What follows belongs to an exercise in optimizing a design on an open flow for small area; a production flow would make more cautious choices.
At most, simulation tests tie the RTL to the original design; equivalence was not proved.
The series may have gaps, and a smaller design here may also do less where the tests do not look.
Function not checked in runs 4 to 7: the RTL went through the layout flow alone.

==> flow/design.v <==
module altitude_reflex_chip (
    input wire clk,
    input wire rst_n,
    input wire signed [15:0] altitude_current,
    input wire signed [15:0] altitude_target,
    input wire signed [15:0] velocity_z,
    input wire signed [15:0] accel_z,
    input wire [7:0] compliance,
    input wire signed [15:0] pid_kp,
    input wire signed [15:0] pid_ki,
    input wire signed [15:0] pid_kd,
    output wire signed [15:0] thrust_output,
    output reg control_valid
);
reg [16:0] integral;
reg [15:0] derivative;
reg [15:0] last_error;
reg [10:0] thrust;
wire n0 = ~altitude_current[0];
wire n1 = ~altitude_current[1];
wire n2 = ~altitude_current[2];
wire n3 = ~altitude_current[3];
wire n4 = ~altitude_current[4];
wire n5 = ~altitude_current[5];
wire n6 = ~altitude_current[6];
wire n7 = ~altitude_current[7];
wire n8 = ~altitude_current[8];
wire n9 = ~altitude_current[9];
wire n10 = ~altitude_current[10];
wire n11 = ~altitude_current[11];
wire n12 = ~altitude_current[12];
wire n13 = ~altitude_current[13];
wire n14 = ~altitude_current[14];
wire n15 = ~altitude_current[15];
wire n16 = altitude_target[0] & n0;
wire n17 = altitude_target[1] & n1;
wire n18 = altitude_target[2] & n2;
wire n19 = altitude_target[3] & n3;
wire n20 = altitude_target[4] & n4;
wire n21 = altitude_target[5] & n5;
wire n22 = altitude_target[6] & n6;
wire n23 = altitude_target[7] & n7;
wire n24 = altitude_target[8] & n8;
wire n25 = altitude_target[9] & n9;
wire n26 = altitude_target[10] & n10;
wire n27 = altitude_target[11] & n11;
wire n28 = altitude_target[12] & n12;
wire n29 = altitude_target[13] & n13;
wire n30 = altitude_target[14] & n14;
wire n31 = altitude_target[15] & n15;
wire n32 = altitude_target[0] ^ n0;
wire n33 = altitude_target[1] ^ n1;
wire n34 = altitude_target[2] ^ n2;
wire n35 = altitude_target[3] ^ n3;
wire n36 = altitude_target[4] ^ n4;
wire n37 = altitude_target[5] ^ n5;
wire n38 = altitude_target[6] ^ n6;
wire n39 = altitude_target[7] ^ n7;
wire n40 = altitude_target[8] ^ n8;
wire n41 = altitude_target[9] ^ n9;
wire n42 = altitude_target[10] ^ n10;
wire n43 = altitude_target[11] ^ n11;
wire n44 = altitude_target[12] ^ n12;
wire n45 = altitude_target[13] ^ n13;
wire n46 = altitude_target[14] ^ n14;
wire n47 = altitude_target[15] ^ n15;
wire n48 = n16 | n32;
wire n49 = n33 & n48;
wire n50 = n17 | n49;
wire n51 = n33 & n32;
wire n52 = n35 & n18;
wire n53 = n19 | n52;
wire n54 = n35 & n34;
wire n55 = n37 & n20;
wire n56 = n21 | n55;
wire n57 = n37 & n36;
wire n58 = n39 & n22;
wire n59 = n23 | n58;
wire n60 = n39 & n38;
wire n61 = n41 & n24;
wire n62 = n25 | n61;
wire n63 = n41 & n40;
wire n64 = n43 & n26;
wire n65 = n27 | n64;
wire n66 = n43 & n42;
wire n67 = n45 & n28;
wire n68 = n29 | n67;
wire n69 = n45 & n44;
wire n70 = n47 & n30;
wire n71 = n31 | n70;
wire n72 = n47 & n46;
wire n73 = n54 & n50;
wire n74 = n53 | n73;
wire n75 = n54 & n51;
wire n76 = n60 & n56;
wire n77 = n59 | n76;
wire n78 = n60 & n57;
wire n79 = n66 & n62;
wire n80 = n65 | n79;
wire n81 = n66 & n63;
wire n82 = n72 & n68;
wire n83 = n71 | n82;
wire n84 = n72 & n69;
wire n85 = n78 & n74;
wire n86 = n77 | n85;
wire n87 = n78 & n75;
wire n88 = n84 & n80;
wire n89 = n83 | n88;
wire n90 = n84 & n81;
wire n91 = n90 & n86;
wire n92 = n89 | n91;
wire n93 = n90 & n87;
wire n94 = n81 & n86;
wire n95 = n80 | n94;
wire n96 = n81 & n87;
wire n97 = n57 & n74;
wire n98 = n56 | n97;
wire n99 = n57 & n75;
wire n100 = n63 & n86;
wire n101 = n62 | n100;
wire n102 = n63 & n87;
wire n103 = n69 & n95;
wire n104 = n68 | n103;
wire n105 = n69 & n96;
wire n106 = n34 & n50;
wire n107 = n18 | n106;
wire n108 = n34 & n51;
wire n109 = n36 & n74;
wire n110 = n20 | n109;
wire n111 = n36 & n75;
wire n112 = n38 & n98;
wire n113 = n22 | n112;
wire n114 = n38 & n99;
wire n115 = n40 & n86;
wire n116 = n24 | n115;
wire n117 = n40 & n87;
wire n118 = n42 & n101;
wire n119 = n26 | n118;
wire n120 = n42 & n102;
wire n121 = n44 & n95;
wire n122 = n28 | n121;
wire n123 = n44 & n96;
wire n124 = n46 & n104;
wire n125 = n30 | n124;
wire n126 = n46 & n105;
wire n127 = ~n32;
wire n128 = n33 ^ n48;
wire n129 = n34 ^ n50;
wire n130 = n35 ^ n107;
wire n131 = n36 ^ n74;
wire n132 = n37 ^ n110;
wire n133 = n38 ^ n98;
wire n134 = n39 ^ n113;
wire n135 = n40 ^ n86;
wire n136 = n41 ^ n116;
wire n137 = n42 ^ n101;
wire n138 = n43 ^ n119;
wire n139 = n44 ^ n95;
wire n140 = n45 ^ n122;
wire n141 = n46 ^ n104;
wire n142 = n47 ^ n125;
wire n143 = ~last_error[0];
wire n144 = ~last_error[1];
wire n145 = ~last_error[2];
wire n146 = ~last_error[3];
wire n147 = ~last_error[4];
wire n148 = ~last_error[5];
wire n149 = ~last_error[6];
wire n150 = ~last_error[7];
wire n151 = ~last_error[8];
wire n152 = ~last_error[9];
wire n153 = ~last_error[10];
wire n154 = ~last_error[11];
wire n155 = ~last_error[12];
wire n156 = ~last_error[13];
wire n157 = ~last_error[14];
wire n158 = ~last_error[15];
wire n159 = ~(n127 ^ n143);
wire n160 = n127 | n143;
wire s161, c162;
reflex_fa us161 (.a(n128), .b(n144), .c(n160), .s(s161), .co(c162));
wire s163, c164;
reflex_fa us163 (.a(n129), .b(n145), .c(c162), .s(s163), .co(c164));
wire s165, c166;
reflex_fa us165 (.a(n130), .b(n146), .c(c164), .s(s165), .co(c166));
wire s167, c168;
reflex_fa us167 (.a(n131), .b(n147), .c(c166), .s(s167), .co(c168));
wire s169, c170;
reflex_fa us169 (.a(n132), .b(n148), .c(c168), .s(s169), .co(c170));
wire s171, c172;
reflex_fa us171 (.a(n133), .b(n149), .c(c170), .s(s171), .co(c172));
wire s173, c174;
reflex_fa us173 (.a(n134), .b(n150), .c(c172), .s(s173), .co(c174));
wire s175, c176;
reflex_fa us175 (.a(n135), .b(n151), .c(c174), .s(s175), .co(c176));
wire s177, c178;
reflex_fa us177 (.a(n136), .b(n152), .c(c176), .s(s177), .co(c178));
wire s179, c180;
reflex_fa us179 (.a(n137), .b(n153), .c(c178), .s(s179), .co(c180));
wire s181, c182;
reflex_fa us181 (.a(n138), .b(n154), .c(c180), .s(s181), .co(c182));
wire s183, c184;
reflex_fa us183 (.a(n139), .b(n155), .c(c182), .s(s183), .co(c184));
wire s185, c186;
reflex_fa us185 (.a(n140), .b(n156), .c(c184), .s(s185), .co(c186));
wire s187, c188;
reflex_fa us187 (.a(n141), .b(n157), .c(c186), .s(s187), .co(c188));
wire n189 = n142 ^ n158;
wire n190 = n189 ^ c188;
wire s191, c192;
reflex_ha us191 (.a(integral[0]), .b(n127), .s(s191), .co(c192));
wire s193, c194;
reflex_fa us193 (.a(integral[1]), .b(n128), .c(c192), .s(s193), .co(c194));
wire s195, c196;
reflex_fa us195 (.a(integral[2]), .b(n129), .c(c194), .s(s195), .co(c196));
wire s197, c198;
reflex_fa us197 (.a(integral[3]), .b(n130), .c(c196), .s(s197), .co(c198));
wire s199, c200;
reflex_fa us199 (.a(integral[4]), .b(n131), .c(c198), .s(s199), .co(c200));
wire s201, c202;
reflex_fa us201 (.a(integral[5]), .b(n132), .c(c200), .s(s201), .co(c202));
wire s203, c204;
reflex_fa us203 (.a(integral[6]), .b(n133), .c(c202), .s(s203), .co(c204));
wire s205, c206;
reflex_fa us205 (.a(integral[7]), .b(n134), .c(c204), .s(s205), .co(c206));
wire s207, c208;
reflex_fa us207 (.a(integral[8]), .b(n135), .c(c206), .s(s207), .co(c208));
wire s209, c210;
reflex_fa us209 (.a(integral[9]), .b(n136), .c(c208), .s(s209), .co(c210));
wire s211, c212;
reflex_fa us211 (.a(integral[10]), .b(n137), .c(c210), .s(s211), .co(c212));
wire s213, c214;
reflex_fa us213 (.a(integral[11]), .b(n138), .c(c212), .s(s213), .co(c214));
wire s215, c216;
reflex_fa us215 (.a(integral[12]), .b(n139), .c(c214), .s(s215), .co(c216));
wire s217, c218;
reflex_fa us217 (.a(integral[13]), .b(n140), .c(c216), .s(s217), .co(c218));
wire s219, c220;
reflex_fa us219 (.a(integral[14]), .b(n141), .c(c218), .s(s219), .co(c220));
wire s221, c222;
reflex_fa us221 (.a(integral[15]), .b(n142), .c(c220), .s(s221), .co(c222));
wire n223 = integral[15] ^ n142;
wire n224 = n223 ^ c222;
wire n225 = integral[16] ^ integral[15];
wire n226 = ~integral[16];
wire n227 = n225 ? n226 : s191;
wire n228 = ~integral[16];
wire n229 = n225 ? n228 : s193;
wire n230 = ~integral[16];
wire n231 = n225 ? n230 : s195;
wire n232 = ~integral[16];
wire n233 = n225 ? n232 : s197;
wire n234 = ~integral[16];
wire n235 = n225 ? n234 : s199;
wire n236 = ~integral[16];
wire n237 = n225 ? n236 : s201;
wire n238 = ~integral[16];
wire n239 = n225 ? n238 : s203;
wire n240 = ~integral[16];
wire n241 = n225 ? n240 : s205;
wire n242 = ~integral[16];
wire n243 = n225 ? n242 : s207;
wire n244 = ~integral[16];
wire n245 = n225 ? n244 : s209;
wire n246 = ~integral[16];
wire n247 = n225 ? n246 : s211;
wire n248 = ~integral[16];
wire n249 = n225 ? n248 : s213;
wire n250 = ~integral[16];
wire n251 = n225 ? n250 : s215;
wire n252 = ~integral[16];
wire n253 = n225 ? n252 : s217;
wire n254 = ~integral[16];
wire n255 = n225 ? n254 : s219;
wire n256 = n225 ? integral[16] : s221;
wire n257 = n225 ? integral[16] : n224;
wire n258 = ~pid_kp[0] & pid_kp[1];
wire n259 = pid_kp[0] & n127;
wire n260 = n259 ^ pid_kp[1];
wire n261 = (pid_kp[0] & n128) | (n258 & n127);
wire n262 = n261 ^ pid_kp[1];
wire n263 = (pid_kp[0] & n129) | (n258 & n128);
wire n264 = n263 ^ pid_kp[1];
wire n265 = (pid_kp[0] & n130) | (n258 & n129);
wire n266 = n265 ^ pid_kp[1];
wire n267 = (pid_kp[0] & n131) | (n258 & n130);
wire n268 = n267 ^ pid_kp[1];
wire n269 = (pid_kp[0] & n132) | (n258 & n131);
wire n270 = n269 ^ pid_kp[1];
wire n271 = (pid_kp[0] & n133) | (n258 & n132);
wire n272 = n271 ^ pid_kp[1];
wire n273 = (pid_kp[0] & n134) | (n258 & n133);
wire n274 = n273 ^ pid_kp[1];
wire n275 = (pid_kp[0] & n135) | (n258 & n134);
wire n276 = n275 ^ pid_kp[1];
wire n277 = (pid_kp[0] & n136) | (n258 & n135);
wire n278 = n277 ^ pid_kp[1];
wire n279 = (pid_kp[0] & n137) | (n258 & n136);
wire n280 = n279 ^ pid_kp[1];
wire n281 = (pid_kp[0] & n138) | (n258 & n137);
wire n282 = n281 ^ pid_kp[1];
wire n283 = (pid_kp[0] & n139) | (n258 & n138);
wire n284 = n283 ^ pid_kp[1];
wire n285 = (pid_kp[0] & n140) | (n258 & n139);
wire n286 = n285 ^ pid_kp[1];
wire n287 = (pid_kp[0] & n141) | (n258 & n140);
wire n288 = n287 ^ pid_kp[1];
wire n289 = (pid_kp[0] & n142) | (n258 & n141);
wire n290 = n289 ^ pid_kp[1];
wire n291 = (pid_kp[0] & n142) | (n258 & n142);
wire n292 = n291 ^ pid_kp[1];
wire n293 = ~n292;
wire n294 = pid_kp[2] ^ pid_kp[1];
wire n295 = ~n294 & (pid_kp[3] ^ pid_kp[2]);
wire n296 = n294 & n127;
wire n297 = n296 ^ pid_kp[3];
wire n298 = (n294 & n128) | (n295 & n127);
wire n299 = n298 ^ pid_kp[3];
wire n300 = (n294 & n129) | (n295 & n128);
wire n301 = n300 ^ pid_kp[3];
wire n302 = (n294 & n130) | (n295 & n129);
wire n303 = n302 ^ pid_kp[3];
wire n304 = (n294 & n131) | (n295 & n130);
wire n305 = n304 ^ pid_kp[3];
wire n306 = (n294 & n132) | (n295 & n131);
wire n307 = n306 ^ pid_kp[3];
wire n308 = (n294 & n133) | (n295 & n132);
wire n309 = n308 ^ pid_kp[3];
wire n310 = (n294 & n134) | (n295 & n133);
wire n311 = n310 ^ pid_kp[3];
wire n312 = (n294 & n135) | (n295 & n134);
wire n313 = n312 ^ pid_kp[3];
wire n314 = (n294 & n136) | (n295 & n135);
wire n315 = n314 ^ pid_kp[3];
wire n316 = (n294 & n137) | (n295 & n136);
wire n317 = n316 ^ pid_kp[3];
wire n318 = (n294 & n138) | (n295 & n137);
wire n319 = n318 ^ pid_kp[3];
wire n320 = (n294 & n139) | (n295 & n138);
wire n321 = n320 ^ pid_kp[3];
wire n322 = (n294 & n140) | (n295 & n139);
wire n323 = n322 ^ pid_kp[3];
wire n324 = (n294 & n141) | (n295 & n140);
wire n325 = n324 ^ pid_kp[3];
wire n326 = (n294 & n142) | (n295 & n141);
wire n327 = n326 ^ pid_kp[3];
wire n328 = (n294 & n142) | (n295 & n142);
wire n329 = n328 ^ pid_kp[3];
wire n330 = ~n329;
wire n331 = pid_kp[4] ^ pid_kp[3];
wire n332 = ~n331 & (pid_kp[5] ^ pid_kp[4]);
wire n333 = n331 & n127;
wire n334 = n333 ^ pid_kp[5];
wire n335 = (n331 & n128) | (n332 & n127);
wire n336 = n335 ^ pid_kp[5];
wire n337 = (n331 & n129) | (n332 & n128);
wire n338 = n337 ^ pid_kp[5];
wire n339 = (n331 & n130) | (n332 & n129);
wire n340 = n339 ^ pid_kp[5];
wire n341 = (n331 & n131) | (n332 & n130);
wire n342 = n341 ^ pid_kp[5];
wire n343 = (n331 & n132) | (n332 & n131);
wire n344 = n343 ^ pid_kp[5];
wire n345 = (n331 & n133) | (n332 & n132);
wire n346 = n345 ^ pid_kp[5];
wire n347 = (n331 & n134) | (n332 & n133);
wire n348 = n347 ^ pid_kp[5];
wire n349 = (n331 & n135) | (n332 & n134);
wire n350 = n349 ^ pid_kp[5];
wire n351 = (n331 & n136) | (n332 & n135);
wire n352 = n351 ^ pid_kp[5];
wire n353 = (n331 & n137) | (n332 & n136);
wire n354 = n353 ^ pid_kp[5];
wire n355 = (n331 & n138) | (n332 & n137);
wire n356 = n355 ^ pid_kp[5];
wire n357 = (n331 & n139) | (n332 & n138);
wire n358 = n357 ^ pid_kp[5];
wire n359 = (n331 & n140) | (n332 & n139);
wire n360 = n359 ^ pid_kp[5];
wire n361 = (n331 & n141) | (n332 & n140);
wire n362 = n361 ^ pid_kp[5];
wire n363 = (n331 & n142) | (n332 & n141);
wire n364 = n363 ^ pid_kp[5];
wire n365 = (n331 & n142) | (n332 & n142);
wire n366 = n365 ^ pid_kp[5];
wire n367 = ~n366;
wire n368 = pid_kp[6] ^ pid_kp[5];
wire n369 = ~n368 & (pid_kp[7] ^ pid_kp[6]);
wire n370 = n368 & n127;
wire n371 = n370 ^ pid_kp[7];
wire n372 = (n368 & n128) | (n369 & n127);
wire n373 = n372 ^ pid_kp[7];
wire n374 = (n368 & n129) | (n369 & n128);
wire n375 = n374 ^ pid_kp[7];
wire n376 = (n368 & n130) | (n369 & n129);
wire n377 = n376 ^ pid_kp[7];
wire n378 = (n368 & n131) | (n369 & n130);
wire n379 = n378 ^ pid_kp[7];
wire n380 = (n368 & n132) | (n369 & n131);
wire n381 = n380 ^ pid_kp[7];
wire n382 = (n368 & n133) | (n369 & n132);
wire n383 = n382 ^ pid_kp[7];
wire n384 = (n368 & n134) | (n369 & n133);
wire n385 = n384 ^ pid_kp[7];
wire n386 = (n368 & n135) | (n369 & n134);
wire n387 = n386 ^ pid_kp[7];
wire n388 = (n368 & n136) | (n369 & n135);
wire n389 = n388 ^ pid_kp[7];
wire n390 = (n368 & n137) | (n369 & n136);
wire n391 = n390 ^ pid_kp[7];
wire n392 = (n368 & n138) | (n369 & n137);
wire n393 = n392 ^ pid_kp[7];
wire n394 = (n368 & n139) | (n369 & n138);
wire n395 = n394 ^ pid_kp[7];
wire n396 = (n368 & n140) | (n369 & n139);
wire n397 = n396 ^ pid_kp[7];
wire n398 = (n368 & n141) | (n369 & n140);
wire n399 = n398 ^ pid_kp[7];
wire n400 = (n368 & n142) | (n369 & n141);
wire n401 = n400 ^ pid_kp[7];
wire n402 = (n368 & n142) | (n369 & n142);
wire n403 = n402 ^ pid_kp[7];
wire n404 = ~n403;
wire n405 = pid_kp[8] ^ pid_kp[7];
wire n406 = ~n405 & (pid_kp[9] ^ pid_kp[8]);
wire n407 = n405 & n127;
wire n408 = n407 ^ pid_kp[9];
wire n409 = (n405 & n128) | (n406 & n127);
wire n410 = n409 ^ pid_kp[9];
wire n411 = (n405 & n129) | (n406 & n128);
wire n412 = n411 ^ pid_kp[9];
wire n413 = (n405 & n130) | (n406 & n129);
wire n414 = n413 ^ pid_kp[9];
wire n415 = (n405 & n131) | (n406 & n130);
wire n416 = n415 ^ pid_kp[9];
wire n417 = (n405 & n132) | (n406 & n131);
wire n418 = n417 ^ pid_kp[9];
wire n419 = (n405 & n133) | (n406 & n132);
wire n420 = n419 ^ pid_kp[9];
wire n421 = (n405 & n134) | (n406 & n133);
wire n422 = n421 ^ pid_kp[9];
wire n423 = (n405 & n135) | (n406 & n134);
wire n424 = n423 ^ pid_kp[9];
wire n425 = (n405 & n136) | (n406 & n135);
wire n426 = n425 ^ pid_kp[9];
wire n427 = (n405 & n137) | (n406 & n136);
wire n428 = n427 ^ pid_kp[9];
wire n429 = (n405 & n138) | (n406 & n137);
wire n430 = n429 ^ pid_kp[9];
wire n431 = (n405 & n139) | (n406 & n138);
wire n432 = n431 ^ pid_kp[9];
wire n433 = (n405 & n140) | (n406 & n139);
wire n434 = n433 ^ pid_kp[9];
wire n435 = (n405 & n141) | (n406 & n140);
wire n436 = n435 ^ pid_kp[9];
wire n437 = (n405 & n142) | (n406 & n141);
wire n438 = n437 ^ pid_kp[9];
wire n439 = (n405 & n142) | (n406 & n142);
wire n440 = n439 ^ pid_kp[9];
wire n441 = ~n440;
wire n442 = pid_kp[10] ^ pid_kp[9];
wire n443 = ~n442 & (pid_kp[11] ^ pid_kp[10]);
wire n444 = n442 & n127;
wire n445 = n444 ^ pid_kp[11];
wire n446 = (n442 & n128) | (n443 & n127);
wire n447 = n446 ^ pid_kp[11];
wire n448 = (n442 & n129) | (n443 & n128);
wire n449 = n448 ^ pid_kp[11];
wire n450 = (n442 & n130) | (n443 & n129);
wire n451 = n450 ^ pid_kp[11];
wire n452 = (n442 & n131) | (n443 & n130);
wire n453 = n452 ^ pid_kp[11];
wire n454 = (n442 & n132) | (n443 & n131);
wire n455 = n454 ^ pid_kp[11];
wire n456 = (n442 & n133) | (n443 & n132);
wire n457 = n456 ^ pid_kp[11];
wire n458 = (n442 & n134) | (n443 & n133);
wire n459 = n458 ^ pid_kp[11];
wire n460 = (n442 & n135) | (n443 & n134);
wire n461 = n460 ^ pid_kp[11];
wire n462 = (n442 & n136) | (n443 & n135);
wire n463 = n462 ^ pid_kp[11];
wire n464 = (n442 & n137) | (n443 & n136);
wire n465 = n464 ^ pid_kp[11];
wire n466 = (n442 & n138) | (n443 & n137);
wire n467 = n466 ^ pid_kp[11];
wire n468 = (n442 & n139) | (n443 & n138);
wire n469 = n468 ^ pid_kp[11];
wire n470 = (n442 & n140) | (n443 & n139);
wire n471 = n470 ^ pid_kp[11];
wire n472 = (n442 & n141) | (n443 & n140);
wire n473 = n472 ^ pid_kp[11];
wire n474 = (n442 & n142) | (n443 & n141);
wire n475 = n474 ^ pid_kp[11];
wire n476 = (n442 & n142) | (n443 & n142);
wire n477 = n476 ^ pid_kp[11];
wire n478 = ~n477;
wire n479 = pid_kp[12] ^ pid_kp[11];
wire n480 = ~n479 & (pid_kp[13] ^ pid_kp[12]);
wire n481 = n479 & n127;
wire n482 = n481 ^ pid_kp[13];
wire n483 = (n479 & n128) | (n480 & n127);
wire n484 = n483 ^ pid_kp[13];
wire n485 = (n479 & n129) | (n480 & n128);
wire n486 = n485 ^ pid_kp[13];
wire n487 = (n479 & n130) | (n480 & n129);
wire n488 = n487 ^ pid_kp[13];
wire n489 = (n479 & n131) | (n480 & n130);
wire n490 = n489 ^ pid_kp[13];
wire n491 = (n479 & n132) | (n480 & n131);
wire n492 = n491 ^ pid_kp[13];
wire n493 = (n479 & n133) | (n480 & n132);
wire n494 = n493 ^ pid_kp[13];
wire n495 = (n479 & n134) | (n480 & n133);
wire n496 = n495 ^ pid_kp[13];
wire n497 = (n479 & n135) | (n480 & n134);
wire n498 = n497 ^ pid_kp[13];
wire n499 = (n479 & n136) | (n480 & n135);
wire n500 = n499 ^ pid_kp[13];
wire n501 = (n479 & n137) | (n480 & n136);
wire n502 = n501 ^ pid_kp[13];
wire n503 = (n479 & n138) | (n480 & n137);
wire n504 = n503 ^ pid_kp[13];
wire n505 = (n479 & n139) | (n480 & n138);
wire n506 = n505 ^ pid_kp[13];
wire n507 = (n479 & n140) | (n480 & n139);
wire n508 = n507 ^ pid_kp[13];
wire n509 = (n479 & n141) | (n480 & n140);
wire n510 = n509 ^ pid_kp[13];
wire n511 = (n479 & n142) | (n480 & n141);
wire n512 = n511 ^ pid_kp[13];
wire n513 = (n479 & n142) | (n480 & n142);
wire n514 = n513 ^ pid_kp[13];
wire n515 = ~n514;
wire n516 = pid_kp[14] ^ pid_kp[13];
wire n517 = ~n516 & (pid_kp[15] ^ pid_kp[14]);
wire n518 = n516 & n127;
wire n519 = n518 ^ pid_kp[15];
wire n520 = (n516 & n128) | (n517 & n127);
wire n521 = n520 ^ pid_kp[15];
wire n522 = (n516 & n129) | (n517 & n128);
wire n523 = n522 ^ pid_kp[15];
wire n524 = (n516 & n130) | (n517 & n129);
wire n525 = n524 ^ pid_kp[15];
wire n526 = (n516 & n131) | (n517 & n130);
wire n527 = n526 ^ pid_kp[15];
wire n528 = (n516 & n132) | (n517 & n131);
wire n529 = n528 ^ pid_kp[15];
wire n530 = (n516 & n133) | (n517 & n132);
wire n531 = n530 ^ pid_kp[15];
wire n532 = (n516 & n134) | (n517 & n133);
wire n533 = n532 ^ pid_kp[15];
wire n534 = (n516 & n135) | (n517 & n134);
wire n535 = n534 ^ pid_kp[15];
wire n536 = (n516 & n136) | (n517 & n135);
wire n537 = n536 ^ pid_kp[15];
wire n538 = (n516 & n137) | (n517 & n136);
wire n539 = n538 ^ pid_kp[15];
wire n540 = (n516 & n138) | (n517 & n137);
wire n541 = n540 ^ pid_kp[15];
wire n542 = (n516 & n139) | (n517 & n138);
wire n543 = n542 ^ pid_kp[15];
wire n544 = (n516 & n140) | (n517 & n139);
wire n545 = n544 ^ pid_kp[15];
wire n546 = (n516 & n141) | (n517 & n140);
wire n547 = n546 ^ pid_kp[15];
wire n548 = (n516 & n142) | (n517 & n141);
wire n549 = n548 ^ pid_kp[15];
wire n550 = (n516 & n142) | (n517 & n142);
wire n551 = n550 ^ pid_kp[15];
wire n552 = ~n551;
wire s553, c554;
reflex_ha us553 (.a(pid_kp[7]), .b(n371), .s(s553), .co(c554));
wire s555, c556;
reflex_ha us555 (.a(n373), .b(n340), .s(s555), .co(c556));
wire s557, c558;
reflex_ha us557 (.a(pid_kp[5]), .b(n334), .s(s557), .co(c558));
wire s559, c560;
reflex_ha us559 (.a(n336), .b(n303), .s(s559), .co(c560));
wire s561, c562;
reflex_fa us561 (.a(s553), .b(n338), .c(n305), .s(s561), .co(c562));
wire s563, c564;
reflex_fa us563 (.a(c554), .b(n307), .c(s555), .s(s563), .co(c564));
wire s565, c566;
reflex_ha us565 (.a(pid_kp[3]), .b(n297), .s(s565), .co(c566));
wire s567, c568;
reflex_ha us567 (.a(n299), .b(n266), .s(s567), .co(c568));
wire s569, c570;
reflex_fa us569 (.a(s557), .b(n301), .c(n268), .s(s569), .co(c570));
wire s571, c572;
reflex_fa us571 (.a(c558), .b(n270), .c(s559), .s(s571), .co(c572));
wire s573, c574;
reflex_fa us573 (.a(n272), .b(c560), .c(s561), .s(s573), .co(c574));
wire s575, c576;
reflex_fa us575 (.a(n274), .b(c562), .c(s563), .s(s575), .co(c576));
wire n577 = pid_kp[1] & n260;
wire n578 = pid_kp[1] | n260;
wire n579 = s565 & n264;
wire n580 = s565 | n264;
wire n581 = c566 & s567;
wire n582 = c566 | s567;
wire n583 = c568 & s569;
wire n584 = c568 | s569;
wire n585 = c570 & s571;
wire n586 = c570 | s571;
wire n587 = c572 & s573;
wire n588 = c572 | s573;
wire n589 = c574 & s575;
wire n590 = c574 | s575;
wire n591 = n262 & n577;
wire n592 = n580 & n591;
wire n593 = n579 | n592;
wire n594 = n582 & n593;
wire n595 = n581 | n594;
wire n596 = n584 & n595;
wire n597 = n583 | n596;
wire n598 = n586 & n597;
wire n599 = n585 | n598;
wire n600 = n588 & n599;
wire n601 = n587 | n600;
wire n602 = n590 & n601;
wire n603 = n589 | n602;
wire n604 = ~pid_kd[0] & pid_kd[1];
wire n605 = pid_kd[0] & derivative[0];
wire n606 = n605 ^ pid_kd[1];
wire n607 = (pid_kd[0] & derivative[1]) | (n604 & derivative[0]);
wire n608 = n607 ^ pid_kd[1];
wire n609 = (pid_kd[0] & derivative[2]) | (n604 & derivative[1]);
wire n610 = n609 ^ pid_kd[1];
wire n611 = (pid_kd[0] & derivative[3]) | (n604 & derivative[2]);
wire n612 = n611 ^ pid_kd[1];
wire n613 = (pid_kd[0] & derivative[4]) | (n604 & derivative[3]);
wire n614 = n613 ^ pid_kd[1];
wire n615 = (pid_kd[0] & derivative[5]) | (n604 & derivative[4]);
wire n616 = n615 ^ pid_kd[1];
wire n617 = (pid_kd[0] & derivative[6]) | (n604 & derivative[5]);
wire n618 = n617 ^ pid_kd[1];
wire n619 = (pid_kd[0] & derivative[7]) | (n604 & derivative[6]);
wire n620 = n619 ^ pid_kd[1];
wire n621 = (pid_kd[0] & derivative[8]) | (n604 & derivative[7]);
wire n622 = n621 ^ pid_kd[1];
wire n623 = (pid_kd[0] & derivative[9]) | (n604 & derivative[8]);
wire n624 = n623 ^ pid_kd[1];
wire n625 = (pid_kd[0] & derivative[10]) | (n604 & derivative[9]);
wire n626 = n625 ^ pid_kd[1];
wire n627 = (pid_kd[0] & derivative[11]) | (n604 & derivative[10]);
wire n628 = n627 ^ pid_kd[1];
wire n629 = (pid_kd[0] & derivative[12]) | (n604 & derivative[11]);
wire n630 = n629 ^ pid_kd[1];
wire n631 = (pid_kd[0] & derivative[13]) | (n604 & derivative[12]);
wire n632 = n631 ^ pid_kd[1];
wire n633 = (pid_kd[0] & derivative[14]) | (n604 & derivative[13]);
wire n634 = n633 ^ pid_kd[1];
wire n635 = (pid_kd[0] & derivative[15]) | (n604 & derivative[14]);
wire n636 = n635 ^ pid_kd[1];
wire n637 = (pid_kd[0] & derivative[15]) | (n604 & derivative[15]);
wire n638 = n637 ^ pid_kd[1];
wire n639 = ~n638;
wire n640 = pid_kd[2] ^ pid_kd[1];
wire n641 = ~n640 & (pid_kd[3] ^ pid_kd[2]);
wire n642 = n640 & derivative[0];
wire n643 = n642 ^ pid_kd[3];
wire n644 = (n640 & derivative[1]) | (n641 & derivative[0]);
wire n645 = n644 ^ pid_kd[3];
wire n646 = (n640 & derivative[2]) | (n641 & derivative[1]);
wire n647 = n646 ^ pid_kd[3];
wire n648 = (n640 & derivative[3]) | (n641 & derivative[2]);
wire n649 = n648 ^ pid_kd[3];
wire n650 = (n640 & derivative[4]) | (n641 & derivative[3]);
wire n651 = n650 ^ pid_kd[3];
wire n652 = (n640 & derivative[5]) | (n641 & derivative[4]);
wire n653 = n652 ^ pid_kd[3];
wire n654 = (n640 & derivative[6]) | (n641 & derivative[5]);
wire n655 = n654 ^ pid_kd[3];
wire n656 = (n640 & derivative[7]) | (n641 & derivative[6]);
wire n657 = n656 ^ pid_kd[3];
wire n658 = (n640 & derivative[8]) | (n641 & derivative[7]);
wire n659 = n658 ^ pid_kd[3];
wire n660 = (n640 & derivative[9]) | (n641 & derivative[8]);
wire n661 = n660 ^ pid_kd[3];
wire n662 = (n640 & derivative[10]) | (n641 & derivative[9]);
wire n663 = n662 ^ pid_kd[3];
wire n664 = (n640 & derivative[11]) | (n641 & derivative[10]);
wire n665 = n664 ^ pid_kd[3];
wire n666 = (n640 & derivative[12]) | (n641 & derivative[11]);
wire n667 = n666 ^ pid_kd[3];
wire n668 = (n640 & derivative[13]) | (n641 & derivative[12]);
wire n669 = n668 ^ pid_kd[3];
wire n670 = (n640 & derivative[14]) | (n641 & derivative[13]);
wire n671 = n670 ^ pid_kd[3];
wire n672 = (n640 & derivative[15]) | (n641 & derivative[14]);
wire n673 = n672 ^ pid_kd[3];
wire n674 = (n640 & derivative[15]) | (n641 & derivative[15]);
wire n675 = n674 ^ pid_kd[3];
wire n676 = ~n675;
wire n677 = pid_kd[4] ^ pid_kd[3];
wire n678 = ~n677 & (pid_kd[5] ^ pid_kd[4]);
wire n679 = n677 & derivative[0];
wire n680 = n679 ^ pid_kd[5];
wire n681 = (n677 & derivative[1]) | (n678 & derivative[0]);
wire n682 = n681 ^ pid_kd[5];
wire n683 = (n677 & derivative[2]) | (n678 & derivative[1]);
wire n684 = n683 ^ pid_kd[5];
wire n685 = (n677 & derivative[3]) | (n678 & derivative[2]);
wire n686 = n685 ^ pid_kd[5];
wire n687 = (n677 & derivative[4]) | (n678 & derivative[3]);
wire n688 = n687 ^ pid_kd[5];
wire n689 = (n677 & derivative[5]) | (n678 & derivative[4]);
wire n690 = n689 ^ pid_kd[5];
wire n691 = (n677 & derivative[6]) | (n678 & derivative[5]);
wire n692 = n691 ^ pid_kd[5];
wire n693 = (n677 & derivative[7]) | (n678 & derivative[6]);
wire n694 = n693 ^ pid_kd[5];
wire n695 = (n677 & derivative[8]) | (n678 & derivative[7]);
wire n696 = n695 ^ pid_kd[5];
wire n697 = (n677 & derivative[9]) | (n678 & derivative[8]);
wire n698 = n697 ^ pid_kd[5];
wire n699 = (n677 & derivative[10]) | (n678 & derivative[9]);
wire n700 = n699 ^ pid_kd[5];
wire n701 = (n677 & derivative[11]) | (n678 & derivative[10]);
wire n702 = n701 ^ pid_kd[5];
wire n703 = (n677 & derivative[12]) | (n678 & derivative[11]);
wire n704 = n703 ^ pid_kd[5];
wire n705 = (n677 & derivative[13]) | (n678 & derivative[12]);
wire n706 = n705 ^ pid_kd[5];
wire n707 = (n677 & derivative[14]) | (n678 & derivative[13]);
wire n708 = n707 ^ pid_kd[5];
wire n709 = (n677 & derivative[15]) | (n678 & derivative[14]);
wire n710 = n709 ^ pid_kd[5];
wire n711 = (n677 & derivative[15]) | (n678 & derivative[15]);
wire n712 = n711 ^ pid_kd[5];
wire n713 = ~n712;
wire n714 = pid_kd[6] ^ pid_kd[5];
wire n715 = ~n714 & (pid_kd[7] ^ pid_kd[6]);
wire n716 = n714 & derivative[0];
wire n717 = n716 ^ pid_kd[7];
wire n718 = (n714 & derivative[1]) | (n715 & derivative[0]);
wire n719 = n718 ^ pid_kd[7];
wire n720 = (n714 & derivative[2]) | (n715 & derivative[1]);
wire n721 = n720 ^ pid_kd[7];
wire n722 = (n714 & derivative[3]) | (n715 & derivative[2]);
wire n723 = n722 ^ pid_kd[7];
wire n724 = (n714 & derivative[4]) | (n715 & derivative[3]);
wire n725 = n724 ^ pid_kd[7];
wire n726 = (n714 & derivative[5]) | (n715 & derivative[4]);
wire n727 = n726 ^ pid_kd[7];
wire n728 = (n714 & derivative[6]) | (n715 & derivative[5]);
wire n729 = n728 ^ pid_kd[7];
wire n730 = (n714 & derivative[7]) | (n715 & derivative[6]);
wire n731 = n730 ^ pid_kd[7];
wire n732 = (n714 & derivative[8]) | (n715 & derivative[7]);
wire n733 = n732 ^ pid_kd[7];
wire n734 = (n714 & derivative[9]) | (n715 & derivative[8]);
wire n735 = n734 ^ pid_kd[7];
wire n736 = (n714 & derivative[10]) | (n715 & derivative[9]);
wire n737 = n736 ^ pid_kd[7];
wire n738 = (n714 & derivative[11]) | (n715 & derivative[10]);
wire n739 = n738 ^ pid_kd[7];
wire n740 = (n714 & derivative[12]) | (n715 & derivative[11]);
wire n741 = n740 ^ pid_kd[7];
wire n742 = (n714 & derivative[13]) | (n715 & derivative[12]);
wire n743 = n742 ^ pid_kd[7];
wire n744 = (n714 & derivative[14]) | (n715 & derivative[13]);
wire n745 = n744 ^ pid_kd[7];
wire n746 = (n714 & derivative[15]) | (n715 & derivative[14]);
wire n747 = n746 ^ pid_kd[7];
wire n748 = (n714 & derivative[15]) | (n715 & derivative[15]);
wire n749 = n748 ^ pid_kd[7];
wire n750 = ~n749;
wire n751 = pid_kd[8] ^ pid_kd[7];
wire n752 = ~n751 & (pid_kd[9] ^ pid_kd[8]);
wire n753 = n751 & derivative[0];
wire n754 = n753 ^ pid_kd[9];
wire n755 = (n751 & derivative[1]) | (n752 & derivative[0]);
wire n756 = n755 ^ pid_kd[9];
wire n757 = (n751 & derivative[2]) | (n752 & derivative[1]);
wire n758 = n757 ^ pid_kd[9];
wire n759 = (n751 & derivative[3]) | (n752 & derivative[2]);
wire n760 = n759 ^ pid_kd[9];
wire n761 = (n751 & derivative[4]) | (n752 & derivative[3]);
wire n762 = n761 ^ pid_kd[9];
wire n763 = (n751 & derivative[5]) | (n752 & derivative[4]);
wire n764 = n763 ^ pid_kd[9];
wire n765 = (n751 & derivative[6]) | (n752 & derivative[5]);
wire n766 = n765 ^ pid_kd[9];
wire n767 = (n751 & derivative[7]) | (n752 & derivative[6]);
wire n768 = n767 ^ pid_kd[9];
wire n769 = (n751 & derivative[8]) | (n752 & derivative[7]);
wire n770 = n769 ^ pid_kd[9];
wire n771 = (n751 & derivative[9]) | (n752 & derivative[8]);
wire n772 = n771 ^ pid_kd[9];
wire n773 = (n751 & derivative[10]) | (n752 & derivative[9]);
wire n774 = n773 ^ pid_kd[9];
wire n775 = (n751 & derivative[11]) | (n752 & derivative[10]);
wire n776 = n775 ^ pid_kd[9];
wire n777 = (n751 & derivative[12]) | (n752 & derivative[11]);
wire n778 = n777 ^ pid_kd[9];
wire n779 = (n751 & derivative[13]) | (n752 & derivative[12]);
wire n780 = n779 ^ pid_kd[9];
wire n781 = (n751 & derivative[14]) | (n752 & derivative[13]);
wire n782 = n781 ^ pid_kd[9];
wire n783 = (n751 & derivative[15]) | (n752 & derivative[14]);
wire n784 = n783 ^ pid_kd[9];
wire n785 = (n751 & derivative[15]) | (n752 & derivative[15]);
wire n786 = n785 ^ pid_kd[9];
wire n787 = ~n786;
wire n788 = pid_kd[10] ^ pid_kd[9];
wire n789 = ~n788 & (pid_kd[11] ^ pid_kd[10]);
wire n790 = n788 & derivative[0];
wire n791 = n790 ^ pid_kd[11];
wire n792 = (n788 & derivative[1]) | (n789 & derivative[0]);
wire n793 = n792 ^ pid_kd[11];
wire n794 = (n788 & derivative[2]) | (n789 & derivative[1]);
wire n795 = n794 ^ pid_kd[11];
wire n796 = (n788 & derivative[3]) | (n789 & derivative[2]);
wire n797 = n796 ^ pid_kd[11];
wire n798 = (n788 & derivative[4]) | (n789 & derivative[3]);
wire n799 = n798 ^ pid_kd[11];
wire n800 = (n788 & derivative[5]) | (n789 & derivative[4]);
wire n801 = n800 ^ pid_kd[11];
wire n802 = (n788 & derivative[6]) | (n789 & derivative[5]);
wire n803 = n802 ^ pid_kd[11];
wire n804 = (n788 & derivative[7]) | (n789 & derivative[6]);
wire n805 = n804 ^ pid_kd[11];
wire n806 = (n788 & derivative[8]) | (n789 & derivative[7]);
wire n807 = n806 ^ pid_kd[11];
wire n808 = (n788 & derivative[9]) | (n789 & derivative[8]);
wire n809 = n808 ^ pid_kd[11];
wire n810 = (n788 & derivative[10]) | (n789 & derivative[9]);
wire n811 = n810 ^ pid_kd[11];
wire n812 = (n788 & derivative[11]) | (n789 & derivative[10]);
wire n813 = n812 ^ pid_kd[11];
wire n814 = (n788 & derivative[12]) | (n789 & derivative[11]);
wire n815 = n814 ^ pid_kd[11];
wire n816 = (n788 & derivative[13]) | (n789 & derivative[12]);
wire n817 = n816 ^ pid_kd[11];
wire n818 = (n788 & derivative[14]) | (n789 & derivative[13]);
wire n819 = n818 ^ pid_kd[11];
wire n820 = (n788 & derivative[15]) | (n789 & derivative[14]);
wire n821 = n820 ^ pid_kd[11];
wire n822 = (n788 & derivative[15]) | (n789 & derivative[15]);
wire n823 = n822 ^ pid_kd[11];
wire n824 = ~n823;
wire n825 = pid_kd[12] ^ pid_kd[11];
wire n826 = ~n825 & (pid_kd[13] ^ pid_kd[12]);
wire n827 = n825 & derivative[0];
wire n828 = n827 ^ pid_kd[13];
wire n829 = (n825 & derivative[1]) | (n826 & derivative[0]);
wire n830 = n829 ^ pid_kd[13];
wire n831 = (n825 & derivative[2]) | (n826 & derivative[1]);
wire n832 = n831 ^ pid_kd[13];
wire n833 = (n825 & derivative[3]) | (n826 & derivative[2]);
wire n834 = n833 ^ pid_kd[13];
wire n835 = (n825 & derivative[4]) | (n826 & derivative[3]);
wire n836 = n835 ^ pid_kd[13];
wire n837 = (n825 & derivative[5]) | (n826 & derivative[4]);
wire n838 = n837 ^ pid_kd[13];
wire n839 = (n825 & derivative[6]) | (n826 & derivative[5]);
wire n840 = n839 ^ pid_kd[13];
wire n841 = (n825 & derivative[7]) | (n826 & derivative[6]);
wire n842 = n841 ^ pid_kd[13];
wire n843 = (n825 & derivative[8]) | (n826 & derivative[7]);
wire n844 = n843 ^ pid_kd[13];
wire n845 = (n825 & derivative[9]) | (n826 & derivative[8]);
wire n846 = n845 ^ pid_kd[13];
wire n847 = (n825 & derivative[10]) | (n826 & derivative[9]);
wire n848 = n847 ^ pid_kd[13];
wire n849 = (n825 & derivative[11]) | (n826 & derivative[10]);
wire n850 = n849 ^ pid_kd[13];
wire n851 = (n825 & derivative[12]) | (n826 & derivative[11]);
wire n852 = n851 ^ pid_kd[13];
wire n853 = (n825 & derivative[13]) | (n826 & derivative[12]);
wire n854 = n853 ^ pid_kd[13];
wire n855 = (n825 & derivative[14]) | (n826 & derivative[13]);
wire n856 = n855 ^ pid_kd[13];
wire n857 = (n825 & derivative[15]) | (n826 & derivative[14]);
wire n858 = n857 ^ pid_kd[13];
wire n859 = (n825 & derivative[15]) | (n826 & derivative[15]);
wire n860 = n859 ^ pid_kd[13];
wire n861 = ~n860;
wire n862 = pid_kd[14] ^ pid_kd[13];
wire n863 = ~n862 & (pid_kd[15] ^ pid_kd[14]);
wire n864 = n862 & derivative[0];
wire n865 = n864 ^ pid_kd[15];
wire n866 = (n862 & derivative[1]) | (n863 & derivative[0]);
wire n867 = n866 ^ pid_kd[15];
wire n868 = (n862 & derivative[2]) | (n863 & derivative[1]);
wire n869 = n868 ^ pid_kd[15];
wire n870 = (n862 & derivative[3]) | (n863 & derivative[2]);
wire n871 = n870 ^ pid_kd[15];
wire n872 = (n862 & derivative[4]) | (n863 & derivative[3]);
wire n873 = n872 ^ pid_kd[15];
wire n874 = (n862 & derivative[5]) | (n863 & derivative[4]);
wire n875 = n874 ^ pid_kd[15];
wire n876 = (n862 & derivative[6]) | (n863 & derivative[5]);
wire n877 = n876 ^ pid_kd[15];
wire n878 = (n862 & derivative[7]) | (n863 & derivative[6]);
wire n879 = n878 ^ pid_kd[15];
wire n880 = (n862 & derivative[8]) | (n863 & derivative[7]);
wire n881 = n880 ^ pid_kd[15];
wire n882 = (n862 & derivative[9]) | (n863 & derivative[8]);
wire n883 = n882 ^ pid_kd[15];
wire n884 = (n862 & derivative[10]) | (n863 & derivative[9]);
wire n885 = n884 ^ pid_kd[15];
wire n886 = (n862 & derivative[11]) | (n863 & derivative[10]);
wire n887 = n886 ^ pid_kd[15];
wire n888 = (n862 & derivative[12]) | (n863 & derivative[11]);
wire n889 = n888 ^ pid_kd[15];
wire n890 = (n862 & derivative[13]) | (n863 & derivative[12]);
wire n891 = n890 ^ pid_kd[15];
wire n892 = (n862 & derivative[14]) | (n863 & derivative[13]);
wire n893 = n892 ^ pid_kd[15];
wire n894 = (n862 & derivative[15]) | (n863 & derivative[14]);
wire n895 = n894 ^ pid_kd[15];
wire n896 = (n862 & derivative[15]) | (n863 & derivative[15]);
wire n897 = n896 ^ pid_kd[15];
wire n898 = ~n897;
wire s899, c900;
reflex_ha us899 (.a(pid_kd[7]), .b(n618), .s(s899), .co(c900));
wire s901, c902;
reflex_ha us901 (.a(n620), .b(n653), .s(s901), .co(c902));
wire s903, c904;
reflex_ha us903 (.a(pid_kd[5]), .b(n614), .s(s903), .co(c904));
wire s905, c906;
reflex_ha us905 (.a(n616), .b(n649), .s(s905), .co(c906));
wire s907, c908;
reflex_fa us907 (.a(n651), .b(n684), .c(n717), .s(s907), .co(c908));
wire s909, c910;
reflex_fa us909 (.a(n686), .b(n719), .c(c900), .s(s909), .co(c910));
wire s911, c912;
reflex_ha us911 (.a(pid_kd[3]), .b(n610), .s(s911), .co(c912));
wire s913, c914;
reflex_ha us913 (.a(n612), .b(n645), .s(s913), .co(c914));
wire s915, c916;
reflex_fa us915 (.a(n647), .b(n680), .c(s903), .s(s915), .co(c916));
wire s917, c918;
reflex_fa us917 (.a(n682), .b(c904), .c(s905), .s(s917), .co(c918));
wire s919, c920;
reflex_fa us919 (.a(c906), .b(s899), .c(s907), .s(s919), .co(c920));
wire s921, c922;
reflex_fa us921 (.a(s901), .b(c908), .c(s909), .s(s921), .co(c922));
wire n923 = pid_kd[1] & n606;
wire n924 = pid_kd[1] | n606;
wire n925 = n643 & s911;
wire n926 = n643 | s911;
wire n927 = c912 & s913;
wire n928 = c912 | s913;
wire n929 = c914 & s915;
wire n930 = c914 | s915;
wire n931 = c916 & s917;
wire n932 = c916 | s917;
wire n933 = c918 & s919;
wire n934 = c918 | s919;
wire n935 = c920 & s921;
wire n936 = c920 | s921;
wire n937 = n608 & n923;
wire n938 = n926 & n937;
wire n939 = n925 | n938;
wire n940 = n928 & n939;
wire n941 = n927 | n940;
wire n942 = n930 & n941;
wire n943 = n929 | n942;
wire n944 = n932 & n943;
wire n945 = n931 | n944;
wire n946 = n934 & n945;
wire n947 = n933 | n946;
wire n948 = n936 & n947;
wire n949 = n935 | n948;
wire n950 = ~pid_ki[0] & pid_ki[1];
wire n951 = pid_ki[0] & integral[0];
wire n952 = n951 ^ pid_ki[1];
wire n953 = (pid_ki[0] & integral[1]) | (n950 & integral[0]);
wire n954 = n953 ^ pid_ki[1];
wire n955 = (pid_ki[0] & integral[2]) | (n950 & integral[1]);
wire n956 = n955 ^ pid_ki[1];
wire n957 = (pid_ki[0] & integral[3]) | (n950 & integral[2]);
wire n958 = n957 ^ pid_ki[1];
wire n959 = (pid_ki[0] & integral[4]) | (n950 & integral[3]);
wire n960 = n959 ^ pid_ki[1];
wire n961 = (pid_ki[0] & integral[5]) | (n950 & integral[4]);
wire n962 = n961 ^ pid_ki[1];
wire n963 = (pid_ki[0] & integral[6]) | (n950 & integral[5]);
wire n964 = n963 ^ pid_ki[1];
wire n965 = (pid_ki[0] & integral[7]) | (n950 & integral[6]);
wire n966 = n965 ^ pid_ki[1];
wire n967 = (pid_ki[0] & integral[8]) | (n950 & integral[7]);
wire n968 = n967 ^ pid_ki[1];
wire n969 = (pid_ki[0] & integral[9]) | (n950 & integral[8]);
wire n970 = n969 ^ pid_ki[1];
wire n971 = (pid_ki[0] & integral[10]) | (n950 & integral[9]);
wire n972 = n971 ^ pid_ki[1];
wire n973 = (pid_ki[0] & integral[11]) | (n950 & integral[10]);
wire n974 = n973 ^ pid_ki[1];
wire n975 = (pid_ki[0] & integral[12]) | (n950 & integral[11]);
wire n976 = n975 ^ pid_ki[1];
wire n977 = (pid_ki[0] & integral[13]) | (n950 & integral[12]);
wire n978 = n977 ^ pid_ki[1];
wire n979 = (pid_ki[0] & integral[14]) | (n950 & integral[13]);
wire n980 = n979 ^ pid_ki[1];
wire n981 = (pid_ki[0] & integral[15]) | (n950 & integral[14]);
wire n982 = n981 ^ pid_ki[1];
wire n983 = (pid_ki[0] & integral[16]) | (n950 & integral[15]);
wire n984 = n983 ^ pid_ki[1];
wire n985 = (pid_ki[0] & integral[16]) | (n950 & integral[16]);
wire n986 = n985 ^ pid_ki[1];
wire n987 = ~n986;
wire n988 = pid_ki[2] ^ pid_ki[1];
wire n989 = ~n988 & (pid_ki[3] ^ pid_ki[2]);
wire n990 = n988 & integral[0];
wire n991 = n990 ^ pid_ki[3];
wire n992 = (n988 & integral[1]) | (n989 & integral[0]);
wire n993 = n992 ^ pid_ki[3];
wire n994 = (n988 & integral[2]) | (n989 & integral[1]);
wire n995 = n994 ^ pid_ki[3];
wire n996 = (n988 & integral[3]) | (n989 & integral[2]);
wire n997 = n996 ^ pid_ki[3];
wire n998 = (n988 & integral[4]) | (n989 & integral[3]);
wire n999 = n998 ^ pid_ki[3];
wire n1000 = (n988 & integral[5]) | (n989 & integral[4]);
wire n1001 = n1000 ^ pid_ki[3];
wire n1002 = (n988 & integral[6]) | (n989 & integral[5]);
wire n1003 = n1002 ^ pid_ki[3];
wire n1004 = (n988 & integral[7]) | (n989 & integral[6]);
wire n1005 = n1004 ^ pid_ki[3];
wire n1006 = (n988 & integral[8]) | (n989 & integral[7]);
wire n1007 = n1006 ^ pid_ki[3];
wire n1008 = (n988 & integral[9]) | (n989 & integral[8]);
wire n1009 = n1008 ^ pid_ki[3];
wire n1010 = (n988 & integral[10]) | (n989 & integral[9]);
wire n1011 = n1010 ^ pid_ki[3];
wire n1012 = (n988 & integral[11]) | (n989 & integral[10]);
wire n1013 = n1012 ^ pid_ki[3];
wire n1014 = (n988 & integral[12]) | (n989 & integral[11]);
wire n1015 = n1014 ^ pid_ki[3];
wire n1016 = (n988 & integral[13]) | (n989 & integral[12]);
wire n1017 = n1016 ^ pid_ki[3];
wire n1018 = (n988 & integral[14]) | (n989 & integral[13]);
wire n1019 = n1018 ^ pid_ki[3];
wire n1020 = (n988 & integral[15]) | (n989 & integral[14]);
wire n1021 = n1020 ^ pid_ki[3];
wire n1022 = (n988 & integral[16]) | (n989 & integral[15]);
wire n1023 = n1022 ^ pid_ki[3];
wire n1024 = (n988 & integral[16]) | (n989 & integral[16]);
wire n1025 = n1024 ^ pid_ki[3];
wire n1026 = ~n1025;
wire n1027 = pid_ki[4] ^ pid_ki[3];
wire n1028 = ~n1027 & (pid_ki[5] ^ pid_ki[4]);
wire n1029 = n1027 & integral[0];
wire n1030 = n1029 ^ pid_ki[5];
wire n1031 = (n1027 & integral[1]) | (n1028 & integral[0]);
wire n1032 = n1031 ^ pid_ki[5];
wire n1033 = (n1027 & integral[2]) | (n1028 & integral[1]);
wire n1034 = n1033 ^ pid_ki[5];
wire n1035 = (n1027 & integral[3]) | (n1028 & integral[2]);
wire n1036 = n1035 ^ pid_ki[5];
wire n1037 = (n1027 & integral[4]) | (n1028 & integral[3]);
wire n1038 = n1037 ^ pid_ki[5];
wire n1039 = (n1027 & integral[5]) | (n1028 & integral[4]);
wire n1040 = n1039 ^ pid_ki[5];
wire n1041 = (n1027 & integral[6]) | (n1028 & integral[5]);
wire n1042 = n1041 ^ pid_ki[5];
wire n1043 = (n1027 & integral[7]) | (n1028 & integral[6]);
wire n1044 = n1043 ^ pid_ki[5];
wire n1045 = (n1027 & integral[8]) | (n1028 & integral[7]);
wire n1046 = n1045 ^ pid_ki[5];
wire n1047 = (n1027 & integral[9]) | (n1028 & integral[8]);
wire n1048 = n1047 ^ pid_ki[5];
wire n1049 = (n1027 & integral[10]) | (n1028 & integral[9]);
wire n1050 = n1049 ^ pid_ki[5];
wire n1051 = (n1027 & integral[11]) | (n1028 & integral[10]);
wire n1052 = n1051 ^ pid_ki[5];
wire n1053 = (n1027 & integral[12]) | (n1028 & integral[11]);
wire n1054 = n1053 ^ pid_ki[5];
wire n1055 = (n1027 & integral[13]) | (n1028 & integral[12]);
wire n1056 = n1055 ^ pid_ki[5];
wire n1057 = (n1027 & integral[14]) | (n1028 & integral[13]);
wire n1058 = n1057 ^ pid_ki[5];
wire n1059 = (n1027 & integral[15]) | (n1028 & integral[14]);
wire n1060 = n1059 ^ pid_ki[5];
wire n1061 = (n1027 & integral[16]) | (n1028 & integral[15]);
wire n1062 = n1061 ^ pid_ki[5];
wire n1063 = (n1027 & integral[16]) | (n1028 & integral[16]);
wire n1064 = n1063 ^ pid_ki[5];
wire n1065 = ~n1064;
wire n1066 = pid_ki[6] ^ pid_ki[5];
wire n1067 = ~n1066 & (pid_ki[7] ^ pid_ki[6]);
wire n1068 = n1066 & integral[0];
wire n1069 = n1068 ^ pid_ki[7];
wire n1070 = (n1066 & integral[1]) | (n1067 & integral[0]);
wire n1071 = n1070 ^ pid_ki[7];
wire n1072 = (n1066 & integral[2]) | (n1067 & integral[1]);
wire n1073 = n1072 ^ pid_ki[7];
wire n1074 = (n1066 & integral[3]) | (n1067 & integral[2]);
wire n1075 = n1074 ^ pid_ki[7];
wire n1076 = (n1066 & integral[4]) | (n1067 & integral[3]);
wire n1077 = n1076 ^ pid_ki[7];
wire n1078 = (n1066 & integral[5]) | (n1067 & integral[4]);
wire n1079 = n1078 ^ pid_ki[7];
wire n1080 = (n1066 & integral[6]) | (n1067 & integral[5]);
wire n1081 = n1080 ^ pid_ki[7];
wire n1082 = (n1066 & integral[7]) | (n1067 & integral[6]);
wire n1083 = n1082 ^ pid_ki[7];
wire n1084 = (n1066 & integral[8]) | (n1067 & integral[7]);
wire n1085 = n1084 ^ pid_ki[7];
wire n1086 = (n1066 & integral[9]) | (n1067 & integral[8]);
wire n1087 = n1086 ^ pid_ki[7];
wire n1088 = (n1066 & integral[10]) | (n1067 & integral[9]);
wire n1089 = n1088 ^ pid_ki[7];
wire n1090 = (n1066 & integral[11]) | (n1067 & integral[10]);
wire n1091 = n1090 ^ pid_ki[7];
wire n1092 = (n1066 & integral[12]) | (n1067 & integral[11]);
wire n1093 = n1092 ^ pid_ki[7];
wire n1094 = (n1066 & integral[13]) | (n1067 & integral[12]);
wire n1095 = n1094 ^ pid_ki[7];
wire n1096 = (n1066 & integral[14]) | (n1067 & integral[13]);
wire n1097 = n1096 ^ pid_ki[7];
wire n1098 = (n1066 & integral[15]) | (n1067 & integral[14]);
wire n1099 = n1098 ^ pid_ki[7];
wire n1100 = (n1066 & integral[16]) | (n1067 & integral[15]);
wire n1101 = n1100 ^ pid_ki[7];
wire n1102 = (n1066 & integral[16]) | (n1067 & integral[16]);
wire n1103 = n1102 ^ pid_ki[7];
wire n1104 = ~n1103;
wire n1105 = pid_ki[8] ^ pid_ki[7];
wire n1106 = ~n1105 & (pid_ki[9] ^ pid_ki[8]);
wire n1107 = n1105 & integral[0];
wire n1108 = n1107 ^ pid_ki[9];
wire n1109 = (n1105 & integral[1]) | (n1106 & integral[0]);
wire n1110 = n1109 ^ pid_ki[9];
wire n1111 = (n1105 & integral[2]) | (n1106 & integral[1]);
wire n1112 = n1111 ^ pid_ki[9];
wire n1113 = (n1105 & integral[3]) | (n1106 & integral[2]);
wire n1114 = n1113 ^ pid_ki[9];
wire n1115 = (n1105 & integral[4]) | (n1106 & integral[3]);
wire n1116 = n1115 ^ pid_ki[9];
wire n1117 = (n1105 & integral[5]) | (n1106 & integral[4]);
wire n1118 = n1117 ^ pid_ki[9];
wire n1119 = (n1105 & integral[6]) | (n1106 & integral[5]);
wire n1120 = n1119 ^ pid_ki[9];
wire n1121 = (n1105 & integral[7]) | (n1106 & integral[6]);
wire n1122 = n1121 ^ pid_ki[9];
wire n1123 = (n1105 & integral[8]) | (n1106 & integral[7]);
wire n1124 = n1123 ^ pid_ki[9];
wire n1125 = (n1105 & integral[9]) | (n1106 & integral[8]);
wire n1126 = n1125 ^ pid_ki[9];
wire n1127 = (n1105 & integral[10]) | (n1106 & integral[9]);
wire n1128 = n1127 ^ pid_ki[9];
wire n1129 = (n1105 & integral[11]) | (n1106 & integral[10]);
wire n1130 = n1129 ^ pid_ki[9];
wire n1131 = (n1105 & integral[12]) | (n1106 & integral[11]);
wire n1132 = n1131 ^ pid_ki[9];
wire n1133 = (n1105 & integral[13]) | (n1106 & integral[12]);
wire n1134 = n1133 ^ pid_ki[9];
wire n1135 = (n1105 & integral[14]) | (n1106 & integral[13]);
wire n1136 = n1135 ^ pid_ki[9];
wire n1137 = (n1105 & integral[15]) | (n1106 & integral[14]);
wire n1138 = n1137 ^ pid_ki[9];
wire n1139 = (n1105 & integral[16]) | (n1106 & integral[15]);
wire n1140 = n1139 ^ pid_ki[9];
wire n1141 = (n1105 & integral[16]) | (n1106 & integral[16]);
wire n1142 = n1141 ^ pid_ki[9];
wire n1143 = ~n1142;
wire n1144 = pid_ki[10] ^ pid_ki[9];
wire n1145 = ~n1144 & (pid_ki[11] ^ pid_ki[10]);
wire n1146 = n1144 & integral[0];
wire n1147 = n1146 ^ pid_ki[11];
wire n1148 = (n1144 & integral[1]) | (n1145 & integral[0]);
wire n1149 = n1148 ^ pid_ki[11];
wire n1150 = (n1144 & integral[2]) | (n1145 & integral[1]);
wire n1151 = n1150 ^ pid_ki[11];
wire n1152 = (n1144 & integral[3]) | (n1145 & integral[2]);
wire n1153 = n1152 ^ pid_ki[11];
wire n1154 = (n1144 & integral[4]) | (n1145 & integral[3]);
wire n1155 = n1154 ^ pid_ki[11];
wire n1156 = (n1144 & integral[5]) | (n1145 & integral[4]);
wire n1157 = n1156 ^ pid_ki[11];
wire n1158 = (n1144 & integral[6]) | (n1145 & integral[5]);
wire n1159 = n1158 ^ pid_ki[11];
wire n1160 = (n1144 & integral[7]) | (n1145 & integral[6]);
wire n1161 = n1160 ^ pid_ki[11];
wire n1162 = (n1144 & integral[8]) | (n1145 & integral[7]);
wire n1163 = n1162 ^ pid_ki[11];
wire n1164 = (n1144 & integral[9]) | (n1145 & integral[8]);
wire n1165 = n1164 ^ pid_ki[11];
wire n1166 = (n1144 & integral[10]) | (n1145 & integral[9]);
wire n1167 = n1166 ^ pid_ki[11];
wire n1168 = (n1144 & integral[11]) | (n1145 & integral[10]);
wire n1169 = n1168 ^ pid_ki[11];
wire n1170 = (n1144 & integral[12]) | (n1145 & integral[11]);
wire n1171 = n1170 ^ pid_ki[11];
wire n1172 = (n1144 & integral[13]) | (n1145 & integral[12]);
wire n1173 = n1172 ^ pid_ki[11];
wire n1174 = (n1144 & integral[14]) | (n1145 & integral[13]);
wire n1175 = n1174 ^ pid_ki[11];
wire n1176 = (n1144 & integral[15]) | (n1145 & integral[14]);
wire n1177 = n1176 ^ pid_ki[11];
wire n1178 = (n1144 & integral[16]) | (n1145 & integral[15]);
wire n1179 = n1178 ^ pid_ki[11];
wire n1180 = (n1144 & integral[16]) | (n1145 & integral[16]);
wire n1181 = n1180 ^ pid_ki[11];
wire n1182 = ~n1181;
wire n1183 = pid_ki[12] ^ pid_ki[11];
wire n1184 = ~n1183 & (pid_ki[13] ^ pid_ki[12]);
wire n1185 = n1183 & integral[0];
wire n1186 = n1185 ^ pid_ki[13];
wire n1187 = (n1183 & integral[1]) | (n1184 & integral[0]);
wire n1188 = n1187 ^ pid_ki[13];
wire n1189 = (n1183 & integral[2]) | (n1184 & integral[1]);
wire n1190 = n1189 ^ pid_ki[13];
wire n1191 = (n1183 & integral[3]) | (n1184 & integral[2]);
wire n1192 = n1191 ^ pid_ki[13];
wire n1193 = (n1183 & integral[4]) | (n1184 & integral[3]);
wire n1194 = n1193 ^ pid_ki[13];
wire n1195 = (n1183 & integral[5]) | (n1184 & integral[4]);
wire n1196 = n1195 ^ pid_ki[13];
wire n1197 = (n1183 & integral[6]) | (n1184 & integral[5]);
wire n1198 = n1197 ^ pid_ki[13];
wire n1199 = (n1183 & integral[7]) | (n1184 & integral[6]);
wire n1200 = n1199 ^ pid_ki[13];
wire n1201 = (n1183 & integral[8]) | (n1184 & integral[7]);
wire n1202 = n1201 ^ pid_ki[13];
wire n1203 = (n1183 & integral[9]) | (n1184 & integral[8]);
wire n1204 = n1203 ^ pid_ki[13];
wire n1205 = (n1183 & integral[10]) | (n1184 & integral[9]);
wire n1206 = n1205 ^ pid_ki[13];
wire n1207 = (n1183 & integral[11]) | (n1184 & integral[10]);
wire n1208 = n1207 ^ pid_ki[13];
wire n1209 = (n1183 & integral[12]) | (n1184 & integral[11]);
wire n1210 = n1209 ^ pid_ki[13];
wire n1211 = (n1183 & integral[13]) | (n1184 & integral[12]);
wire n1212 = n1211 ^ pid_ki[13];
wire n1213 = (n1183 & integral[14]) | (n1184 & integral[13]);
wire n1214 = n1213 ^ pid_ki[13];
wire n1215 = (n1183 & integral[15]) | (n1184 & integral[14]);
wire n1216 = n1215 ^ pid_ki[13];
wire n1217 = (n1183 & integral[16]) | (n1184 & integral[15]);
wire n1218 = n1217 ^ pid_ki[13];
wire n1219 = (n1183 & integral[16]) | (n1184 & integral[16]);
wire n1220 = n1219 ^ pid_ki[13];
wire n1221 = ~n1220;
wire n1222 = pid_ki[14] ^ pid_ki[13];
wire n1223 = ~n1222 & (pid_ki[15] ^ pid_ki[14]);
wire n1224 = n1222 & integral[0];
wire n1225 = n1224 ^ pid_ki[15];
wire n1226 = (n1222 & integral[1]) | (n1223 & integral[0]);
wire n1227 = n1226 ^ pid_ki[15];
wire n1228 = (n1222 & integral[2]) | (n1223 & integral[1]);
wire n1229 = n1228 ^ pid_ki[15];
wire n1230 = (n1222 & integral[3]) | (n1223 & integral[2]);
wire n1231 = n1230 ^ pid_ki[15];
wire n1232 = (n1222 & integral[4]) | (n1223 & integral[3]);
wire n1233 = n1232 ^ pid_ki[15];
wire n1234 = (n1222 & integral[5]) | (n1223 & integral[4]);
wire n1235 = n1234 ^ pid_ki[15];
wire n1236 = (n1222 & integral[6]) | (n1223 & integral[5]);
wire n1237 = n1236 ^ pid_ki[15];
wire n1238 = (n1222 & integral[7]) | (n1223 & integral[6]);
wire n1239 = n1238 ^ pid_ki[15];
wire n1240 = (n1222 & integral[8]) | (n1223 & integral[7]);
wire n1241 = n1240 ^ pid_ki[15];
wire n1242 = (n1222 & integral[9]) | (n1223 & integral[8]);
wire n1243 = n1242 ^ pid_ki[15];
wire n1244 = (n1222 & integral[10]) | (n1223 & integral[9]);
wire n1245 = n1244 ^ pid_ki[15];
wire n1246 = (n1222 & integral[11]) | (n1223 & integral[10]);
wire n1247 = n1246 ^ pid_ki[15];
wire n1248 = (n1222 & integral[12]) | (n1223 & integral[11]);
wire n1249 = n1248 ^ pid_ki[15];
wire n1250 = (n1222 & integral[13]) | (n1223 & integral[12]);
wire n1251 = n1250 ^ pid_ki[15];
wire n1252 = (n1222 & integral[14]) | (n1223 & integral[13]);
wire n1253 = n1252 ^ pid_ki[15];
wire n1254 = (n1222 & integral[15]) | (n1223 & integral[14]);
wire n1255 = n1254 ^ pid_ki[15];
wire n1256 = (n1222 & integral[16]) | (n1223 & integral[15]);
wire n1257 = n1256 ^ pid_ki[15];
wire n1258 = (n1222 & integral[16]) | (n1223 & integral[16]);
wire n1259 = n1258 ^ pid_ki[15];
wire n1260 = ~n1259;
wire s1261, c1262;
reflex_ha us1261 (.a(pid_ki[11]), .b(n1007), .s(s1261), .co(c1262));
wire s1263, c1264;
reflex_ha us1263 (.a(n1009), .b(n1044), .s(s1263), .co(c1264));
wire s1265, c1266;
reflex_fa us1265 (.a(pid_ki[13]), .b(n1011), .c(n1046), .s(s1265), .co(c1266));
wire s1267, c1268;
reflex_ha us1267 (.a(n1081), .b(n1116), .s(s1267), .co(c1268));
wire s1269, c1270;
reflex_fa us1269 (.a(n1013), .b(n1048), .c(n1083), .s(s1269), .co(c1270));
wire s1271, c1272;
reflex_ha us1271 (.a(n1118), .b(n1153), .s(s1271), .co(c1272));
wire s1273, c1274;
reflex_fa us1273 (.a(pid_ki[15]), .b(n1015), .c(n1050), .s(s1273), .co(c1274));
wire s1275, c1276;
reflex_fa us1275 (.a(n1085), .b(n1120), .c(n1155), .s(s1275), .co(c1276));
wire s1277, c1278;
reflex_ha us1277 (.a(n1190), .b(n1225), .s(s1277), .co(c1278));
wire s1279, c1280;
reflex_fa us1279 (.a(n1017), .b(n1052), .c(n1087), .s(s1279), .co(c1280));
wire s1281, c1282;
reflex_fa us1281 (.a(n1122), .b(n1157), .c(n1192), .s(s1281), .co(c1282));
wire s1283, c1284;
reflex_ha us1283 (.a(n1227), .b(n982), .s(s1283), .co(c1284));
wire s1285, c1286;
reflex_ha us1285 (.a(pid_ki[7]), .b(n1034), .s(s1285), .co(c1286));
wire s1287, c1288;
reflex_ha us1287 (.a(n1001), .b(n1036), .s(s1287), .co(c1288));
wire s1289, c1290;
reflex_fa us1289 (.a(pid_ki[9]), .b(n1003), .c(n1038), .s(s1289), .co(c1290));
wire s1291, c1292;
reflex_ha us1291 (.a(n1073), .b(n1108), .s(s1291), .co(c1292));
wire s1293, c1294;
reflex_fa us1293 (.a(n1005), .b(n1040), .c(n1075), .s(s1293), .co(c1294));
wire s1295, c1296;
reflex_ha us1295 (.a(n1110), .b(n970), .s(s1295), .co(c1296));
wire s1297, c1298;
reflex_fa us1297 (.a(n1042), .b(n1077), .c(n1112), .s(s1297), .co(c1298));
wire s1299, c1300;
reflex_fa us1299 (.a(n1147), .b(n972), .c(s1261), .s(s1299), .co(c1300));
wire s1301, c1302;
reflex_fa us1301 (.a(n1079), .b(n1114), .c(n1149), .s(s1301), .co(c1302));
wire s1303, c1304;
reflex_fa us1303 (.a(n974), .b(c1262), .c(s1263), .s(s1303), .co(c1304));
wire s1305, c1306;
reflex_fa us1305 (.a(n1151), .b(n1186), .c(n976), .s(s1305), .co(c1306));
wire s1307, c1308;
reflex_fa us1307 (.a(c1264), .b(s1267), .c(s1265), .s(s1307), .co(c1308));
wire s1309, c1310;
reflex_fa us1309 (.a(n1188), .b(n978), .c(c1268), .s(s1309), .co(c1310));
wire s1311, c1312;
reflex_fa us1311 (.a(s1271), .b(c1266), .c(s1269), .s(s1311), .co(c1312));
wire s1313, c1314;
reflex_fa us1313 (.a(n980), .b(c1272), .c(s1277), .s(s1313), .co(c1314));
wire s1315, c1316;
reflex_fa us1315 (.a(c1270), .b(s1273), .c(s1275), .s(s1315), .co(c1316));
wire s1317, c1318;
reflex_fa us1317 (.a(c1278), .b(s1283), .c(c1274), .s(s1317), .co(c1318));
wire s1319, c1320;
reflex_fa us1319 (.a(c1276), .b(s1279), .c(s1281), .s(s1319), .co(c1320));
wire s1321, c1322;
reflex_ha us1321 (.a(pid_ki[5]), .b(n1030), .s(s1321), .co(c1322));
wire s1323, c1324;
reflex_ha us1323 (.a(n1032), .b(n962), .s(s1323), .co(c1324));
wire s1325, c1326;
reflex_fa us1325 (.a(n1069), .b(n964), .c(n999), .s(s1325), .co(c1326));
wire s1327, c1328;
reflex_fa us1327 (.a(n1071), .b(n966), .c(c1286), .s(s1327), .co(c1328));
wire s1329, c1330;
reflex_fa us1329 (.a(n968), .b(c1288), .c(s1291), .s(s1329), .co(c1330));
wire s1331, c1332;
reflex_fa us1331 (.a(c1292), .b(s1295), .c(c1290), .s(s1331), .co(c1332));
wire s1333, c1334;
reflex_fa us1333 (.a(c1296), .b(c1294), .c(s1297), .s(s1333), .co(c1334));
wire s1335, c1336;
reflex_fa us1335 (.a(c1298), .b(s1301), .c(c1300), .s(s1335), .co(c1336));
wire s1337, c1338;
reflex_fa us1337 (.a(c1302), .b(s1305), .c(c1304), .s(s1337), .co(c1338));
wire s1339, c1340;
reflex_fa us1339 (.a(c1306), .b(s1309), .c(c1308), .s(s1339), .co(c1340));
wire s1341, c1342;
reflex_fa us1341 (.a(c1310), .b(s1313), .c(c1312), .s(s1341), .co(c1342));
wire s1343, c1344;
reflex_fa us1343 (.a(c1314), .b(s1317), .c(c1316), .s(s1343), .co(c1344));
wire s1345, c1346;
reflex_ha us1345 (.a(pid_ki[3]), .b(n956), .s(s1345), .co(c1346));
wire s1347, c1348;
reflex_ha us1347 (.a(n958), .b(n993), .s(s1347), .co(c1348));
wire s1349, c1350;
reflex_fa us1349 (.a(n960), .b(n995), .c(s1321), .s(s1349), .co(c1350));
wire s1351, c1352;
reflex_fa us1351 (.a(n997), .b(c1322), .c(s1323), .s(s1351), .co(c1352));
wire s1353, c1354;
reflex_fa us1353 (.a(c1324), .b(s1285), .c(s1325), .s(s1353), .co(c1354));
wire s1355, c1356;
reflex_fa us1355 (.a(s1287), .b(c1326), .c(s1327), .s(s1355), .co(c1356));
wire s1357, c1358;
reflex_fa us1357 (.a(s1289), .b(c1328), .c(s1329), .s(s1357), .co(c1358));
wire s1359, c1360;
reflex_fa us1359 (.a(s1293), .b(c1330), .c(s1331), .s(s1359), .co(c1360));
wire s1361, c1362;
reflex_fa us1361 (.a(s1299), .b(c1332), .c(s1333), .s(s1361), .co(c1362));
wire s1363, c1364;
reflex_fa us1363 (.a(s1303), .b(c1334), .c(s1335), .s(s1363), .co(c1364));
wire s1365, c1366;
reflex_fa us1365 (.a(s1307), .b(c1336), .c(s1337), .s(s1365), .co(c1366));
wire s1367, c1368;
reflex_fa us1367 (.a(s1311), .b(c1338), .c(s1339), .s(s1367), .co(c1368));
wire s1369, c1370;
reflex_fa us1369 (.a(s1315), .b(c1340), .c(s1341), .s(s1369), .co(c1370));
wire s1371, c1372;
reflex_fa us1371 (.a(s1319), .b(c1342), .c(s1343), .s(s1371), .co(c1372));
wire n1373 = pid_ki[1] & n952;
wire n1374 = pid_ki[1] | n952;
wire n1375 = n991 & s1345;
wire n1376 = n991 | s1345;
wire n1377 = c1346 & s1347;
wire n1378 = c1346 | s1347;
wire n1379 = c1348 & s1349;
wire n1380 = c1348 | s1349;
wire n1381 = c1350 & s1351;
wire n1382 = c1350 | s1351;
wire n1383 = c1352 & s1353;
wire n1384 = c1352 | s1353;
wire n1385 = c1354 & s1355;
wire n1386 = c1354 | s1355;
wire n1387 = c1356 & s1357;
wire n1388 = c1356 | s1357;
wire n1389 = c1358 & s1359;
wire n1390 = c1358 | s1359;
wire n1391 = c1360 & s1361;
wire n1392 = c1360 | s1361;
wire n1393 = c1362 & s1363;
wire n1394 = c1362 | s1363;
wire n1395 = c1364 & s1365;
wire n1396 = c1364 | s1365;
wire n1397 = c1366 & s1367;
wire n1398 = c1366 | s1367;
wire n1399 = c1368 & s1369;
wire n1400 = c1368 | s1369;
wire n1401 = c1370 & s1371;
wire n1402 = c1370 | s1371;
wire n1403 = n954 & n1373;
wire n1404 = n1376 & n1403;
wire n1405 = n1375 | n1404;
wire n1406 = n1378 & n1405;
wire n1407 = n1377 | n1406;
wire n1408 = n1380 & n1407;
wire n1409 = n1379 | n1408;
wire n1410 = n1382 & n1409;
wire n1411 = n1381 | n1410;
wire n1412 = n1384 & n1411;
wire n1413 = n1383 | n1412;
wire n1414 = n1386 & n1413;
wire n1415 = n1385 | n1414;
wire n1416 = n1390 & n1387;
wire n1417 = n1389 | n1416;
wire n1418 = n1390 & n1388;
wire n1419 = n1418 & n1415;
wire n1420 = n1417 | n1419;
wire n1421 = n1394 & n1391;
wire n1422 = n1393 | n1421;
wire n1423 = n1394 & n1392;
wire n1424 = n1423 & n1420;
wire n1425 = n1422 | n1424;
wire n1426 = n1398 & n1395;
wire n1427 = n1397 | n1426;
wire n1428 = n1398 & n1396;
wire n1429 = n1402 & n1399;
wire n1430 = n1401 | n1429;
wire n1431 = n1402 & n1400;
wire n1432 = n1428 & n1425;
wire n1433 = n1427 | n1432;
wire n1434 = n1431 & n1433;
wire n1435 = n1430 | n1434;
wire n1436 = (integral == 17'h10000) & (pid_ki == 16'h8000);
wire n1437 = ~n1436;
wire s1438, c1439;
reflex_fa us1438 (.a(pid_kd[9]), .b(pid_kp[9]), .c(n1019), .s(s1438), .co(c1439));
wire s1440, c1441;
reflex_fa us1440 (.a(n1054), .b(n1089), .c(n1124), .s(s1440), .co(c1441));
wire s1442, c1443;
reflex_fa us1442 (.a(n1159), .b(n1194), .c(n1229), .s(s1442), .co(c1443));
wire s1444, c1445;
reflex_fa us1444 (.a(n622), .b(n655), .c(n688), .s(s1444), .co(c1445));
wire s1446, c1447;
reflex_fa us1446 (.a(n721), .b(n754), .c(n984), .s(s1446), .co(c1447));
wire s1448, c1449;
reflex_fa us1448 (.a(n408), .b(c1284), .c(c902), .s(s1448), .co(c1449));
wire s1450, c1451;
reflex_fa us1450 (.a(c1280), .b(c1282), .c(n375), .s(s1450), .co(c1451));
wire s1452, c1453;
reflex_fa us1452 (.a(s1438), .b(s1440), .c(s1442), .s(s1452), .co(c1453));
wire s1454, c1455;
reflex_fa us1454 (.a(s1444), .b(s1446), .c(n342), .s(s1454), .co(c1455));
wire s1456, c1457;
reflex_fa us1456 (.a(c910), .b(s1448), .c(n309), .s(s1456), .co(c1457));
wire s1458, c1459;
reflex_fa us1458 (.a(c1318), .b(c1320), .c(c556), .s(s1458), .co(c1459));
wire s1460, c1461;
reflex_fa us1460 (.a(n276), .b(s1450), .c(s1452), .s(s1460), .co(c1461));
wire s1462, c1463;
reflex_fa us1462 (.a(s1454), .b(c922), .c(s1456), .s(s1462), .co(c1463));
wire s1464, c1465;
reflex_fa us1464 (.a(c1344), .b(c564), .c(s1458), .s(s1464), .co(c1465));
wire s1466, c1467;
reflex_fa us1466 (.a(s1460), .b(n949), .c(s1462), .s(s1466), .co(c1467));
wire s1468, c1469;
reflex_fa us1468 (.a(c1372), .b(c576), .c(s1464), .s(s1468), .co(c1469));
wire s1470, c1471;
reflex_fa us1470 (.a(n603), .b(s1466), .c(s1468), .s(s1470), .co(c1471));
wire n1472 = ~(n1021 ^ n1056);
wire n1473 = n1021 | n1056;
wire s1474, c1475;
reflex_fa us1474 (.a(n1091), .b(n1126), .c(n1161), .s(s1474), .co(c1475));
wire s1476, c1477;
reflex_fa us1476 (.a(n1196), .b(n1231), .c(n624), .s(s1476), .co(c1477));
wire s1478, c1479;
reflex_fa us1478 (.a(n657), .b(n690), .c(n723), .s(s1478), .co(c1479));
wire s1480, c1481;
reflex_fa us1480 (.a(n756), .b(n987), .c(n410), .s(s1480), .co(c1481));
wire s1482, c1483;
reflex_fa us1482 (.a(c1439), .b(c1441), .c(c1443), .s(s1482), .co(c1483));
wire s1484, c1485;
reflex_fa us1484 (.a(c1445), .b(c1447), .c(n1472), .s(s1484), .co(c1485));
wire s1486, c1487;
reflex_fa us1486 (.a(s1474), .b(s1476), .c(s1478), .s(s1486), .co(c1487));
wire s1488, c1489;
reflex_fa us1488 (.a(n377), .b(c1449), .c(s1480), .s(s1488), .co(c1489));
wire s1490, c1491;
reflex_fa us1490 (.a(n344), .b(s1482), .c(c1451), .s(s1490), .co(c1491));
wire s1492, c1493;
reflex_fa us1492 (.a(c1453), .b(n278), .c(n311), .s(s1492), .co(c1493));
wire s1494, c1495;
reflex_fa us1494 (.a(s1484), .b(s1486), .c(c1455), .s(s1494), .co(c1495));
wire s1496, c1497;
reflex_fa us1496 (.a(c1457), .b(s1488), .c(c1459), .s(s1496), .co(c1497));
wire s1498, c1499;
reflex_fa us1498 (.a(c1461), .b(s1490), .c(s1492), .s(s1498), .co(c1499));
wire s1500, c1501;
reflex_fa us1500 (.a(s1494), .b(c1463), .c(c1465), .s(s1500), .co(c1501));
wire s1502, c1503;
reflex_fa us1502 (.a(s1496), .b(s1498), .c(c1467), .s(s1502), .co(c1503));
wire s1504, c1505;
reflex_fa us1504 (.a(c1469), .b(s1500), .c(s1502), .s(s1504), .co(c1505));
wire n1506 = ~(pid_kd[11] ^ pid_kp[11]);
wire n1507 = pid_kd[11] | pid_kp[11];
wire s1508, c1509;
reflex_fa us1508 (.a(n1506), .b(n1023), .c(n1058), .s(s1508), .co(c1509));
wire s1510, c1511;
reflex_fa us1510 (.a(n1093), .b(n1128), .c(n1163), .s(s1510), .co(c1511));
wire s1512, c1513;
reflex_fa us1512 (.a(n1198), .b(n1233), .c(n626), .s(s1512), .co(c1513));
wire s1514, c1515;
reflex_fa us1514 (.a(n659), .b(n692), .c(n725), .s(s1514), .co(c1515));
wire s1516, c1517;
reflex_fa us1516 (.a(n758), .b(n791), .c(n445), .s(s1516), .co(c1517));
wire s1518, c1519;
reflex_fa us1518 (.a(c1475), .b(c1477), .c(c1479), .s(s1518), .co(c1519));
wire s1520, c1521;
reflex_fa us1520 (.a(n1473), .b(n412), .c(s1508), .s(s1520), .co(c1521));
wire s1522, c1523;
reflex_fa us1522 (.a(s1510), .b(s1512), .c(s1514), .s(s1522), .co(c1523));
wire s1524, c1525;
reflex_fa us1524 (.a(n379), .b(s1516), .c(c1481), .s(s1524), .co(c1525));
wire s1526, c1527;
reflex_fa us1526 (.a(n346), .b(c1483), .c(s1518), .s(s1526), .co(c1527));
wire s1528, c1529;
reflex_fa us1528 (.a(c1485), .b(c1487), .c(n280), .s(s1528), .co(c1529));
wire s1530, c1531;
reflex_fa us1530 (.a(n313), .b(s1520), .c(s1522), .s(s1530), .co(c1531));
wire s1532, c1533;
reflex_fa us1532 (.a(s1524), .b(c1489), .c(c1491), .s(s1532), .co(c1533));
wire s1534, c1535;
reflex_fa us1534 (.a(c1493), .b(s1526), .c(s1528), .s(s1534), .co(c1535));
wire s1536, c1537;
reflex_fa us1536 (.a(s1530), .b(c1495), .c(c1497), .s(s1536), .co(c1537));
wire s1538, c1539;
reflex_fa us1538 (.a(s1532), .b(c1499), .c(s1534), .s(s1538), .co(c1539));
wire s1540, c1541;
reflex_fa us1540 (.a(c1501), .b(s1536), .c(s1538), .s(s1540), .co(c1541));
wire s1542, c1543;
reflex_fa us1542 (.a(c1503), .b(s1540), .c(c1505), .s(s1542), .co(c1543));
wire s1544, c1545;
reflex_fa us1544 (.a(n1507), .b(n1060), .c(n1095), .s(s1544), .co(c1545));
wire s1546, c1547;
reflex_fa us1546 (.a(n1130), .b(n1165), .c(n1200), .s(s1546), .co(c1547));
wire s1548, c1549;
reflex_fa us1548 (.a(n1235), .b(n628), .c(n661), .s(s1548), .co(c1549));
wire s1550, c1551;
reflex_fa us1550 (.a(n694), .b(n727), .c(n760), .s(s1550), .co(c1551));
wire s1552, c1553;
reflex_fa us1552 (.a(n793), .b(n1026), .c(n447), .s(s1552), .co(c1553));
wire s1554, c1555;
reflex_fa us1554 (.a(c1509), .b(c1511), .c(c1513), .s(s1554), .co(c1555));
wire s1556, c1557;
reflex_fa us1556 (.a(c1515), .b(s1544), .c(s1546), .s(s1556), .co(c1557));
wire s1558, c1559;
reflex_fa us1558 (.a(s1548), .b(s1550), .c(c1517), .s(s1558), .co(c1559));
wire s1560, c1561;
reflex_fa us1560 (.a(n414), .b(s1552), .c(n381), .s(s1560), .co(c1561));
wire s1562, c1563;
reflex_fa us1562 (.a(c1519), .b(s1554), .c(c1521), .s(s1562), .co(c1563));
wire s1564, c1565;
reflex_fa us1564 (.a(c1523), .b(n315), .c(n348), .s(s1564), .co(c1565));
wire s1566, c1567;
reflex_fa us1566 (.a(s1556), .b(s1558), .c(n282), .s(s1566), .co(c1567));
wire s1568, c1569;
reflex_fa us1568 (.a(c1525), .b(s1560), .c(c1527), .s(s1568), .co(c1569));
wire s1570, c1571;
reflex_fa us1570 (.a(c1529), .b(c1531), .c(s1562), .s(s1570), .co(c1571));
wire s1572, c1573;
reflex_fa us1572 (.a(s1564), .b(s1566), .c(c1533), .s(s1572), .co(c1573));
wire s1574, c1575;
reflex_fa us1574 (.a(s1568), .b(c1535), .c(s1570), .s(s1574), .co(c1575));
wire s1576, c1577;
reflex_fa us1576 (.a(c1537), .b(s1572), .c(c1539), .s(s1576), .co(c1577));
wire s1578, c1579;
reflex_fa us1578 (.a(s1574), .b(c1541), .c(s1576), .s(s1578), .co(c1579));
wire n1580 = ~(pid_kd[13] ^ pid_kp[13]);
wire n1581 = pid_kd[13] | pid_kp[13];
wire s1582, c1583;
reflex_fa us1582 (.a(n1580), .b(n1062), .c(n1097), .s(s1582), .co(c1583));
wire s1584, c1585;
reflex_fa us1584 (.a(n1132), .b(n1167), .c(n1202), .s(s1584), .co(c1585));
wire s1586, c1587;
reflex_fa us1586 (.a(n1237), .b(n630), .c(n663), .s(s1586), .co(c1587));
wire s1588, c1589;
reflex_fa us1588 (.a(n696), .b(n729), .c(n762), .s(s1588), .co(c1589));
wire s1590, c1591;
reflex_fa us1590 (.a(n795), .b(n828), .c(n482), .s(s1590), .co(c1591));
wire s1592, c1593;
reflex_fa us1592 (.a(c1545), .b(c1547), .c(c1549), .s(s1592), .co(c1593));
wire s1594, c1595;
reflex_fa us1594 (.a(c1551), .b(n449), .c(s1582), .s(s1594), .co(c1595));
wire s1596, c1597;
reflex_fa us1596 (.a(s1584), .b(s1586), .c(s1588), .s(s1596), .co(c1597));
wire s1598, c1599;
reflex_fa us1598 (.a(n416), .b(s1590), .c(c1553), .s(s1598), .co(c1599));
wire s1600, c1601;
reflex_fa us1600 (.a(n383), .b(c1555), .c(s1592), .s(s1600), .co(c1601));
wire s1602, c1603;
reflex_fa us1602 (.a(c1557), .b(n317), .c(n350), .s(s1602), .co(c1603));
wire s1604, c1605;
reflex_fa us1604 (.a(s1594), .b(s1596), .c(c1559), .s(s1604), .co(c1605));
wire s1606, c1607;
reflex_fa us1606 (.a(n284), .b(s1598), .c(c1561), .s(s1606), .co(c1607));
wire s1608, c1609;
reflex_fa us1608 (.a(c1563), .b(c1565), .c(s1600), .s(s1608), .co(c1609));
wire s1610, c1611;
reflex_fa us1610 (.a(s1602), .b(s1604), .c(c1567), .s(s1610), .co(c1611));
wire s1612, c1613;
reflex_fa us1612 (.a(s1606), .b(c1569), .c(c1571), .s(s1612), .co(c1613));
wire s1614, c1615;
reflex_fa us1614 (.a(s1608), .b(s1610), .c(c1573), .s(s1614), .co(c1615));
wire s1616, c1617;
reflex_fa us1616 (.a(c1575), .b(s1612), .c(s1614), .s(s1616), .co(c1617));
wire s1618, c1619;
reflex_fa us1618 (.a(c1577), .b(s1616), .c(c1579), .s(s1618), .co(c1619));
wire s1620, c1621;
reflex_fa us1620 (.a(n1581), .b(n1099), .c(n1134), .s(s1620), .co(c1621));
wire s1622, c1623;
reflex_fa us1622 (.a(n1169), .b(n1204), .c(n1239), .s(s1622), .co(c1623));
wire s1624, c1625;
reflex_fa us1624 (.a(n632), .b(n665), .c(n698), .s(s1624), .co(c1625));
wire s1626, c1627;
reflex_fa us1626 (.a(n731), .b(n764), .c(n797), .s(s1626), .co(c1627));
wire s1628, c1629;
reflex_fa us1628 (.a(n830), .b(n1065), .c(n484), .s(s1628), .co(c1629));
wire s1630, c1631;
reflex_fa us1630 (.a(c1583), .b(c1585), .c(c1587), .s(s1630), .co(c1631));
wire s1632, c1633;
reflex_fa us1632 (.a(c1589), .b(s1620), .c(s1622), .s(s1632), .co(c1633));
wire s1634, c1635;
reflex_fa us1634 (.a(s1624), .b(s1626), .c(c1591), .s(s1634), .co(c1635));
wire s1636, c1637;
reflex_fa us1636 (.a(n451), .b(s1628), .c(n418), .s(s1636), .co(c1637));
wire s1638, c1639;
reflex_fa us1638 (.a(c1593), .b(s1630), .c(c1595), .s(s1638), .co(c1639));
wire s1640, c1641;
reflex_fa us1640 (.a(c1597), .b(n352), .c(n385), .s(s1640), .co(c1641));
wire s1642, c1643;
reflex_fa us1642 (.a(s1632), .b(s1634), .c(n286), .s(s1642), .co(c1643));
wire s1644, c1645;
reflex_fa us1644 (.a(n319), .b(c1599), .c(s1636), .s(s1644), .co(c1645));
wire s1646, c1647;
reflex_fa us1646 (.a(c1601), .b(c1603), .c(s1638), .s(s1646), .co(c1647));
wire s1648, c1649;
reflex_fa us1648 (.a(c1605), .b(s1640), .c(s1642), .s(s1648), .co(c1649));
wire s1650, c1651;
reflex_fa us1650 (.a(c1607), .b(s1644), .c(c1609), .s(s1650), .co(c1651));
wire s1652, c1653;
reflex_fa us1652 (.a(s1646), .b(c1611), .c(s1648), .s(s1652), .co(c1653));
wire s1654, c1655;
reflex_fa us1654 (.a(c1613), .b(s1650), .c(c1615), .s(s1654), .co(c1655));
wire s1656, c1657;
reflex_fa us1656 (.a(s1652), .b(c1617), .c(s1654), .s(s1656), .co(c1657));
wire n1658 = ~(pid_kd[15] ^ pid_kp[15]);
wire n1659 = pid_kd[15] | pid_kp[15];
wire s1660, c1661;
reflex_fa us1660 (.a(n1658), .b(n1101), .c(n1136), .s(s1660), .co(c1661));
wire s1662, c1663;
reflex_fa us1662 (.a(n1171), .b(n1206), .c(n1241), .s(s1662), .co(c1663));
wire s1664, c1665;
reflex_fa us1664 (.a(n634), .b(n667), .c(n700), .s(s1664), .co(c1665));
wire s1666, c1667;
reflex_fa us1666 (.a(n733), .b(n766), .c(n799), .s(s1666), .co(c1667));
wire s1668, c1669;
reflex_fa us1668 (.a(n832), .b(n865), .c(n519), .s(s1668), .co(c1669));
wire s1670, c1671;
reflex_fa us1670 (.a(c1621), .b(c1623), .c(c1625), .s(s1670), .co(c1671));
wire s1672, c1673;
reflex_fa us1672 (.a(c1627), .b(n486), .c(s1660), .s(s1672), .co(c1673));
wire s1674, c1675;
reflex_fa us1674 (.a(s1662), .b(s1664), .c(s1666), .s(s1674), .co(c1675));
wire s1676, c1677;
reflex_fa us1676 (.a(n453), .b(s1668), .c(c1629), .s(s1676), .co(c1677));
wire s1678, c1679;
reflex_fa us1678 (.a(n420), .b(c1631), .c(s1670), .s(s1678), .co(c1679));
wire s1680, c1681;
reflex_fa us1680 (.a(c1633), .b(n354), .c(n387), .s(s1680), .co(c1681));
wire s1682, c1683;
reflex_fa us1682 (.a(s1672), .b(s1674), .c(c1635), .s(s1682), .co(c1683));
wire s1684, c1685;
reflex_fa us1684 (.a(n288), .b(n321), .c(s1676), .s(s1684), .co(c1685));
wire s1686, c1687;
reflex_fa us1686 (.a(c1637), .b(c1639), .c(c1641), .s(s1686), .co(c1687));
wire s1688, c1689;
reflex_fa us1688 (.a(s1678), .b(s1680), .c(s1682), .s(s1688), .co(c1689));
wire s1690, c1691;
reflex_fa us1690 (.a(c1643), .b(s1684), .c(c1645), .s(s1690), .co(c1691));
wire s1692, c1693;
reflex_fa us1692 (.a(c1647), .b(s1686), .c(s1688), .s(s1692), .co(c1693));
wire s1694, c1695;
reflex_fa us1694 (.a(c1649), .b(s1690), .c(c1651), .s(s1694), .co(c1695));
wire s1696, c1697;
reflex_fa us1696 (.a(s1692), .b(c1653), .c(s1694), .s(s1696), .co(c1697));
wire s1698, c1699;
reflex_fa us1698 (.a(c1655), .b(s1696), .c(c1657), .s(s1698), .co(c1699));
wire s1700, c1701;
reflex_fa us1700 (.a(n1659), .b(n1138), .c(n1173), .s(s1700), .co(c1701));
wire s1702, c1703;
reflex_fa us1702 (.a(n1208), .b(n1243), .c(n636), .s(s1702), .co(c1703));
wire s1704, c1705;
reflex_fa us1704 (.a(n669), .b(n702), .c(n735), .s(s1704), .co(c1705));
wire s1706, c1707;
reflex_fa us1706 (.a(n768), .b(n801), .c(n834), .s(s1706), .co(c1707));
wire s1708, c1709;
reflex_fa us1708 (.a(n867), .b(n1104), .c(n521), .s(s1708), .co(c1709));
wire s1710, c1711;
reflex_fa us1710 (.a(c1661), .b(c1663), .c(c1665), .s(s1710), .co(c1711));
wire s1712, c1713;
reflex_fa us1712 (.a(c1667), .b(s1700), .c(s1702), .s(s1712), .co(c1713));
wire s1714, c1715;
reflex_fa us1714 (.a(s1704), .b(s1706), .c(c1669), .s(s1714), .co(c1715));
wire s1716, c1717;
reflex_fa us1716 (.a(n488), .b(s1708), .c(n455), .s(s1716), .co(c1717));
wire s1718, c1719;
reflex_fa us1718 (.a(c1671), .b(s1710), .c(c1673), .s(s1718), .co(c1719));
wire s1720, c1721;
reflex_fa us1720 (.a(c1675), .b(n389), .c(n422), .s(s1720), .co(c1721));
wire s1722, c1723;
reflex_fa us1722 (.a(s1712), .b(s1714), .c(n323), .s(s1722), .co(c1723));
wire s1724, c1725;
reflex_fa us1724 (.a(n356), .b(c1677), .c(n290), .s(s1724), .co(c1725));
wire s1726, c1727;
reflex_fa us1726 (.a(s1716), .b(c1679), .c(c1681), .s(s1726), .co(c1727));
wire s1728, c1729;
reflex_fa us1728 (.a(s1718), .b(c1683), .c(s1720), .s(s1728), .co(c1729));
wire s1730, c1731;
reflex_fa us1730 (.a(s1722), .b(c1685), .c(s1724), .s(s1730), .co(c1731));
wire s1732, c1733;
reflex_fa us1732 (.a(c1687), .b(s1726), .c(c1689), .s(s1732), .co(c1733));
wire s1734, c1735;
reflex_fa us1734 (.a(s1728), .b(c1691), .c(s1730), .s(s1734), .co(c1735));
wire s1736, c1737;
reflex_fa us1736 (.a(c1693), .b(s1732), .c(c1695), .s(s1736), .co(c1737));
wire s1738, c1739;
reflex_fa us1738 (.a(s1734), .b(c1697), .c(s1736), .s(s1738), .co(c1739));
wire n1740 = ~(n1140 ^ n1175);
wire n1741 = n1140 | n1175;
wire s1742, c1743;
reflex_fa us1742 (.a(n1210), .b(n1245), .c(n671), .s(s1742), .co(c1743));
wire s1744, c1745;
reflex_fa us1744 (.a(n704), .b(n737), .c(n770), .s(s1744), .co(c1745));
wire s1746, c1747;
reflex_fa us1746 (.a(n803), .b(n836), .c(n869), .s(s1746), .co(c1747));
wire s1748, c1749;
reflex_fa us1748 (.a(n639), .b(c1701), .c(c1703), .s(s1748), .co(c1749));
wire s1750, c1751;
reflex_fa us1750 (.a(c1705), .b(c1707), .c(n1740), .s(s1750), .co(c1751));
wire s1752, c1753;
reflex_fa us1752 (.a(n523), .b(s1742), .c(s1744), .s(s1752), .co(c1753));
wire s1754, c1755;
reflex_fa us1754 (.a(s1746), .b(n490), .c(c1709), .s(s1754), .co(c1755));
wire s1756, c1757;
reflex_fa us1756 (.a(n457), .b(c1711), .c(s1748), .s(s1756), .co(c1757));
wire s1758, c1759;
reflex_fa us1758 (.a(c1713), .b(n391), .c(n424), .s(s1758), .co(c1759));
wire s1760, c1761;
reflex_fa us1760 (.a(s1750), .b(s1752), .c(c1715), .s(s1760), .co(c1761));
wire s1762, c1763;
reflex_fa us1762 (.a(n325), .b(n358), .c(s1754), .s(s1762), .co(c1763));
wire s1764, c1765;
reflex_fa us1764 (.a(c1717), .b(c1719), .c(c1721), .s(s1764), .co(c1765));
wire s1766, c1767;
reflex_fa us1766 (.a(s1756), .b(n293), .c(s1758), .s(s1766), .co(c1767));
wire s1768, c1769;
reflex_fa us1768 (.a(s1760), .b(c1723), .c(c1725), .s(s1768), .co(c1769));
wire s1770, c1771;
reflex_fa us1770 (.a(s1762), .b(c1727), .c(c1729), .s(s1770), .co(c1771));
wire s1772, c1773;
reflex_fa us1772 (.a(s1764), .b(s1766), .c(c1731), .s(s1772), .co(c1773));
wire s1774, c1775;
reflex_fa us1774 (.a(s1768), .b(c1733), .c(s1770), .s(s1774), .co(c1775));
wire s1776, c1777;
reflex_fa us1776 (.a(c1735), .b(s1772), .c(s1774), .s(s1776), .co(c1777));
wire s1778, c1779;
reflex_fa us1778 (.a(c1737), .b(s1776), .c(c1739), .s(s1778), .co(c1779));
wire n1780 = ~(n1177 ^ n1212);
wire n1781 = n1177 | n1212;
wire s1782, c1783;
reflex_fa us1782 (.a(n1247), .b(n673), .c(n706), .s(s1782), .co(c1783));
wire s1784, c1785;
reflex_fa us1784 (.a(n739), .b(n772), .c(n805), .s(s1784), .co(c1785));
wire s1786, c1787;
reflex_fa us1786 (.a(n838), .b(n871), .c(n1143), .s(s1786), .co(c1787));
wire s1788, c1789;
reflex_fa us1788 (.a(c1743), .b(c1745), .c(c1747), .s(s1788), .co(c1789));
wire s1790, c1791;
reflex_fa us1790 (.a(n1741), .b(n1780), .c(s1782), .s(s1790), .co(c1791));
wire s1792, c1793;
reflex_fa us1792 (.a(s1784), .b(n525), .c(s1786), .s(s1792), .co(c1793));
wire s1794, c1795;
reflex_fa us1794 (.a(n492), .b(c1749), .c(s1788), .s(s1794), .co(c1795));
wire s1796, c1797;
reflex_fa us1796 (.a(c1751), .b(c1753), .c(n426), .s(s1796), .co(c1797));
wire s1798, c1799;
reflex_fa us1798 (.a(n459), .b(s1790), .c(n360), .s(s1798), .co(c1799));
wire s1800, c1801;
reflex_fa us1800 (.a(n393), .b(s1792), .c(c1755), .s(s1800), .co(c1801));
wire s1802, c1803;
reflex_fa us1802 (.a(n327), .b(c1757), .c(c1759), .s(s1802), .co(c1803));
wire s1804, c1805;
reflex_fa us1804 (.a(s1794), .b(c1761), .c(s1796), .s(s1804), .co(c1805));
wire s1806, c1807;
reflex_fa us1806 (.a(s1798), .b(c1763), .c(s1800), .s(s1806), .co(c1807));
wire s1808, c1809;
reflex_fa us1808 (.a(c1765), .b(c1767), .c(s1802), .s(s1808), .co(c1809));
wire s1810, c1811;
reflex_fa us1810 (.a(s1804), .b(c1769), .c(s1806), .s(s1810), .co(c1811));
wire s1812, c1813;
reflex_fa us1812 (.a(c1771), .b(s1808), .c(c1773), .s(s1812), .co(c1813));
wire s1814, c1815;
reflex_fa us1814 (.a(s1810), .b(c1775), .c(s1812), .s(s1814), .co(c1815));
wire s1816, c1817;
reflex_fa us1816 (.a(c1777), .b(s1814), .c(c1779), .s(s1816), .co(c1817));
wire s1818, c1819;
reflex_fa us1818 (.a(n1179), .b(n1214), .c(n1249), .s(s1818), .co(c1819));
wire s1820, c1821;
reflex_fa us1820 (.a(n708), .b(n741), .c(n774), .s(s1820), .co(c1821));
wire s1822, c1823;
reflex_fa us1822 (.a(n807), .b(n840), .c(n873), .s(s1822), .co(c1823));
wire s1824, c1825;
reflex_fa us1824 (.a(n676), .b(c1783), .c(c1785), .s(s1824), .co(c1825));
wire s1826, c1827;
reflex_fa us1826 (.a(n1781), .b(s1818), .c(s1820), .s(s1826), .co(c1827));
wire s1828, c1829;
reflex_fa us1828 (.a(s1822), .b(c1787), .c(n527), .s(s1828), .co(c1829));
wire s1830, c1831;
reflex_fa us1830 (.a(n494), .b(c1789), .c(s1824), .s(s1830), .co(c1831));
wire s1832, c1833;
reflex_fa us1832 (.a(c1791), .b(n428), .c(n461), .s(s1832), .co(c1833));
wire s1834, c1835;
reflex_fa us1834 (.a(s1826), .b(c1793), .c(n362), .s(s1834), .co(c1835));
wire s1836, c1837;
reflex_fa us1836 (.a(n395), .b(s1828), .c(c1795), .s(s1836), .co(c1837));
wire s1838, c1839;
reflex_fa us1838 (.a(c1797), .b(s1830), .c(n330), .s(s1838), .co(c1839));
wire s1840, c1841;
reflex_fa us1840 (.a(s1832), .b(c1799), .c(c1801), .s(s1840), .co(c1841));
wire s1842, c1843;
reflex_fa us1842 (.a(s1834), .b(c1803), .c(s1836), .s(s1842), .co(c1843));
wire s1844, c1845;
reflex_fa us1844 (.a(c1805), .b(s1838), .c(c1807), .s(s1844), .co(c1845));
wire s1846, c1847;
reflex_fa us1846 (.a(s1840), .b(c1809), .c(s1842), .s(s1846), .co(c1847));
wire s1848, c1849;
reflex_fa us1848 (.a(c1811), .b(s1844), .c(s1846), .s(s1848), .co(c1849));
wire s1850, c1851;
reflex_fa us1850 (.a(c1813), .b(s1848), .c(c1815), .s(s1850), .co(c1851));
wire n1852 = ~(n1216 ^ n1251);
wire n1853 = n1216 | n1251;
wire s1854, c1855;
reflex_fa us1854 (.a(n710), .b(n743), .c(n776), .s(s1854), .co(c1855));
wire s1856, c1857;
reflex_fa us1856 (.a(n809), .b(n842), .c(n875), .s(s1856), .co(c1857));
wire s1858, c1859;
reflex_fa us1858 (.a(n1182), .b(c1819), .c(c1821), .s(s1858), .co(c1859));
wire s1860, c1861;
reflex_fa us1860 (.a(c1823), .b(n1852), .c(s1854), .s(s1860), .co(c1861));
wire s1862, c1863;
reflex_fa us1862 (.a(s1856), .b(n529), .c(c1825), .s(s1862), .co(c1863));
wire s1864, c1865;
reflex_fa us1864 (.a(s1858), .b(c1827), .c(n463), .s(s1864), .co(c1865));
wire s1866, c1867;
reflex_fa us1866 (.a(n496), .b(s1860), .c(c1829), .s(s1866), .co(c1867));
wire s1868, c1869;
reflex_fa us1868 (.a(n397), .b(n430), .c(n364), .s(s1868), .co(c1869));
wire s1870, c1871;
reflex_fa us1870 (.a(s1862), .b(c1831), .c(c1833), .s(s1870), .co(c1871));
wire s1872, c1873;
reflex_fa us1872 (.a(s1864), .b(c1835), .c(s1866), .s(s1872), .co(c1873));
wire s1874, c1875;
reflex_fa us1874 (.a(c1837), .b(s1868), .c(c1839), .s(s1874), .co(c1875));
wire s1876, c1877;
reflex_fa us1876 (.a(s1870), .b(c1841), .c(s1872), .s(s1876), .co(c1877));
wire s1878, c1879;
reflex_fa us1878 (.a(c1843), .b(s1874), .c(c1845), .s(s1878), .co(c1879));
wire s1880, c1881;
reflex_fa us1880 (.a(s1876), .b(c1847), .c(s1878), .s(s1880), .co(c1881));
wire s1882, c1883;
reflex_fa us1882 (.a(c1849), .b(s1880), .c(c1851), .s(s1882), .co(c1883));
wire s1884, c1885;
reflex_fa us1884 (.a(n1218), .b(n1253), .c(n745), .s(s1884), .co(c1885));
wire s1886, c1887;
reflex_fa us1886 (.a(n778), .b(n811), .c(n844), .s(s1886), .co(c1887));
wire s1888, c1889;
reflex_fa us1888 (.a(n877), .b(n713), .c(c1855), .s(s1888), .co(c1889));
wire s1890, c1891;
reflex_fa us1890 (.a(c1857), .b(n1853), .c(s1884), .s(s1890), .co(c1891));
wire s1892, c1893;
reflex_fa us1892 (.a(s1886), .b(n531), .c(c1859), .s(s1892), .co(c1893));
wire s1894, c1895;
reflex_fa us1894 (.a(s1888), .b(c1861), .c(n465), .s(s1894), .co(c1895));
wire s1896, c1897;
reflex_fa us1896 (.a(n498), .b(s1890), .c(n399), .s(s1896), .co(c1897));
wire s1898, c1899;
reflex_fa us1898 (.a(n432), .b(c1863), .c(s1892), .s(s1898), .co(c1899));
wire s1900, c1901;
reflex_fa us1900 (.a(c1865), .b(n367), .c(s1894), .s(s1900), .co(c1901));
wire s1902, c1903;
reflex_fa us1902 (.a(c1867), .b(s1896), .c(c1869), .s(s1902), .co(c1903));
wire s1904, c1905;
reflex_fa us1904 (.a(c1871), .b(s1898), .c(s1900), .s(s1904), .co(c1905));
wire s1906, c1907;
reflex_fa us1906 (.a(c1873), .b(s1902), .c(c1875), .s(s1906), .co(c1907));
wire s1908, c1909;
reflex_fa us1908 (.a(s1904), .b(c1877), .c(s1906), .s(s1908), .co(c1909));
wire s1910, c1911;
reflex_fa us1910 (.a(c1879), .b(s1908), .c(c1881), .s(s1910), .co(c1911));
wire n1912 = ~(n1255 ^ n747);
wire n1913 = n1255 | n747;
wire s1914, c1915;
reflex_fa us1914 (.a(n780), .b(n813), .c(n846), .s(s1914), .co(c1915));
wire s1916, c1917;
reflex_fa us1916 (.a(n879), .b(n1221), .c(c1885), .s(s1916), .co(c1917));
wire s1918, c1919;
reflex_fa us1918 (.a(c1887), .b(n1912), .c(s1914), .s(s1918), .co(c1919));
wire s1920, c1921;
reflex_fa us1920 (.a(c1889), .b(s1916), .c(c1891), .s(s1920), .co(c1921));
wire s1922, c1923;
reflex_fa us1922 (.a(n500), .b(n533), .c(s1918), .s(s1922), .co(c1923));
wire s1924, c1925;
reflex_fa us1924 (.a(n434), .b(n467), .c(c1893), .s(s1924), .co(c1925));
wire s1926, c1927;
reflex_fa us1926 (.a(n401), .b(c1895), .c(s1920), .s(s1926), .co(c1927));
wire s1928, c1929;
reflex_fa us1928 (.a(s1922), .b(c1897), .c(c1899), .s(s1928), .co(c1929));
wire s1930, c1931;
reflex_fa us1930 (.a(s1924), .b(c1901), .c(s1926), .s(s1930), .co(c1931));
wire s1932, c1933;
reflex_fa us1932 (.a(c1903), .b(s1928), .c(c1905), .s(s1932), .co(c1933));
wire s1934, c1935;
reflex_fa us1934 (.a(s1930), .b(c1907), .c(s1932), .s(s1934), .co(c1935));
wire s1936, c1937;
reflex_fa us1936 (.a(c1909), .b(s1934), .c(c1911), .s(s1936), .co(c1937));
wire s1938, c1939;
reflex_fa us1938 (.a(n1257), .b(n782), .c(n815), .s(s1938), .co(c1939));
wire s1940, c1941;
reflex_fa us1940 (.a(n848), .b(n881), .c(n750), .s(s1940), .co(c1941));
wire s1942, c1943;
reflex_fa us1942 (.a(c1915), .b(n1913), .c(s1938), .s(s1942), .co(c1943));
wire s1944, c1945;
reflex_fa us1944 (.a(s1940), .b(c1917), .c(c1919), .s(s1944), .co(c1945));
wire s1946, c1947;
reflex_fa us1946 (.a(n502), .b(n535), .c(s1942), .s(s1946), .co(c1947));
wire s1948, c1949;
reflex_fa us1948 (.a(n436), .b(n469), .c(c1921), .s(s1948), .co(c1949));
wire s1950, c1951;
reflex_fa us1950 (.a(c1923), .b(s1944), .c(n404), .s(s1950), .co(c1951));
wire s1952, c1953;
reflex_fa us1952 (.a(s1946), .b(c1925), .c(c1927), .s(s1952), .co(c1953));
wire s1954, c1955;
reflex_fa us1954 (.a(s1948), .b(s1950), .c(c1929), .s(s1954), .co(c1955));
wire s1956, c1957;
reflex_fa us1956 (.a(c1931), .b(s1952), .c(s1954), .s(s1956), .co(c1957));
wire s1958, c1959;
reflex_fa us1958 (.a(c1933), .b(s1956), .c(c1935), .s(s1958), .co(c1959));
wire n1960 = ~(n784 ^ n817);
wire n1961 = n784 | n817;
wire s1962, c1963;
reflex_fa us1962 (.a(n850), .b(n883), .c(n1260), .s(s1962), .co(c1963));
wire s1964, c1965;
reflex_fa us1964 (.a(c1939), .b(n1960), .c(c1941), .s(s1964), .co(c1965));
wire s1966, c1967;
reflex_fa us1966 (.a(s1962), .b(c1943), .c(n537), .s(s1966), .co(c1967));
wire s1968, c1969;
reflex_fa us1968 (.a(s1964), .b(n471), .c(n504), .s(s1968), .co(c1969));
wire s1970, c1971;
reflex_fa us1970 (.a(n438), .b(c1945), .c(c1947), .s(s1970), .co(c1971));
wire s1972, c1973;
reflex_fa us1972 (.a(s1966), .b(s1968), .c(c1949), .s(s1972), .co(c1973));
wire s1974, c1975;
reflex_fa us1974 (.a(c1951), .b(s1970), .c(c1953), .s(s1974), .co(c1975));
wire s1976, c1977;
reflex_fa us1976 (.a(s1972), .b(c1955), .c(s1974), .s(s1976), .co(c1977));
wire s1978, c1979;
reflex_fa us1978 (.a(c1957), .b(s1976), .c(c1959), .s(s1978), .co(c1979));
wire n1980 = ~(n1437 ^ n819);
wire n1981 = n1437 | n819;
wire s1982, c1983;
reflex_fa us1982 (.a(n852), .b(n885), .c(n787), .s(s1982), .co(c1983));
wire s1984, c1985;
reflex_fa us1984 (.a(n1961), .b(n1980), .c(c1963), .s(s1984), .co(c1985));
wire s1986, c1987;
reflex_fa us1986 (.a(s1982), .b(n539), .c(c1965), .s(s1986), .co(c1987));
wire s1988, c1989;
reflex_fa us1988 (.a(s1984), .b(n473), .c(n506), .s(s1988), .co(c1989));
wire s1990, c1991;
reflex_fa us1990 (.a(c1967), .b(n441), .c(s1986), .s(s1990), .co(c1991));
wire s1992, c1993;
reflex_fa us1992 (.a(c1969), .b(s1988), .c(c1971), .s(s1992), .co(c1993));
wire s1994, c1995;
reflex_fa us1994 (.a(s1990), .b(c1973), .c(s1992), .s(s1994), .co(c1995));
wire s1996, c1997;
reflex_fa us1996 (.a(c1975), .b(s1994), .c(c1977), .s(s1996), .co(c1997));
wire n1998 = ~(n821 ^ n854);
wire n1999 = n821 | n854;
wire s2000, c2001;
reflex_fa us2000 (.a(n887), .b(n1981), .c(n1998), .s(s2000), .co(c2001));
wire s2002, c2003;
reflex_fa us2002 (.a(c1983), .b(s2000), .c(c1985), .s(s2002), .co(c2003));
wire s2004, c2005;
reflex_fa us2004 (.a(n508), .b(n541), .c(n475), .s(s2004), .co(c2005));
wire s2006, c2007;
reflex_fa us2006 (.a(c1987), .b(s2002), .c(c1989), .s(s2006), .co(c2007));
wire s2008, c2009;
reflex_fa us2008 (.a(s2004), .b(c1991), .c(s2006), .s(s2008), .co(c2009));
wire s2010, c2011;
reflex_fa us2010 (.a(c1993), .b(s2008), .c(c1995), .s(s2010), .co(c2011));
wire s2012, c2013;
reflex_fa us2012 (.a(n856), .b(n889), .c(n824), .s(s2012), .co(c2013));
wire s2014, c2015;
reflex_fa us2014 (.a(n1999), .b(s2012), .c(c2001), .s(s2014), .co(c2015));
wire s2016, c2017;
reflex_fa us2016 (.a(n510), .b(n543), .c(s2014), .s(s2016), .co(c2017));
wire s2018, c2019;
reflex_fa us2018 (.a(c2003), .b(n478), .c(c2005), .s(s2018), .co(c2019));
wire s2020, c2021;
reflex_fa us2020 (.a(s2016), .b(c2007), .c(s2018), .s(s2020), .co(c2021));
wire s2022, c2023;
reflex_fa us2022 (.a(c2009), .b(s2020), .c(c2011), .s(s2022), .co(c2023));
wire s2024, c2025;
reflex_fa us2024 (.a(n858), .b(n891), .c(c2013), .s(s2024), .co(c2025));
wire s2026, c2027;
reflex_fa us2026 (.a(s2024), .b(n545), .c(n512), .s(s2026), .co(c2027));
wire s2028, c2029;
reflex_fa us2028 (.a(c2015), .b(s2026), .c(c2017), .s(s2028), .co(c2029));
wire s2030, c2031;
reflex_fa us2030 (.a(c2019), .b(s2028), .c(c2021), .s(s2030), .co(c2031));
wire n2032 = ~(n893 ^ n861);
wire n2033 = n893 | n861;
wire s2034, c2035;
reflex_fa us2034 (.a(n2032), .b(c2025), .c(n547), .s(s2034), .co(c2035));
wire s2036, c2037;
reflex_fa us2036 (.a(n515), .b(s2034), .c(c2027), .s(s2036), .co(c2037));
wire s2038, c2039;
reflex_fa us2038 (.a(s2036), .b(c2029), .c(c2031), .s(s2038), .co(c2039));
wire s2040, c2041;
reflex_fa us2040 (.a(n895), .b(n2033), .c(n549), .s(s2040), .co(c2041));
wire s2042, c2043;
reflex_fa us2042 (.a(c2035), .b(s2040), .c(c2037), .s(s2042), .co(c2043));
wire n2044 = ~(n898 ^ n552);
wire n2045 = n898 | n552;
wire s2046, c2047;
reflex_fa us2046 (.a(c2041), .b(n2044), .c(c2043), .s(s2046), .co(c2047));
wire n2048 = n1435 & s1470;
wire n2049 = c1471 & s1504;
wire n2050 = s1578 & c1543;
wire n2051 = s1656 & c1619;
wire n2052 = s1738 & c1699;
wire n2053 = s1850 & c1817;
wire n2054 = s1910 & c1883;
wire n2055 = s1958 & c1937;
wire n2056 = s1996 & c1979;
wire n2057 = s2010 & c1997;
wire n2058 = s2030 & c2023;
wire n2059 = s2042 & c2039;
wire n2060 = n2045 & c2047;
wire n2061 = n1435 ^ s1470;
wire n2062 = c1471 ^ s1504;
wire n2063 = s1578 ^ c1543;
wire n2064 = s1656 ^ c1619;
wire n2065 = s1738 ^ c1699;
wire n2066 = s1850 ^ c1817;
wire n2067 = s1910 ^ c1883;
wire n2068 = s1958 ^ c1937;
wire n2069 = s1996 ^ c1979;
wire n2070 = s2010 ^ c1997;
wire n2071 = s2030 ^ c2023;
wire n2072 = s2042 ^ c2039;
wire n2073 = n2045 ^ c2047;
wire n2074 = n2062 & n2048;
wire n2075 = n2049 | n2074;
wire n2076 = n2062 & n2061;
wire n2077 = n2063 & s1542;
wire n2078 = n2064 & s1618;
wire n2079 = n2065 & s1698;
wire n2080 = s1816 & s1778;
wire n2081 = s1882 & n2053;
wire n2082 = s1882 & n2066;
wire n2083 = s1936 & n2054;
wire n2084 = s1936 & n2067;
wire n2085 = s1978 & n2055;
wire n2086 = s1978 & n2068;
wire n2087 = n2070 & n2056;
wire n2088 = n2057 | n2087;
wire n2089 = n2070 & n2069;
wire n2090 = n2071 & s2022;
wire n2091 = n2072 & s2038;
wire n2092 = n2073 & s2046;
wire n2093 = n2077 & n2075;
wire n2094 = n2050 | n2093;
wire n2095 = n2077 & n2076;
wire n2096 = n2079 & n2051;
wire n2097 = n2052 | n2096;
wire n2098 = n2079 & n2078;
wire n2099 = n2082 & n2080;
wire n2100 = n2086 & n2083;
wire n2101 = n2085 | n2100;
wire n2102 = n2086 & n2084;
wire n2103 = n2090 & n2088;
wire n2104 = n2058 | n2103;
wire n2105 = n2090 & n2089;
wire n2106 = n2092 & n2059;
wire n2107 = n2060 | n2106;
wire n2108 = n2092 & n2091;
wire n2109 = n2098 & n2094;
wire n2110 = n2097 | n2109;
wire n2111 = n2098 & n2095;
wire n2112 = n2102 & n2081;
wire n2113 = n2101 | n2112;
wire n2114 = n2102 & n2099;
wire n2115 = n2108 & n2104;
wire n2116 = n2107 | n2115;
wire n2117 = n2108 & n2105;
wire n2118 = n2114 & n2110;
wire n2119 = n2113 | n2118;
wire n2120 = n2114 & n2111;
wire n2121 = n2117 & n2119;
wire n2122 = n2116 | n2121;
wire n2123 = n2117 & n2120;
wire n2124 = n2099 & n2110;
wire n2125 = n2081 | n2124;
wire n2126 = n2099 & n2111;
wire n2127 = n2105 & n2119;
wire n2128 = n2104 | n2127;
wire n2129 = n2105 & n2120;
wire n2130 = n2078 & n2094;
wire n2131 = n2051 | n2130;
wire n2132 = n2078 & n2095;
wire n2133 = n2080 & n2110;
wire n2134 = n2080 & n2111;
wire n2135 = n2084 & n2125;
wire n2136 = n2083 | n2135;
wire n2137 = n2084 & n2126;
wire n2138 = n2089 & n2119;
wire n2139 = n2088 | n2138;
wire n2140 = n2089 & n2120;
wire n2141 = n2091 & n2128;
wire n2142 = n2059 | n2141;
wire n2143 = n2091 & n2129;
wire n2144 = s1542 & n2075;
wire n2145 = s1542 & n2076;
wire n2146 = s1618 & n2094;
wire n2147 = s1618 & n2095;
wire n2148 = s1698 & n2131;
wire n2149 = s1698 & n2132;
wire n2150 = s1778 & n2110;
wire n2151 = s1778 & n2111;
wire n2152 = n2066 & n2133;
wire n2153 = n2053 | n2152;
wire n2154 = n2066 & n2134;
wire n2155 = n2067 & n2125;
wire n2156 = n2054 | n2155;
wire n2157 = n2067 & n2126;
wire n2158 = n2068 & n2136;
wire n2159 = n2055 | n2158;
wire n2160 = n2068 & n2137;
wire n2161 = n2069 & n2119;
wire n2162 = n2056 | n2161;
wire n2163 = n2069 & n2120;
wire n2164 = s2022 & n2139;
wire n2165 = s2022 & n2140;
wire n2166 = s2038 & n2128;
wire n2167 = s2038 & n2129;
wire n2168 = s2046 & n2142;
wire n2169 = s2046 & n2143;
wire n2170 = n2062 ^ n2048;
wire n2171 = s1542 ^ n2075;
wire n2172 = n2063 ^ n2144;
wire n2173 = s1618 ^ n2094;
wire n2174 = n2064 ^ n2146;
wire n2175 = s1698 ^ n2131;
wire n2176 = n2065 ^ n2148;
wire n2177 = s1778 ^ n2110;
wire n2178 = s1816 ^ n2150;
wire n2179 = n2066 ^ n2133;
wire n2180 = s1882 ^ n2153;
wire n2181 = n2067 ^ n2125;
wire n2182 = s1936 ^ n2156;
wire n2183 = n2068 ^ n2136;
wire n2184 = s1978 ^ n2159;
wire n2185 = n2069 ^ n2119;
wire n2186 = n2070 ^ n2162;
wire n2187 = s2022 ^ n2139;
wire n2188 = n2071 ^ n2164;
wire n2189 = s2038 ^ n2128;
wire n2190 = n2072 ^ n2166;
wire n2191 = s2046 ^ n2142;
wire n2192 = n2073 ^ n2168;
wire n2193 = ~n2122;
wire [24:0] pid_sum = {n2193, n2192, n2191, n2190, n2189, n2188, n2187, n2186, n2185, n2184, n2183, n2182, n2181, n2180, n2179, n2178, n2177, n2176, n2175, n2174, n2173, n2172, n2171, n2170, n2061};
wire pid_hi = ~pid_sum[24] & (pid_sum[23:0] > 24'd1000);
wire pid_lo = pid_sum[24] & (pid_sum[23:0] < 24'hFFFC18);
wire [10:0] pid_c = pid_hi ? 11'd1000 : pid_lo ? 11'h418 : pid_sum[10:0];
wire n2194 = ~n142;
wire n2195 = ~velocity_z[15];
wire n2196 = ~accel_z[15];
wire s2197, c2198;
reflex_fa us2197 (.a(accel_z[8]), .b(velocity_z[5]), .c(n129), .s(s2197), .co(c2198));
wire s2199, c2200;
reflex_fa us2199 (.a(accel_z[9]), .b(velocity_z[6]), .c(n130), .s(s2199), .co(c2200));
wire s2201, c2202;
reflex_fa us2201 (.a(accel_z[10]), .b(velocity_z[7]), .c(n131), .s(s2201), .co(c2202));
wire s2203, c2204;
reflex_fa us2203 (.a(accel_z[11]), .b(velocity_z[8]), .c(n132), .s(s2203), .co(c2204));
wire s2205, c2206;
reflex_fa us2205 (.a(accel_z[12]), .b(velocity_z[9]), .c(n133), .s(s2205), .co(c2206));
wire s2207, c2208;
reflex_fa us2207 (.a(accel_z[13]), .b(velocity_z[10]), .c(n134), .s(s2207), .co(c2208));
wire s2209, c2210;
reflex_fa us2209 (.a(accel_z[14]), .b(velocity_z[11]), .c(n135), .s(s2209), .co(c2210));
wire n2211 = ~(velocity_z[12] ^ n2196);
wire n2212 = velocity_z[12] | n2196;
wire s2213, c2214;
reflex_fa us2213 (.a(n2211), .b(n136), .c(c2210), .s(s2213), .co(c2214));
wire n2215 = ~(velocity_z[13] ^ n2212);
wire n2216 = velocity_z[13] | n2212;
wire s2217, c2218;
reflex_fa us2217 (.a(n2215), .b(n137), .c(c2214), .s(s2217), .co(c2218));
wire n2219 = ~(velocity_z[14] ^ n2216);
wire n2220 = velocity_z[14] | n2216;
wire s2221, c2222;
reflex_fa us2221 (.a(n138), .b(n2219), .c(c2218), .s(s2221), .co(c2222));
wire s2223, c2224;
reflex_fa us2223 (.a(n2195), .b(n139), .c(n2220), .s(s2223), .co(c2224));
wire n2225 = ~(n140 ^ c2224);
wire n2226 = n140 | c2224;
wire n2227 = ~(n141 ^ n2226);
wire n2228 = n141 | n2226;
wire s2229, c2230;
reflex_ha us2229 (.a(accel_z[7]), .b(velocity_z[4]), .s(s2229), .co(c2230));
wire s2231, c2232;
reflex_ha us2231 (.a(s2197), .b(c2230), .s(s2231), .co(c2232));
wire s2233, c2234;
reflex_fa us2233 (.a(c2198), .b(s2199), .c(c2232), .s(s2233), .co(c2234));
wire s2235, c2236;
reflex_fa us2235 (.a(c2200), .b(s2201), .c(c2234), .s(s2235), .co(c2236));
wire s2237, c2238;
reflex_fa us2237 (.a(c2202), .b(s2203), .c(c2236), .s(s2237), .co(c2238));
wire s2239, c2240;
reflex_fa us2239 (.a(c2204), .b(s2205), .c(c2238), .s(s2239), .co(c2240));
wire s2241, c2242;
reflex_fa us2241 (.a(c2206), .b(s2207), .c(c2240), .s(s2241), .co(c2242));
wire s2243, c2244;
reflex_fa us2243 (.a(s2209), .b(c2208), .c(c2242), .s(s2243), .co(c2244));
wire s2245, c2246;
reflex_ha us2245 (.a(s2213), .b(c2244), .s(s2245), .co(c2246));
wire s2247, c2248;
reflex_ha us2247 (.a(s2217), .b(c2246), .s(s2247), .co(c2248));
wire s2249, c2250;
reflex_ha us2249 (.a(s2221), .b(c2248), .s(s2249), .co(c2250));
wire s2251, c2252;
reflex_fa us2251 (.a(s2223), .b(c2222), .c(c2250), .s(s2251), .co(c2252));
wire s2253, c2254;
reflex_ha us2253 (.a(n2225), .b(c2252), .s(s2253), .co(c2254));
wire s2255, c2256;
reflex_ha us2255 (.a(n2227), .b(c2254), .s(s2255), .co(c2256));
wire s2257, c2258;
reflex_fa us2257 (.a(n2194), .b(n2228), .c(c2256), .s(s2257), .co(c2258));
wire n2259 = ~c2258;
wire [16:0] l1 = {n2259, s2257, s2255, s2253, s2251, s2249, s2247, s2245, s2243, s2241, s2239, s2237, s2235, s2233, s2231, s2229, accel_z[6]};
wire l1_hi = ~l1[16] & (l1[15:0] > 16'd125);
wire l1_lo = l1[16] & (l1[15:0] < 16'hFF83);
wire [7:0] l1c = l1_hi ? 8'd125 : l1_lo ? 8'h83 : l1[7:0];
wire n2260 = ~l1c[7];
wire n2261 = ~l1c[7];
wire n2262 = ~(l1c[5] ^ n2261);
wire n2263 = l1c[5] | n2261;
wire n2264 = ~(l1c[6] ^ n2263);
wire n2265 = l1c[6] | n2263;
wire s2266, c2267;
reflex_ha us2266 (.a(l1c[0]), .b(l1c[2]), .s(s2266), .co(c2267));
wire s2268, c2269;
reflex_fa us2268 (.a(l1c[1]), .b(l1c[3]), .c(c2267), .s(s2268), .co(c2269));
wire s2270, c2271;
reflex_fa us2270 (.a(l1c[2]), .b(l1c[4]), .c(c2269), .s(s2270), .co(c2271));
wire s2272, c2273;
reflex_fa us2272 (.a(l1c[3]), .b(l1c[5]), .c(c2271), .s(s2272), .co(c2273));
wire s2274, c2275;
reflex_fa us2274 (.a(l1c[4]), .b(l1c[6]), .c(c2273), .s(s2274), .co(c2275));
wire s2276, c2277;
reflex_ha us2276 (.a(n2262), .b(c2275), .s(s2276), .co(c2277));
wire s2278, c2279;
reflex_ha us2278 (.a(n2264), .b(c2277), .s(s2278), .co(c2279));
wire s2280, c2281;
reflex_fa us2280 (.a(n2260), .b(n2265), .c(c2279), .s(s2280), .co(c2281));
wire n2282 = ~c2281;
wire n2283 = compliance[0] ? l1c[1] : pid_c[0];
wire n2284 = compliance[0] ? s2266 : pid_c[1];
wire n2285 = compliance[0] ? s2268 : pid_c[2];
wire n2286 = compliance[0] ? s2270 : pid_c[3];
wire n2287 = compliance[0] ? s2272 : pid_c[4];
wire n2288 = compliance[0] ? s2274 : pid_c[5];
wire n2289 = compliance[0] ? s2276 : pid_c[6];
wire n2290 = compliance[0] ? s2278 : pid_c[7];
wire n2291 = compliance[0] ? s2280 : pid_c[8];
wire n2292 = compliance[0] ? n2282 : pid_c[9];
wire n2293 = compliance[0] ? n2282 : pid_c[10];
wire n2294 = ~n2293;
wire n2295 = compliance[1] ? l1c[1] : pid_c[0];
wire n2296 = compliance[1] ? s2266 : pid_c[1];
wire n2297 = compliance[1] ? s2268 : pid_c[2];
wire n2298 = compliance[1] ? s2270 : pid_c[3];
wire n2299 = compliance[1] ? s2272 : pid_c[4];
wire n2300 = compliance[1] ? s2274 : pid_c[5];
wire n2301 = compliance[1] ? s2276 : pid_c[6];
wire n2302 = compliance[1] ? s2278 : pid_c[7];
wire n2303 = compliance[1] ? s2280 : pid_c[8];
wire n2304 = compliance[1] ? n2282 : pid_c[9];
wire n2305 = compliance[1] ? n2282 : pid_c[10];
wire n2306 = ~n2305;
wire n2307 = compliance[2] ? l1c[1] : pid_c[0];
wire n2308 = compliance[2] ? s2266 : pid_c[1];
wire n2309 = compliance[2] ? s2268 : pid_c[2];
wire n2310 = compliance[2] ? s2270 : pid_c[3];
wire n2311 = compliance[2] ? s2272 : pid_c[4];
wire n2312 = compliance[2] ? s2274 : pid_c[5];
wire n2313 = compliance[2] ? s2276 : pid_c[6];
wire n2314 = compliance[2] ? s2278 : pid_c[7];
wire n2315 = compliance[2] ? s2280 : pid_c[8];
wire n2316 = compliance[2] ? n2282 : pid_c[9];
wire n2317 = compliance[2] ? n2282 : pid_c[10];
wire n2318 = ~n2317;
wire n2319 = compliance[3] ? l1c[1] : pid_c[0];
wire n2320 = compliance[3] ? s2266 : pid_c[1];
wire n2321 = compliance[3] ? s2268 : pid_c[2];
wire n2322 = compliance[3] ? s2270 : pid_c[3];
wire n2323 = compliance[3] ? s2272 : pid_c[4];
wire n2324 = compliance[3] ? s2274 : pid_c[5];
wire n2325 = compliance[3] ? s2276 : pid_c[6];
wire n2326 = compliance[3] ? s2278 : pid_c[7];
wire n2327 = compliance[3] ? s2280 : pid_c[8];
wire n2328 = compliance[3] ? n2282 : pid_c[9];
wire n2329 = compliance[3] ? n2282 : pid_c[10];
wire n2330 = ~n2329;
wire n2331 = compliance[4] ? l1c[1] : pid_c[0];
wire n2332 = compliance[4] ? s2266 : pid_c[1];
wire n2333 = compliance[4] ? s2268 : pid_c[2];
wire n2334 = compliance[4] ? s2270 : pid_c[3];
wire n2335 = compliance[4] ? s2272 : pid_c[4];
wire n2336 = compliance[4] ? s2274 : pid_c[5];
wire n2337 = compliance[4] ? s2276 : pid_c[6];
wire n2338 = compliance[4] ? s2278 : pid_c[7];
wire n2339 = compliance[4] ? s2280 : pid_c[8];
wire n2340 = compliance[4] ? n2282 : pid_c[9];
wire n2341 = compliance[4] ? n2282 : pid_c[10];
wire n2342 = ~n2341;
wire n2343 = compliance[5] ? l1c[1] : pid_c[0];
wire n2344 = compliance[5] ? s2266 : pid_c[1];
wire n2345 = compliance[5] ? s2268 : pid_c[2];
wire n2346 = compliance[5] ? s2270 : pid_c[3];
wire n2347 = compliance[5] ? s2272 : pid_c[4];
wire n2348 = compliance[5] ? s2274 : pid_c[5];
wire n2349 = compliance[5] ? s2276 : pid_c[6];
wire n2350 = compliance[5] ? s2278 : pid_c[7];
wire n2351 = compliance[5] ? s2280 : pid_c[8];
wire n2352 = compliance[5] ? n2282 : pid_c[9];
wire n2353 = compliance[5] ? n2282 : pid_c[10];
wire n2354 = ~n2353;
wire n2355 = compliance[6] ? l1c[1] : pid_c[0];
wire n2356 = compliance[6] ? s2266 : pid_c[1];
wire n2357 = compliance[6] ? s2268 : pid_c[2];
wire n2358 = compliance[6] ? s2270 : pid_c[3];
wire n2359 = compliance[6] ? s2272 : pid_c[4];
wire n2360 = compliance[6] ? s2274 : pid_c[5];
wire n2361 = compliance[6] ? s2276 : pid_c[6];
wire n2362 = compliance[6] ? s2278 : pid_c[7];
wire n2363 = compliance[6] ? s2280 : pid_c[8];
wire n2364 = compliance[6] ? n2282 : pid_c[9];
wire n2365 = compliance[6] ? n2282 : pid_c[10];
wire n2366 = ~n2365;
wire n2367 = compliance[7] ? l1c[1] : pid_c[0];
wire n2368 = compliance[7] ? s2266 : pid_c[1];
wire n2369 = compliance[7] ? s2268 : pid_c[2];
wire n2370 = compliance[7] ? s2270 : pid_c[3];
wire n2371 = compliance[7] ? s2272 : pid_c[4];
wire n2372 = compliance[7] ? s2274 : pid_c[5];
wire n2373 = compliance[7] ? s2276 : pid_c[6];
wire n2374 = compliance[7] ? s2278 : pid_c[7];
wire n2375 = compliance[7] ? s2280 : pid_c[8];
wire n2376 = compliance[7] ? n2282 : pid_c[9];
wire n2377 = compliance[7] ? n2282 : pid_c[10];
wire n2378 = ~n2377;
wire s2379, c2380;
reflex_fa us2379 (.a(n2285), .b(n2296), .c(n2307), .s(s2379), .co(c2380));
wire s2381, c2382;
reflex_fa us2381 (.a(n2286), .b(n2297), .c(n2308), .s(s2381), .co(c2382));
wire s2383, c2384;
reflex_fa us2383 (.a(n2319), .b(c2380), .c(s2381), .s(s2383), .co(c2384));
wire s2385, c2386;
reflex_fa us2385 (.a(n2287), .b(n2298), .c(n2309), .s(s2385), .co(c2386));
wire s2387, c2388;
reflex_fa us2387 (.a(n2320), .b(n2331), .c(c2382), .s(s2387), .co(c2388));
wire s2389, c2390;
reflex_fa us2389 (.a(s2385), .b(c2384), .c(s2387), .s(s2389), .co(c2390));
wire s2391, c2392;
reflex_fa us2391 (.a(n2288), .b(n2299), .c(n2310), .s(s2391), .co(c2392));
wire s2393, c2394;
reflex_fa us2393 (.a(n2321), .b(n2332), .c(n2343), .s(s2393), .co(c2394));
wire s2395, c2396;
reflex_fa us2395 (.a(c2386), .b(s2391), .c(s2393), .s(s2395), .co(c2396));
wire s2397, c2398;
reflex_fa us2397 (.a(c2388), .b(s2395), .c(c2390), .s(s2397), .co(c2398));
wire s2399, c2400;
reflex_fa us2399 (.a(n2289), .b(n2300), .c(n2311), .s(s2399), .co(c2400));
wire s2401, c2402;
reflex_fa us2401 (.a(n2322), .b(n2333), .c(n2344), .s(s2401), .co(c2402));
wire s2403, c2404;
reflex_fa us2403 (.a(n2355), .b(c2392), .c(c2394), .s(s2403), .co(c2404));
wire s2405, c2406;
reflex_fa us2405 (.a(s2399), .b(s2401), .c(c2396), .s(s2405), .co(c2406));
wire s2407, c2408;
reflex_fa us2407 (.a(s2403), .b(s2405), .c(c2398), .s(s2407), .co(c2408));
wire s2409, c2410;
reflex_fa us2409 (.a(n2290), .b(n2301), .c(n2312), .s(s2409), .co(c2410));
wire s2411, c2412;
reflex_fa us2411 (.a(n2323), .b(n2334), .c(n2345), .s(s2411), .co(c2412));
wire s2413, c2414;
reflex_fa us2413 (.a(n2356), .b(n2367), .c(c2400), .s(s2413), .co(c2414));
wire s2415, c2416;
reflex_fa us2415 (.a(c2402), .b(s2409), .c(s2411), .s(s2415), .co(c2416));
wire s2417, c2418;
reflex_fa us2417 (.a(c2404), .b(s2413), .c(s2415), .s(s2417), .co(c2418));
wire s2419, c2420;
reflex_fa us2419 (.a(c2406), .b(s2417), .c(c2408), .s(s2419), .co(c2420));
wire s2421, c2422;
reflex_fa us2421 (.a(n2291), .b(n2302), .c(n2313), .s(s2421), .co(c2422));
wire s2423, c2424;
reflex_fa us2423 (.a(n2324), .b(n2335), .c(n2346), .s(s2423), .co(c2424));
wire s2425, c2426;
reflex_fa us2425 (.a(n2357), .b(n2368), .c(c2410), .s(s2425), .co(c2426));
wire s2427, c2428;
reflex_fa us2427 (.a(c2412), .b(s2421), .c(s2423), .s(s2427), .co(c2428));
wire s2429, c2430;
reflex_fa us2429 (.a(c2414), .b(c2416), .c(s2425), .s(s2429), .co(c2430));
wire s2431, c2432;
reflex_fa us2431 (.a(s2427), .b(c2418), .c(s2429), .s(s2431), .co(c2432));
wire s2433, c2434;
reflex_fa us2433 (.a(n2292), .b(n2303), .c(n2314), .s(s2433), .co(c2434));
wire s2435, c2436;
reflex_fa us2435 (.a(n2325), .b(n2336), .c(n2347), .s(s2435), .co(c2436));
wire s2437, c2438;
reflex_fa us2437 (.a(n2358), .b(n2369), .c(c2422), .s(s2437), .co(c2438));
wire s2439, c2440;
reflex_fa us2439 (.a(c2424), .b(s2433), .c(s2435), .s(s2439), .co(c2440));
wire s2441, c2442;
reflex_fa us2441 (.a(c2426), .b(c2428), .c(s2437), .s(s2441), .co(c2442));
wire s2443, c2444;
reflex_fa us2443 (.a(s2439), .b(c2430), .c(s2441), .s(s2443), .co(c2444));
wire n2445 = ~(n2304 ^ n2315);
wire n2446 = n2304 | n2315;
wire s2447, c2448;
reflex_fa us2447 (.a(n2326), .b(n2337), .c(n2348), .s(s2447), .co(c2448));
wire s2449, c2450;
reflex_fa us2449 (.a(n2359), .b(n2370), .c(n2294), .s(s2449), .co(c2450));
wire s2451, c2452;
reflex_fa us2451 (.a(c2434), .b(c2436), .c(n2445), .s(s2451), .co(c2452));
wire s2453, c2454;
reflex_fa us2453 (.a(s2447), .b(s2449), .c(c2438), .s(s2453), .co(c2454));
wire s2455, c2456;
reflex_fa us2455 (.a(c2440), .b(s2451), .c(c2442), .s(s2455), .co(c2456));
wire s2457, c2458;
reflex_fa us2457 (.a(s2453), .b(s2455), .c(c2444), .s(s2457), .co(c2458));
wire s2459, c2460;
reflex_fa us2459 (.a(n2316), .b(n2327), .c(n2338), .s(s2459), .co(c2460));
wire s2461, c2462;
reflex_fa us2461 (.a(n2349), .b(n2360), .c(n2371), .s(s2461), .co(c2462));
wire s2463, c2464;
reflex_fa us2463 (.a(n2306), .b(c2448), .c(n2446), .s(s2463), .co(c2464));
wire s2465, c2466;
reflex_fa us2465 (.a(s2459), .b(s2461), .c(c2450), .s(s2465), .co(c2466));
wire s2467, c2468;
reflex_fa us2467 (.a(c2452), .b(s2463), .c(s2465), .s(s2467), .co(c2468));
wire s2469, c2470;
reflex_fa us2469 (.a(c2454), .b(s2467), .c(c2456), .s(s2469), .co(c2470));
wire s2471, c2472;
reflex_fa us2471 (.a(n2328), .b(n2339), .c(n2350), .s(s2471), .co(c2472));
wire s2473, c2474;
reflex_fa us2473 (.a(n2361), .b(n2372), .c(n2318), .s(s2473), .co(c2474));
wire s2475, c2476;
reflex_fa us2475 (.a(c2460), .b(c2462), .c(s2471), .s(s2475), .co(c2476));
wire s2477, c2478;
reflex_fa us2477 (.a(s2473), .b(c2464), .c(s2475), .s(s2477), .co(c2478));
wire s2479, c2480;
reflex_fa us2479 (.a(c2466), .b(s2477), .c(c2468), .s(s2479), .co(c2480));
wire s2481, c2482;
reflex_fa us2481 (.a(n2340), .b(n2351), .c(n2362), .s(s2481), .co(c2482));
wire s2483, c2484;
reflex_fa us2483 (.a(n2373), .b(n2330), .c(c2472), .s(s2483), .co(c2484));
wire s2485, c2486;
reflex_fa us2485 (.a(s2481), .b(c2474), .c(c2476), .s(s2485), .co(c2486));
wire s2487, c2488;
reflex_fa us2487 (.a(s2483), .b(c2478), .c(s2485), .s(s2487), .co(c2488));
wire s2489, c2490;
reflex_fa us2489 (.a(n2352), .b(n2363), .c(n2374), .s(s2489), .co(c2490));
wire s2491, c2492;
reflex_fa us2491 (.a(n2342), .b(c2482), .c(s2489), .s(s2491), .co(c2492));
wire s2493, c2494;
reflex_fa us2493 (.a(c2484), .b(s2491), .c(c2486), .s(s2493), .co(c2494));
wire s2495, c2496;
reflex_fa us2495 (.a(n2364), .b(n2375), .c(n2354), .s(s2495), .co(c2496));
wire s2497, c2498;
reflex_fa us2497 (.a(c2490), .b(s2495), .c(c2492), .s(s2497), .co(c2498));
wire s2499, c2500;
reflex_fa us2499 (.a(n2376), .b(n2366), .c(c2496), .s(s2499), .co(c2500));
wire n2501 = n2284 & n2295;
wire n2502 = n2284 | n2295;
wire n2503 = s2379 & n2501;
wire n2504 = s2383 & n2503;
wire n2505 = s2389 & n2504;
wire n2506 = s2397 & n2505;
wire n2507 = s2407 & n2506;
wire n2508 = s2419 & n2507;
wire s2509, c2510;
reflex_fa us2509 (.a(s2431), .b(c2420), .c(n2508), .s(s2509), .co(c2510));
wire s2511, c2512;
reflex_fa us2511 (.a(c2432), .b(s2443), .c(c2510), .s(s2511), .co(c2512));
wire s2513, c2514;
reflex_ha us2513 (.a(s2457), .b(c2512), .s(s2513), .co(c2514));
wire s2515, c2516;
reflex_fa us2515 (.a(c2458), .b(s2469), .c(c2514), .s(s2515), .co(c2516));
wire s2517, c2518;
reflex_fa us2517 (.a(s2479), .b(c2470), .c(c2516), .s(s2517), .co(c2518));
wire s2519, c2520;
reflex_fa us2519 (.a(s2487), .b(c2480), .c(c2518), .s(s2519), .co(c2520));
wire s2521, c2522;
reflex_fa us2521 (.a(s2493), .b(c2488), .c(c2520), .s(s2521), .co(c2522));
wire s2523, c2524;
reflex_fa us2523 (.a(s2497), .b(c2494), .c(c2522), .s(s2523), .co(c2524));
wire s2525, c2526;
reflex_fa us2525 (.a(s2499), .b(c2498), .c(c2524), .s(s2525), .co(c2526));
wire s2527, c2528;
reflex_fa us2527 (.a(n2378), .b(c2500), .c(c2526), .s(s2527), .co(c2528));
wire n2529 = ~c2528;
always @(posedge clk or negedge rst_n) begin
    if (!rst_n) begin
        integral <= 17'd0;
        last_error <= 16'd0;
        derivative <= 16'd0;
    end else begin
        integral <= {n257, n256, n255, n253, n251, n249, n247, n245, n243, n241, n239, n237, n235, n233, n231, n229, n227};
        derivative <= {n190, s187, s185, s183, s181, s179, s177, s175, s173, s171, s169, s167, s165, s163, s161, n159};
        last_error <= {n142, n141, n140, n139, n138, n137, n136, n135, n134, n133, n132, n131, n130, n129, n128, n127};
    end
end
always @(posedge clk or negedge rst_n) begin
    if (!rst_n) begin
        thrust <= 11'd0;
        control_valid <= 1'b0;
    end else begin
        thrust <= {n2529, s2527, s2525, s2523, s2521, s2519, s2517, s2515, s2513, s2511, s2509};
        control_valid <= 1'b1;
    end
end
assign thrust_output = {{5{thrust[10]}}, thrust};
endmodule
module reflex_fa (input wire a, input wire b, input wire c, output wire s, output wire co);
assign s = a ^ b ^ c;
assign co = (a & b) | (a & c) | (b & c);
endmodule
module reflex_ha (input wire a, input wire b, output wire s, output wire co);
assign s = a ^ b;
assign co = a & b;
endmodule
==> flow/flow/run.sh <==
#!/bin/bash
# The standard layout (standard.sh) with these changes:
#  - synthesis is the standard synthesis (synth_recipe.tcl and ORFS's
#    synth.tcl, unchanged but for one line) with ABC's technology-mapping
#    script replaced by flow/abc_area_amap.script (area-oriented mapping);
#    registers, flattening and renaming are exactly as in the standard synthesis;
#  - every input and output port gets a sky130_fd_sc_hd__buf_1 buffer;
#  - the buffers that synthesis inserted are removed once at floorplan and
#    global placement is not timing driven (the design meets timing with margin);
#  - clock tree synthesis uses clkbuf_4/clkbuf_8 and inserts no dummy loads.
# Each tool's full output is in standard.log (and ORFS's own logs under orfs/logs).
set -o pipefail
HERE=$(pwd)
F=$HERE/flow
sed "s#\$::env(SCRIPTS_DIR)/abc_area.script#$F/abc_area_amap.script#" \
  "$FLOW_HOME/scripts/synth_preamble.tcl" > "$HERE/synth_preamble_amap.tcl"
sed "s#source \$::env(SCRIPTS_DIR)/synth_preamble.tcl#source $HERE/synth_preamble_amap.tcl#" \
  "$FLOW_HOME/scripts/synth.tcl" > "$HERE/synth_amap.tcl"
sed "s#source \$::env(SCRIPTS_DIR)/synth.tcl#source $HERE/synth_amap.tcl#" \
  "$HERE/synth_recipe.tcl" > "$HERE/synth_recipe_amap.tcl"
for f in synth_preamble_amap.tcl synth_amap.tcl synth_recipe_amap.tcl; do
  [ -s "$HERE/$f" ] || { echo "empty $f" > flow_error.log; exit 1; }
done
grep -q "abc_area_amap.script" "$HERE/synth_preamble_amap.tcl" || { echo "preamble edit failed" > flow_error.log; exit 1; }
grep -q "synth_preamble_amap.tcl" "$HERE/synth_amap.tcl" || { echo "synth edit failed" > flow_error.log; exit 1; }
grep -q "synth_amap.tcl" "$HERE/synth_recipe_amap.tcl" || { echo "synth_recipe edit failed" > flow_error.log; exit 1; }
export BUFFER_PORTS_ARGS="-buffer_cell sky130_fd_sc_hd__buf_1"
export CTS_ARGS="-sink_clustering_enable -repair_clock_nets -dont_use_dummy_load -buf_list {sky130_fd_sc_hd__clkbuf_4 sky130_fd_sc_hd__clkbuf_8}"
bash standard.sh SYNTH_SCRIPT="$HERE/synth_recipe_amap.tcl" REMOVE_ABC_BUFFERS=1 GPL_TIMING_DRIVEN=0 > standard.log 2>&1
==> flow/flow/abc_area_amap.script <==
strash
dch -f
amap
topo
dnsize -c
==> flow/standard.sh <==
#!/bin/bash
# synth_recipe.tcl (not shown) runs the flow's synth.tcl, then flattens the netlist and writes it again
# the make line also repeats each setting of config.mk as NAME=value (left out here)
make -C /OpenROAD-flow-scripts/flow DESIGN_CONFIG=/design/flow/config.mk WORK_HOME=/design/flow/orfs CLKGATE_MAP_FILE= SYNTH_SCRIPT=/design/flow/synth_recipe.tcl "${@:-finish}"
==> flow/config.mk <==
export PLATFORM = sky130hd
export DESIGN_NAME = altitude_reflex_chip
export DESIGN_NICKNAME = altitude_reflex_chip
export VERILOG_FILES = /design/flow/design.v
export SDC_FILE = /design/flow/constraint.sdc
export NUM_CORES = 4
export LEC_CHECK = 0
export ABC_AREA = 1
export CAP_MARGIN = 20
export CORE_MARGIN = 2
export CORE_UTILIZATION = 40
export SLEW_MARGIN = 20
export SYNTH_HIERARCHICAL = 1
==> flow/constraint.sdc <==
create_clock -name core_clock -period 25.0 [get_ports {clk}]
set_input_delay 5.0000 -clock core_clock [delete_from_list [all_inputs] [get_ports {clk}]]
set_output_delay 5.0000 -clock core_clock [all_outputs]
set_load 0.01 [all_outputs]
Run 1, signal wires on met1:
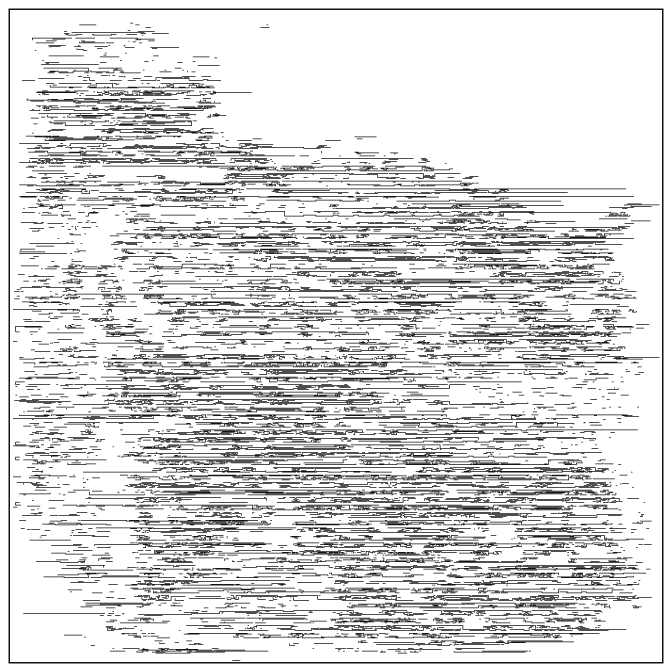
share of all routed wire = 41%
longest straight run = 64.9 um
main direction = horizontal
nets with wire on the layer = 3019
wire length on this layer = 32.3 mm
grt met1 use: 0.395
Total Wirelength: 78600 um
DR vias: 20900

Run 1, cell placement:
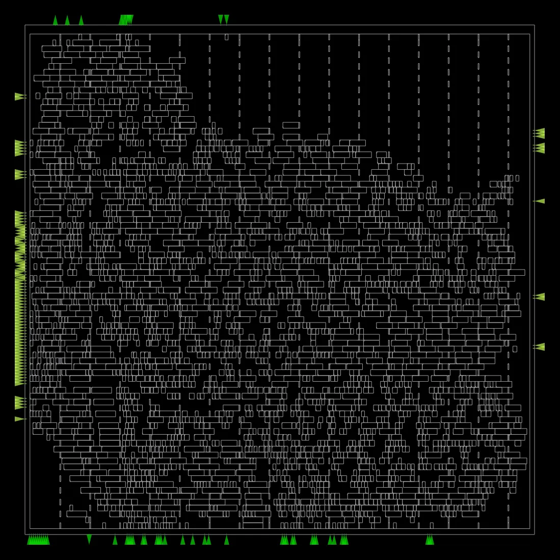
Seq/total area: 0.0661
Core Rows: 84
Finished Layout Cells: 3304
core area: 52800 um2

Run 1, placed cells, one color a class:
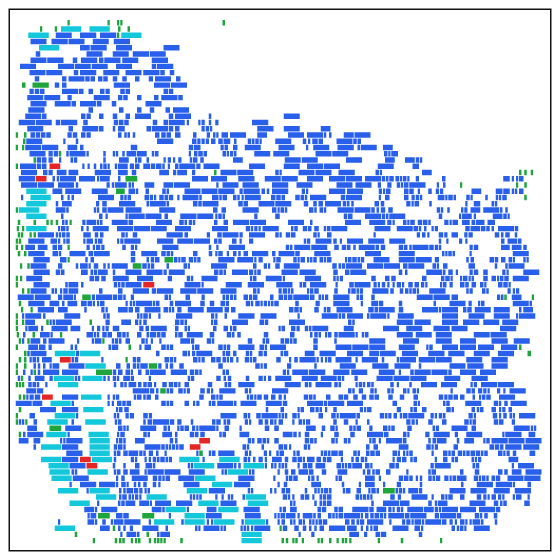
blue -> combinational and other logic  # cells 2403, share of their area 90%
cyan -> sequential cells  # cells 61, share of their area 6.9%
green -> remaining buffers and delay cells  # cells 141, share of their area 3.0%
red -> clock drivers  # cells 9, share of their area 0.56%
finished layout cell area: 23100 um2
final core occ: 0.438

run 1: Yosys cell counts, drive strengths merged, types with 2 or more instances:
cell type and number:
clkinv 210, o22a 8, o21bai 3, o22ai 462
or3 3, nor3 6, a21oi 84, a221o 3
o221ai 7, o32a 4, dfrtp 61, nand4 15
o21ai 402, nand3 9, a221oi 2, a2111oi 3
a31o 4, a31oi 5, nor2 142, ha 99
o21a 2, a211oi 4, or2 6, o221a 2
fa 481, buf 6, nor4 3, nand2 418
run 1: flip-flops by register name, indices dropped and copies added, names as in the netlist:
signal,count
control_valid,1
thrust,11
derivative,16
last_error,16
integral,17
run 1: layout make-up:
class	instances	area, um2	area share
Clock buffer	9	124	0.00536
Multi-Input combinational cell	2193	19100	0.828
Inverter	210	796	0.0344
Antenna cell	2	5.00	0.000217
Sequential cell	61	1530	0.0661
Timing Repair Buffer	141	663	0.0287
Tap cell	688	861	0.0373
run 1: Yosys stat by module, one instance, submodules excluded:
| module | copies in the design | flops+latches | cells | area [um2] |
|---|---|---|---|---|
| reflex_ha | 38 | 0 | 1 | 12.5 |
| reflex_fa | 468 | 0 | 1 | 20.0 |
| altitude_reflex_chip | 1 | 61 | 1964 | 11600 |
==> metrics.yaml, run 1 <==
outcome: "complete, no violations"
grt_antenna_before_repair: 2
route.detailed.drc: 0
ant_nets: 0
crit_top_cell: "fa_1"
routedWlPerCell_um: 23.8
worstHoldPathType: "flop to flop"
synth_fa_ha_area_frac: 0.507
cap_violations: 0
fin_crit_ns: 24.10
critPathMaxFanout: 17
ys_seq_elements: 61
path_buf_inv: 5
rsz0062_at_grt: "no"
routed_via_density: 6.33
yosysTopAreaCellShare: 0.450
crit_start: "altitude_target[0]"
final_cell_mix: "481 x fa_1, 461 x o22ai_1, 418 x nand2_1, 386 x o21ai_0, 208 x clkinv_1"
fin_skew_ns: 0.0302
slowest_stage: "nor3_1"
htreeDepth: 3
synth_area_leaders: "fa_1 45%, o22ai_1 13%, o21ai_0 9.4%"
drive_gt1_frac: 0.0172
numPortBuffers: 128
nNetsFinal: 3318
synth_area_um2: 21400
ys_types: 45
synth_top_family_by_area: "adder cells"
max_freq_ghz: 0.0415
setup.worst_path.end: "thrust[9]"
max-slew-margin-rel: 0.233
cp.required_ns: 25.23
cts_buffer_depth: 2
n_fill_cell: 5271
cts_tree: "done"
io_pins: 139
use_met2: 0.442
clk_latency_ns: 0.38
dr_wl_met2_um: 34900
highest_layer: "met4"
synth_compound_area_frac: 0.270
grt-ovfl-total: 0
end_kind: "flop"
hold_violations: 0
synth-edff-count: 0
hold_ws_ns: 0.557
max_stage_delay_ns: 0.96
timing.rr.end: "thrust[9]"
synthMuxAreaShare: 0
dr_wl_met3_um: 8370
cts-root-buf: "clkbuf_8"
place_ws_ns: 0.717
cts-buffers-inserted: 9
cp.depth: 68
fin_ws_ns: 0.898
yosys.area_share.simple: 0.112
path_class: "primary input to flop"
syn_avg_cell_area_um2: 8.67
setup_viol_count_final: 0
dieWidth_um: 235
reg2regPathDepth: 53
cts_hold_buf: 0
hp-start: "last_error[0]"
initial_core_util: 0.406
r2r_setup_slack_ns: 7.39
finalMaxSlewViolations: 0
whs_path_depth: 2
cts-resized-gates: 0
yosysTopAreaCell: "fa_1"
clk_pin_slew_worst_paths_ns: 0.09
grt_usage: 0.286
regToRegStartpoint: "integral[12]"
drt_pass1_iterations: 8
dpl_cell_area_um2: 22900
syn_to_final_growth_pct: 7.90
synth_top_flop_cell: "dfrtp_1"
critPathLaunchType: "primary input"
ys_seq_area_frac: 0.0713
cts_sinks: 61
post-cts-setup-buffers: 0
grt_pass1_vias: 20700
grt.busiest_layer: "met2"
die-area_um2: 55400
cp_data_arrival_time_ns: 24.34
place_hpwl_um: 61700
dp.cells: 3292
grt_first_pass_wirelength_um: 122000
final_common_cell: "fa_1"
tightestPinTransition_ns: 1.14
use_met3: 0.0616
place.gp.congestion: 0.940
async_flop_share: 1.00
wl_met1_um: 32300
crit_family: "adder cells"
synthCells: 2470
yosysWarnings: 7
whs_endpoint: "derivative[0]"
drt_iter0_markers: 2044
fin_tns_setup_ns: 0
die_h_um: 235
grt_start_max_net_pins: 41
fin_crit_sh: 0.964
synth_xor_area_frac: 0
## Run 2: what changed since run 1
--- a/flow/config.mk
+++ b/flow/config.mk
@@ -10,3 +10,3 @@
 export CORE_MARGIN = 2
-export CORE_UTILIZATION = 40
+export CORE_UTILIZATION = 60
 export SLEW_MARGIN = 20
Run 2, signal wires on met1:
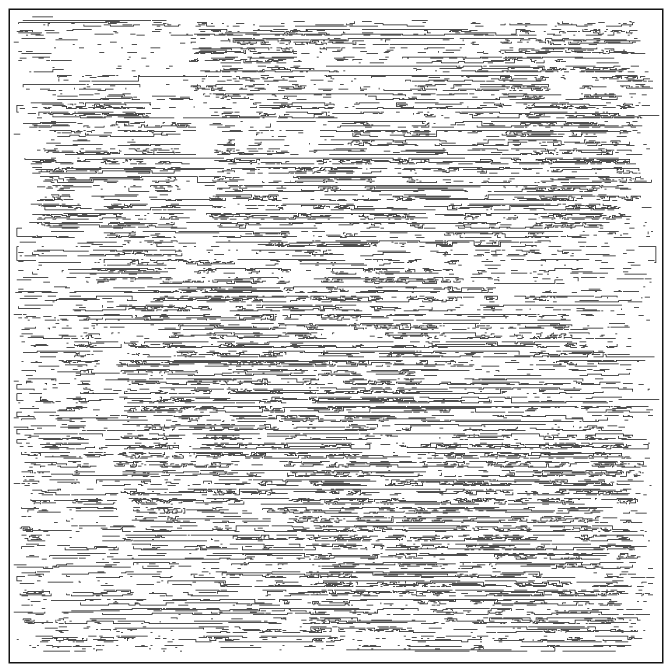
wire length on this layer = 27.8 mm
main direction = horizontal
Total Wirelength: 76500 um
DR vias: 21200
grt met1 use: 0.543

Run 2, cell placement:
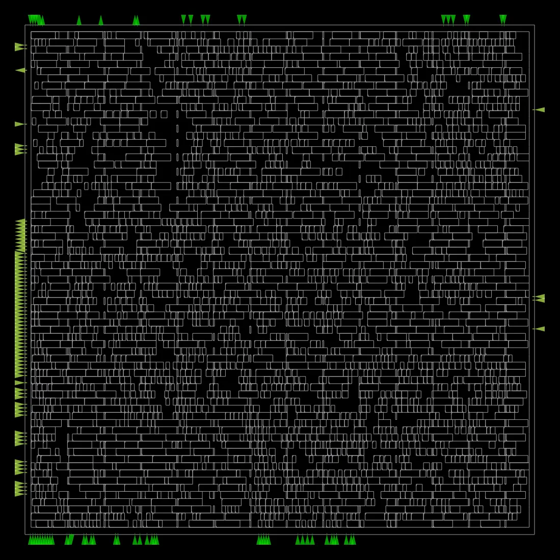
final core occ: 0.644
Core Rows: 69
core area: 35400 um2
Fill cells: 3088

==> run 2 against run 1 <==
Net effect:
- register-to-register slack improved by 0.07 ns
- wire length fell by 2.6%
- critical endpoint unchanged
- sequential cell count did not move
- clock skew grew 0.010 ns
- area after synthesis unchanged
- final cell count down 6.9%
- highest routed layer is now met5
- non-clock buffer count fell by 1
- hold slack better by 0.019 ns
==> metrics.yaml, run 2 <==
use_met2: 0.656  # +0.214
place_hpwl_um: 59200  # -4.0%
clk_latency_ns: 0.38  # about the same
route.detailed.drc: 0  # unchanged
cp.required_ns: 25.22  # about the same
path_class: "primary input to flop"
synth_area_um2: 21400  # unchanged
cp_data_arrival_time_ns: 24.30  # -0.04 ns
dr_wl_met2_um: 33900  # -2.8%
wl_met1_um: 27800  # -14%
drt_pass1_iterations: 9  # +1
htreeDepth: 3  # unchanged
grt_antenna_before_repair: 4  # +2
ys_types: 45  # unchanged
routed_via_density: 6.88  # +8.7%
synthCells: 2470  # unchanged
grt.busiest_layer: "met2"
yosysTopAreaCellShare: 0.450  # unchanged
nNetsFinal: 3317  # -0.030%
max_freq_ghz: 0.0415  # about the same
hp-start: "last_error[12]"
grt_pass1_vias: 20400  # -1.1%
fin_crit_ns: 24.08  # -0.0182 ns
synth-edff-count: 0  # unchanged
highest_layer: "met5"
drt_iter0_markers: 2494  # +22%
yosysWarnings: 7  # unchanged
slowest_stage: "clkinv_1"
clk_pin_slew_worst_paths_ns: 0.11  # +0.02 ns
fin_tns_setup_ns: 0  # unchanged
place.gp.congestion: 0.973  # +3.5%
cts_sinks: 61  # unchanged
die-area_um2: 37200  # -33%
dpl_cell_area_um2: 22600  # -1.4%
drive_gt1_frac: 0.0161  # -0.00114
cts-root-buf: "clkbuf_8"
stdcell_count: 3077  # -6.9%
final_common_cell: "fa_1"
timing.rr.end: "thrust[9]"
setup.worst_path.end: "thrust[9]"
syn_avg_cell_area_um2: 8.67  # unchanged
reg2regPathDepth: 49  # -7.5%
critPathLaunchType: "primary input"
use_met3: 0.107  # +0.0459
grt_start_max_net_pins: 41  # unchanged
place_ws_ns: 0.276  # -0.441 ns
tightestPinTransition_ns: 1.16  # +0.0173 ns
regToRegStartpoint: "integral[15]"
cts_buffer_depth: 2  # unchanged
fin_ws_ns: 0.916  # +0.0182 ns
ys_seq_area_frac: 0.0713  # unchanged
largest_reg_flops: 17  # unchanged
routedWlPerCell_um: 24.9  # +4.5%
dieWidth_um: 193  # -18%
whs_endpoint: "derivative[12]"
cts-buffers-inserted: 9  # unchanged
rsz0062_at_grt: "no"
reg_top3: "integral: 17 flops, derivative: 16 flops, last_error: 16 flops"
synth_area_leaders: "fa_1 45%, o22ai_1 13%, o21ai_0 9.4%"
synth_top_flop_cell: "dfrtp_1"
end_kind: "flop"
die_h_um: 193  # -18%
worstHoldPathType: "flop to flop"
hold_violations: 0  # unchanged
synth.most_common_cell: "fa_1"
post-cts-setup-buffers: 0  # unchanged
outcome: "complete, no violations"
fin_skew_ns: 0.0407  # +0.0104 ns
fin_crit_sh: 0.963  # about the same
max_stage_delay_ns: 0.94  # -0.02 ns
r2r_setup_slack_ns: 7.46  # +0.07 ns
hold_ws_ns: 0.577  # +0.0194 ns
crit_top_cell: "fa_1"
Run 2, nets reached from selected ports:
Bar = 50 um.
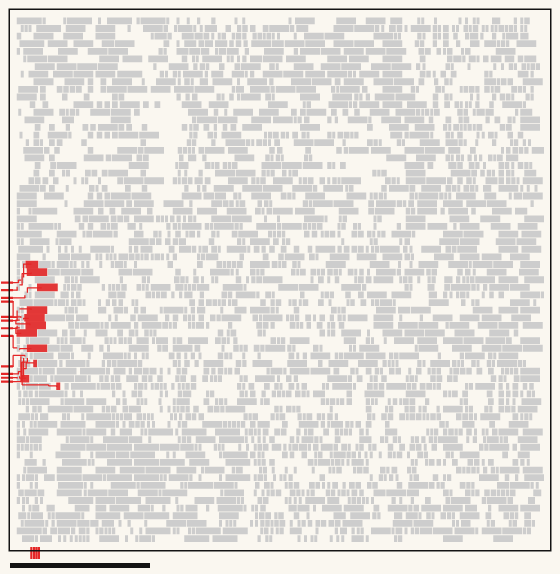
red -> velocity_z  # bits 16, direction input, edge 12 west, 4 south, end cells 12, wire 155 um
PortBufs: 128
Top Ports: 139

-- run 2: cell counts after synthesis --
No cell type changed its count.
-- run 2: cell type report --
class / instances / area (um2) / area share
multi-input combinational: 2193 / 19100 / 0.840
clock buffer: 9 / 124 / 0.00544
tap: 461 / 577 / 0.0253
inverter: 210 / 788 / 0.0346
antenna: 3 / 7.51 / 0.000329
sequential: 61 / 1530 / 0.0670
timing repair buffer: 140 / 629 / 0.0276
-- run 2: cell families after synthesis --
family / Yosys count / share of synthesized area
buffers and inverters: 216 / 0.0387
AO/OA/AOI/OAI: 1003 / 0.270
other: 1 / 0.000175
AND/OR/NAND/NOR: 609 / 0.112
flip-flops: 61 / 0.0713
adder cells (fa/ha/maj): 580 / 0.507
-- run 2: critical path: cells and delay by family --
kind,cells,cell delay (ns)
compound gates,18,3.95
simple gates,12,2.26
buf+inv,5,1.52
fa+ha+maj,27,11.54
-- run 2: what timing repair did --
action,CTS,global route
gates resized for setup,0,1
hold buffers,0,0
setup endpoints to repair,0,2
hold endpoints to repair,0,0
## Run 3: what changed since run 2
--- a/flow/config.mk
+++ b/flow/config.mk
@@ -8,6 +8,6 @@
 export ABC_AREA = 1
-export CAP_MARGIN = 20
+export CAP_MARGIN = 5
 export CORE_MARGIN = 2
-export CORE_UTILIZATION = 60
-export SLEW_MARGIN = 20
+export CORE_UTILIZATION = 40
+export SLEW_MARGIN = 5
 export SYNTH_HIERARCHICAL = 1
Run 3, signal wires on met1:
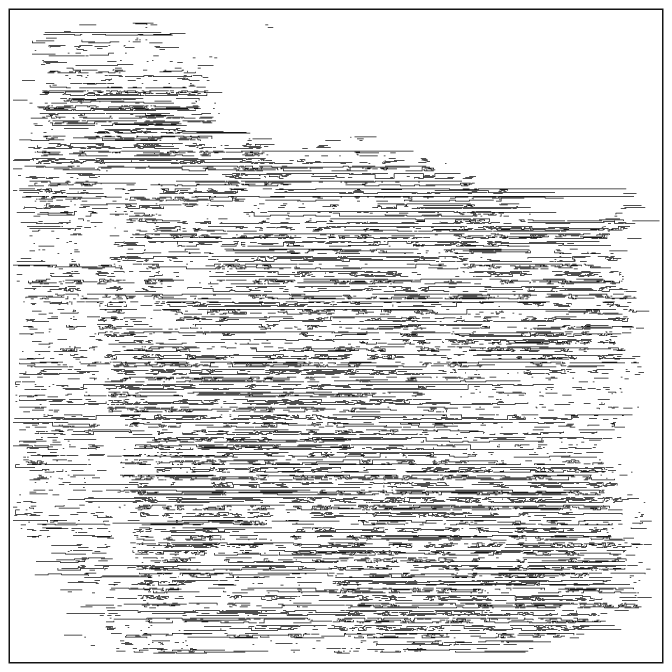
main direction = horizontal
longest straight run = 131 um
share of all routed wire = 41%
nets with wire on the layer = 3048
wire length on this layer = 32.0 mm
Total Wirelength: 78300 um
DR vias: 20800
grt met1 use: 0.392

Run 3, pin placement:
Bar = 50 um. Pins as bars across the die edge, other pins in gray.
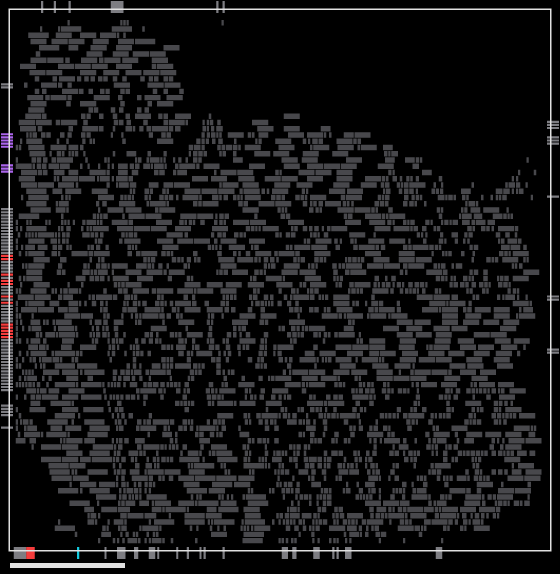
purple -> compliance  # pins 8, direction input, edge west
cyan -> control_valid  # pins 1, direction output, edge south
red -> velocity_z  # pins 16, direction input, edge 12 west, 4 south
Die W: 235 um
Chip Height: 235 um

==> run 3 against run 2 <==
Net effect:
- still clean on timing, DRC and antenna
- clock skew down 0.011 ns
- area after synthesis did not move
==> metrics.yaml, run 3 <==
initial_core_util: 0.406
cts_buffer_depth: 2  # unchanged
whs_path_depth: 2
clk_pin_slew_worst_paths_ns: 0.09  # -0.02 ns
fin_skew_ns: 0.0297  # -0.0110 ns
synthCells: 2470  # unchanged
timing.rr.end: "thrust[9]"
worstHoldPathType: "flop to flop"
path_class: "primary input to flop"
fin_crit_sh: 0.967  # +0.00325
final_common_cell: "fa_1"
nNetsFinal: 3322  # +0.15%
multi_input_area_um2: 19100  # -0.18%
tightestPinTransition_ns: 1.31  # +0.150 ns
hp-start: "last_error[0]"
critPathLaunchType: "primary input"
n_tap_cell: 688  # +49%
cts_hold_buf: 0  # unchanged
ant_nets: 0
crit_family: "adder cells"
largest_reg_flops: 17  # unchanged
fin_tns_setup_ns: 0  # unchanged
cts_tree: "done"
synth_area_leaders: "fa_1 45%, o22ai_1 13%, o21ai_0 9.4%"
ys_seq_area_frac: 0.0713  # unchanged
fin_crit_ns: 24.17  # +0.0813 ns
bufAreaShareNonClock: 0.0291  # +0.00144
synth_area_um2: 21400  # unchanged
end_kind: "flop"
place_ws_ns: 0.759  # +0.483 ns
route.detailed.drc: 0  # unchanged
synthTopCellsByCount: "481 x fa_1, 462 x o22ai_1, 418 x nand2_1"
numPortBuffers: 128  # unchanged
io_pins: 139  # unchanged
ys_types: 45  # unchanged
syn_to_final_growth_pct: 7.75
syn_avg_cell_area_um2: 8.67  # unchanged
regToRegStartpoint: "integral[8]"
synth.most_common_cell: "fa_1"
place.gp.congestion: 0.940  # -3.4%
seq_cells: 61  # unchanged
post-cts-setup-buffers: 0  # unchanged
cap_violations: 0
cts_sinks: 61  # unchanged
fin_util: 0.437  # -0.206
grt_first_pass_wirelength_um: 122000
yosysTopAreaCell: "fa_1"
largest_cell_class: "multi-input gates"
rsz0062_at_grt: "no"
outcome: "complete, no violations"
synth_top_flop_cell: "dfrtp_1"
ys_seq_elements: 61
slowest_stage: "nor3_1"
num-clock-buffers: 9  # unchanged
drive_gt1_frac: 0.0145  # -0.00156
max_freq_ghz: 0.0414  # -0.34%
grt_usage: 0.285
regArea_um2: 1530  # unchanged
final_cell_mix: "481 x fa_1, 461 x o22ai_1, 418 x nand2_1, 389 x o21ai_0, 210 x clkinv_1"
inv_count: 210  # unchanged
synth-edff-count: 0  # unchanged
seq_share: 0.0661  # -0.000846
cts-buffers-inserted: 9  # unchanged
max-slew-margin-rel: 0.127
fin_area_um2: 23100
grt_pass1_vias: 20700  # +1.1%
hold_ws_ns: 0.565  # -0.0120 ns
path_buf_inv: 4  # -1
drt_iter0_markers: 2101  # -16%
grt-ovfl-total: 0
num-nonclk-buffers: 145  # +3.6%
routedWlPerCell_um: 23.7  # -4.8%
coreArea_um2: 52800  # +49%
async_flop_share: 1.00
clkCellAreaFrac: 0.00537  # -0.0000687
yosysTopAreaCellShare: 0.450  # unchanged
finalMaxSlewViolations: 0
yosysWarnings: 7  # unchanged
dp.cells: 3295
critPathMaxFanout: 36
largest_register: "integral"
reg_top3: "integral: 17 flops, derivative: 16 flops, last_error: 16 flops"
htreeDepth: 3  # unchanged
cts-resized-gates: 0  # unchanged
fin_ws_ns: 0.835  # -0.0813 ns
reg2regPathDepth: 53  # +8.2%
comb.multi_input.count: 2193  # unchanged
routed_via_density: 6.30  # -8.5%
cts-root-buf: "clkbuf_8"
n_antenna_cell: 3  # unchanged
hold_violations: 0  # unchanged
cp_data_arrival_time_ns: 24.40  # +0.10 ns
max_stage_delay_ns: 0.98  # +0.04 ns
whs_endpoint: "derivative[0]"
drt_pass1_iterations: 7  # -2
dpl_cell_area_um2: 22900  # +1.3%
die-area_um2: 55400  # +49%
setup_viol_count_final: 0
multi_input_area_share: 0.828  # -0.0121
crit_top_cell: "fa_1"
place_hpwl_um: 61600  # +4.0%
cp.required_ns: 25.23  # about the same
grt_antenna_before_repair: 2  # -2
r2r_setup_slack_ns: 7.37  # -0.09 ns
grt_start_max_net_pins: 41  # unchanged
clk_latency_ns: 0.38  # about the same
Run 3, cell placement:
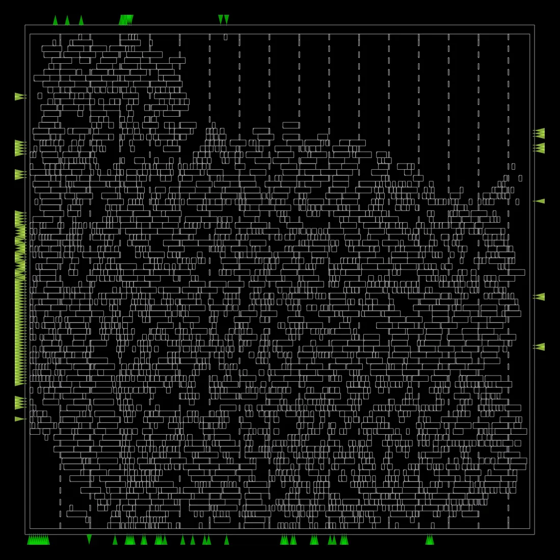
Fill cells: 5248
Finished Layout Cells: 3309
Core Rows: 84

==> run 3: layer usage <==
metal	up-vias	track usage	part of all wire
met2	1171	0.445	0.45
met4	2	0.100	0.037
met1	10200	0.392	0.41
li1	9284	-	-
met3	162	0.0604	0.11
met5	-	0	0.00017
==> run 3: logic make-up (layout without fill, tap and decap cells) <==
| family | count (synthesis) | in the layout | synth area share |
|---|---|---|---|
| simple gates | 609 | 609 | 0.112 |
| fa+ha+maj | 580 | 580 | 0.507 |
| buf+inv | 216 | 364 | 0.0387 |
| other cells | 1 | 4 | 0.000175 |
| flops | 61 | 61 | 0.0713 |
| compound gates | 1003 | 1003 | 0.270 |
==> run 3: worst max path at each step <==
stage	from	slack, ns	depth (start not counted)	to
after detailed placement	pid_ki[9]	0.76	57	thrust[9]
after CTS	pid_ki[5]	1.17	57	thrust[9]
final	pid_ki[5]	0.83	57	thrust[9]
after floorplan	altitude_target[0]	3.33	59	thrust[9]
after global routing	pid_ki[5]	0.01	57	thrust[9]
after global placement	altitude_target[0]	-0.72	65	thrust[9]
==> run 4: a larger rewrite; changed files in full <==
removed: flow/flow/run.sh
removed: flow/flow/abc_area_amap.script
removed: flow/standard.sh
==> flow/design.v <==
module altitude_reflex_chip (
    input wire clk,
    input wire rst_n,
    input wire signed [15:0] altitude_current,     
    input wire signed [15:0] altitude_target,      
    input wire signed [15:0] velocity_z,           
    input wire signed [15:0] accel_z,              
    input wire [7:0] compliance,       
    input wire signed [15:0] pid_kp,   
    input wire signed [15:0] pid_ki,   
    input wire signed [15:0] pid_kd,   
    output reg signed [15:0] thrust_output,    
    output reg control_valid                    
);
reg signed [15:0] error;
reg signed [31:0] integral;
reg signed [15:0] derivative;
reg signed [15:0] last_error;
always @(*) begin
    error = altitude_target - altitude_current;
end
always @(posedge clk or negedge rst_n) begin
    if (!rst_n) begin
        integral <= 0;
        last_error <= 0;
        derivative <= 0;
    end else begin
        integral <= integral + error;
        if (integral > 32767) integral <= 32767;
        if (integral < -32768) integral <= -32768;
        derivative <= error - last_error;
        last_error <= error;
    end
end
wire signed [31:0] pid_p = (error * pid_kp) >>> 8;
wire signed [31:0] pid_i = (integral * pid_ki) >>> 16;
wire signed [31:0] pid_d = (derivative * pid_kd) >>> 8;
wire signed [31:0] pid_output_raw = pid_p + pid_i + pid_d;
wire signed [15:0] pid_output = (pid_output_raw > 1000) ? 1000 :
                                 (pid_output_raw < -1000) ? -1000 :
                                 pid_output_raw[15:0];
wire signed [15:0] npu_input_error = error >>> 2;       
wire signed [15:0] npu_input_vel = velocity_z >>> 4;    
wire signed [15:0] npu_input_acc = accel_z >>> 6;       
wire signed [31:0] npu_layer1 = npu_input_error * 16 + npu_input_vel * 8 + npu_input_acc * 4;
wire signed [15:0] npu_activation = (npu_layer1 > 500) ? 500 :
                                     (npu_layer1 < -500) ? -500 :
                                     npu_layer1[15:0];
wire signed [15:0] npu_output = (npu_activation * 80) >>> 7;   
wire [15:0] inv_compliance = 255 - compliance;
wire signed [31:0] pid_scaled = (pid_output * $signed({1'b0, inv_compliance}));
wire signed [31:0] npu_scaled = (npu_output * $signed({1'b0, compliance}));
wire signed [31:0] mixed_output = (pid_scaled + npu_scaled) >>> 8;
always @(posedge clk or negedge rst_n) begin
    if (!rst_n) begin
        thrust_output <= 0;
        control_valid <= 0;
    end else begin
        if (mixed_output > 1000) begin
            thrust_output <= 1000;
        end else if (mixed_output < -1000) begin
            thrust_output <= -1000;
        end else begin
            thrust_output <= mixed_output[15:0];
        end
        control_valid <= 1;
    end
end
endmodule
==> flow/run.sh <==
#!/bin/bash
# synth_recipe.tcl (not shown) runs the flow's synth.tcl, then flattens the netlist and writes it again
# the make line also repeats each setting of config.mk as NAME=value (left out here)
make -C /OpenROAD-flow-scripts/flow DESIGN_CONFIG=/design/flow/config.mk WORK_HOME=/design/flow/orfs CLKGATE_MAP_FILE= SYNTH_SCRIPT=/design/flow/synth_recipe.tcl finish
==> flow/config.mk <==
export PLATFORM = sky130hd
export DESIGN_NAME = altitude_reflex_chip
export DESIGN_NICKNAME = altitude_reflex_chip
export VERILOG_FILES = /design/flow/design.v
export SDC_FILE = /design/flow/constraint.sdc
export NUM_CORES = 4
export LEC_CHECK = 0
export CAP_MARGIN = 20
export CORE_MARGIN = 2
export CORE_UTILIZATION = 40
export SLEW_MARGIN = 20
Run 4, nets reached from selected ports:
Bar = 100 um.
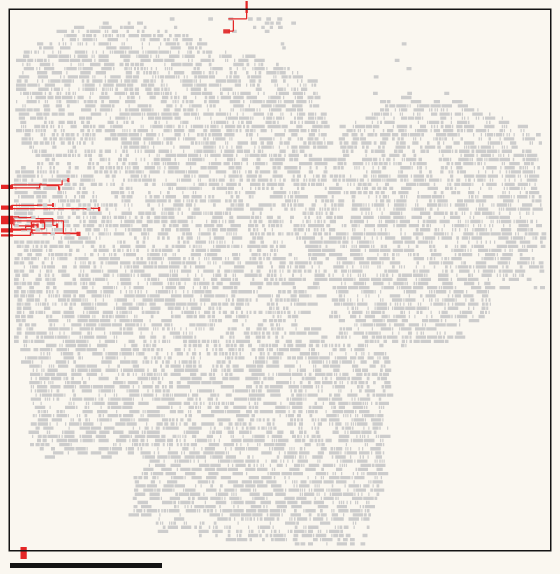
red -> velocity_z  # bits 16, direction input, edge 11 west, 4 south, 1 north, end cells 12, wire 394 um

Run 4, placed cells, one color a class:
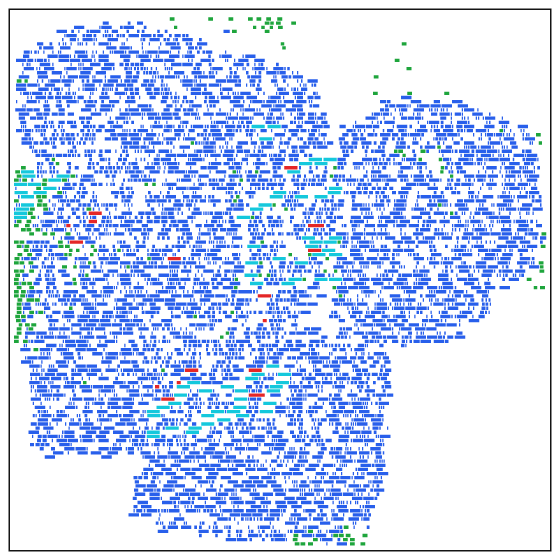
green -> remaining buffers and delay cells  # cells 203, share of their area 3.6%
blue -> combinational and other logic  # cells 5294, share of their area 92%
cyan -> sequential cells  # cells 81, share of their area 4.0%
red -> clock drivers and dummy loads  # cells 16, share of their area 0.66%
finished layout cell area: 53100 um2
core area: 122000 um2
Seq/total area: 0.0382
Core Rows: 128
final core occ: 0.435

==> run 4 against run 3 <==
Net effect:
- die area rose by 130%
- first-iteration DRC count decreased by 8.2%
- global-route usage down 8.5 points
- sequential share of layout area fell by 2.8 points
- synthesized cell count rose by 120%
- critical path depth increased by 13
- non-clock buffer count is 58 higher
- area after synthesis is 130% higher
- hold slack worse by 0.050 ns
- clock skew fell by 0.0061 ns
- highest routed layer is now met4
==> metrics.yaml, run 4 <==
outcome: "complete, no violations"
fin_skew_ns: 0.0236  # -0.00613 ns
max_stage_delay_ns: 0.55  # -0.43 ns
ant_nets: 0  # unchanged
stdcell_count: 7222  # +120%
die_h_um: 355  # +51%
highest_layer: "met4"
wl_met1_um: 54900  # +72%
clk_pin_slew_worst_paths_ns: 0.08  # about the same
cts_hold_buf: 0  # unchanged
end_kind: "flop"
dr_wl_met3_um: 5950  # -29%
final_common_cell: "inv_1"
crit_family: "adder cells"
drive_gt1_frac: 0.0307  # +0.0162
fin_crit_sh: 0.958  # -0.00877
synth_area_um2: 49400  # +130%
reg2regPathDepth: 60  # +13%
route.detailed.drc: 0  # unchanged
async_flop_share: 1.00  # unchanged
slowest_stage: "fa_1"
drt_iter0_markers: 1928  # -8.2%
dieWidth_um: 355  # +51%
yosysTopAreaCellShare: 0.446  # -0.00356
setup_viol_count_final: 0  # unchanged
yosysWarnings: 1  # -6
syn_avg_cell_area_um2: 8.89  # +2.6%
n_fill_cell: 12000  # +130%
use_met3: 0.0231  # -0.0373
synthCells: 5555  # +120%
tightestPinTransition_ns: 1.05  # -0.256 ns
place_hpwl_um: 99800  # +62%
synth_area_leaders: "fa_1 45%, ha_1 13%, inv_1 11%"
dp.cells: 7201  # +120%
path_class: "primary input to flop"
cp_data_arrival_time_ns: 24.26  # -0.14 ns
place.gp.congestion: 0.879  # -6.5%
grt.busiest_layer: "met2"
cts_buffer_depth: 2  # unchanged
setup.worst_path.end: "thrust_output[0]"
worstHoldPathType: "flop to flop"
ys_seq_elements: 81  # +33%
fin_ws_ns: 1.05  # +0.219 ns
io_pins: 139  # unchanged
hold_ws_ns: 0.514  # -0.0503 ns
hold_violations: 0  # unchanged
grt_start_max_net_pins: 44  # +7.3%
crit_start: "altitude_current[1]"
regToRegStartpoint: "integral[5]"
hp-start: "last_error[0]"
cp.required_ns: 25.31  # +0.08 ns
place_ws_ns: 0.398  # -0.361 ns
synth-edff-count: 0  # unchanged
dr_wl_met2_um: 57900  # +65%
cts-root-buf: "clkbuf_16"
synth.most_common_cell: "inv_1"
cts_tree: "done"
die-area_um2: 126000  # +130%
grt_usage: 0.200  # -0.0850
ys_types: 84  # +87%
whs_path_depth: 2  # unchanged
htreeDepth: 3  # unchanged
max_freq_ghz: 0.0418  # +0.92%
fin_tns_setup_ns: 0  # unchanged
critPathMaxFanout: 9  # -75%
grt_first_pass_wirelength_um: 203000  # +66%
drt_pass1_iterations: 6  # -1
critPathLaunchType: "primary input"
synthTopCellsByCount: "1435 x inv_1, 1101 x fa_1, 649 x nand2_1"
largest_register: "integral"
numPortBuffers: 128  # unchanged
fin_crit_ns: 23.95  # -0.219 ns
cts-buffers-inserted: 9  # unchanged
grt-ovfl-total: 0  # unchanged
grt_antenna_before_repair: 2  # unchanged
crit_top_cell: "fa_1"
cap_violations: 0  # unchanged
max-slew-margin-rel: 0.295  # +0.168
nNetsFinal: 7324  # +120%
final_cell_mix: "1435 x inv_1, 1101 x fa_1, 649 x nand2_1, 512 x ha_1, 390 x and2_1"
dpl_cell_area_um2: 52700  # +130%
cp.depth: 70  # +23%
use_met2: 0.336  # -0.109
initial_core_util: 0.404  # -0.00154
timing.rr.end: "thrust_output[0]"
routed_via_density: 4.97  # -21%
finalMaxSlewViolations: 0  # unchanged
grt_pass1_vias: 38400  # +86%
syn_to_final_growth_pct: 7.50
largest_reg_flops: 32  # +15
rsz0062_at_grt: "no"
synth_top_flop_cell: "dfrtp_1"
path_buf_inv: 10  # +6
yosysTopAreaCell: "fa_1"
whs_endpoint: "derivative[0]"
cts_sinks: 81  # +33%
ys_seq_area_frac: 0.0410  # -0.0303
r2r_setup_slack_ns: 6.63  # -0.74 ns
clk_latency_ns: 0.40  # +0.02 ns
routedWlPerCell_um: 16.7  # -29%
Run 4, signal wires on met1:
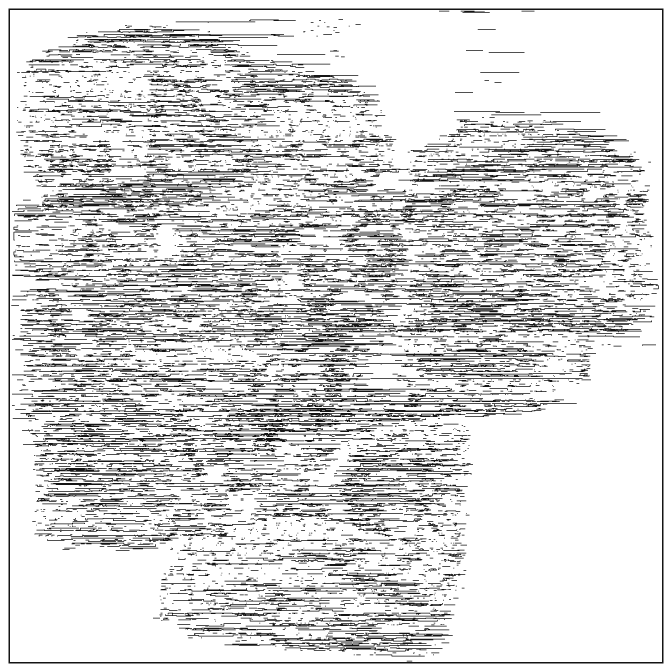
nets with wire on the layer = 6676
longest straight run = 116 um
main direction = horizontal
grt met1 use: 0.279
Total Wirelength: 121000 um
DR vias: 35900

## run 4: cell types whose count changed in the layout (fill, tap and decap cells not counted), moves of 293 or more
cell / delta
and2_1: +390
inv_1: +1435
fa_1: +620
o21ai_0: -293
o22ai_1: -458
ha_1: +413
## run 4: final cells by class
class / instances / area (um2) / area share
clock inverters: 7 / 111 / 0.00210
clock buffers: 9 / 225 / 0.00424
repair buffers: 203 / 1850 / 0.0348
diodes: 3 / 7.51 / 0.000141
well taps: 1625 / 2030 / 0.0383
inverters: 1436 / 5390 / 0.101
multi-input cells: 3858 / 41500 / 0.781
flip-flops and latches: 81 / 2030 / 0.0382
## run 4: logic make-up after synthesis
kind of cell,synth area share
other,0.0000759
xor gates and xnor gates,0.0378
DFF,0.0410
muxes,0.00172
adders and majority gates,0.576
and+or+nand+nor,0.155
AOI/OAI and AO/OA,0.0662
buffers and inverters,0.123
## run 4: repair_timing
item                       in CTS  in global routing
resized for setup               0                  7
setup endpoints to repair       0                 10
buffers inserted                0                  1
--- run 5: outline of the changes from run 4 ---
flow/design.v: 69 -> 2306 lines; modules unchanged: 0
  altitude_reflex_chip: edited, 69 -> 2298 lines
  reflex_fa: new, 4 lines
  reflex_ha: new, 4 lines
==> module reflex_fa as of run 5 <==
module reflex_fa (input wire a, input wire b, input wire c, output wire s, output wire co);
assign s = a ^ b ^ c;
assign co = (a & b) | (a & c) | (b & c);
endmodule
==> module reflex_ha as of run 5 <==
module reflex_ha (input wire a, input wire b, output wire s, output wire co);
assign s = a ^ b;
assign co = a & b;
endmodule
==> flow/flow/run.sh (new file) <==
#!/bin/bash
# The standard layout (standard.sh) with these changes:
#  - synthesis is the standard synthesis (synth_recipe.tcl and ORFS's
#    synth.tcl, unchanged but for one line) with ABC's technology-mapping
#    script replaced by flow/abc_area_amap.script (area-oriented mapping);
#    registers, flattening and renaming are exactly as in the standard synthesis;
#  - every input and output port gets a sky130_fd_sc_hd__buf_1 buffer;
#  - the buffers that synthesis inserted are removed once at floorplan and
#    global placement is not timing driven (the design meets timing with margin);
#  - clock tree synthesis uses clkbuf_4/clkbuf_8 and inserts no dummy loads.
# Each tool's full output is in standard.log (and ORFS's own logs under orfs/logs).
set -o pipefail
HERE=$(pwd)
F=$HERE/flow
sed "s#\$::env(SCRIPTS_DIR)/abc_area.script#$F/abc_area_amap.script#" \
  "$FLOW_HOME/scripts/synth_preamble.tcl" > "$HERE/synth_preamble_amap.tcl"
sed "s#source \$::env(SCRIPTS_DIR)/synth_preamble.tcl#source $HERE/synth_preamble_amap.tcl#" \
  "$FLOW_HOME/scripts/synth.tcl" > "$HERE/synth_amap.tcl"
sed "s#source \$::env(SCRIPTS_DIR)/synth.tcl#source $HERE/synth_amap.tcl#" \
  "$HERE/synth_recipe.tcl" > "$HERE/synth_recipe_amap.tcl"
for f in synth_preamble_amap.tcl synth_amap.tcl synth_recipe_amap.tcl; do
  [ -s "$HERE/$f" ] || { echo "empty $f" > flow_error.log; exit 1; }
done
grep -q "abc_area_amap.script" "$HERE/synth_preamble_amap.tcl" || { echo "preamble edit failed" > flow_error.log; exit 1; }
grep -q "synth_preamble_amap.tcl" "$HERE/synth_amap.tcl" || { echo "synth edit failed" > flow_error.log; exit 1; }
grep -q "synth_amap.tcl" "$HERE/synth_recipe_amap.tcl" || { echo "synth_recipe edit failed" > flow_error.log; exit 1; }
export BUFFER_PORTS_ARGS="-buffer_cell sky130_fd_sc_hd__buf_1"
export CTS_ARGS="-sink_clustering_enable -repair_clock_nets -dont_use_dummy_load -buf_list {sky130_fd_sc_hd__clkbuf_4 sky130_fd_sc_hd__clkbuf_8}"
bash standard.sh SYNTH_SCRIPT="$HERE/synth_recipe_amap.tcl" REMOVE_ABC_BUFFERS=1 GPL_TIMING_DRIVEN=0 > standard.log 2>&1
==> flow/flow/abc_area_amap.script (new file) <==
strash
dch -f
amap
topo
dnsize -c
==> flow/standard.sh (new file) <==
#!/bin/bash
# synth_recipe.tcl (not shown) runs the flow's synth.tcl, then flattens the netlist and writes it again
# the make line also repeats each setting of config.mk as NAME=value (left out here)
make -C /OpenROAD-flow-scripts/flow DESIGN_CONFIG=/design/flow/config.mk WORK_HOME=/design/flow/orfs CLKGATE_MAP_FILE= SYNTH_SCRIPT=/design/flow/synth_recipe.tcl "${@:-finish}"
--- a/flow/config.mk
+++ b/flow/config.mk
@@ -6,6 +6,8 @@
 export NUM_CORES = 4
 export LEC_CHECK = 0
+export ABC_AREA = 1
 export CAP_MARGIN = 20
 export CORE_MARGIN = 2
 export CORE_UTILIZATION = 40
 export SLEW_MARGIN = 20
+export SYNTH_HIERARCHICAL = 1
removed: flow/run.sh
Run 5, signal wires on met1:
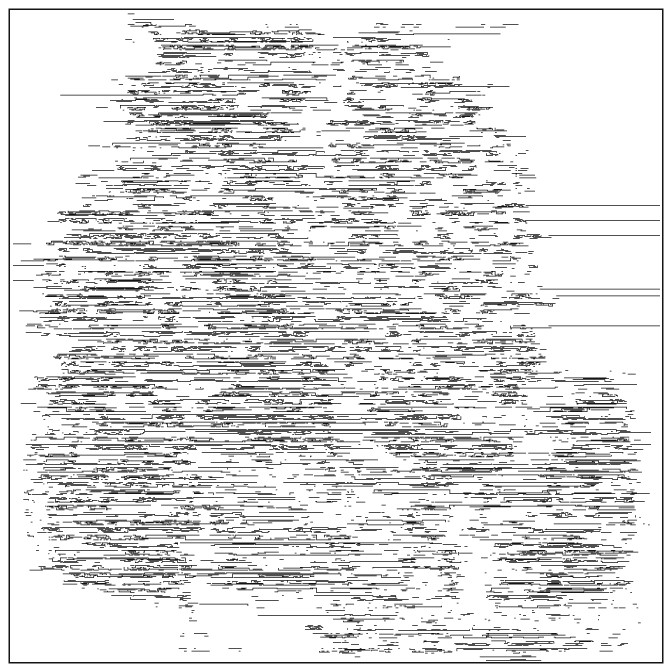
share of all routed wire = 42%
wire length on this layer = 28.9 mm
longest straight run = 81.0 um
main direction = horizontal
Total Wirelength: 69000 um
DR vias: 19300
grt met1 use: 0.340

Run 5, nets reached from selected ports:
Bar = 50 um.
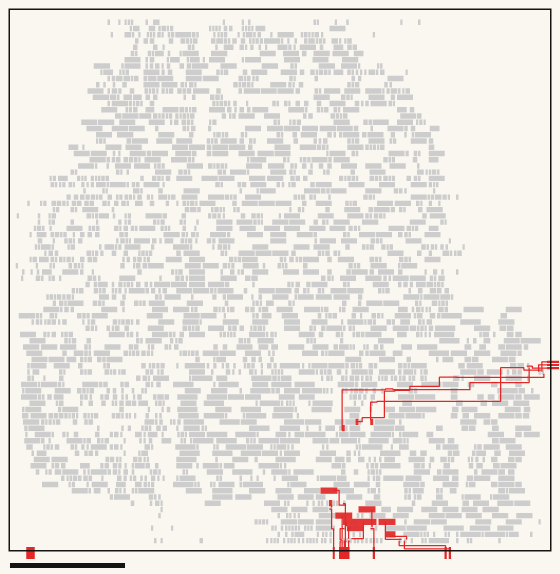
red -> velocity_z  # bits 16, direction input, edge 13 south, 3 east, end cells 12, wire 531 um

==> run 5 against run 4 <==
Net effect:
- core utilization hardly changed
- area after synthesis fell by 57%
- via count is 46% lower
- final cell count down 56%
- first-iteration DRC count fell by 6.0%
- setup slack better by 2.4 ns
- non-clock buffer count shrank 65
- maximum frequency grew 11%
- final area decreased by 57%
- hold slack better by 0.027 ns
- synthesized cell count down 57%
- largest cell class unchanged
==> metrics.yaml, run 5 <==
initial_core_util: 0.406  # +0.00164
max_freq_ghz: 0.0464  # +11%
multi_input_area_share: 0.815  # +0.0339
rows: 84  # -34%
dieWidth_um: 235  # -34%
place_hpwl_um: 54600  # -45%
crit_start: "pid_ki[11]"
clk_pin_slew_worst_paths_ns: 0.08  # about the same
dpl_cell_area_um2: 22800  # -57%
die_h_um: 235  # -34%
cts-buffers-inserted: 9  # unchanged
rsz0062_at_grt: "no"
comb.multi_input.count: 2096  # -46%
n_fill_cell: 5167  # -57%
grt_first_pass_wirelength_um: 111000  # -45%
yosysTopAreaCell: "fa_1"
path_class: "primary input to flop"
fin_skew_ns: 0.0222  # -0.00138 ns
ys_seq_elements: 77  # -4.9%
bufAreaShareNonClock: 0.0270  # -0.00778
cp.required_ns: 25.24  # -0.07 ns
synth-edff-count: 0  # unchanged
n_tap_cell: 688  # -58%
worstHoldPathType: "flop to flop"
slowest_stage: "nand2_1"
grt_start_max_net_pins: 39  # -11%
cts_tree: "done"
clkCellAreaFrac: 0.00541  # -0.000930
syn_avg_cell_area_um2: 8.99  # +1.0%
ys_types: 34  # -60%
timing.rr.end: "pid_c_q[7]"
final_common_cell: "fa_1"
largest_cell_class: "multi-input gates"
drt_pass1_iterations: 6  # unchanged
htreeDepth: 3  # unchanged
hold_ws_ns: 0.541  # +0.0268 ns
die-area_um2: 55300  # -56%
post-cts-setup-buffers: 0  # unchanged
place_ws_ns: 3.06  # +2.66 ns
synth_area_um2: 21400  # -57%
synth.most_common_cell: "fa_1"
inv_count: 190  # -87%
coreArea_um2: 52700  # -57%
cts-resized-gates: 0  # unchanged
ant_nets: 0  # unchanged
fin_ws_ns: 3.43  # +2.38 ns
syn_to_final_growth_pct: 7.18
cts_hold_buf: 0  # unchanged
outcome: "complete, no violations"
cts-root-buf: "clkbuf_8"
fin_area_um2: 22900  # -57%
num-clock-buffers: 9  # unchanged
regArea_um2: 1930  # -4.9%
critPathLaunchType: "primary input"
synth_area_leaders: "fa_1 46%, o22ai_1 11%, dfrtp_1 9.0%"
grt_antenna_before_repair: 2  # unchanged
ys_seq_area_frac: 0.0901  # +0.0491
finalMaxSlewViolations: 0  # unchanged
grt-ovfl-total: 0  # unchanged
max_stage_delay_ns: 0.73  # +0.18 ns
Run 5, the worst timing path:
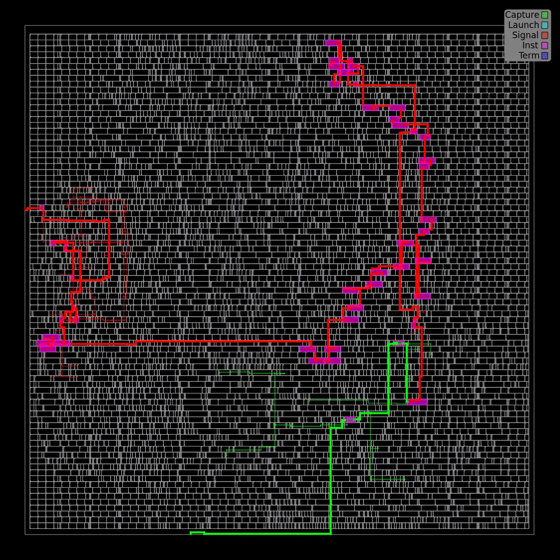
Finished Layout Cells: 3199
final core occ: 0.435

==> run 5: modules after synthesis (local to each module, per instance) <==
| module | cells inside | flip-flops and latches | area [um2] |
|---|---|---|---|
| altitude_reflex_chip | 1848 | 77 | 11000 |
| reflex_ha | 1 | 0 | 12.5 |
| reflex_fa | 1 | 0 | 20.0 |
==> run 5: worst max path at each step <==
stage | end | cells past startpoint
after floorplan | pid_c_q[3] | 44
after global placement | pid_c_q[0] | 46
after detailed placement | pid_c_q[0] | 47
after CTS | pid_c_q[7] | 46
after global routing | pid_c_q[7] | 46
final | pid_c_q[7] | 46
==> run 5: cells by family after synthesis <==
| family | share of synthesized area |
|---|---|
| AO/OA/AOI/OAI | 0.256 |
| adder cells (fa/ha/maj) | 0.502 |
| flip-flops | 0.0901 |
| buffers and inverters | 0.0390 |
| AND/OR/NAND/NOR | 0.113 |
| other | 0.000175 |
==> run 5: layer usage <==
layer	wire [um]	share of wire
met5	13	0.00019
met2	32900	0.48
met1	28900	0.42
met3	5070	0.074
met4	2140	0.031
==> run 5: critical path: cells and delay by family <==
family / cells / cell delay, ns
simple gates: 5 / 1.06
compound gates: 5 / 1.55
fa+ha+maj: 32 / 12.28
buf+inv: 4 / 1.89
--- run 6: outline of the changes from run 5 ---
flow/design.v: 2306 -> 2310 lines; modules unchanged: 2
  altitude_reflex_chip: edited, 2298 -> 2302 lines
==> flow/run.sh (new file) <==
#!/bin/bash
# synth_recipe.tcl (not shown) runs the flow's synth.tcl, then flattens the netlist and writes it again
# the make line also repeats each setting of config.mk as NAME=value (left out here)
make -C /OpenROAD-flow-scripts/flow DESIGN_CONFIG=/design/flow/config.mk WORK_HOME=/design/flow/orfs CLKGATE_MAP_FILE= SYNTH_SCRIPT=/design/flow/synth_recipe.tcl finish
--- a/flow/config.mk
+++ b/flow/config.mk
@@ -10,4 +10,5 @@
 export CORE_MARGIN = 2
 export CORE_UTILIZATION = 40
+export GPL_TIMING_DRIVEN = 0
 export SLEW_MARGIN = 20
 export SYNTH_HIERARCHICAL = 1
removed: flow/flow/run.sh
removed: flow/flow/abc_area_amap.script
removed: flow/standard.sh
Run 6, signal wires on met1:
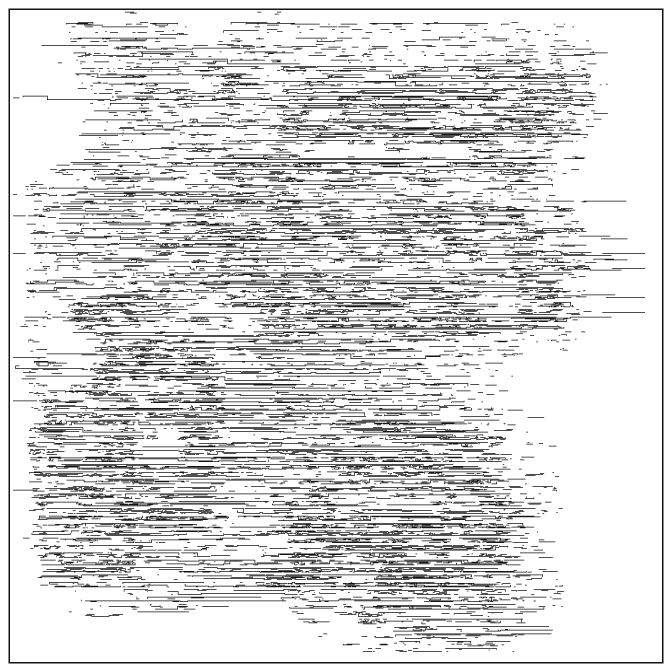
share of all routed wire = 43%
nets with wire on the layer = 2964
grt met1 use: 0.381
DR vias: 18500
Total Wirelength: 76800 um

Run 6, placed cells, one color a class:
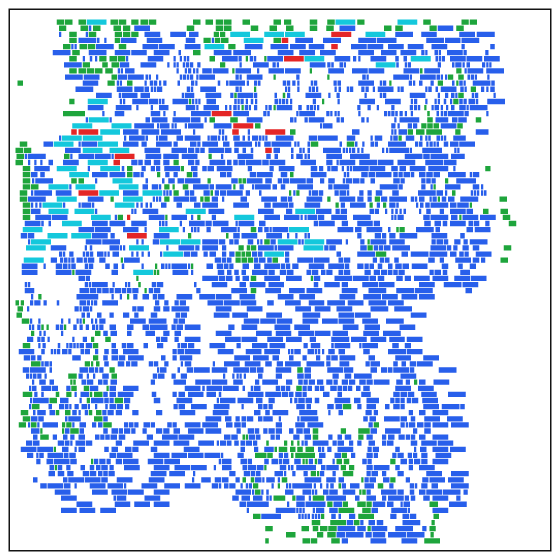
cyan -> sequential cells  # cells 61, share of their area 5.9%
green -> remaining buffers and delay cells  # cells 356, share of their area 11%
red -> clock drivers and dummy loads  # cells 16, share of their area 1.1%
blue -> combinational and other logic  # cells 2086, share of their area 82%
Seq/total area: 0.0573
finished layout cell area: 26600 um2

==> run 6 against run 5 <==
Net effect:
- largest cell class unchanged
- hold slack got worse by 0.022 ns
- clock skew fell by 0.0082 ns
- critical path type unchanged
- critical endpoint is now thrust[9]
- setup slack got worse by 3.2 ns
- sequential share of layout area fell by 2.7 points
- maximum frequency fell by 13%
- first-iteration DRC count fell by 11%
- final cell count rose by 2.1%
==> metrics.yaml, run 6 <==
drive_gt1_frac: 0.170
hold_ws_ns: 0.519  # -0.0219 ns
whs_endpoint: "derivative[0]"
crit_start: "pid_kd[6]"
grt_start_max_net_pins: 46  # +18%
die-area_um2: 57900  # +4.7%
ys_types: 36  # +5.9%
fin_crit_ns: 24.75
n_antenna_cell: 0
final_common_cell: "fa_1"
cts-root-buf: "clkbuf_16"
syn_to_final_growth_pct: 18.8
tightestPinTransition_ns: 0.974
cp.required_ns: 25.28  # +0.04 ns
htreeDepth: 3  # unchanged
fin_tns_setup_ns: 0
nNetsFinal: 3209
grt_usage: 0.270
grt-ovfl-total: 0  # unchanged
cts_tree: "done"
ant_nets: 0  # unchanged
clk_latency_ns: 0.35
critPathLaunchType: "primary input"
crit_top_cell: "fa_2"
synthCells: 2321
grt_pass1_vias: 19400
rsz0062_at_grt: "yes"
worstHoldPathType: "flop to flop"
yosysWarnings: 7
route.detailed.drc: 0
whs_path_depth: 2
cp_data_arrival_time_ns: 25.03
fin_skew_ns: 0.0140  # -0.00822 ns
synth.most_common_cell: "fa_1"
cts_hold_buf: 0  # unchanged
max_freq_ghz: 0.0404  # -13%
final_cell_mix: "430 x fa_1, 379 x xor2_1, 334 x o22ai_1, 193 x nand2_1, 184 x inv_1"
timing.rr.end: "thrust[9]"
grt_first_pass_wirelength_um: 117000  # +4.8%
hp-start: "last_error[0]"
r2r_setup_slack_ns: 3.76
io_pins: 139
cts_buffer_depth: 2
dp.cells: 3188
largest_register: "integral"
synth_top_flop_cell: "dfrtp_1"
max-slew-margin-rel: 0.350
stdcell_count: 3267  # +2.1%
finalMaxSlewViolations: 0  # unchanged
crit_family: "adder cells"
end_kind: "flop"
outcome: "complete, no violations"
setup_viol_count_final: 0
fin_crit_sh: 0.990
numPortBuffers: 118
cts-buffers-inserted: 9  # unchanged
synth-edff-count: 0  # unchanged
synth_area_um2: 22400  # +4.8%
drt_pass1_iterations: 7  # +1
syn_avg_cell_area_um2: 9.66  # +7.4%
regToRegStartpoint: "integral[1]"
post-cts-setup-buffers: 38  # +38
drt_iter0_markers: 1607
synth_area_leaders: "fa_1 46%, xor2_1 15%, o22ai_1 9.7%"
routedWlPerCell_um: 23.5
cts-resized-gates: 211  # +211
dpl_cell_area_um2: 24700  # +8.3%
clk_pin_slew_worst_paths_ns: 0.06  # -0.02 ns
critPathMaxFanout: 10
setup.worst_path.end: "thrust[9]"
path_class: "primary input to flop"
hold_violations: 0
ys_seq_elements: 61  # -21%
largest_reg_flops: 17
grt_antenna_before_repair: 1  # -1
die_h_um: 241  # +2.3%
place_hpwl_um: 63400  # +16%
reg_top3: "integral: 17 flops, derivative: 16 flops, last_error: 16 flops"
async_flop_share: 1.00
yosysTopAreaCellShare: 0.465
fin_util: 0.482  # +0.0471
initial_core_util: 0.406  # about the same
path_buf_inv: 4  # unchanged
synthTopCellsByCount: "520 x fa_1, 387 x xor2_1, 348 x o22ai_1"
max_stage_delay_ns: 0.56  # -0.17 ns
dieWidth_um: 241  # +2.3%
place_ws_ns: -1.97  # -5.03 ns
yosysTopAreaCell: "fa_1"
cts_sinks: 61
routed_via_density: 5.66
cp.depth: 67  # +46%
slowest_stage: "fa_1"
n_fill_cell: 5192  # +0.48%
reg2regPathDepth: 72
cap_violations: 0
fin_ws_ns: 0.250  # -3.18 ns
place.gp.congestion: 1.01
ys_seq_area_frac: 0.0681  # -0.0220
Run 6, cell placement:
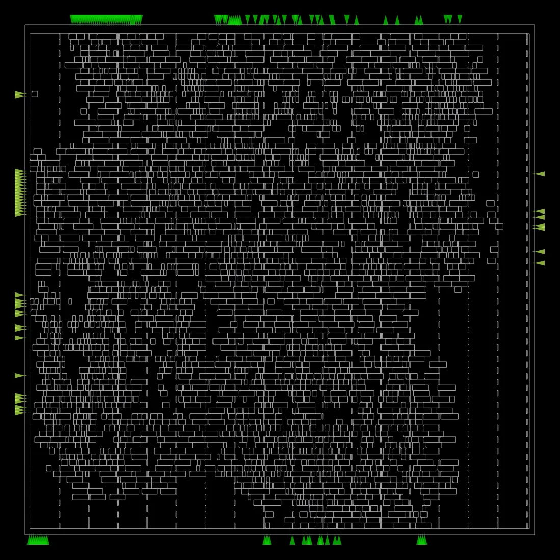
Tapcells: 748
Core Rows: 86
core area: 55200 um2

[run 6: changes by cell type in the layout (fill, tap and decap cells not counted), moves of 95 or more]
cell / change
buf_4: +95
o21ai_0: -232
clkdlybuf4s50_1: +100
nand2_1: -216
inv_1: +184
buf_1: -99
clkinv_1: -180
xor2_1: +379
[run 6: logic make-up (layout without fill, tap and decap cells)]
logic type	after synthesis	in the layout	synth area share
buf+inv	393	591	0.0749
simple gates	381	381	0.0701
other cells	1	1	0.000167
fa+ha+maj	573	573	0.494
xor+xnor	389	389	0.153
compound gates	523	523	0.140
flops	61	61	0.0681
[run 6: final cells by class]
cell class | instances | area [um2] | share of cell area
clock inverters | 7 | 56.3 | 0.00212
repair buffers | 187 | 1730 | 0.0651
multi-input cells | 1867 | 20200 | 0.759
flip-flops and latches | 61 | 1530 | 0.0573
well taps | 748 | 936 | 0.0352
plain buffers | 169 | 1050 | 0.0395
clock buffers | 9 | 225 | 0.00846
inverters | 219 | 881 | 0.0331
[run 6: routing by layer]
layer / vias up / global-route usage / part of all wire
met5: - / 0 / 0.000091
met4: 2 / 0.0670 / 0.028
met3: 131 / 0.0424 / 0.074
met2: 819 / 0.436 / 0.47
met1: 9515 / 0.381 / 0.43
li1: 8014 / - / -
## Run 7: what changed since run 6
--- a/flow/design.v
+++ b/flow/design.v
@@ -17,3 +17,5 @@
 reg [15:0] last_error;
-reg [10:0] thrust;
+reg [10:0] pid_c_q;
+reg [7:0] l1c_q;
+reg [7:0] comp_q;
 wire n0 = ~altitude_current[0];
@@ -2010,18 +2012,18 @@
 wire [7:0] l1c = l1_hi ? 8'd125 : l1_lo ? 8'h83 : l1[7:0];
-wire n1984 = ~l1c[7];
-wire n1985 = ~l1c[7];
-wire n1986 = ~(l1c[5] ^ n1985);
-wire n1987 = l1c[5] | n1985;
-wire n1988 = ~(l1c[6] ^ n1987);
-wire n1989 = l1c[6] | n1987;
+wire n1984 = ~l1c_q[7];
+wire n1985 = ~l1c_q[7];
+wire n1986 = ~(l1c_q[5] ^ n1985);
+wire n1987 = l1c_q[5] | n1985;
+wire n1988 = ~(l1c_q[6] ^ n1987);
+wire n1989 = l1c_q[6] | n1987;
 wire s1990, c1991;
-reflex_ha us1990 (.a(l1c[0]), .b(l1c[2]), .s(s1990), .co(c1991));
+reflex_ha us1990 (.a(l1c_q[0]), .b(l1c_q[2]), .s(s1990), .co(c1991));
 wire s1992, c1993;
-reflex_fa us1992 (.a(l1c[1]), .b(l1c[3]), .c(c1991), .s(s1992), .co(c1993));
+reflex_fa us1992 (.a(l1c_q[1]), .b(l1c_q[3]), .c(c1991), .s(s1992), .co(c1993));
 wire s1994, c1995;
-reflex_fa us1994 (.a(l1c[2]), .b(l1c[4]), .c(c1993), .s(s1994), .co(c1995));
+reflex_fa us1994 (.a(l1c_q[2]), .b(l1c_q[4]), .c(c1993), .s(s1994), .co(c1995));
 wire s1996, c1997;
-reflex_fa us1996 (.a(l1c[3]), .b(l1c[5]), .c(c1995), .s(s1996), .co(c1997));
+reflex_fa us1996 (.a(l1c_q[3]), .b(l1c_q[5]), .c(c1995), .s(s1996), .co(c1997));
 wire s1998, c1999;
-reflex_fa us1998 (.a(l1c[4]), .b(l1c[6]), .c(c1997), .s(s1998), .co(c1999));
+reflex_fa us1998 (.a(l1c_q[4]), .b(l1c_q[6]), .c(c1997), .s(s1998), .co(c1999));
 wire s2000, c2001;
@@ -2033,97 +2035,97 @@
 wire n2006 = ~c2005;
-wire n2007 = compliance[0] ? l1c[1] : pid_c[0];
-wire n2008 = compliance[0] ? s1990 : pid_c[1];
-wire n2009 = compliance[0] ? s1992 : pid_c[2];
-wire n2010 = compliance[0] ? s1994 : pid_c[3];
-wire n2011 = compliance[0] ? s1996 : pid_c[4];
-wire n2012 = compliance[0] ? s1998 : pid_c[5];
-wire n2013 = compliance[0] ? s2000 : pid_c[6];
-wire n2014 = compliance[0] ? s2002 : pid_c[7];
-wire n2015 = compliance[0] ? s2004 : pid_c[8];
-wire n2016 = compliance[0] ? n2006 : pid_c[9];
-wire n2017 = compliance[0] ? n2006 : pid_c[10];
+wire n2007 = comp_q[0] ? l1c_q[1] : pid_c_q[0];
+wire n2008 = comp_q[0] ? s1990 : pid_c_q[1];
+wire n2009 = comp_q[0] ? s1992 : pid_c_q[2];
+wire n2010 = comp_q[0] ? s1994 : pid_c_q[3];
+wire n2011 = comp_q[0] ? s1996 : pid_c_q[4];
+wire n2012 = comp_q[0] ? s1998 : pid_c_q[5];
+wire n2013 = comp_q[0] ? s2000 : pid_c_q[6];
+wire n2014 = comp_q[0] ? s2002 : pid_c_q[7];
+wire n2015 = comp_q[0] ? s2004 : pid_c_q[8];
+wire n2016 = comp_q[0] ? n2006 : pid_c_q[9];
+wire n2017 = comp_q[0] ? n2006 : pid_c_q[10];
 wire n2018 = ~n2017;
-wire n2019 = compliance[1] ? l1c[1] : pid_c[0];
-wire n2020 = compliance[1] ? s1990 : pid_c[1];
-wire n2021 = compliance[1] ? s1992 : pid_c[2];
-wire n2022 = compliance[1] ? s1994 : pid_c[3];
-wire n2023 = compliance[1] ? s1996 : pid_c[4];
-wire n2024 = compliance[1] ? s1998 : pid_c[5];
-wire n2025 = compliance[1] ? s2000 : pid_c[6];
-wire n2026 = compliance[1] ? s2002 : pid_c[7];
-wire n2027 = compliance[1] ? s2004 : pid_c[8];
-wire n2028 = compliance[1] ? n2006 : pid_c[9];
-wire n2029 = compliance[1] ? n2006 : pid_c[10];
+wire n2019 = comp_q[1] ? l1c_q[1] : pid_c_q[0];
+wire n2020 = comp_q[1] ? s1990 : pid_c_q[1];
+wire n2021 = comp_q[1] ? s1992 : pid_c_q[2];
+wire n2022 = comp_q[1] ? s1994 : pid_c_q[3];
+wire n2023 = comp_q[1] ? s1996 : pid_c_q[4];
+wire n2024 = comp_q[1] ? s1998 : pid_c_q[5];
+wire n2025 = comp_q[1] ? s2000 : pid_c_q[6];
+wire n2026 = comp_q[1] ? s2002 : pid_c_q[7];
+wire n2027 = comp_q[1] ? s2004 : pid_c_q[8];
+wire n2028 = comp_q[1] ? n2006 : pid_c_q[9];
+wire n2029 = comp_q[1] ? n2006 : pid_c_q[10];
 wire n2030 = ~n2029;
-wire n2031 = compliance[2] ? l1c[1] : pid_c[0];
-wire n2032 = compliance[2] ? s1990 : pid_c[1];
-wire n2033 = compliance[2] ? s1992 : pid_c[2];
-wire n2034 = compliance[2] ? s1994 : pid_c[3];
-wire n2035 = compliance[2] ? s1996 : pid_c[4];
-wire n2036 = compliance[2] ? s1998 : pid_c[5];
-wire n2037 = compliance[2] ? s2000 : pid_c[6];
-wire n2038 = compliance[2] ? s2002 : pid_c[7];
-wire n2039 = compliance[2] ? s2004 : pid_c[8];
-wire n2040 = compliance[2] ? n2006 : pid_c[9];
-wire n2041 = compliance[2] ? n2006 : pid_c[10];
+wire n2031 = comp_q[2] ? l1c_q[1] : pid_c_q[0];
+wire n2032 = comp_q[2] ? s1990 : pid_c_q[1];
+wire n2033 = comp_q[2] ? s1992 : pid_c_q[2];
+wire n2034 = comp_q[2] ? s1994 : pid_c_q[3];
+wire n2035 = comp_q[2] ? s1996 : pid_c_q[4];
+wire n2036 = comp_q[2] ? s1998 : pid_c_q[5];
+wire n2037 = comp_q[2] ? s2000 : pid_c_q[6];
+wire n2038 = comp_q[2] ? s2002 : pid_c_q[7];
+wire n2039 = comp_q[2] ? s2004 : pid_c_q[8];
+wire n2040 = comp_q[2] ? n2006 : pid_c_q[9];
+wire n2041 = comp_q[2] ? n2006 : pid_c_q[10];
 wire n2042 = ~n2041;
-wire n2043 = compliance[3] ? l1c[1] : pid_c[0];
-wire n2044 = compliance[3] ? s1990 : pid_c[1];
-wire n2045 = compliance[3] ? s1992 : pid_c[2];
-wire n2046 = compliance[3] ? s1994 : pid_c[3];
-wire n2047 = compliance[3] ? s1996 : pid_c[4];
-wire n2048 = compliance[3] ? s1998 : pid_c[5];
-wire n2049 = compliance[3] ? s2000 : pid_c[6];
-wire n2050 = compliance[3] ? s2002 : pid_c[7];
-wire n2051 = compliance[3] ? s2004 : pid_c[8];
-wire n2052 = compliance[3] ? n2006 : pid_c[9];
-wire n2053 = compliance[3] ? n2006 : pid_c[10];
+wire n2043 = comp_q[3] ? l1c_q[1] : pid_c_q[0];
+wire n2044 = comp_q[3] ? s1990 : pid_c_q[1];
+wire n2045 = comp_q[3] ? s1992 : pid_c_q[2];
+wire n2046 = comp_q[3] ? s1994 : pid_c_q[3];
+wire n2047 = comp_q[3] ? s1996 : pid_c_q[4];
+wire n2048 = comp_q[3] ? s1998 : pid_c_q[5];
+wire n2049 = comp_q[3] ? s2000 : pid_c_q[6];
+wire n2050 = comp_q[3] ? s2002 : pid_c_q[7];
+wire n2051 = comp_q[3] ? s2004 : pid_c_q[8];
+wire n2052 = comp_q[3] ? n2006 : pid_c_q[9];
+wire n2053 = comp_q[3] ? n2006 : pid_c_q[10];
 wire n2054 = ~n2053;
-wire n2055 = compliance[4] ? l1c[1] : pid_c[0];
-wire n2056 = compliance[4] ? s1990 : pid_c[1];
-wire n2057 = compliance[4] ? s1992 : pid_c[2];
-wire n2058 = compliance[4] ? s1994 : pid_c[3];
-wire n2059 = compliance[4] ? s1996 : pid_c[4];
-wire n2060 = compliance[4] ? s1998 : pid_c[5];
-wire n2061 = compliance[4] ? s2000 : pid_c[6];
-wire n2062 = compliance[4] ? s2002 : pid_c[7];
-wire n2063 = compliance[4] ? s2004 : pid_c[8];
-wire n2064 = compliance[4] ? n2006 : pid_c[9];
-wire n2065 = compliance[4] ? n2006 : pid_c[10];
+wire n2055 = comp_q[4] ? l1c_q[1] : pid_c_q[0];
+wire n2056 = comp_q[4] ? s1990 : pid_c_q[1];
+wire n2057 = comp_q[4] ? s1992 : pid_c_q[2];
+wire n2058 = comp_q[4] ? s1994 : pid_c_q[3];
+wire n2059 = comp_q[4] ? s1996 : pid_c_q[4];
+wire n2060 = comp_q[4] ? s1998 : pid_c_q[5];
+wire n2061 = comp_q[4] ? s2000 : pid_c_q[6];
+wire n2062 = comp_q[4] ? s2002 : pid_c_q[7];
+wire n2063 = comp_q[4] ? s2004 : pid_c_q[8];
+wire n2064 = comp_q[4] ? n2006 : pid_c_q[9];
+wire n2065 = comp_q[4] ? n2006 : pid_c_q[10];
 wire n2066 = ~n2065;
-wire n2067 = compliance[5] ? l1c[1] : pid_c[0];
-wire n2068 = compliance[5] ? s1990 : pid_c[1];
-wire n2069 = compliance[5] ? s1992 : pid_c[2];
-wire n2070 = compliance[5] ? s1994 : pid_c[3];
-wire n2071 = compliance[5] ? s1996 : pid_c[4];
-wire n2072 = compliance[5] ? s1998 : pid_c[5];
-wire n2073 = compliance[5] ? s2000 : pid_c[6];
-wire n2074 = compliance[5] ? s2002 : pid_c[7];
-wire n2075 = compliance[5] ? s2004 : pid_c[8];
-wire n2076 = compliance[5] ? n2006 : pid_c[9];
-wire n2077 = compliance[5] ? n2006 : pid_c[10];
+wire n2067 = comp_q[5] ? l1c_q[1] : pid_c_q[0];
+wire n2068 = comp_q[5] ? s1990 : pid_c_q[1];
+wire n2069 = comp_q[5] ? s1992 : pid_c_q[2];
+wire n2070 = comp_q[5] ? s1994 : pid_c_q[3];
+wire n2071 = comp_q[5] ? s1996 : pid_c_q[4];
+wire n2072 = comp_q[5] ? s1998 : pid_c_q[5];
+wire n2073 = comp_q[5] ? s2000 : pid_c_q[6];
+wire n2074 = comp_q[5] ? s2002 : pid_c_q[7];
+wire n2075 = comp_q[5] ? s2004 : pid_c_q[8];
+wire n2076 = comp_q[5] ? n2006 : pid_c_q[9];
+wire n2077 = comp_q[5] ? n2006 : pid_c_q[10];
 wire n2078 = ~n2077;
-wire n2079 = compliance[6] ? l1c[1] : pid_c[0];
-wire n2080 = compliance[6] ? s1990 : pid_c[1];
-wire n2081 = compliance[6] ? s1992 : pid_c[2];
-wire n2082 = compliance[6] ? s1994 : pid_c[3];
-wire n2083 = compliance[6] ? s1996 : pid_c[4];
-wire n2084 = compliance[6] ? s1998 : pid_c[5];
-wire n2085 = compliance[6] ? s2000 : pid_c[6];
-wire n2086 = compliance[6] ? s2002 : pid_c[7];
-wire n2087 = compliance[6] ? s2004 : pid_c[8];
-wire n2088 = compliance[6] ? n2006 : pid_c[9];
-wire n2089 = compliance[6] ? n2006 : pid_c[10];
+wire n2079 = comp_q[6] ? l1c_q[1] : pid_c_q[0];
+wire n2080 = comp_q[6] ? s1990 : pid_c_q[1];
+wire n2081 = comp_q[6] ? s1992 : pid_c_q[2];
+wire n2082 = comp_q[6] ? s1994 : pid_c_q[3];
+wire n2083 = comp_q[6] ? s1996 : pid_c_q[4];
+wire n2084 = comp_q[6] ? s1998 : pid_c_q[5];
+wire n2085 = comp_q[6] ? s2000 : pid_c_q[6];
+wire n2086 = comp_q[6] ? s2002 : pid_c_q[7];
+wire n2087 = comp_q[6] ? s2004 : pid_c_q[8];
+wire n2088 = comp_q[6] ? n2006 : pid_c_q[9];
+wire n2089 = comp_q[6] ? n2006 : pid_c_q[10];
 wire n2090 = ~n2089;
-wire n2091 = compliance[7] ? l1c[1] : pid_c[0];
-wire n2092 = compliance[7] ? s1990 : pid_c[1];
-wire n2093 = compliance[7] ? s1992 : pid_c[2];
-wire n2094 = compliance[7] ? s1994 : pid_c[3];
-wire n2095 = compliance[7] ? s1996 : pid_c[4];
-wire n2096 = compliance[7] ? s1998 : pid_c[5];
-wire n2097 = compliance[7] ? s2000 : pid_c[6];
-wire n2098 = compliance[7] ? s2002 : pid_c[7];
-wire n2099 = compliance[7] ? s2004 : pid_c[8];
-wire n2100 = compliance[7] ? n2006 : pid_c[9];
-wire n2101 = compliance[7] ? n2006 : pid_c[10];
+wire n2091 = comp_q[7] ? l1c_q[1] : pid_c_q[0];
+wire n2092 = comp_q[7] ? s1990 : pid_c_q[1];
+wire n2093 = comp_q[7] ? s1992 : pid_c_q[2];
+wire n2094 = comp_q[7] ? s1994 : pid_c_q[3];
+wire n2095 = comp_q[7] ? s1996 : pid_c_q[4];
+wire n2096 = comp_q[7] ? s1998 : pid_c_q[5];
+wire n2097 = comp_q[7] ? s2000 : pid_c_q[6];
+wire n2098 = comp_q[7] ? s2002 : pid_c_q[7];
+wire n2099 = comp_q[7] ? s2004 : pid_c_q[8];
+wire n2100 = comp_q[7] ? n2006 : pid_c_q[9];
+wire n2101 = comp_q[7] ? n2006 : pid_c_q[10];
 wire n2102 = ~n2101;
@@ -2293,6 +2295,10 @@
     if (!rst_n) begin
-        thrust <= 11'd0;
+        pid_c_q <= 11'd0;
+        l1c_q <= 8'd0;
+        comp_q <= 8'd0;
         control_valid <= 1'b0;
     end else begin
-        thrust <= {n2253, s2251, s2249, s2247, s2245, s2243, s2241, s2239, s2237, s2235, s2233};
+        pid_c_q <= pid_c;
+        l1c_q <= l1c;
+        comp_q <= compliance;
         control_valid <= 1'b1;
@@ -2300,2 +2306,3 @@
 end
+wire [10:0] thrust = {n2253, s2251, s2249, s2247, s2245, s2243, s2241, s2239, s2237, s2235, s2233};
 assign thrust_output = {{5{thrust[10]}}, thrust};
Run 7, the worst timing path:
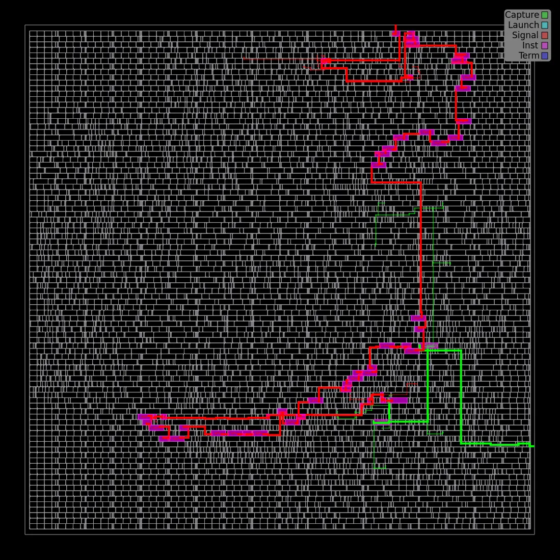
setup TNS: 0 ns
final core occ: 0.445

Run 7, signal wires on met1:
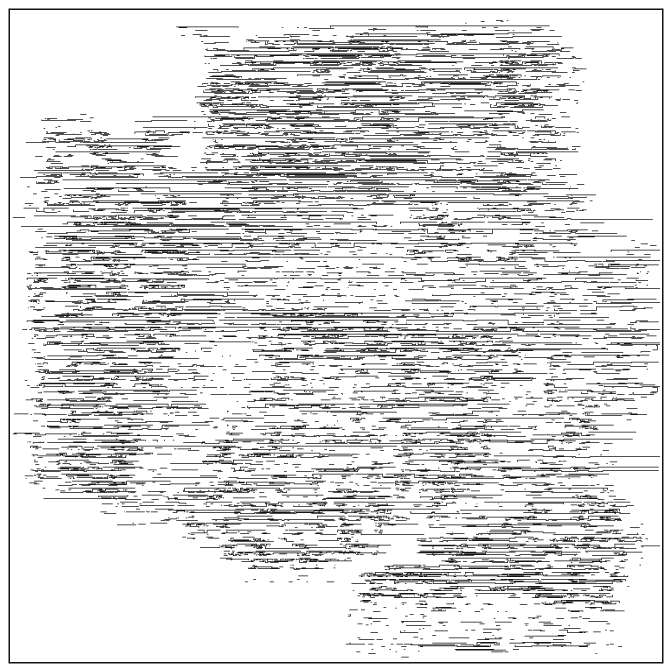
nets with wire on the layer = 2933
longest straight run = 87.4 um
share of all routed wire = 43%
grt met1 use: 0.345
DR vias: 18600

==> run 7 against run 6 <==
Net effect:
- final area is 3.1% higher
- still clean on timing, DRC and antenna
- via count is 0.45% higher
- critical path type unchanged
- setup slack better by 4.3 ns
- critical path depth is 14 lower
- hold slack better by 0.0013 ns
- first-iteration DRC count is 20% lower
- critical endpoint is now pid_c_q[4]
==> metrics.yaml, run 7 <==
fin_ws_ns: 4.56  # +4.31 ns
routed_via_density: 5.47  # -3.4%
synth.most_common_cell: "fa_1"
grt-ovfl-total: 0  # unchanged
outcome: "complete, no violations"
hp-start: "last_error[0]"
path_class: "primary input to flop"
place_ws_ns: 4.26  # +6.22 ns
wl_met1_um: 33800  # +3.3%
timing.rr.end: "pid_c_q[4]"
cp.required_ns: 25.24  # -0.04 ns
synth_xor_area_frac: 0.131  # -0.0217
die-area_um2: 64100  # +11%
drive_gt1_frac: 0.183  # +0.0134
cts-root-buf: "clkbuf_16"
synth_compound_area_frac: 0.169  # +0.0290
grt_pass1_vias: 20000  # +3.3%
cts_sinks: 77  # +26%
crit_top_cell: "fa_1"
dr_wl_met2_um: 37400  # +3.1%
slowest_stage: "clkdlybuf4s50_1"
htreeDepth: 3  # unchanged
route.detailed.drc: 0  # unchanged
async_flop_share: 1.00  # unchanged
n_fill_cell: 5927  # +14%
n_antenna_cell: 0  # unchanged
fin_crit_ns: 20.44  # -4.31 ns
grt_start_max_net_pins: 59  # +28%
tightestPinTransition_ns: 0.885  # -0.0896 ns
worstHoldPathType: "flop to flop"
nNetsFinal: 3249  # +1.2%
cts_tree: "done"
drt_pass1_iterations: 5  # -2
use_met3: 0.0392  # -0.00327
clk_pin_slew_worst_paths_ns: 0.06  # about the same
die_h_um: 253  # +5.2%
dr_wl_met3_um: 5610  # -1.2%
routedWlPerCell_um: 23.2  # -1.4%
fin_skew_ns: 0.0107  # -0.00332 ns
synthMuxAreaShare: 0  # unchanged
synth_area_um2: 24800  # +11%
grt.busiest_layer: "met2"
yosysTopAreaCellShare: 0.419  # -0.0454
rsz0062_at_grt: "no"
synth-edff-count: 0  # unchanged
stdcell_count: 3396  # +3.9%
io_pins: 139  # unchanged
reg2regPathDepth: 52  # -28%
whs_path_depth: 2  # unchanged
dp.cells: 3380  # +6.0%
whs_endpoint: "derivative[0]"
regToRegStartpoint: "integral[1]"
max_freq_ghz: 0.0489  # +21%
grt_first_pass_wirelength_um: 121000  # +3.6%
place.gp.congestion: 0.984  # -2.6%
ant_nets: 0  # unchanged
cap_violations: 0  # unchanged
ys_seq_elements: 77  # +26%
end_kind: "flop"
ys_types: 39  # +8.3%
largest_register: "integral"
syn_avg_cell_area_um2: 10.3  # +6.3%
critPathMaxFanout: 10  # unchanged
clk_latency_ns: 0.35  # about the same
dpl_cell_area_um2: 27100  # +10%
largest_reg_flops: 17  # unchanged
cts_buffer_depth: 2  # unchanged
finalMaxSlewViolations: 0  # unchanged
dieWidth_um: 253  # +5.2%
cts_hold_buf: 0  # unchanged
hold_violations: 0  # unchanged
setup.worst_path.end: "pid_c_q[4]"
cts-resized-gates: 0  # -100%
highest_layer: "met5"
synthTopCellsByCount: "520 x fa_1, 372 x xor2_1, 274 x nand2_1"
final_cell_mix: "520 x fa_1, 372 x xor2_1, 274 x nand2_1, 206 x o22ai_2, 191 x inv_1"
grt_antenna_before_repair: 3  # +2
ys_seq_area_frac: 0.0776  # +0.00947
yosysWarnings: 7  # unchanged
numPortBuffers: 122  # +3.4%
finalWirelength_um: 78700  # +2.5%
max_stage_delay_ns: 0.51  # -0.05 ns
synth_area_leaders: "fa_1 42%, xor2_1 13%, o22ai_2 10%"
synth_top_family_by_area: "adder cells"
Run 7, placed cells, one color a class:
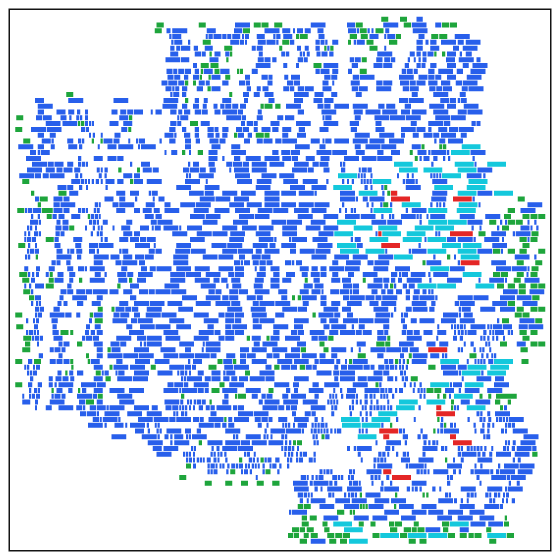
blue -> combinational and other logic  # cells 2152, share of their area 82%
red -> clock drivers and dummy loads  # cells 16, share of their area 1.2%
cyan -> sequential cells  # cells 77, share of their area 7.3%
green -> remaining buffers and delay cells  # cells 314, share of their area 9.4%
core area: 61600 um2
finished layout cell area: 27400 um2
Core Rows: 91

-- run 7: cell count changes in the layout (fill, tap and decap cells not counted), sizes merged, moves of 6 or more --
cell and delta:
nand3 +8, inv +11, buf -25, nor2 -9, clkdlybuf4s50 +21, clkinvlp -9, o21bai +8, nand2 +116
o22ai -6, clkbuf -30, o21ai -37, xor2 -15, a21o +6, dfrtp +16
-- run 7: cell type report --
cell class / instances / area [um2] / share of cell area
Clock inverter: 7 / 80.1 / 0.00292
Inverter: 220 / 836 / 0.0305
Buffer: 191 / 1230 / 0.0447
Tap cell: 837 / 1050 / 0.0382
Sequential cell: 77 / 1930 / 0.0702
Timing Repair Buffer: 123 / 1250 / 0.0454
Clock buffer: 9 / 225 / 0.00821
Multi-Input combinational cell: 1932 / 20900 / 0.760
-- run 7: worst max-delay path, delay by kind of cell --
| kind | cells | cell delay (ns) |
|---|---|---|
| AO/OA/AOI/OAI | 1 | 0.22 |
| XOR/XNOR | 1 | 0.19 |
| adder cells (fa/ha/maj) | 39 | 13.11 |
| buffers and inverters | 5 | 1.27 |
| AND/OR/NAND/NOR | 7 | 0.86 |
==> run 8: too many edits to list; what changed since run 7 <==
flow/design.v: 2317 -> 2567 lines; modules unchanged: 2
  altitude_reflex_chip: edited, 2309 -> 2559 lines
==> flow/flow/run.sh (new file) <==
#!/bin/bash
# The standard layout (standard.sh) with these changes:
#  - synthesis is the standard synthesis (synth_recipe.tcl and ORFS's
#    synth.tcl, unchanged but for one line) with ABC's technology-mapping
#    script replaced by flow/abc_area_amap.script (area-oriented mapping);
#    registers, flattening and renaming are exactly as in the standard synthesis;
#  - every input and output port gets a sky130_fd_sc_hd__buf_1 buffer;
#  - the buffers that synthesis inserted are removed once at floorplan and
#    global placement is not timing driven (the design meets timing with margin);
#  - clock tree synthesis uses clkbuf_4/clkbuf_8 and inserts no dummy loads.
# Each tool's full output is in standard.log (and ORFS's own logs under orfs/logs).
set -o pipefail
HERE=$(pwd)
F=$HERE/flow
sed "s#\$::env(SCRIPTS_DIR)/abc_area.script#$F/abc_area_amap.script#" \
  "$FLOW_HOME/scripts/synth_preamble.tcl" > "$HERE/synth_preamble_amap.tcl"
sed "s#source \$::env(SCRIPTS_DIR)/synth_preamble.tcl#source $HERE/synth_preamble_amap.tcl#" \
  "$FLOW_HOME/scripts/synth.tcl" > "$HERE/synth_amap.tcl"
sed "s#source \$::env(SCRIPTS_DIR)/synth.tcl#source $HERE/synth_amap.tcl#" \
  "$HERE/synth_recipe.tcl" > "$HERE/synth_recipe_amap.tcl"
for f in synth_preamble_amap.tcl synth_amap.tcl synth_recipe_amap.tcl; do
  [ -s "$HERE/$f" ] || { echo "empty $f" > flow_error.log; exit 1; }
done
grep -q "abc_area_amap.script" "$HERE/synth_preamble_amap.tcl" || { echo "preamble edit failed" > flow_error.log; exit 1; }
grep -q "synth_preamble_amap.tcl" "$HERE/synth_amap.tcl" || { echo "synth edit failed" > flow_error.log; exit 1; }
grep -q "synth_amap.tcl" "$HERE/synth_recipe_amap.tcl" || { echo "synth_recipe edit failed" > flow_error.log; exit 1; }
export BUFFER_PORTS_ARGS="-buffer_cell sky130_fd_sc_hd__buf_1"
export CTS_ARGS="-sink_clustering_enable -repair_clock_nets -dont_use_dummy_load -buf_list {sky130_fd_sc_hd__clkbuf_4 sky130_fd_sc_hd__clkbuf_8}"
bash standard.sh SYNTH_SCRIPT="$HERE/synth_recipe_amap.tcl" REMOVE_ABC_BUFFERS=1 GPL_TIMING_DRIVEN=0 > standard.log 2>&1
==> flow/flow/abc_area_amap.script (new file) <==
strash
dch -f
amap
topo
dnsize -c
==> flow/standard.sh (new file) <==
#!/bin/bash
# synth_recipe.tcl (not shown) runs the flow's synth.tcl, then flattens the netlist and writes it again
# the make line also repeats each setting of config.mk as NAME=value (left out here)
make -C /OpenROAD-flow-scripts/flow DESIGN_CONFIG=/design/flow/config.mk WORK_HOME=/design/flow/orfs CLKGATE_MAP_FILE= SYNTH_SCRIPT=/design/flow/synth_recipe.tcl "${@:-finish}"
--- a/flow/config.mk
+++ b/flow/config.mk
@@ -7,8 +7,7 @@
 export LEC_CHECK = 0
 export ABC_AREA = 1
-export CAP_MARGIN = 20
+export CAP_MARGIN = 5
 export CORE_MARGIN = 2
 export CORE_UTILIZATION = 40
-export GPL_TIMING_DRIVEN = 0
-export SLEW_MARGIN = 20
+export SLEW_MARGIN = 5
 export SYNTH_HIERARCHICAL = 1
removed: flow/run.sh
Run 8, placed cells, one color a class:
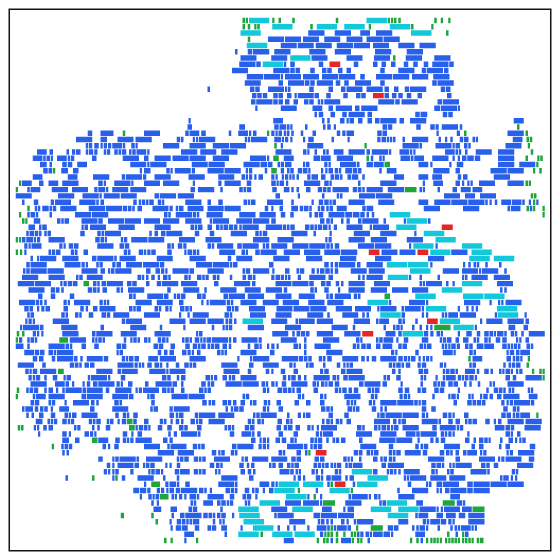
red -> clock drivers  # cells 9, share of their area 0.56%
cyan -> sequential cells  # cells 61, share of their area 6.9%
green -> remaining buffers and delay cells  # cells 146, share of their area 3.1%
blue -> combinational and other logic  # cells 2378, share of their area 89%
core area: 52600 um2
final core occ: 0.436
Core Rows: 84
finished layout cell area: 22900 um2
Seq/total area: 0.0666

Run 8, signal wires on met1:
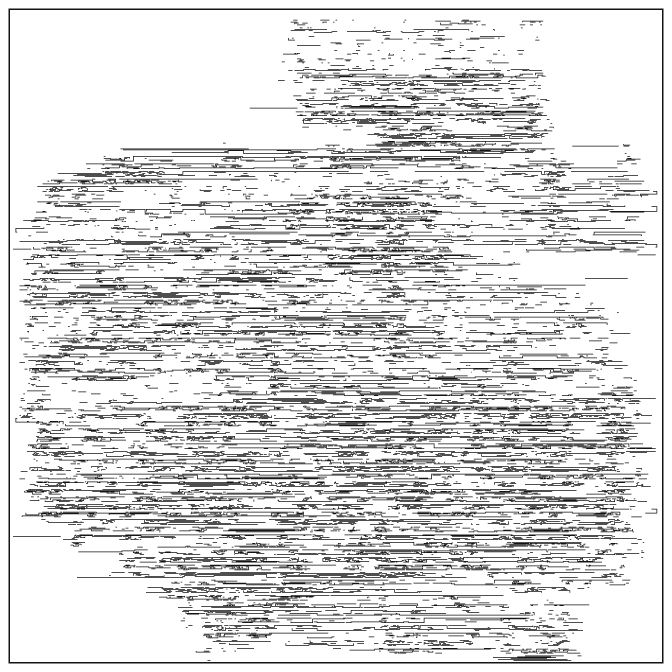
main direction = horizontal
share of all routed wire = 40%
wire length on this layer = 30.6 mm
grt met1 use: 0.382
DR vias: 20500
Total Wirelength: 75800 um

==> run 8 against run 7 <==
Net effect:
- now fails the layout checks on max-capacitance violations, max-slew violations
- core utilization fell by 0.96 points
- clock skew up 0.015 ns
- hold slack better by 0.072 ns
- final cell count fell by 3.3%
- setup slack worse by 3.5 ns
- critical path type unchanged
==> metrics.yaml, run 8 <==
max_stage_delay_ns: 0.81  # +0.30 ns
ys_types: 46  # +18%
place_ws_ns: -0.285  # -4.54 ns
numPortBuffers: 128  # +4.9%
cts-resized-gates: 0  # unchanged
whs_path_depth: 3  # +1
cts_hold_buf: 0  # unchanged
syn_avg_cell_area_um2: 8.68  # -15%
cp.required_ns: 25.25  # about the same
routed_via_density: 6.24  # +14%
finalMaxSlewViolations: 2  # +2
drive_gt1_frac: 0.0158  # -0.167
path_class: "primary input to flop"
cts_sinks: 61  # -21%
htreeDepth: 3  # unchanged
synthTopCellsByCount: "484 x fa_1, 457 x o22ai_1, 404 x nand2_1"
ant_nets: 0  # unchanged
timing.rr.end: "thrust[9]"
cts_buffer_depth: 2  # unchanged
stdcell_count: 3283  # -3.3%
crit_top_cell: "fa_1"
synth-edff-count: 0  # unchanged
synth_area_um2: 21200  # -15%
ys_seq_elements: 61  # -21%
slowest_stage: "clkinv_1"
drt_pass1_iterations: 6  # +1
cts-root-buf: "clkbuf_8"
violations: "max-capacitance violations, max-slew violations"
grt_first_pass_wirelength_um: 119000  # -2.0%
place.gp.congestion: 0.945  # -4.0%
ys_seq_area_frac: 0.0719  # -0.00567
yosysTopAreaCellShare: 0.456  # +0.0373
synth.most_common_cell: "fa_1"
largest_register: "integral"
final_cell_mix: "484 x fa_1, 456 x o22ai_1, 404 x nand2_1, 351 x o21ai_0, 218 x clkinv_1"
hp-start: "last_error[15]"
grt-ovfl-total: 0  # unchanged
fin_ws_ns: 1.02  # -3.54 ns
cts_tree: "done"
dp.cells: 3269  # -3.3%
routedWlPerCell_um: 23.1  # -0.46%
async_flop_share: 1.00  # unchanged
grt_antenna_before_repair: 1  # -2
path_buf_inv: 6  # +1
crit_family: "adder cells"
outcome: "finished with violations"
cap_violations: 1  # +1
rsz0062_at_grt: "no"
largest_reg_flops: 17  # unchanged
synthCells: 2445
end_kind: "flop"
synth_area_leaders: "fa_1 46%, o22ai_1 13%, o21ai_0 8.6%"
die-area_um2: 54900  # -14%
yosysWarnings: 7  # unchanged
setup.worst_path.end: "thrust[9]"
fin_skew_ns: 0.0259  # +0.0152 ns
worstHoldPathType: "flop to flop"
grt_pass1_vias: 20100  # +0.37%
Run 8, nets reached from selected ports:
Bar = 50 um.
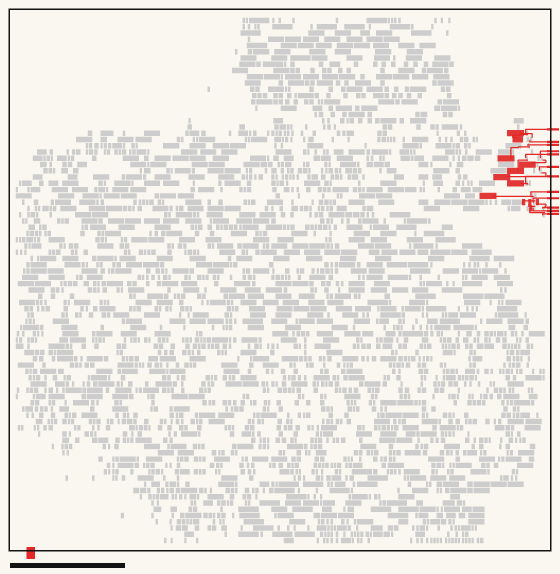
red -> velocity_z  # bits 16, direction input, edge 12 east, 4 south, end cells 12, wire 217 um

-- run 8: cell count changes in the layout (fill, tap and decap cells not counted), moves of 130 or more --
| cell | previous run | this run |
|---|---|---|
| xor2_1 | 372 | 0 |
| o21ai_0 | 89 | 351 |
| nand2_1 | 274 | 404 |
| inv_1 | 191 | 0 |
| o22ai_1 | 137 | 456 |
| o22ai_2 | 206 | 1 |
| clkinv_1 | 9 | 218 |
-- run 8: cell families after synthesis --
kind of cell	Yosys count	share of synthesized area
AOI/OAI and AO/OA	979	0.267
adders and majority gates	568	0.506
buffers and inverters	224	0.0405
DFF	61	0.0719
other	1	0.000177
and+or+nand+nor	612	0.114
-- run 8: layer usage --
layer | GRT usage | part of all wire
met4 | 0.152 | 0.062
met2 | 0.452 | 0.46
met5 | 0 | 0
met3 | 0.0330 | 0.074
met1 | 0.382 | 0.40
-- run 8: cell type report --
type / instances / area (um2)
fill: 5216 / 29600
multi-input combinational: 2160 / 18900
sequential: 61 / 1530
tap: 688 / 861
inverter: 218 / 818
timing repair buffer: 146 / 679
clock buffer: 9 / 124
antenna: 1 / 2.50
## Run 9: what changed since run 8
--- a/flow/config.mk
+++ b/flow/config.mk
@@ -8,6 +8,6 @@
 export ABC_AREA = 1
-export CAP_MARGIN = 5
+export CAP_MARGIN = 12
 export CORE_MARGIN = 2
 export CORE_UTILIZATION = 40
-export SLEW_MARGIN = 5
+export SLEW_MARGIN = 12
 export SYNTH_HIERARCHICAL = 1
Run 9, cell placement:
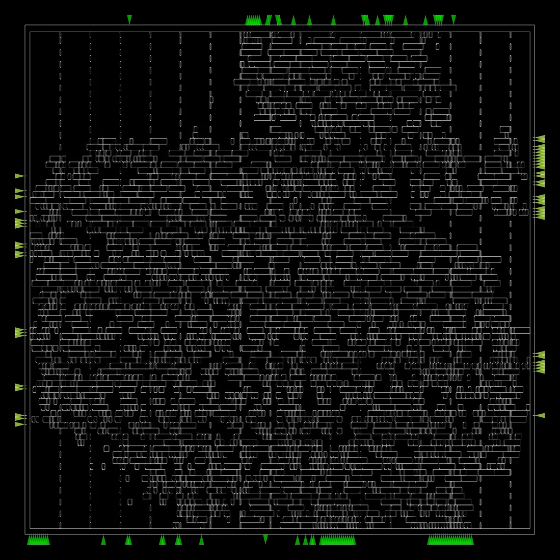
Seq Cell Count: 61
Tapcells: 688
final core occ: 0.436
Seq/total area: 0.0666

Run 9, pin placement:
Bar = 50 um. Pins as bars across the die edge, other pins in gray.
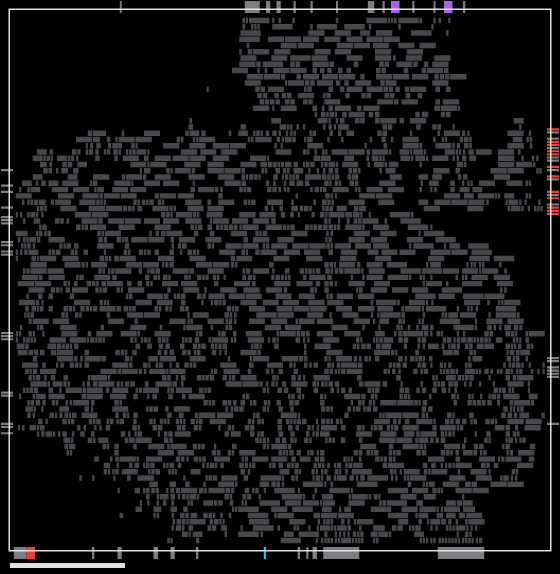
purple -> compliance  # pins 8, direction input, edge north
cyan -> control_valid  # pins 1, direction output, edge south
red -> velocity_z  # pins 16, direction input, edge 12 east, 4 south
Die W: 234 um
Chip Height: 234 um

==> run 9 against run 8 <==
Net effect:
- the run now finishes clean
- count of clock-buffer cells in the layout did not move
- final area is essentially flat
- non-clock buffer count decreased by 5
==> metrics.yaml, run 9 <==
outcome: "complete, no violations"
hold_violations: 0
fin_skew_ns: 0.0246  # -0.00123 ns
synth-edff-count: 0  # unchanged
reg2regPathDepth: 51
max_stage_delay_ns: 0.80  # about the same
synth_compound_area_frac: 0.267  # unchanged
use_met3: 0.0357  # +0.00280
initial_core_util: 0.404
critPathLaunchType: "primary input"
die-area_um2: 54900  # unchanged
synth_top_family_by_area: "adder cells"
finalMaxSlewViolations: 0  # -2
crit_start: "pid_ki[7]"
grt_start_max_net_pins: 39
yosysTopAreaCellShare: 0.456  # unchanged
yosys.area_share.simple: 0.114  # unchanged
synth_area_um2: 21200  # unchanged
fin_crit_ns: 23.99
crit_family: "adder cells"
cp_data_arrival_time_ns: 24.25
fin_area_um2: 22900  # about the same
grt_first_pass_wirelength_um: 119000  # +0.41%
place_hpwl_um: 59100
routedWlPerCell_um: 23.2  # +0.50%
synth_area_leaders: "fa_1 46%, o22ai_1 13%, o21ai_0 8.6%"
htreeDepth: 3  # unchanged
n_fill_cell: 5217  # +0.019%
largest_reg_flops: 17  # unchanged
synthTopCellsByCount: "484 x fa_1, 457 x o22ai_1, 404 x nand2_1"
largest_register: "integral"
post-cts-setup-buffers: 0
drt_pass1_iterations: 7  # +1
clk_pin_slew_worst_paths_ns: 0.08
setup_viol_count_final: 0
setup.worst_path.end: "thrust[9]"
synthMuxAreaShare: 0  # unchanged
synthCells: 2445  # unchanged
tightestPinTransition_ns: 1.16
grt.busiest_layer: "met2"
synth_top_flop_cell: "dfrtp_1"
cts_hold_buf: 0  # unchanged
rsz0062_at_grt: "no"
use_met2: 0.457  # +0.00470
max_freq_ghz: 0.0417
r2r_setup_slack_ns: 7.35
final_cell_mix: "484 x fa_1, 456 x o22ai_1, 404 x nand2_1, 349 x o21ai_0, 217 x clkinv_1"
cap_violations: 0  # -1
cts-resized-gates: 0  # unchanged
cts_sinks: 61  # unchanged
dp.cells: 3267  # -0.061%
worstHoldPathType: "flop to flop"
place_ws_ns: -0.281  # +0.00381 ns
rows: 84  # unchanged
timing.rr.end: "thrust[9]"
path_buf_inv: 6  # unchanged
cts_tree: "done"
grt_pass1_vias: 20400  # +1.7%
critPathMaxFanout: 35
cts_buffer_depth: 2  # unchanged
grt-ovfl-total: 0  # unchanged
grt_antenna_before_repair: 3  # +2
slowest_stage: "clkinv_1"
reg_top3: "integral: 17 flops, derivative: 16 flops, last_error: 16 flops"
syn_to_final_growth_pct: 7.91
ys_seq_elements: 61  # unchanged
route.detailed.drc: 0
crit_top_cell: "fa_1"
coreArea_um2: 52600  # unchanged
ys_types: 46  # unchanged
stdcell_count: 3280  # -0.091%
whs_path_depth: 2  # -1
dpl_cell_area_um2: 22700
cts-root-buf: "clkbuf_8"
whs_endpoint: "derivative[11]"
path_class: "primary input to flop"
fin_tns_setup_ns: 0
cts-buffers-inserted: 9
regToRegStartpoint: "derivative[9]"
async_flop_share: 1.00  # unchanged
drt_iter0_markers: 2018
hp-start: "last_error[11]"
numPortBuffers: 128  # unchanged
fin_ws_ns: 1.01  # -0.0152 ns
yosysTopAreaCell: "fa_1"
fin_crit_sh: 0.960
drive_gt1_frac: 0.0166  # +0.000803
cp.depth: 56
clk_latency_ns: 0.40
synth_fa_ha_area_frac: 0.506  # unchanged
routed_via_density: 6.23  # -0.10%
io_pins: 139
max-slew-margin-rel: 0.214
nNetsFinal: 3281
yosysWarnings: 7  # unchanged
grt_usage: 0.286
place.gp.congestion: 0.945  # unchanged
ys_seq_area_frac: 0.0719  # unchanged
synth_xor_area_frac: 0  # unchanged
end_kind: "flop"
synth.most_common_cell: "fa_1"
cp.required_ns: 25.26  # about the same
ant_nets: 0  # unchanged
syn_avg_cell_area_um2: 8.68  # unchanged
final_common_cell: "fa_1"
Run 9, signal wires on met1:
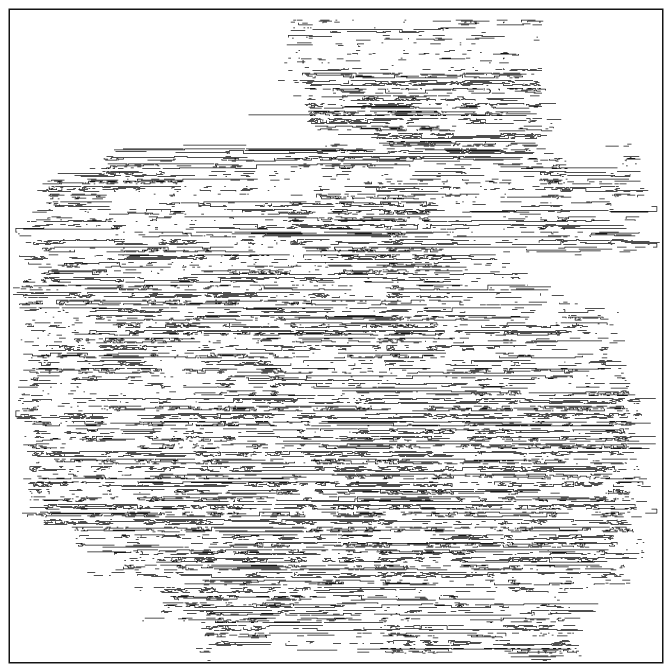
longest straight run = 59.8 um
main direction = horizontal
share of all routed wire = 40%
wire length on this layer = 30.6 mm
Total Wirelength: 76100 um
grt met1 use: 0.382
DR vias: 20400

[run 9: cell counts after synthesis]
No cell type changed its count.
[run 9: per-layer routing]
metal  wire length (um)  vias up
met5                  0        -
met4               4240        0
met3               5770      184
met2              35500      984
met1              30600    10100
li1                   -     9151
[run 9: modules after synthesis (local to each module, per instance)]
module,area (um2),times used,cells inside,flip-flops and latches
reflex_ha,12.5,25,1,0
reflex_fa,20.0,468,1,0
altitude_reflex_chip,11500,1,1952,61
[run 9: per-stage QoR]
step	hold slack, ns
finish	0.592
global route	0.612
CTS	0.606
detailed placement	0.588
global placement	0.571
floorplan	0.520
[run 9: layout make-up]
type	instances	area, um2	area share
antenna	3	7.51	0.000328
inverter	218	822	0.0359
multi-input combinational	2160	18900	0.826
sequential	61	1530	0.0666
tap	688	861	0.0376
clock buffer	9	124	0.00541
timing repair buffer	141	654	0.0286
## Run 10: what changed since run 9
--- a/flow/config.mk
+++ b/flow/config.mk
@@ -8,6 +8,6 @@
 export ABC_AREA = 1
-export CAP_MARGIN = 12
+export CAP_MARGIN = 20
 export CORE_MARGIN = 2
 export CORE_UTILIZATION = 40
-export SLEW_MARGIN = 12
+export SLEW_MARGIN = 20
 export SYNTH_HIERARCHICAL = 1
Run 10, the worst timing path:
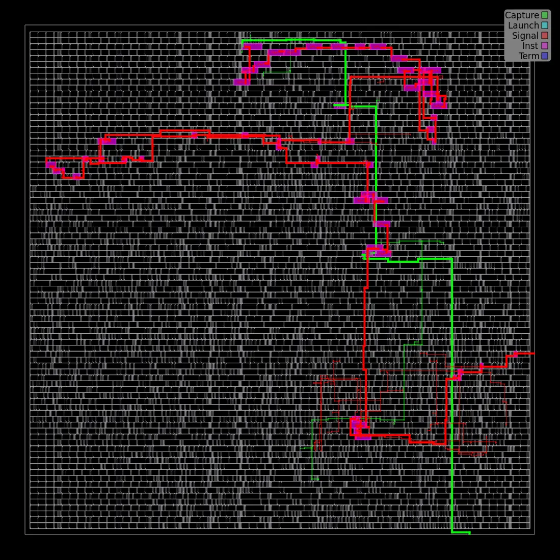
min setup slack post-route: 1.16 ns
Finished Layout Cells: 3273
final core occ: 0.436
minimum clock period: 23.84 ns

Run 10, nets reached from selected ports:
Bar = 50 um.
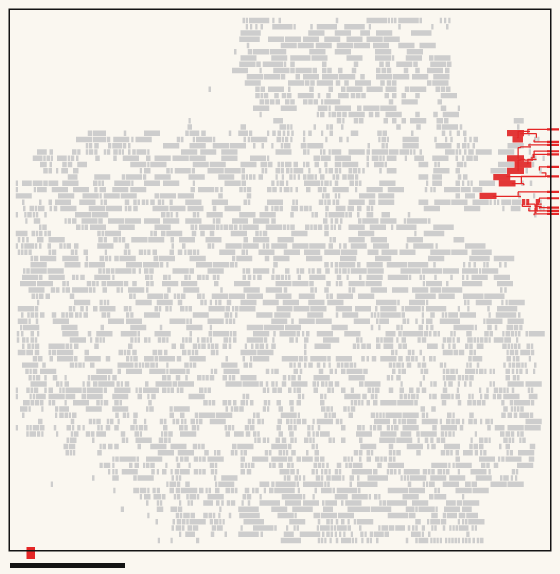
red -> velocity_z  # bits 16, direction input, edge 12 east, 4 south, end cells 12, wire 211 um

==> run 10 against run 9 <==
Net effect:
- still clean
- synthesized cell count unchanged
- wire length down 0.21%
- via count down 0.12%
- setup slack better by 0.16 ns
- register-to-register slack better by 0.12 ns
- hold slack better by 0.0089 ns
- clock skew down 0.0065 ns
- first-iteration DRC count down 1.1%
- sequential share of layout area about the same
- die area unchanged
- largest cell class unchanged
==> metrics.yaml, run 10 <==
synth_top_flop_cell: "dfrtp_1"
cp.required_ns: 25.25  # about the same
grt-ovfl-total: 0  # unchanged
cts-buffers-inserted: 9  # unchanged
cap_violations: 0  # unchanged
fin_skew_ns: 0.0181  # -0.00650 ns
ys_seq_elements: 61  # unchanged
ys_seq_area_frac: 0.0719  # unchanged
cts-root-buf: "clkbuf_8"
largest_reg_flops: 17  # unchanged
clk_latency_ns: 0.39  # about the same
hp-start: "last_error[4]"
synth.most_common_cell: "fa_1"
async_flop_share: 1.00  # unchanged
routed_via_density: 6.24  # about the same
vias: 20400  # -0.12%
dieWidth_um: 234  # unchanged
syn_avg_cell_area_um2: 8.68  # unchanged
cp.depth: 56  # unchanged
r2r_setup_slack_ns: 7.47  # +0.12 ns
synthMuxAreaShare: 0  # unchanged
synth_xor_area_frac: 0  # unchanged
yosysTopAreaCell: "fa_1"
routedWlPerCell_um: 23.2  # about the same
cts_sinks: 61  # unchanged
outcome: "complete, no violations"
path_buf_inv: 6  # unchanged
setup_viol_count_final: 0  # unchanged
crit_top_cell: "fa_1"
ant_nets: 0  # unchanged
max-slew-margin-rel: 0.320  # +0.106
synthTopCellsByCount: "484 x fa_1, 457 x o22ai_1, 404 x nand2_1"
synth_top_family_by_area: "adder cells"
whs_endpoint: "derivative[4]"
synth_area_um2: 21200  # unchanged
finalWirelength_um: 75900  # -0.21%
clk_pin_slew_worst_paths_ns: 0.08  # about the same
worstHoldPathType: "flop to flop"
nNetsFinal: 3276  # -0.15%
crit_start: "pid_ki[7]"
coreArea_um2: 52600  # unchanged
place_ws_ns: 0.176  # +0.457 ns
die-area_um2: 54900  # unchanged
critPathMaxFanout: 35  # unchanged
grt_first_pass_wirelength_um: 119000  # +0.16%
ys_types: 46  # unchanged
post-cts-setup-buffers: 0  # unchanged
grt_pass1_vias: 20300  # -0.61%
synthCells: 2445  # unchanged
cp_data_arrival_time_ns: 24.09  # -0.16 ns
cts-resized-gates: 0  # unchanged
syn_to_final_growth_pct: 7.94  # about the same
cts_buffer_depth: 2  # unchanged
io_pins: 139  # unchanged
route.detailed.drc: 0  # unchanged
hold_ws_ns: 0.601  # +0.00892 ns
grt_antenna_before_repair: 1  # -2
path_class: "primary input to flop"
synth_fa_ha_area_frac: 0.506  # unchanged
crit_family: "adder cells"
dpl_cell_area_um2: 22800  # about the same
cts_tree: "done"
drt_pass1_iterations: 7  # unchanged
max_freq_ghz: 0.0420  # +0.65%
critPathLaunchType: "primary input"
hold_violations: 0  # unchanged
timing.rr.end: "thrust[9]"
synth_area_leaders: "fa_1 46%, o22ai_1 13%, o21ai_0 8.6%"
max_stage_delay_ns: 0.81  # about the same
yosys.area_share.simple: 0.114  # unchanged
tightestPinTransition_ns: 1.01  # -0.154 ns
grt_usage: 0.286  # +0.000474
place_hpwl_um: 58800  # -0.56%
cts_hold_buf: 0  # unchanged
reg2regPathDepth: 51  # unchanged
rows: 84  # unchanged
dp.cells: 3263  # -0.12%
Run 10, placed cells, one color a class:
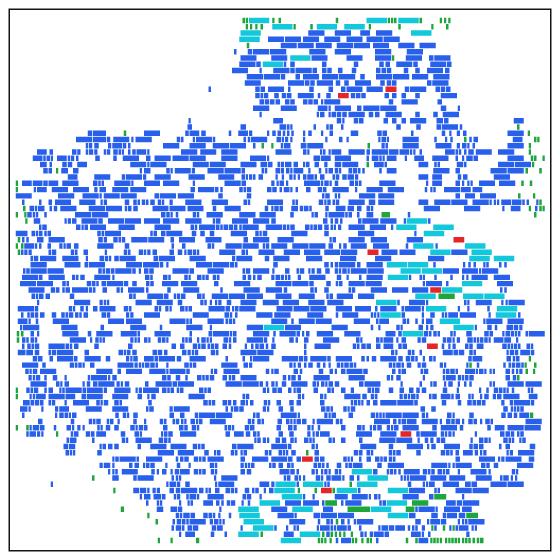
green -> remaining buffers and delay cells  # cells 136, share of their area 2.8%
blue -> combinational and other logic  # cells 2378, share of their area 90%
red -> clock drivers  # cells 9, share of their area 0.56%
cyan -> sequential cells  # cells 61, share of their area 6.9%
finished layout cell area: 22900 um2
Seq/total area: 0.0666

run 10: worst reg2reg max path: cells and delay by family, from the launching register on:
kind	cells	cell delay [ns]
AO/OA/AOI/OAI	14	3.49
adder cells (fa/ha/maj)	25	10.40
buffers and inverters	4	1.20
flip-flops	1	0.44
AND/OR/NAND/NOR	8	1.87
run 10: final cells by class:
type	count	area [um2]	share of cell area
antenna	1	2.50	0.000109
clock buffer	9	124	0.00541
inverter	218	822	0.0359
multi-input combinational	2160	19000	0.827
sequential	61	1530	0.0666
tap	688	861	0.0376
timing repair buffer	136	621	0.0271
run 10: per-module statistics from Yosys (local to each module, per instance):
module                flops+latches  copies in the design
reflex_ha                         0                    25
reflex_fa                         0                   468
altitude_reflex_chip             61                     1
run 10: per-layer routing:
metal,share of wire,GRT usage,vias up
met1,0.40,0.378,9952
met4,0.057,0.136,0
li1,-,-,9142
met3,0.081,0.0439,210
met5,0,0,-
met2,0.47,0.462,1115
## Run 11: what changed since run 10
--- a/flow/config.mk
+++ b/flow/config.mk
@@ -10,3 +10,3 @@
 export CORE_MARGIN = 2
-export CORE_UTILIZATION = 40
+export CORE_UTILIZATION = 55
 export SLEW_MARGIN = 20
Run 11, cell placement:
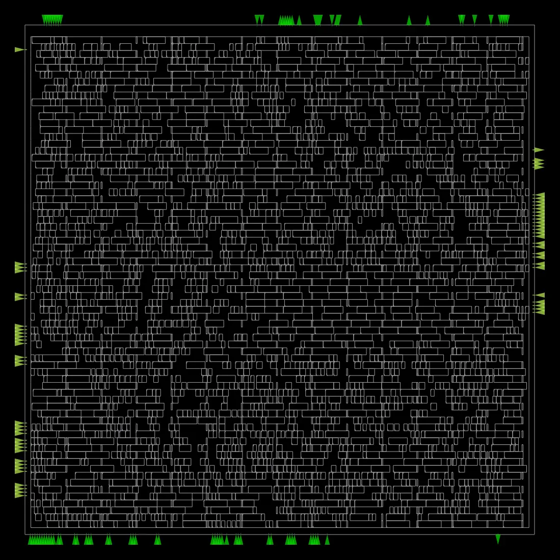
Finished Layout Cells: 3101
Seq/total area: 0.0672
Fill cells: 3453
Core Rows: 71
Tapcells: 511

Run 11, pin placement:
Bar = 50 um. Pins as bars across the die edge, other pins in gray.
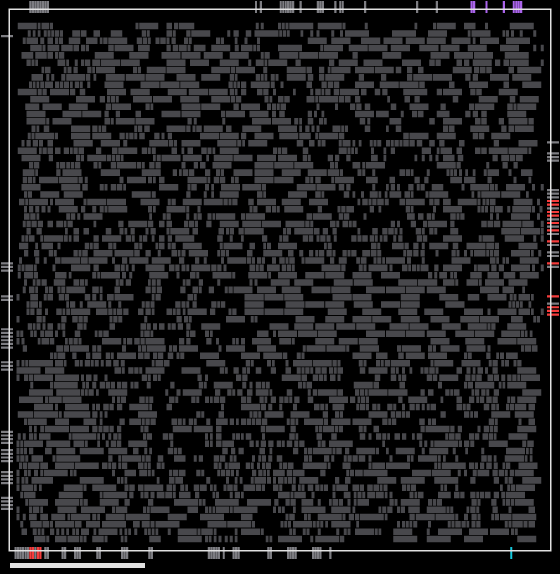
purple -> compliance  # pins 8, direction input, edge north
cyan -> control_valid  # pins 1, direction output, edge south
red -> velocity_z  # pins 16, direction input, edge 12 east, 4 south
all pins by edge = 46 south, 34 north, 31 west, 28 east
Die W: 200 um
Chip Height: 200 um

==> run 11 against run 10 <==
Net effect:
- non-clock buffer count grew 5
- setup slack lost 0.10 ns
- count of clock-buffer cells in the layout is the same
- core utilization grew 16 points
- global-route usage grew 8.4 points
- via count grew 0.27%
- final cell count shrank 5.3%
- hold slack lost 0.085 ns
- first-iteration DRC count grew 15%
- critical path type unchanged
- largest cell class unchanged
- highest routed layer unchanged
==> metrics.yaml, run 11 <==
max-slew-margin-rel: 0.200  # -0.120
synth_top_flop_cell: "dfrtp_1"
whs_endpoint: "derivative[0]"
fin_ws_ns: 1.06  # -0.101 ns
end_kind: "flop"
syn_to_final_growth_pct: 7.01
synth_top_family_by_area: "adder cells"
critPathLaunchType: "primary input"
synth_compound_area_frac: 0.267
finalWirelength_um: 72200  # -4.9%
use_met3: 0.0753  # +0.0314
synth_fa_ha_area_frac: 0.506  # unchanged
setup_viol_count_final: 0  # unchanged
cp_data_arrival_time_ns: 24.21  # +0.12 ns
cts-resized-gates: 0  # unchanged
synth_area_leaders: "fa_1 46%, o22ai_1 13%, o21ai_0 8.6%"
coreArea_um2: 37800  # -28%
ys_seq_area_frac: 0.0719  # unchanged
io_pins: 139  # unchanged
ant_nets: 0  # unchanged
fin_skew_ns: 0.0447  # +0.0266 ns
clk_latency_ns: 0.44  # +0.05 ns
synth.most_common_cell: "fa_1"
grt_pass1_vias: 20400  # +0.62%
cts-buffers-inserted: 9  # unchanged
synthMuxAreaShare: 0  # unchanged
die-area_um2: 40200  # -27%
post-cts-setup-buffers: 0  # unchanged
cap_violations: 0  # unchanged
critPathMaxFanout: 35  # unchanged
fin_tns_setup_ns: 0
cts_hold_buf: 0  # unchanged
grt_start_max_net_pins: 39
max_freq_ghz: 0.0418  # -0.42%
hold_violations: 0  # unchanged
highest_layer: "met4"
crit_start: "pid_ki[7]"
use_met2: 0.589  # +0.127
ys_seq_elements: 61  # unchanged
cp.required_ns: 25.28  # +0.03 ns
grt_first_pass_wirelength_um: 115000  # -3.5%
yosysTopAreaCell: "fa_1"
cts_tree: "done"
synthCells: 2445  # unchanged
async_flop_share: 1.00  # unchanged
largest_reg_flops: 17  # unchanged
clk_pin_slew_worst_paths_ns: 0.11  # +0.03 ns
wl_met1_um: 28000  # -7.2%
grt.busiest_layer: "met2"
reg2regPathDepth: 52  # +2.0%
dr_wl_met3_um: 7080  # +16%
tightestPinTransition_ns: 1.18  # +0.175 ns
nNetsFinal: 3281  # +0.15%
outcome: "complete, no violations"
fin_area_um2: 22700  # -0.86%
synthTopCellsByCount: "484 x fa_1, 457 x o22ai_1, 404 x nand2_1"
setup.worst_path.end: "thrust[9]"
crit_top_cell: "fa_1"
route.detailed.drc: 0  # unchanged
routedWlPerCell_um: 23.3  # +0.33%
syn_avg_cell_area_um2: 8.68  # unchanged
place_ws_ns: -0.173  # -0.349 ns
path_class: "primary input to flop"
place_hpwl_um: 57000  # -3.0%
fin_util: 0.600  # +0.164
hp-start: "last_error[0]"
routed_via_density: 6.60  # +5.8%
dp.cells: 3091  # -5.3%
ys_types: 46  # unchanged
fin_crit_ns: 23.94  # +0.101 ns
dr_wl_met2_um: 33000  # -6.4%
cts-root-buf: "clkbuf_8"
synth_area_um2: 21200  # unchanged
grt-ovfl-total: 0  # unchanged
synth_xor_area_frac: 0  # unchanged
cts_sinks: 61  # unchanged
drt_pass1_iterations: 6  # -1
worstHoldPathType: "flop to flop"
yosys.area_share.simple: 0.114  # unchanged
dpl_cell_area_um2: 22600  # -0.87%
cts_buffer_depth: 2  # unchanged
Run 11, signal wires on met1:
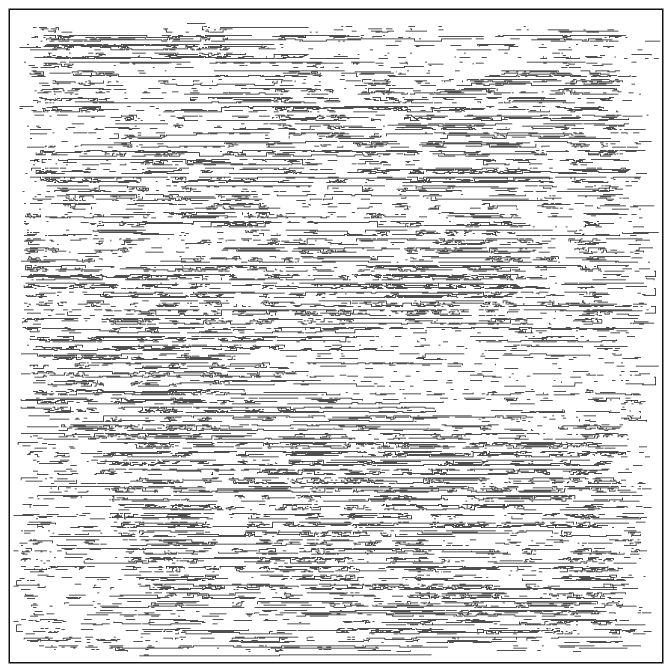
wire length on this layer = 28.0 mm
longest straight run = 46.7 um
main direction = horizontal
DR vias: 20500
grt met1 use: 0.489

run 11: per-module statistics from Yosys (local to each module, per instance):
module	cell area, um2	cells inside	flip-flops and latches	copies in the design
altitude_reflex_chip	11500	1952	61	1
reflex_fa	20.0	1	0	468
reflex_ha	12.5	1	0	25
run 11: cells by family after synthesis:
logic type      after synthesis
flops                        61
fa+ha+maj                   568
simple gates                612
compound gates              979
buf+inv                     224
other cells                   1
run 11: area by class of cell:
cell class	instances	area, um2
multi-input cells	2160	18900
diodes	1	2.50
repair buffers	141	658
inverters	218	826
well taps	511	639
fillers	3453	15100
flip-flops and latches	61	1530
clock buffers	9	124
run 11: worst max-delay path: cells and delay by family:
kind / cells / cell delay (ns)
adder cells (fa/ha/maj): 25 / 10.39
buffers and inverters: 6 / 2.21
AO/OA/AOI/OAI: 15 / 3.82
AND/OR/NAND/NOR: 10 / 2.77

==> gallery <==
Pin placement.
panel A
Bar = 100 um. Pins as bars across the die edge, other pins in gray.
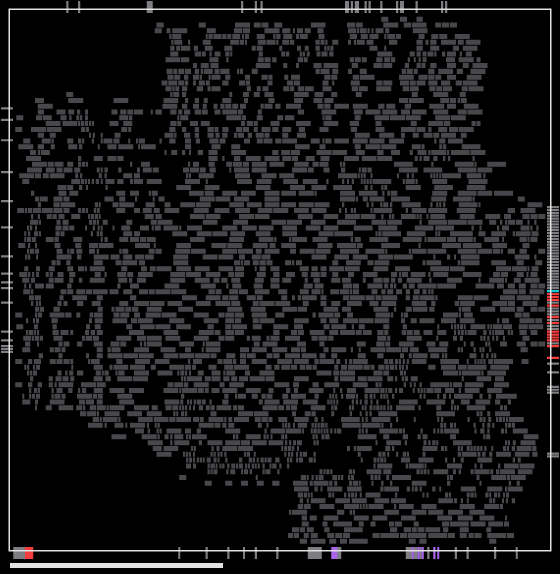
panel B
Bar = 50 um. Pins as bars across the die edge, other pins in gray.
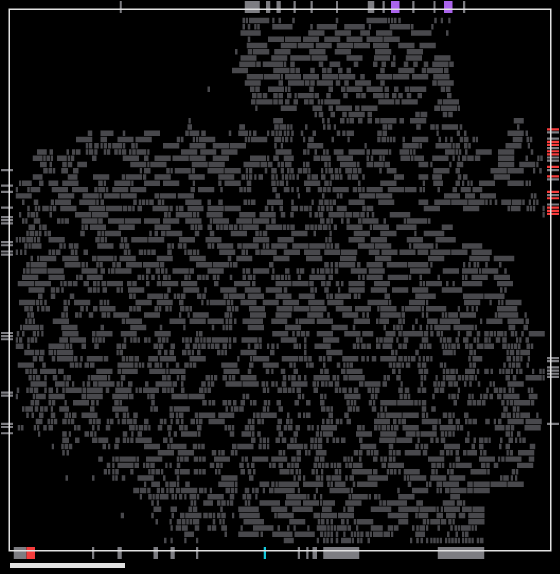
panel C
Bar = 50 um. Pins as bars across the die edge, other pins in gray.
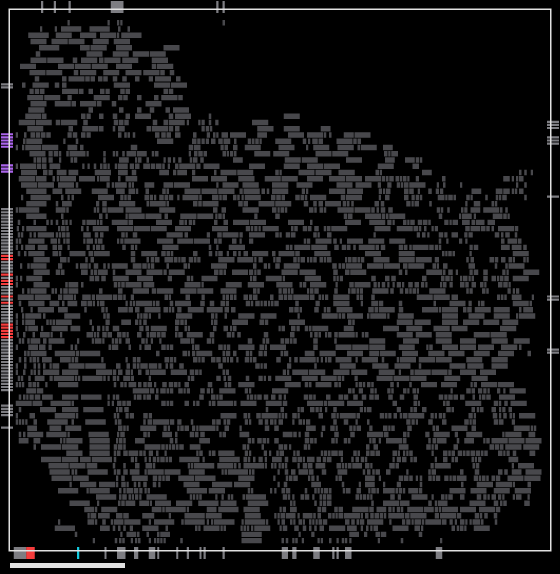
panel D
Bar = 50 um. Pins as bars across the die edge, other pins in gray.
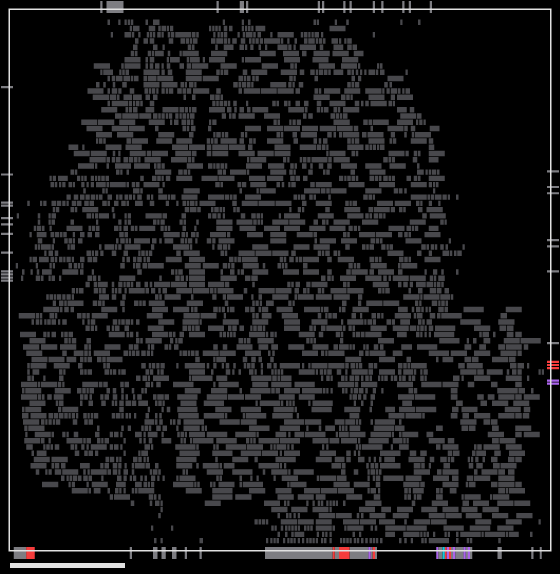
panel E
Bar = 50 um. Pins as bars across the die edge, other pins in gray.
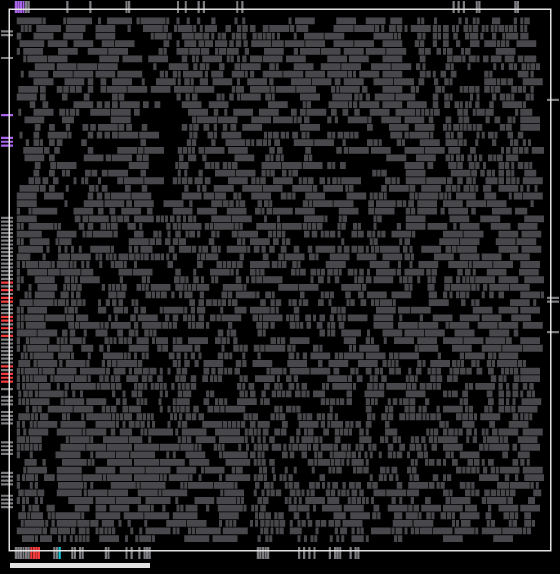
panel F
Bar = 50 um. Pins as bars across the die edge, other pins in gray.
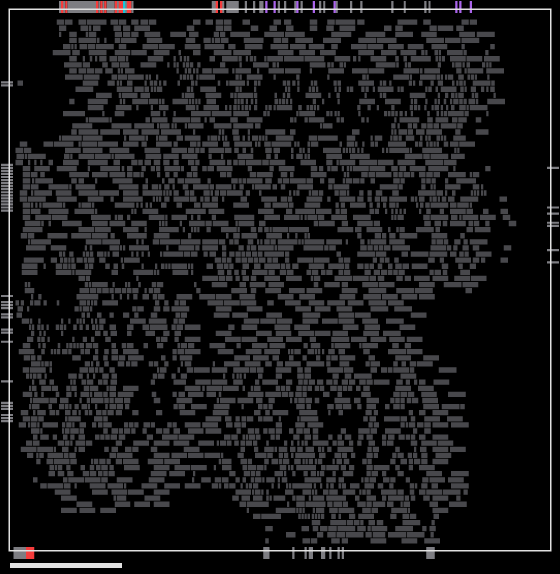
run 5 -> panel D
run 6 -> panel F
run 2 -> panel E
run 8 -> panel B
run 7 -> panel A
run 1 -> panel C

Key to panel E:
red -> velocity_z  # pins 16, direction input, edge 12 west, 4 south
cyan -> control_valid  # pins 1, direction output, edge south
purple -> compliance  # pins 8, direction input, edge 4 west, 4 north


==> gallery <==
Cell placement.
(a)
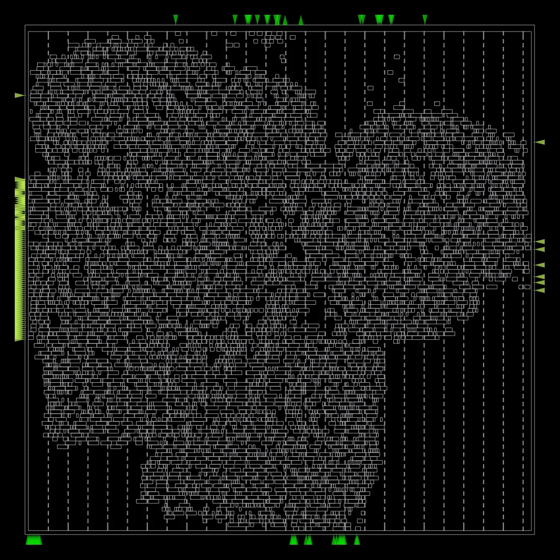
(b)
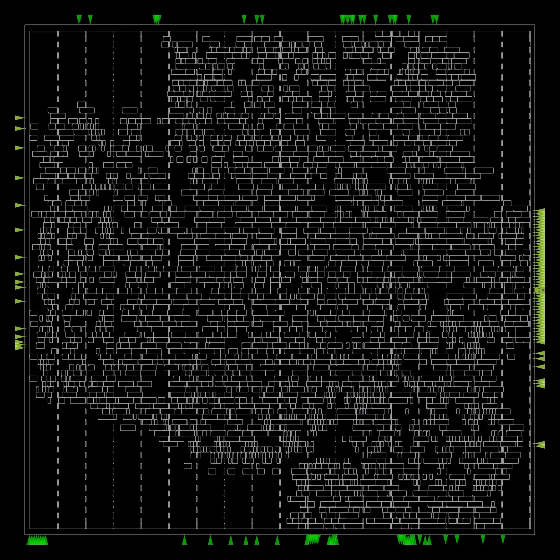
(c)
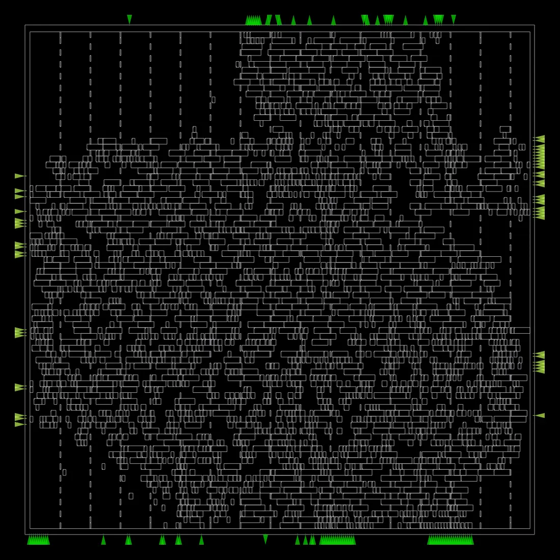
(d)
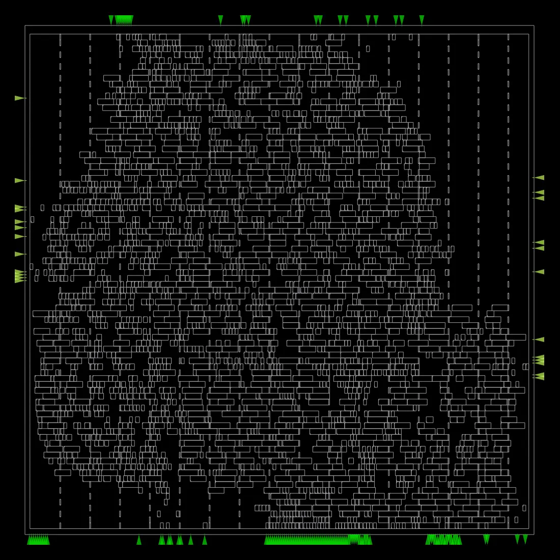
(c) -> run 10
(b) -> run 7
(a) -> run 4
(d) -> run 5

==> what the ideal ports hide <==
Ports are ideal in the flow. The routed layouts listed here were re-timed in OpenROAD.
Step 1: set_driving_cell puts a clkbuf_16 on clk and a buf_2 on each other input, an assumption about the parent block.
Step 2 also shifts input and output timing later by t, the mid clock arrival at the registers, as if the neighbouring blocks saw the same clock.
Slacks: no drivers / after step 1 / after step 2; pairs: no drivers / after step 1.
run	t, ns	setup slack, ns	clock arrival spread, ns	cell pins on the clock port's net
run 1	0.414	0.898 / 0.926 / 0.512	0.036 / 0.036	1
run 2	0.402	0.916 / 0.937 / 0.535	0.040 / 0.041	1
run 3	0.404	0.835 / 0.850 / 0.446	0.035 / 0.035	1
run 4	0.438	1.054 / 1.078 / 0.641	0.027 / 0.027	1
run 5	0.403	3.433 / 3.444 / 3.041	0.022 / 0.022	1
run 6	0.386	0.250 / 0.256 / -0.130	0.014 / 0.014	1
run 7	0.388	4.563 / 4.583 / 4.196	0.013 / 0.013	1
run 8	0.438	1.023 / 1.048 / 0.610	0.026 / 0.026	1
run 9	0.434	1.008 / 1.033 / 0.599	0.025 / 0.024	1
run 10	0.439	1.164 / 1.193 / 0.755	0.019 / 0.019	1
run 11	0.474	1.063 / 1.090 / 0.617	0.045 / 0.045	1
With both steps, setup timing fails in run 6, where it was met with ideal ports. The setup slack of run 11, which loses most, moves by +0.027 ns with the drivers and by -0.446 ns with both steps.
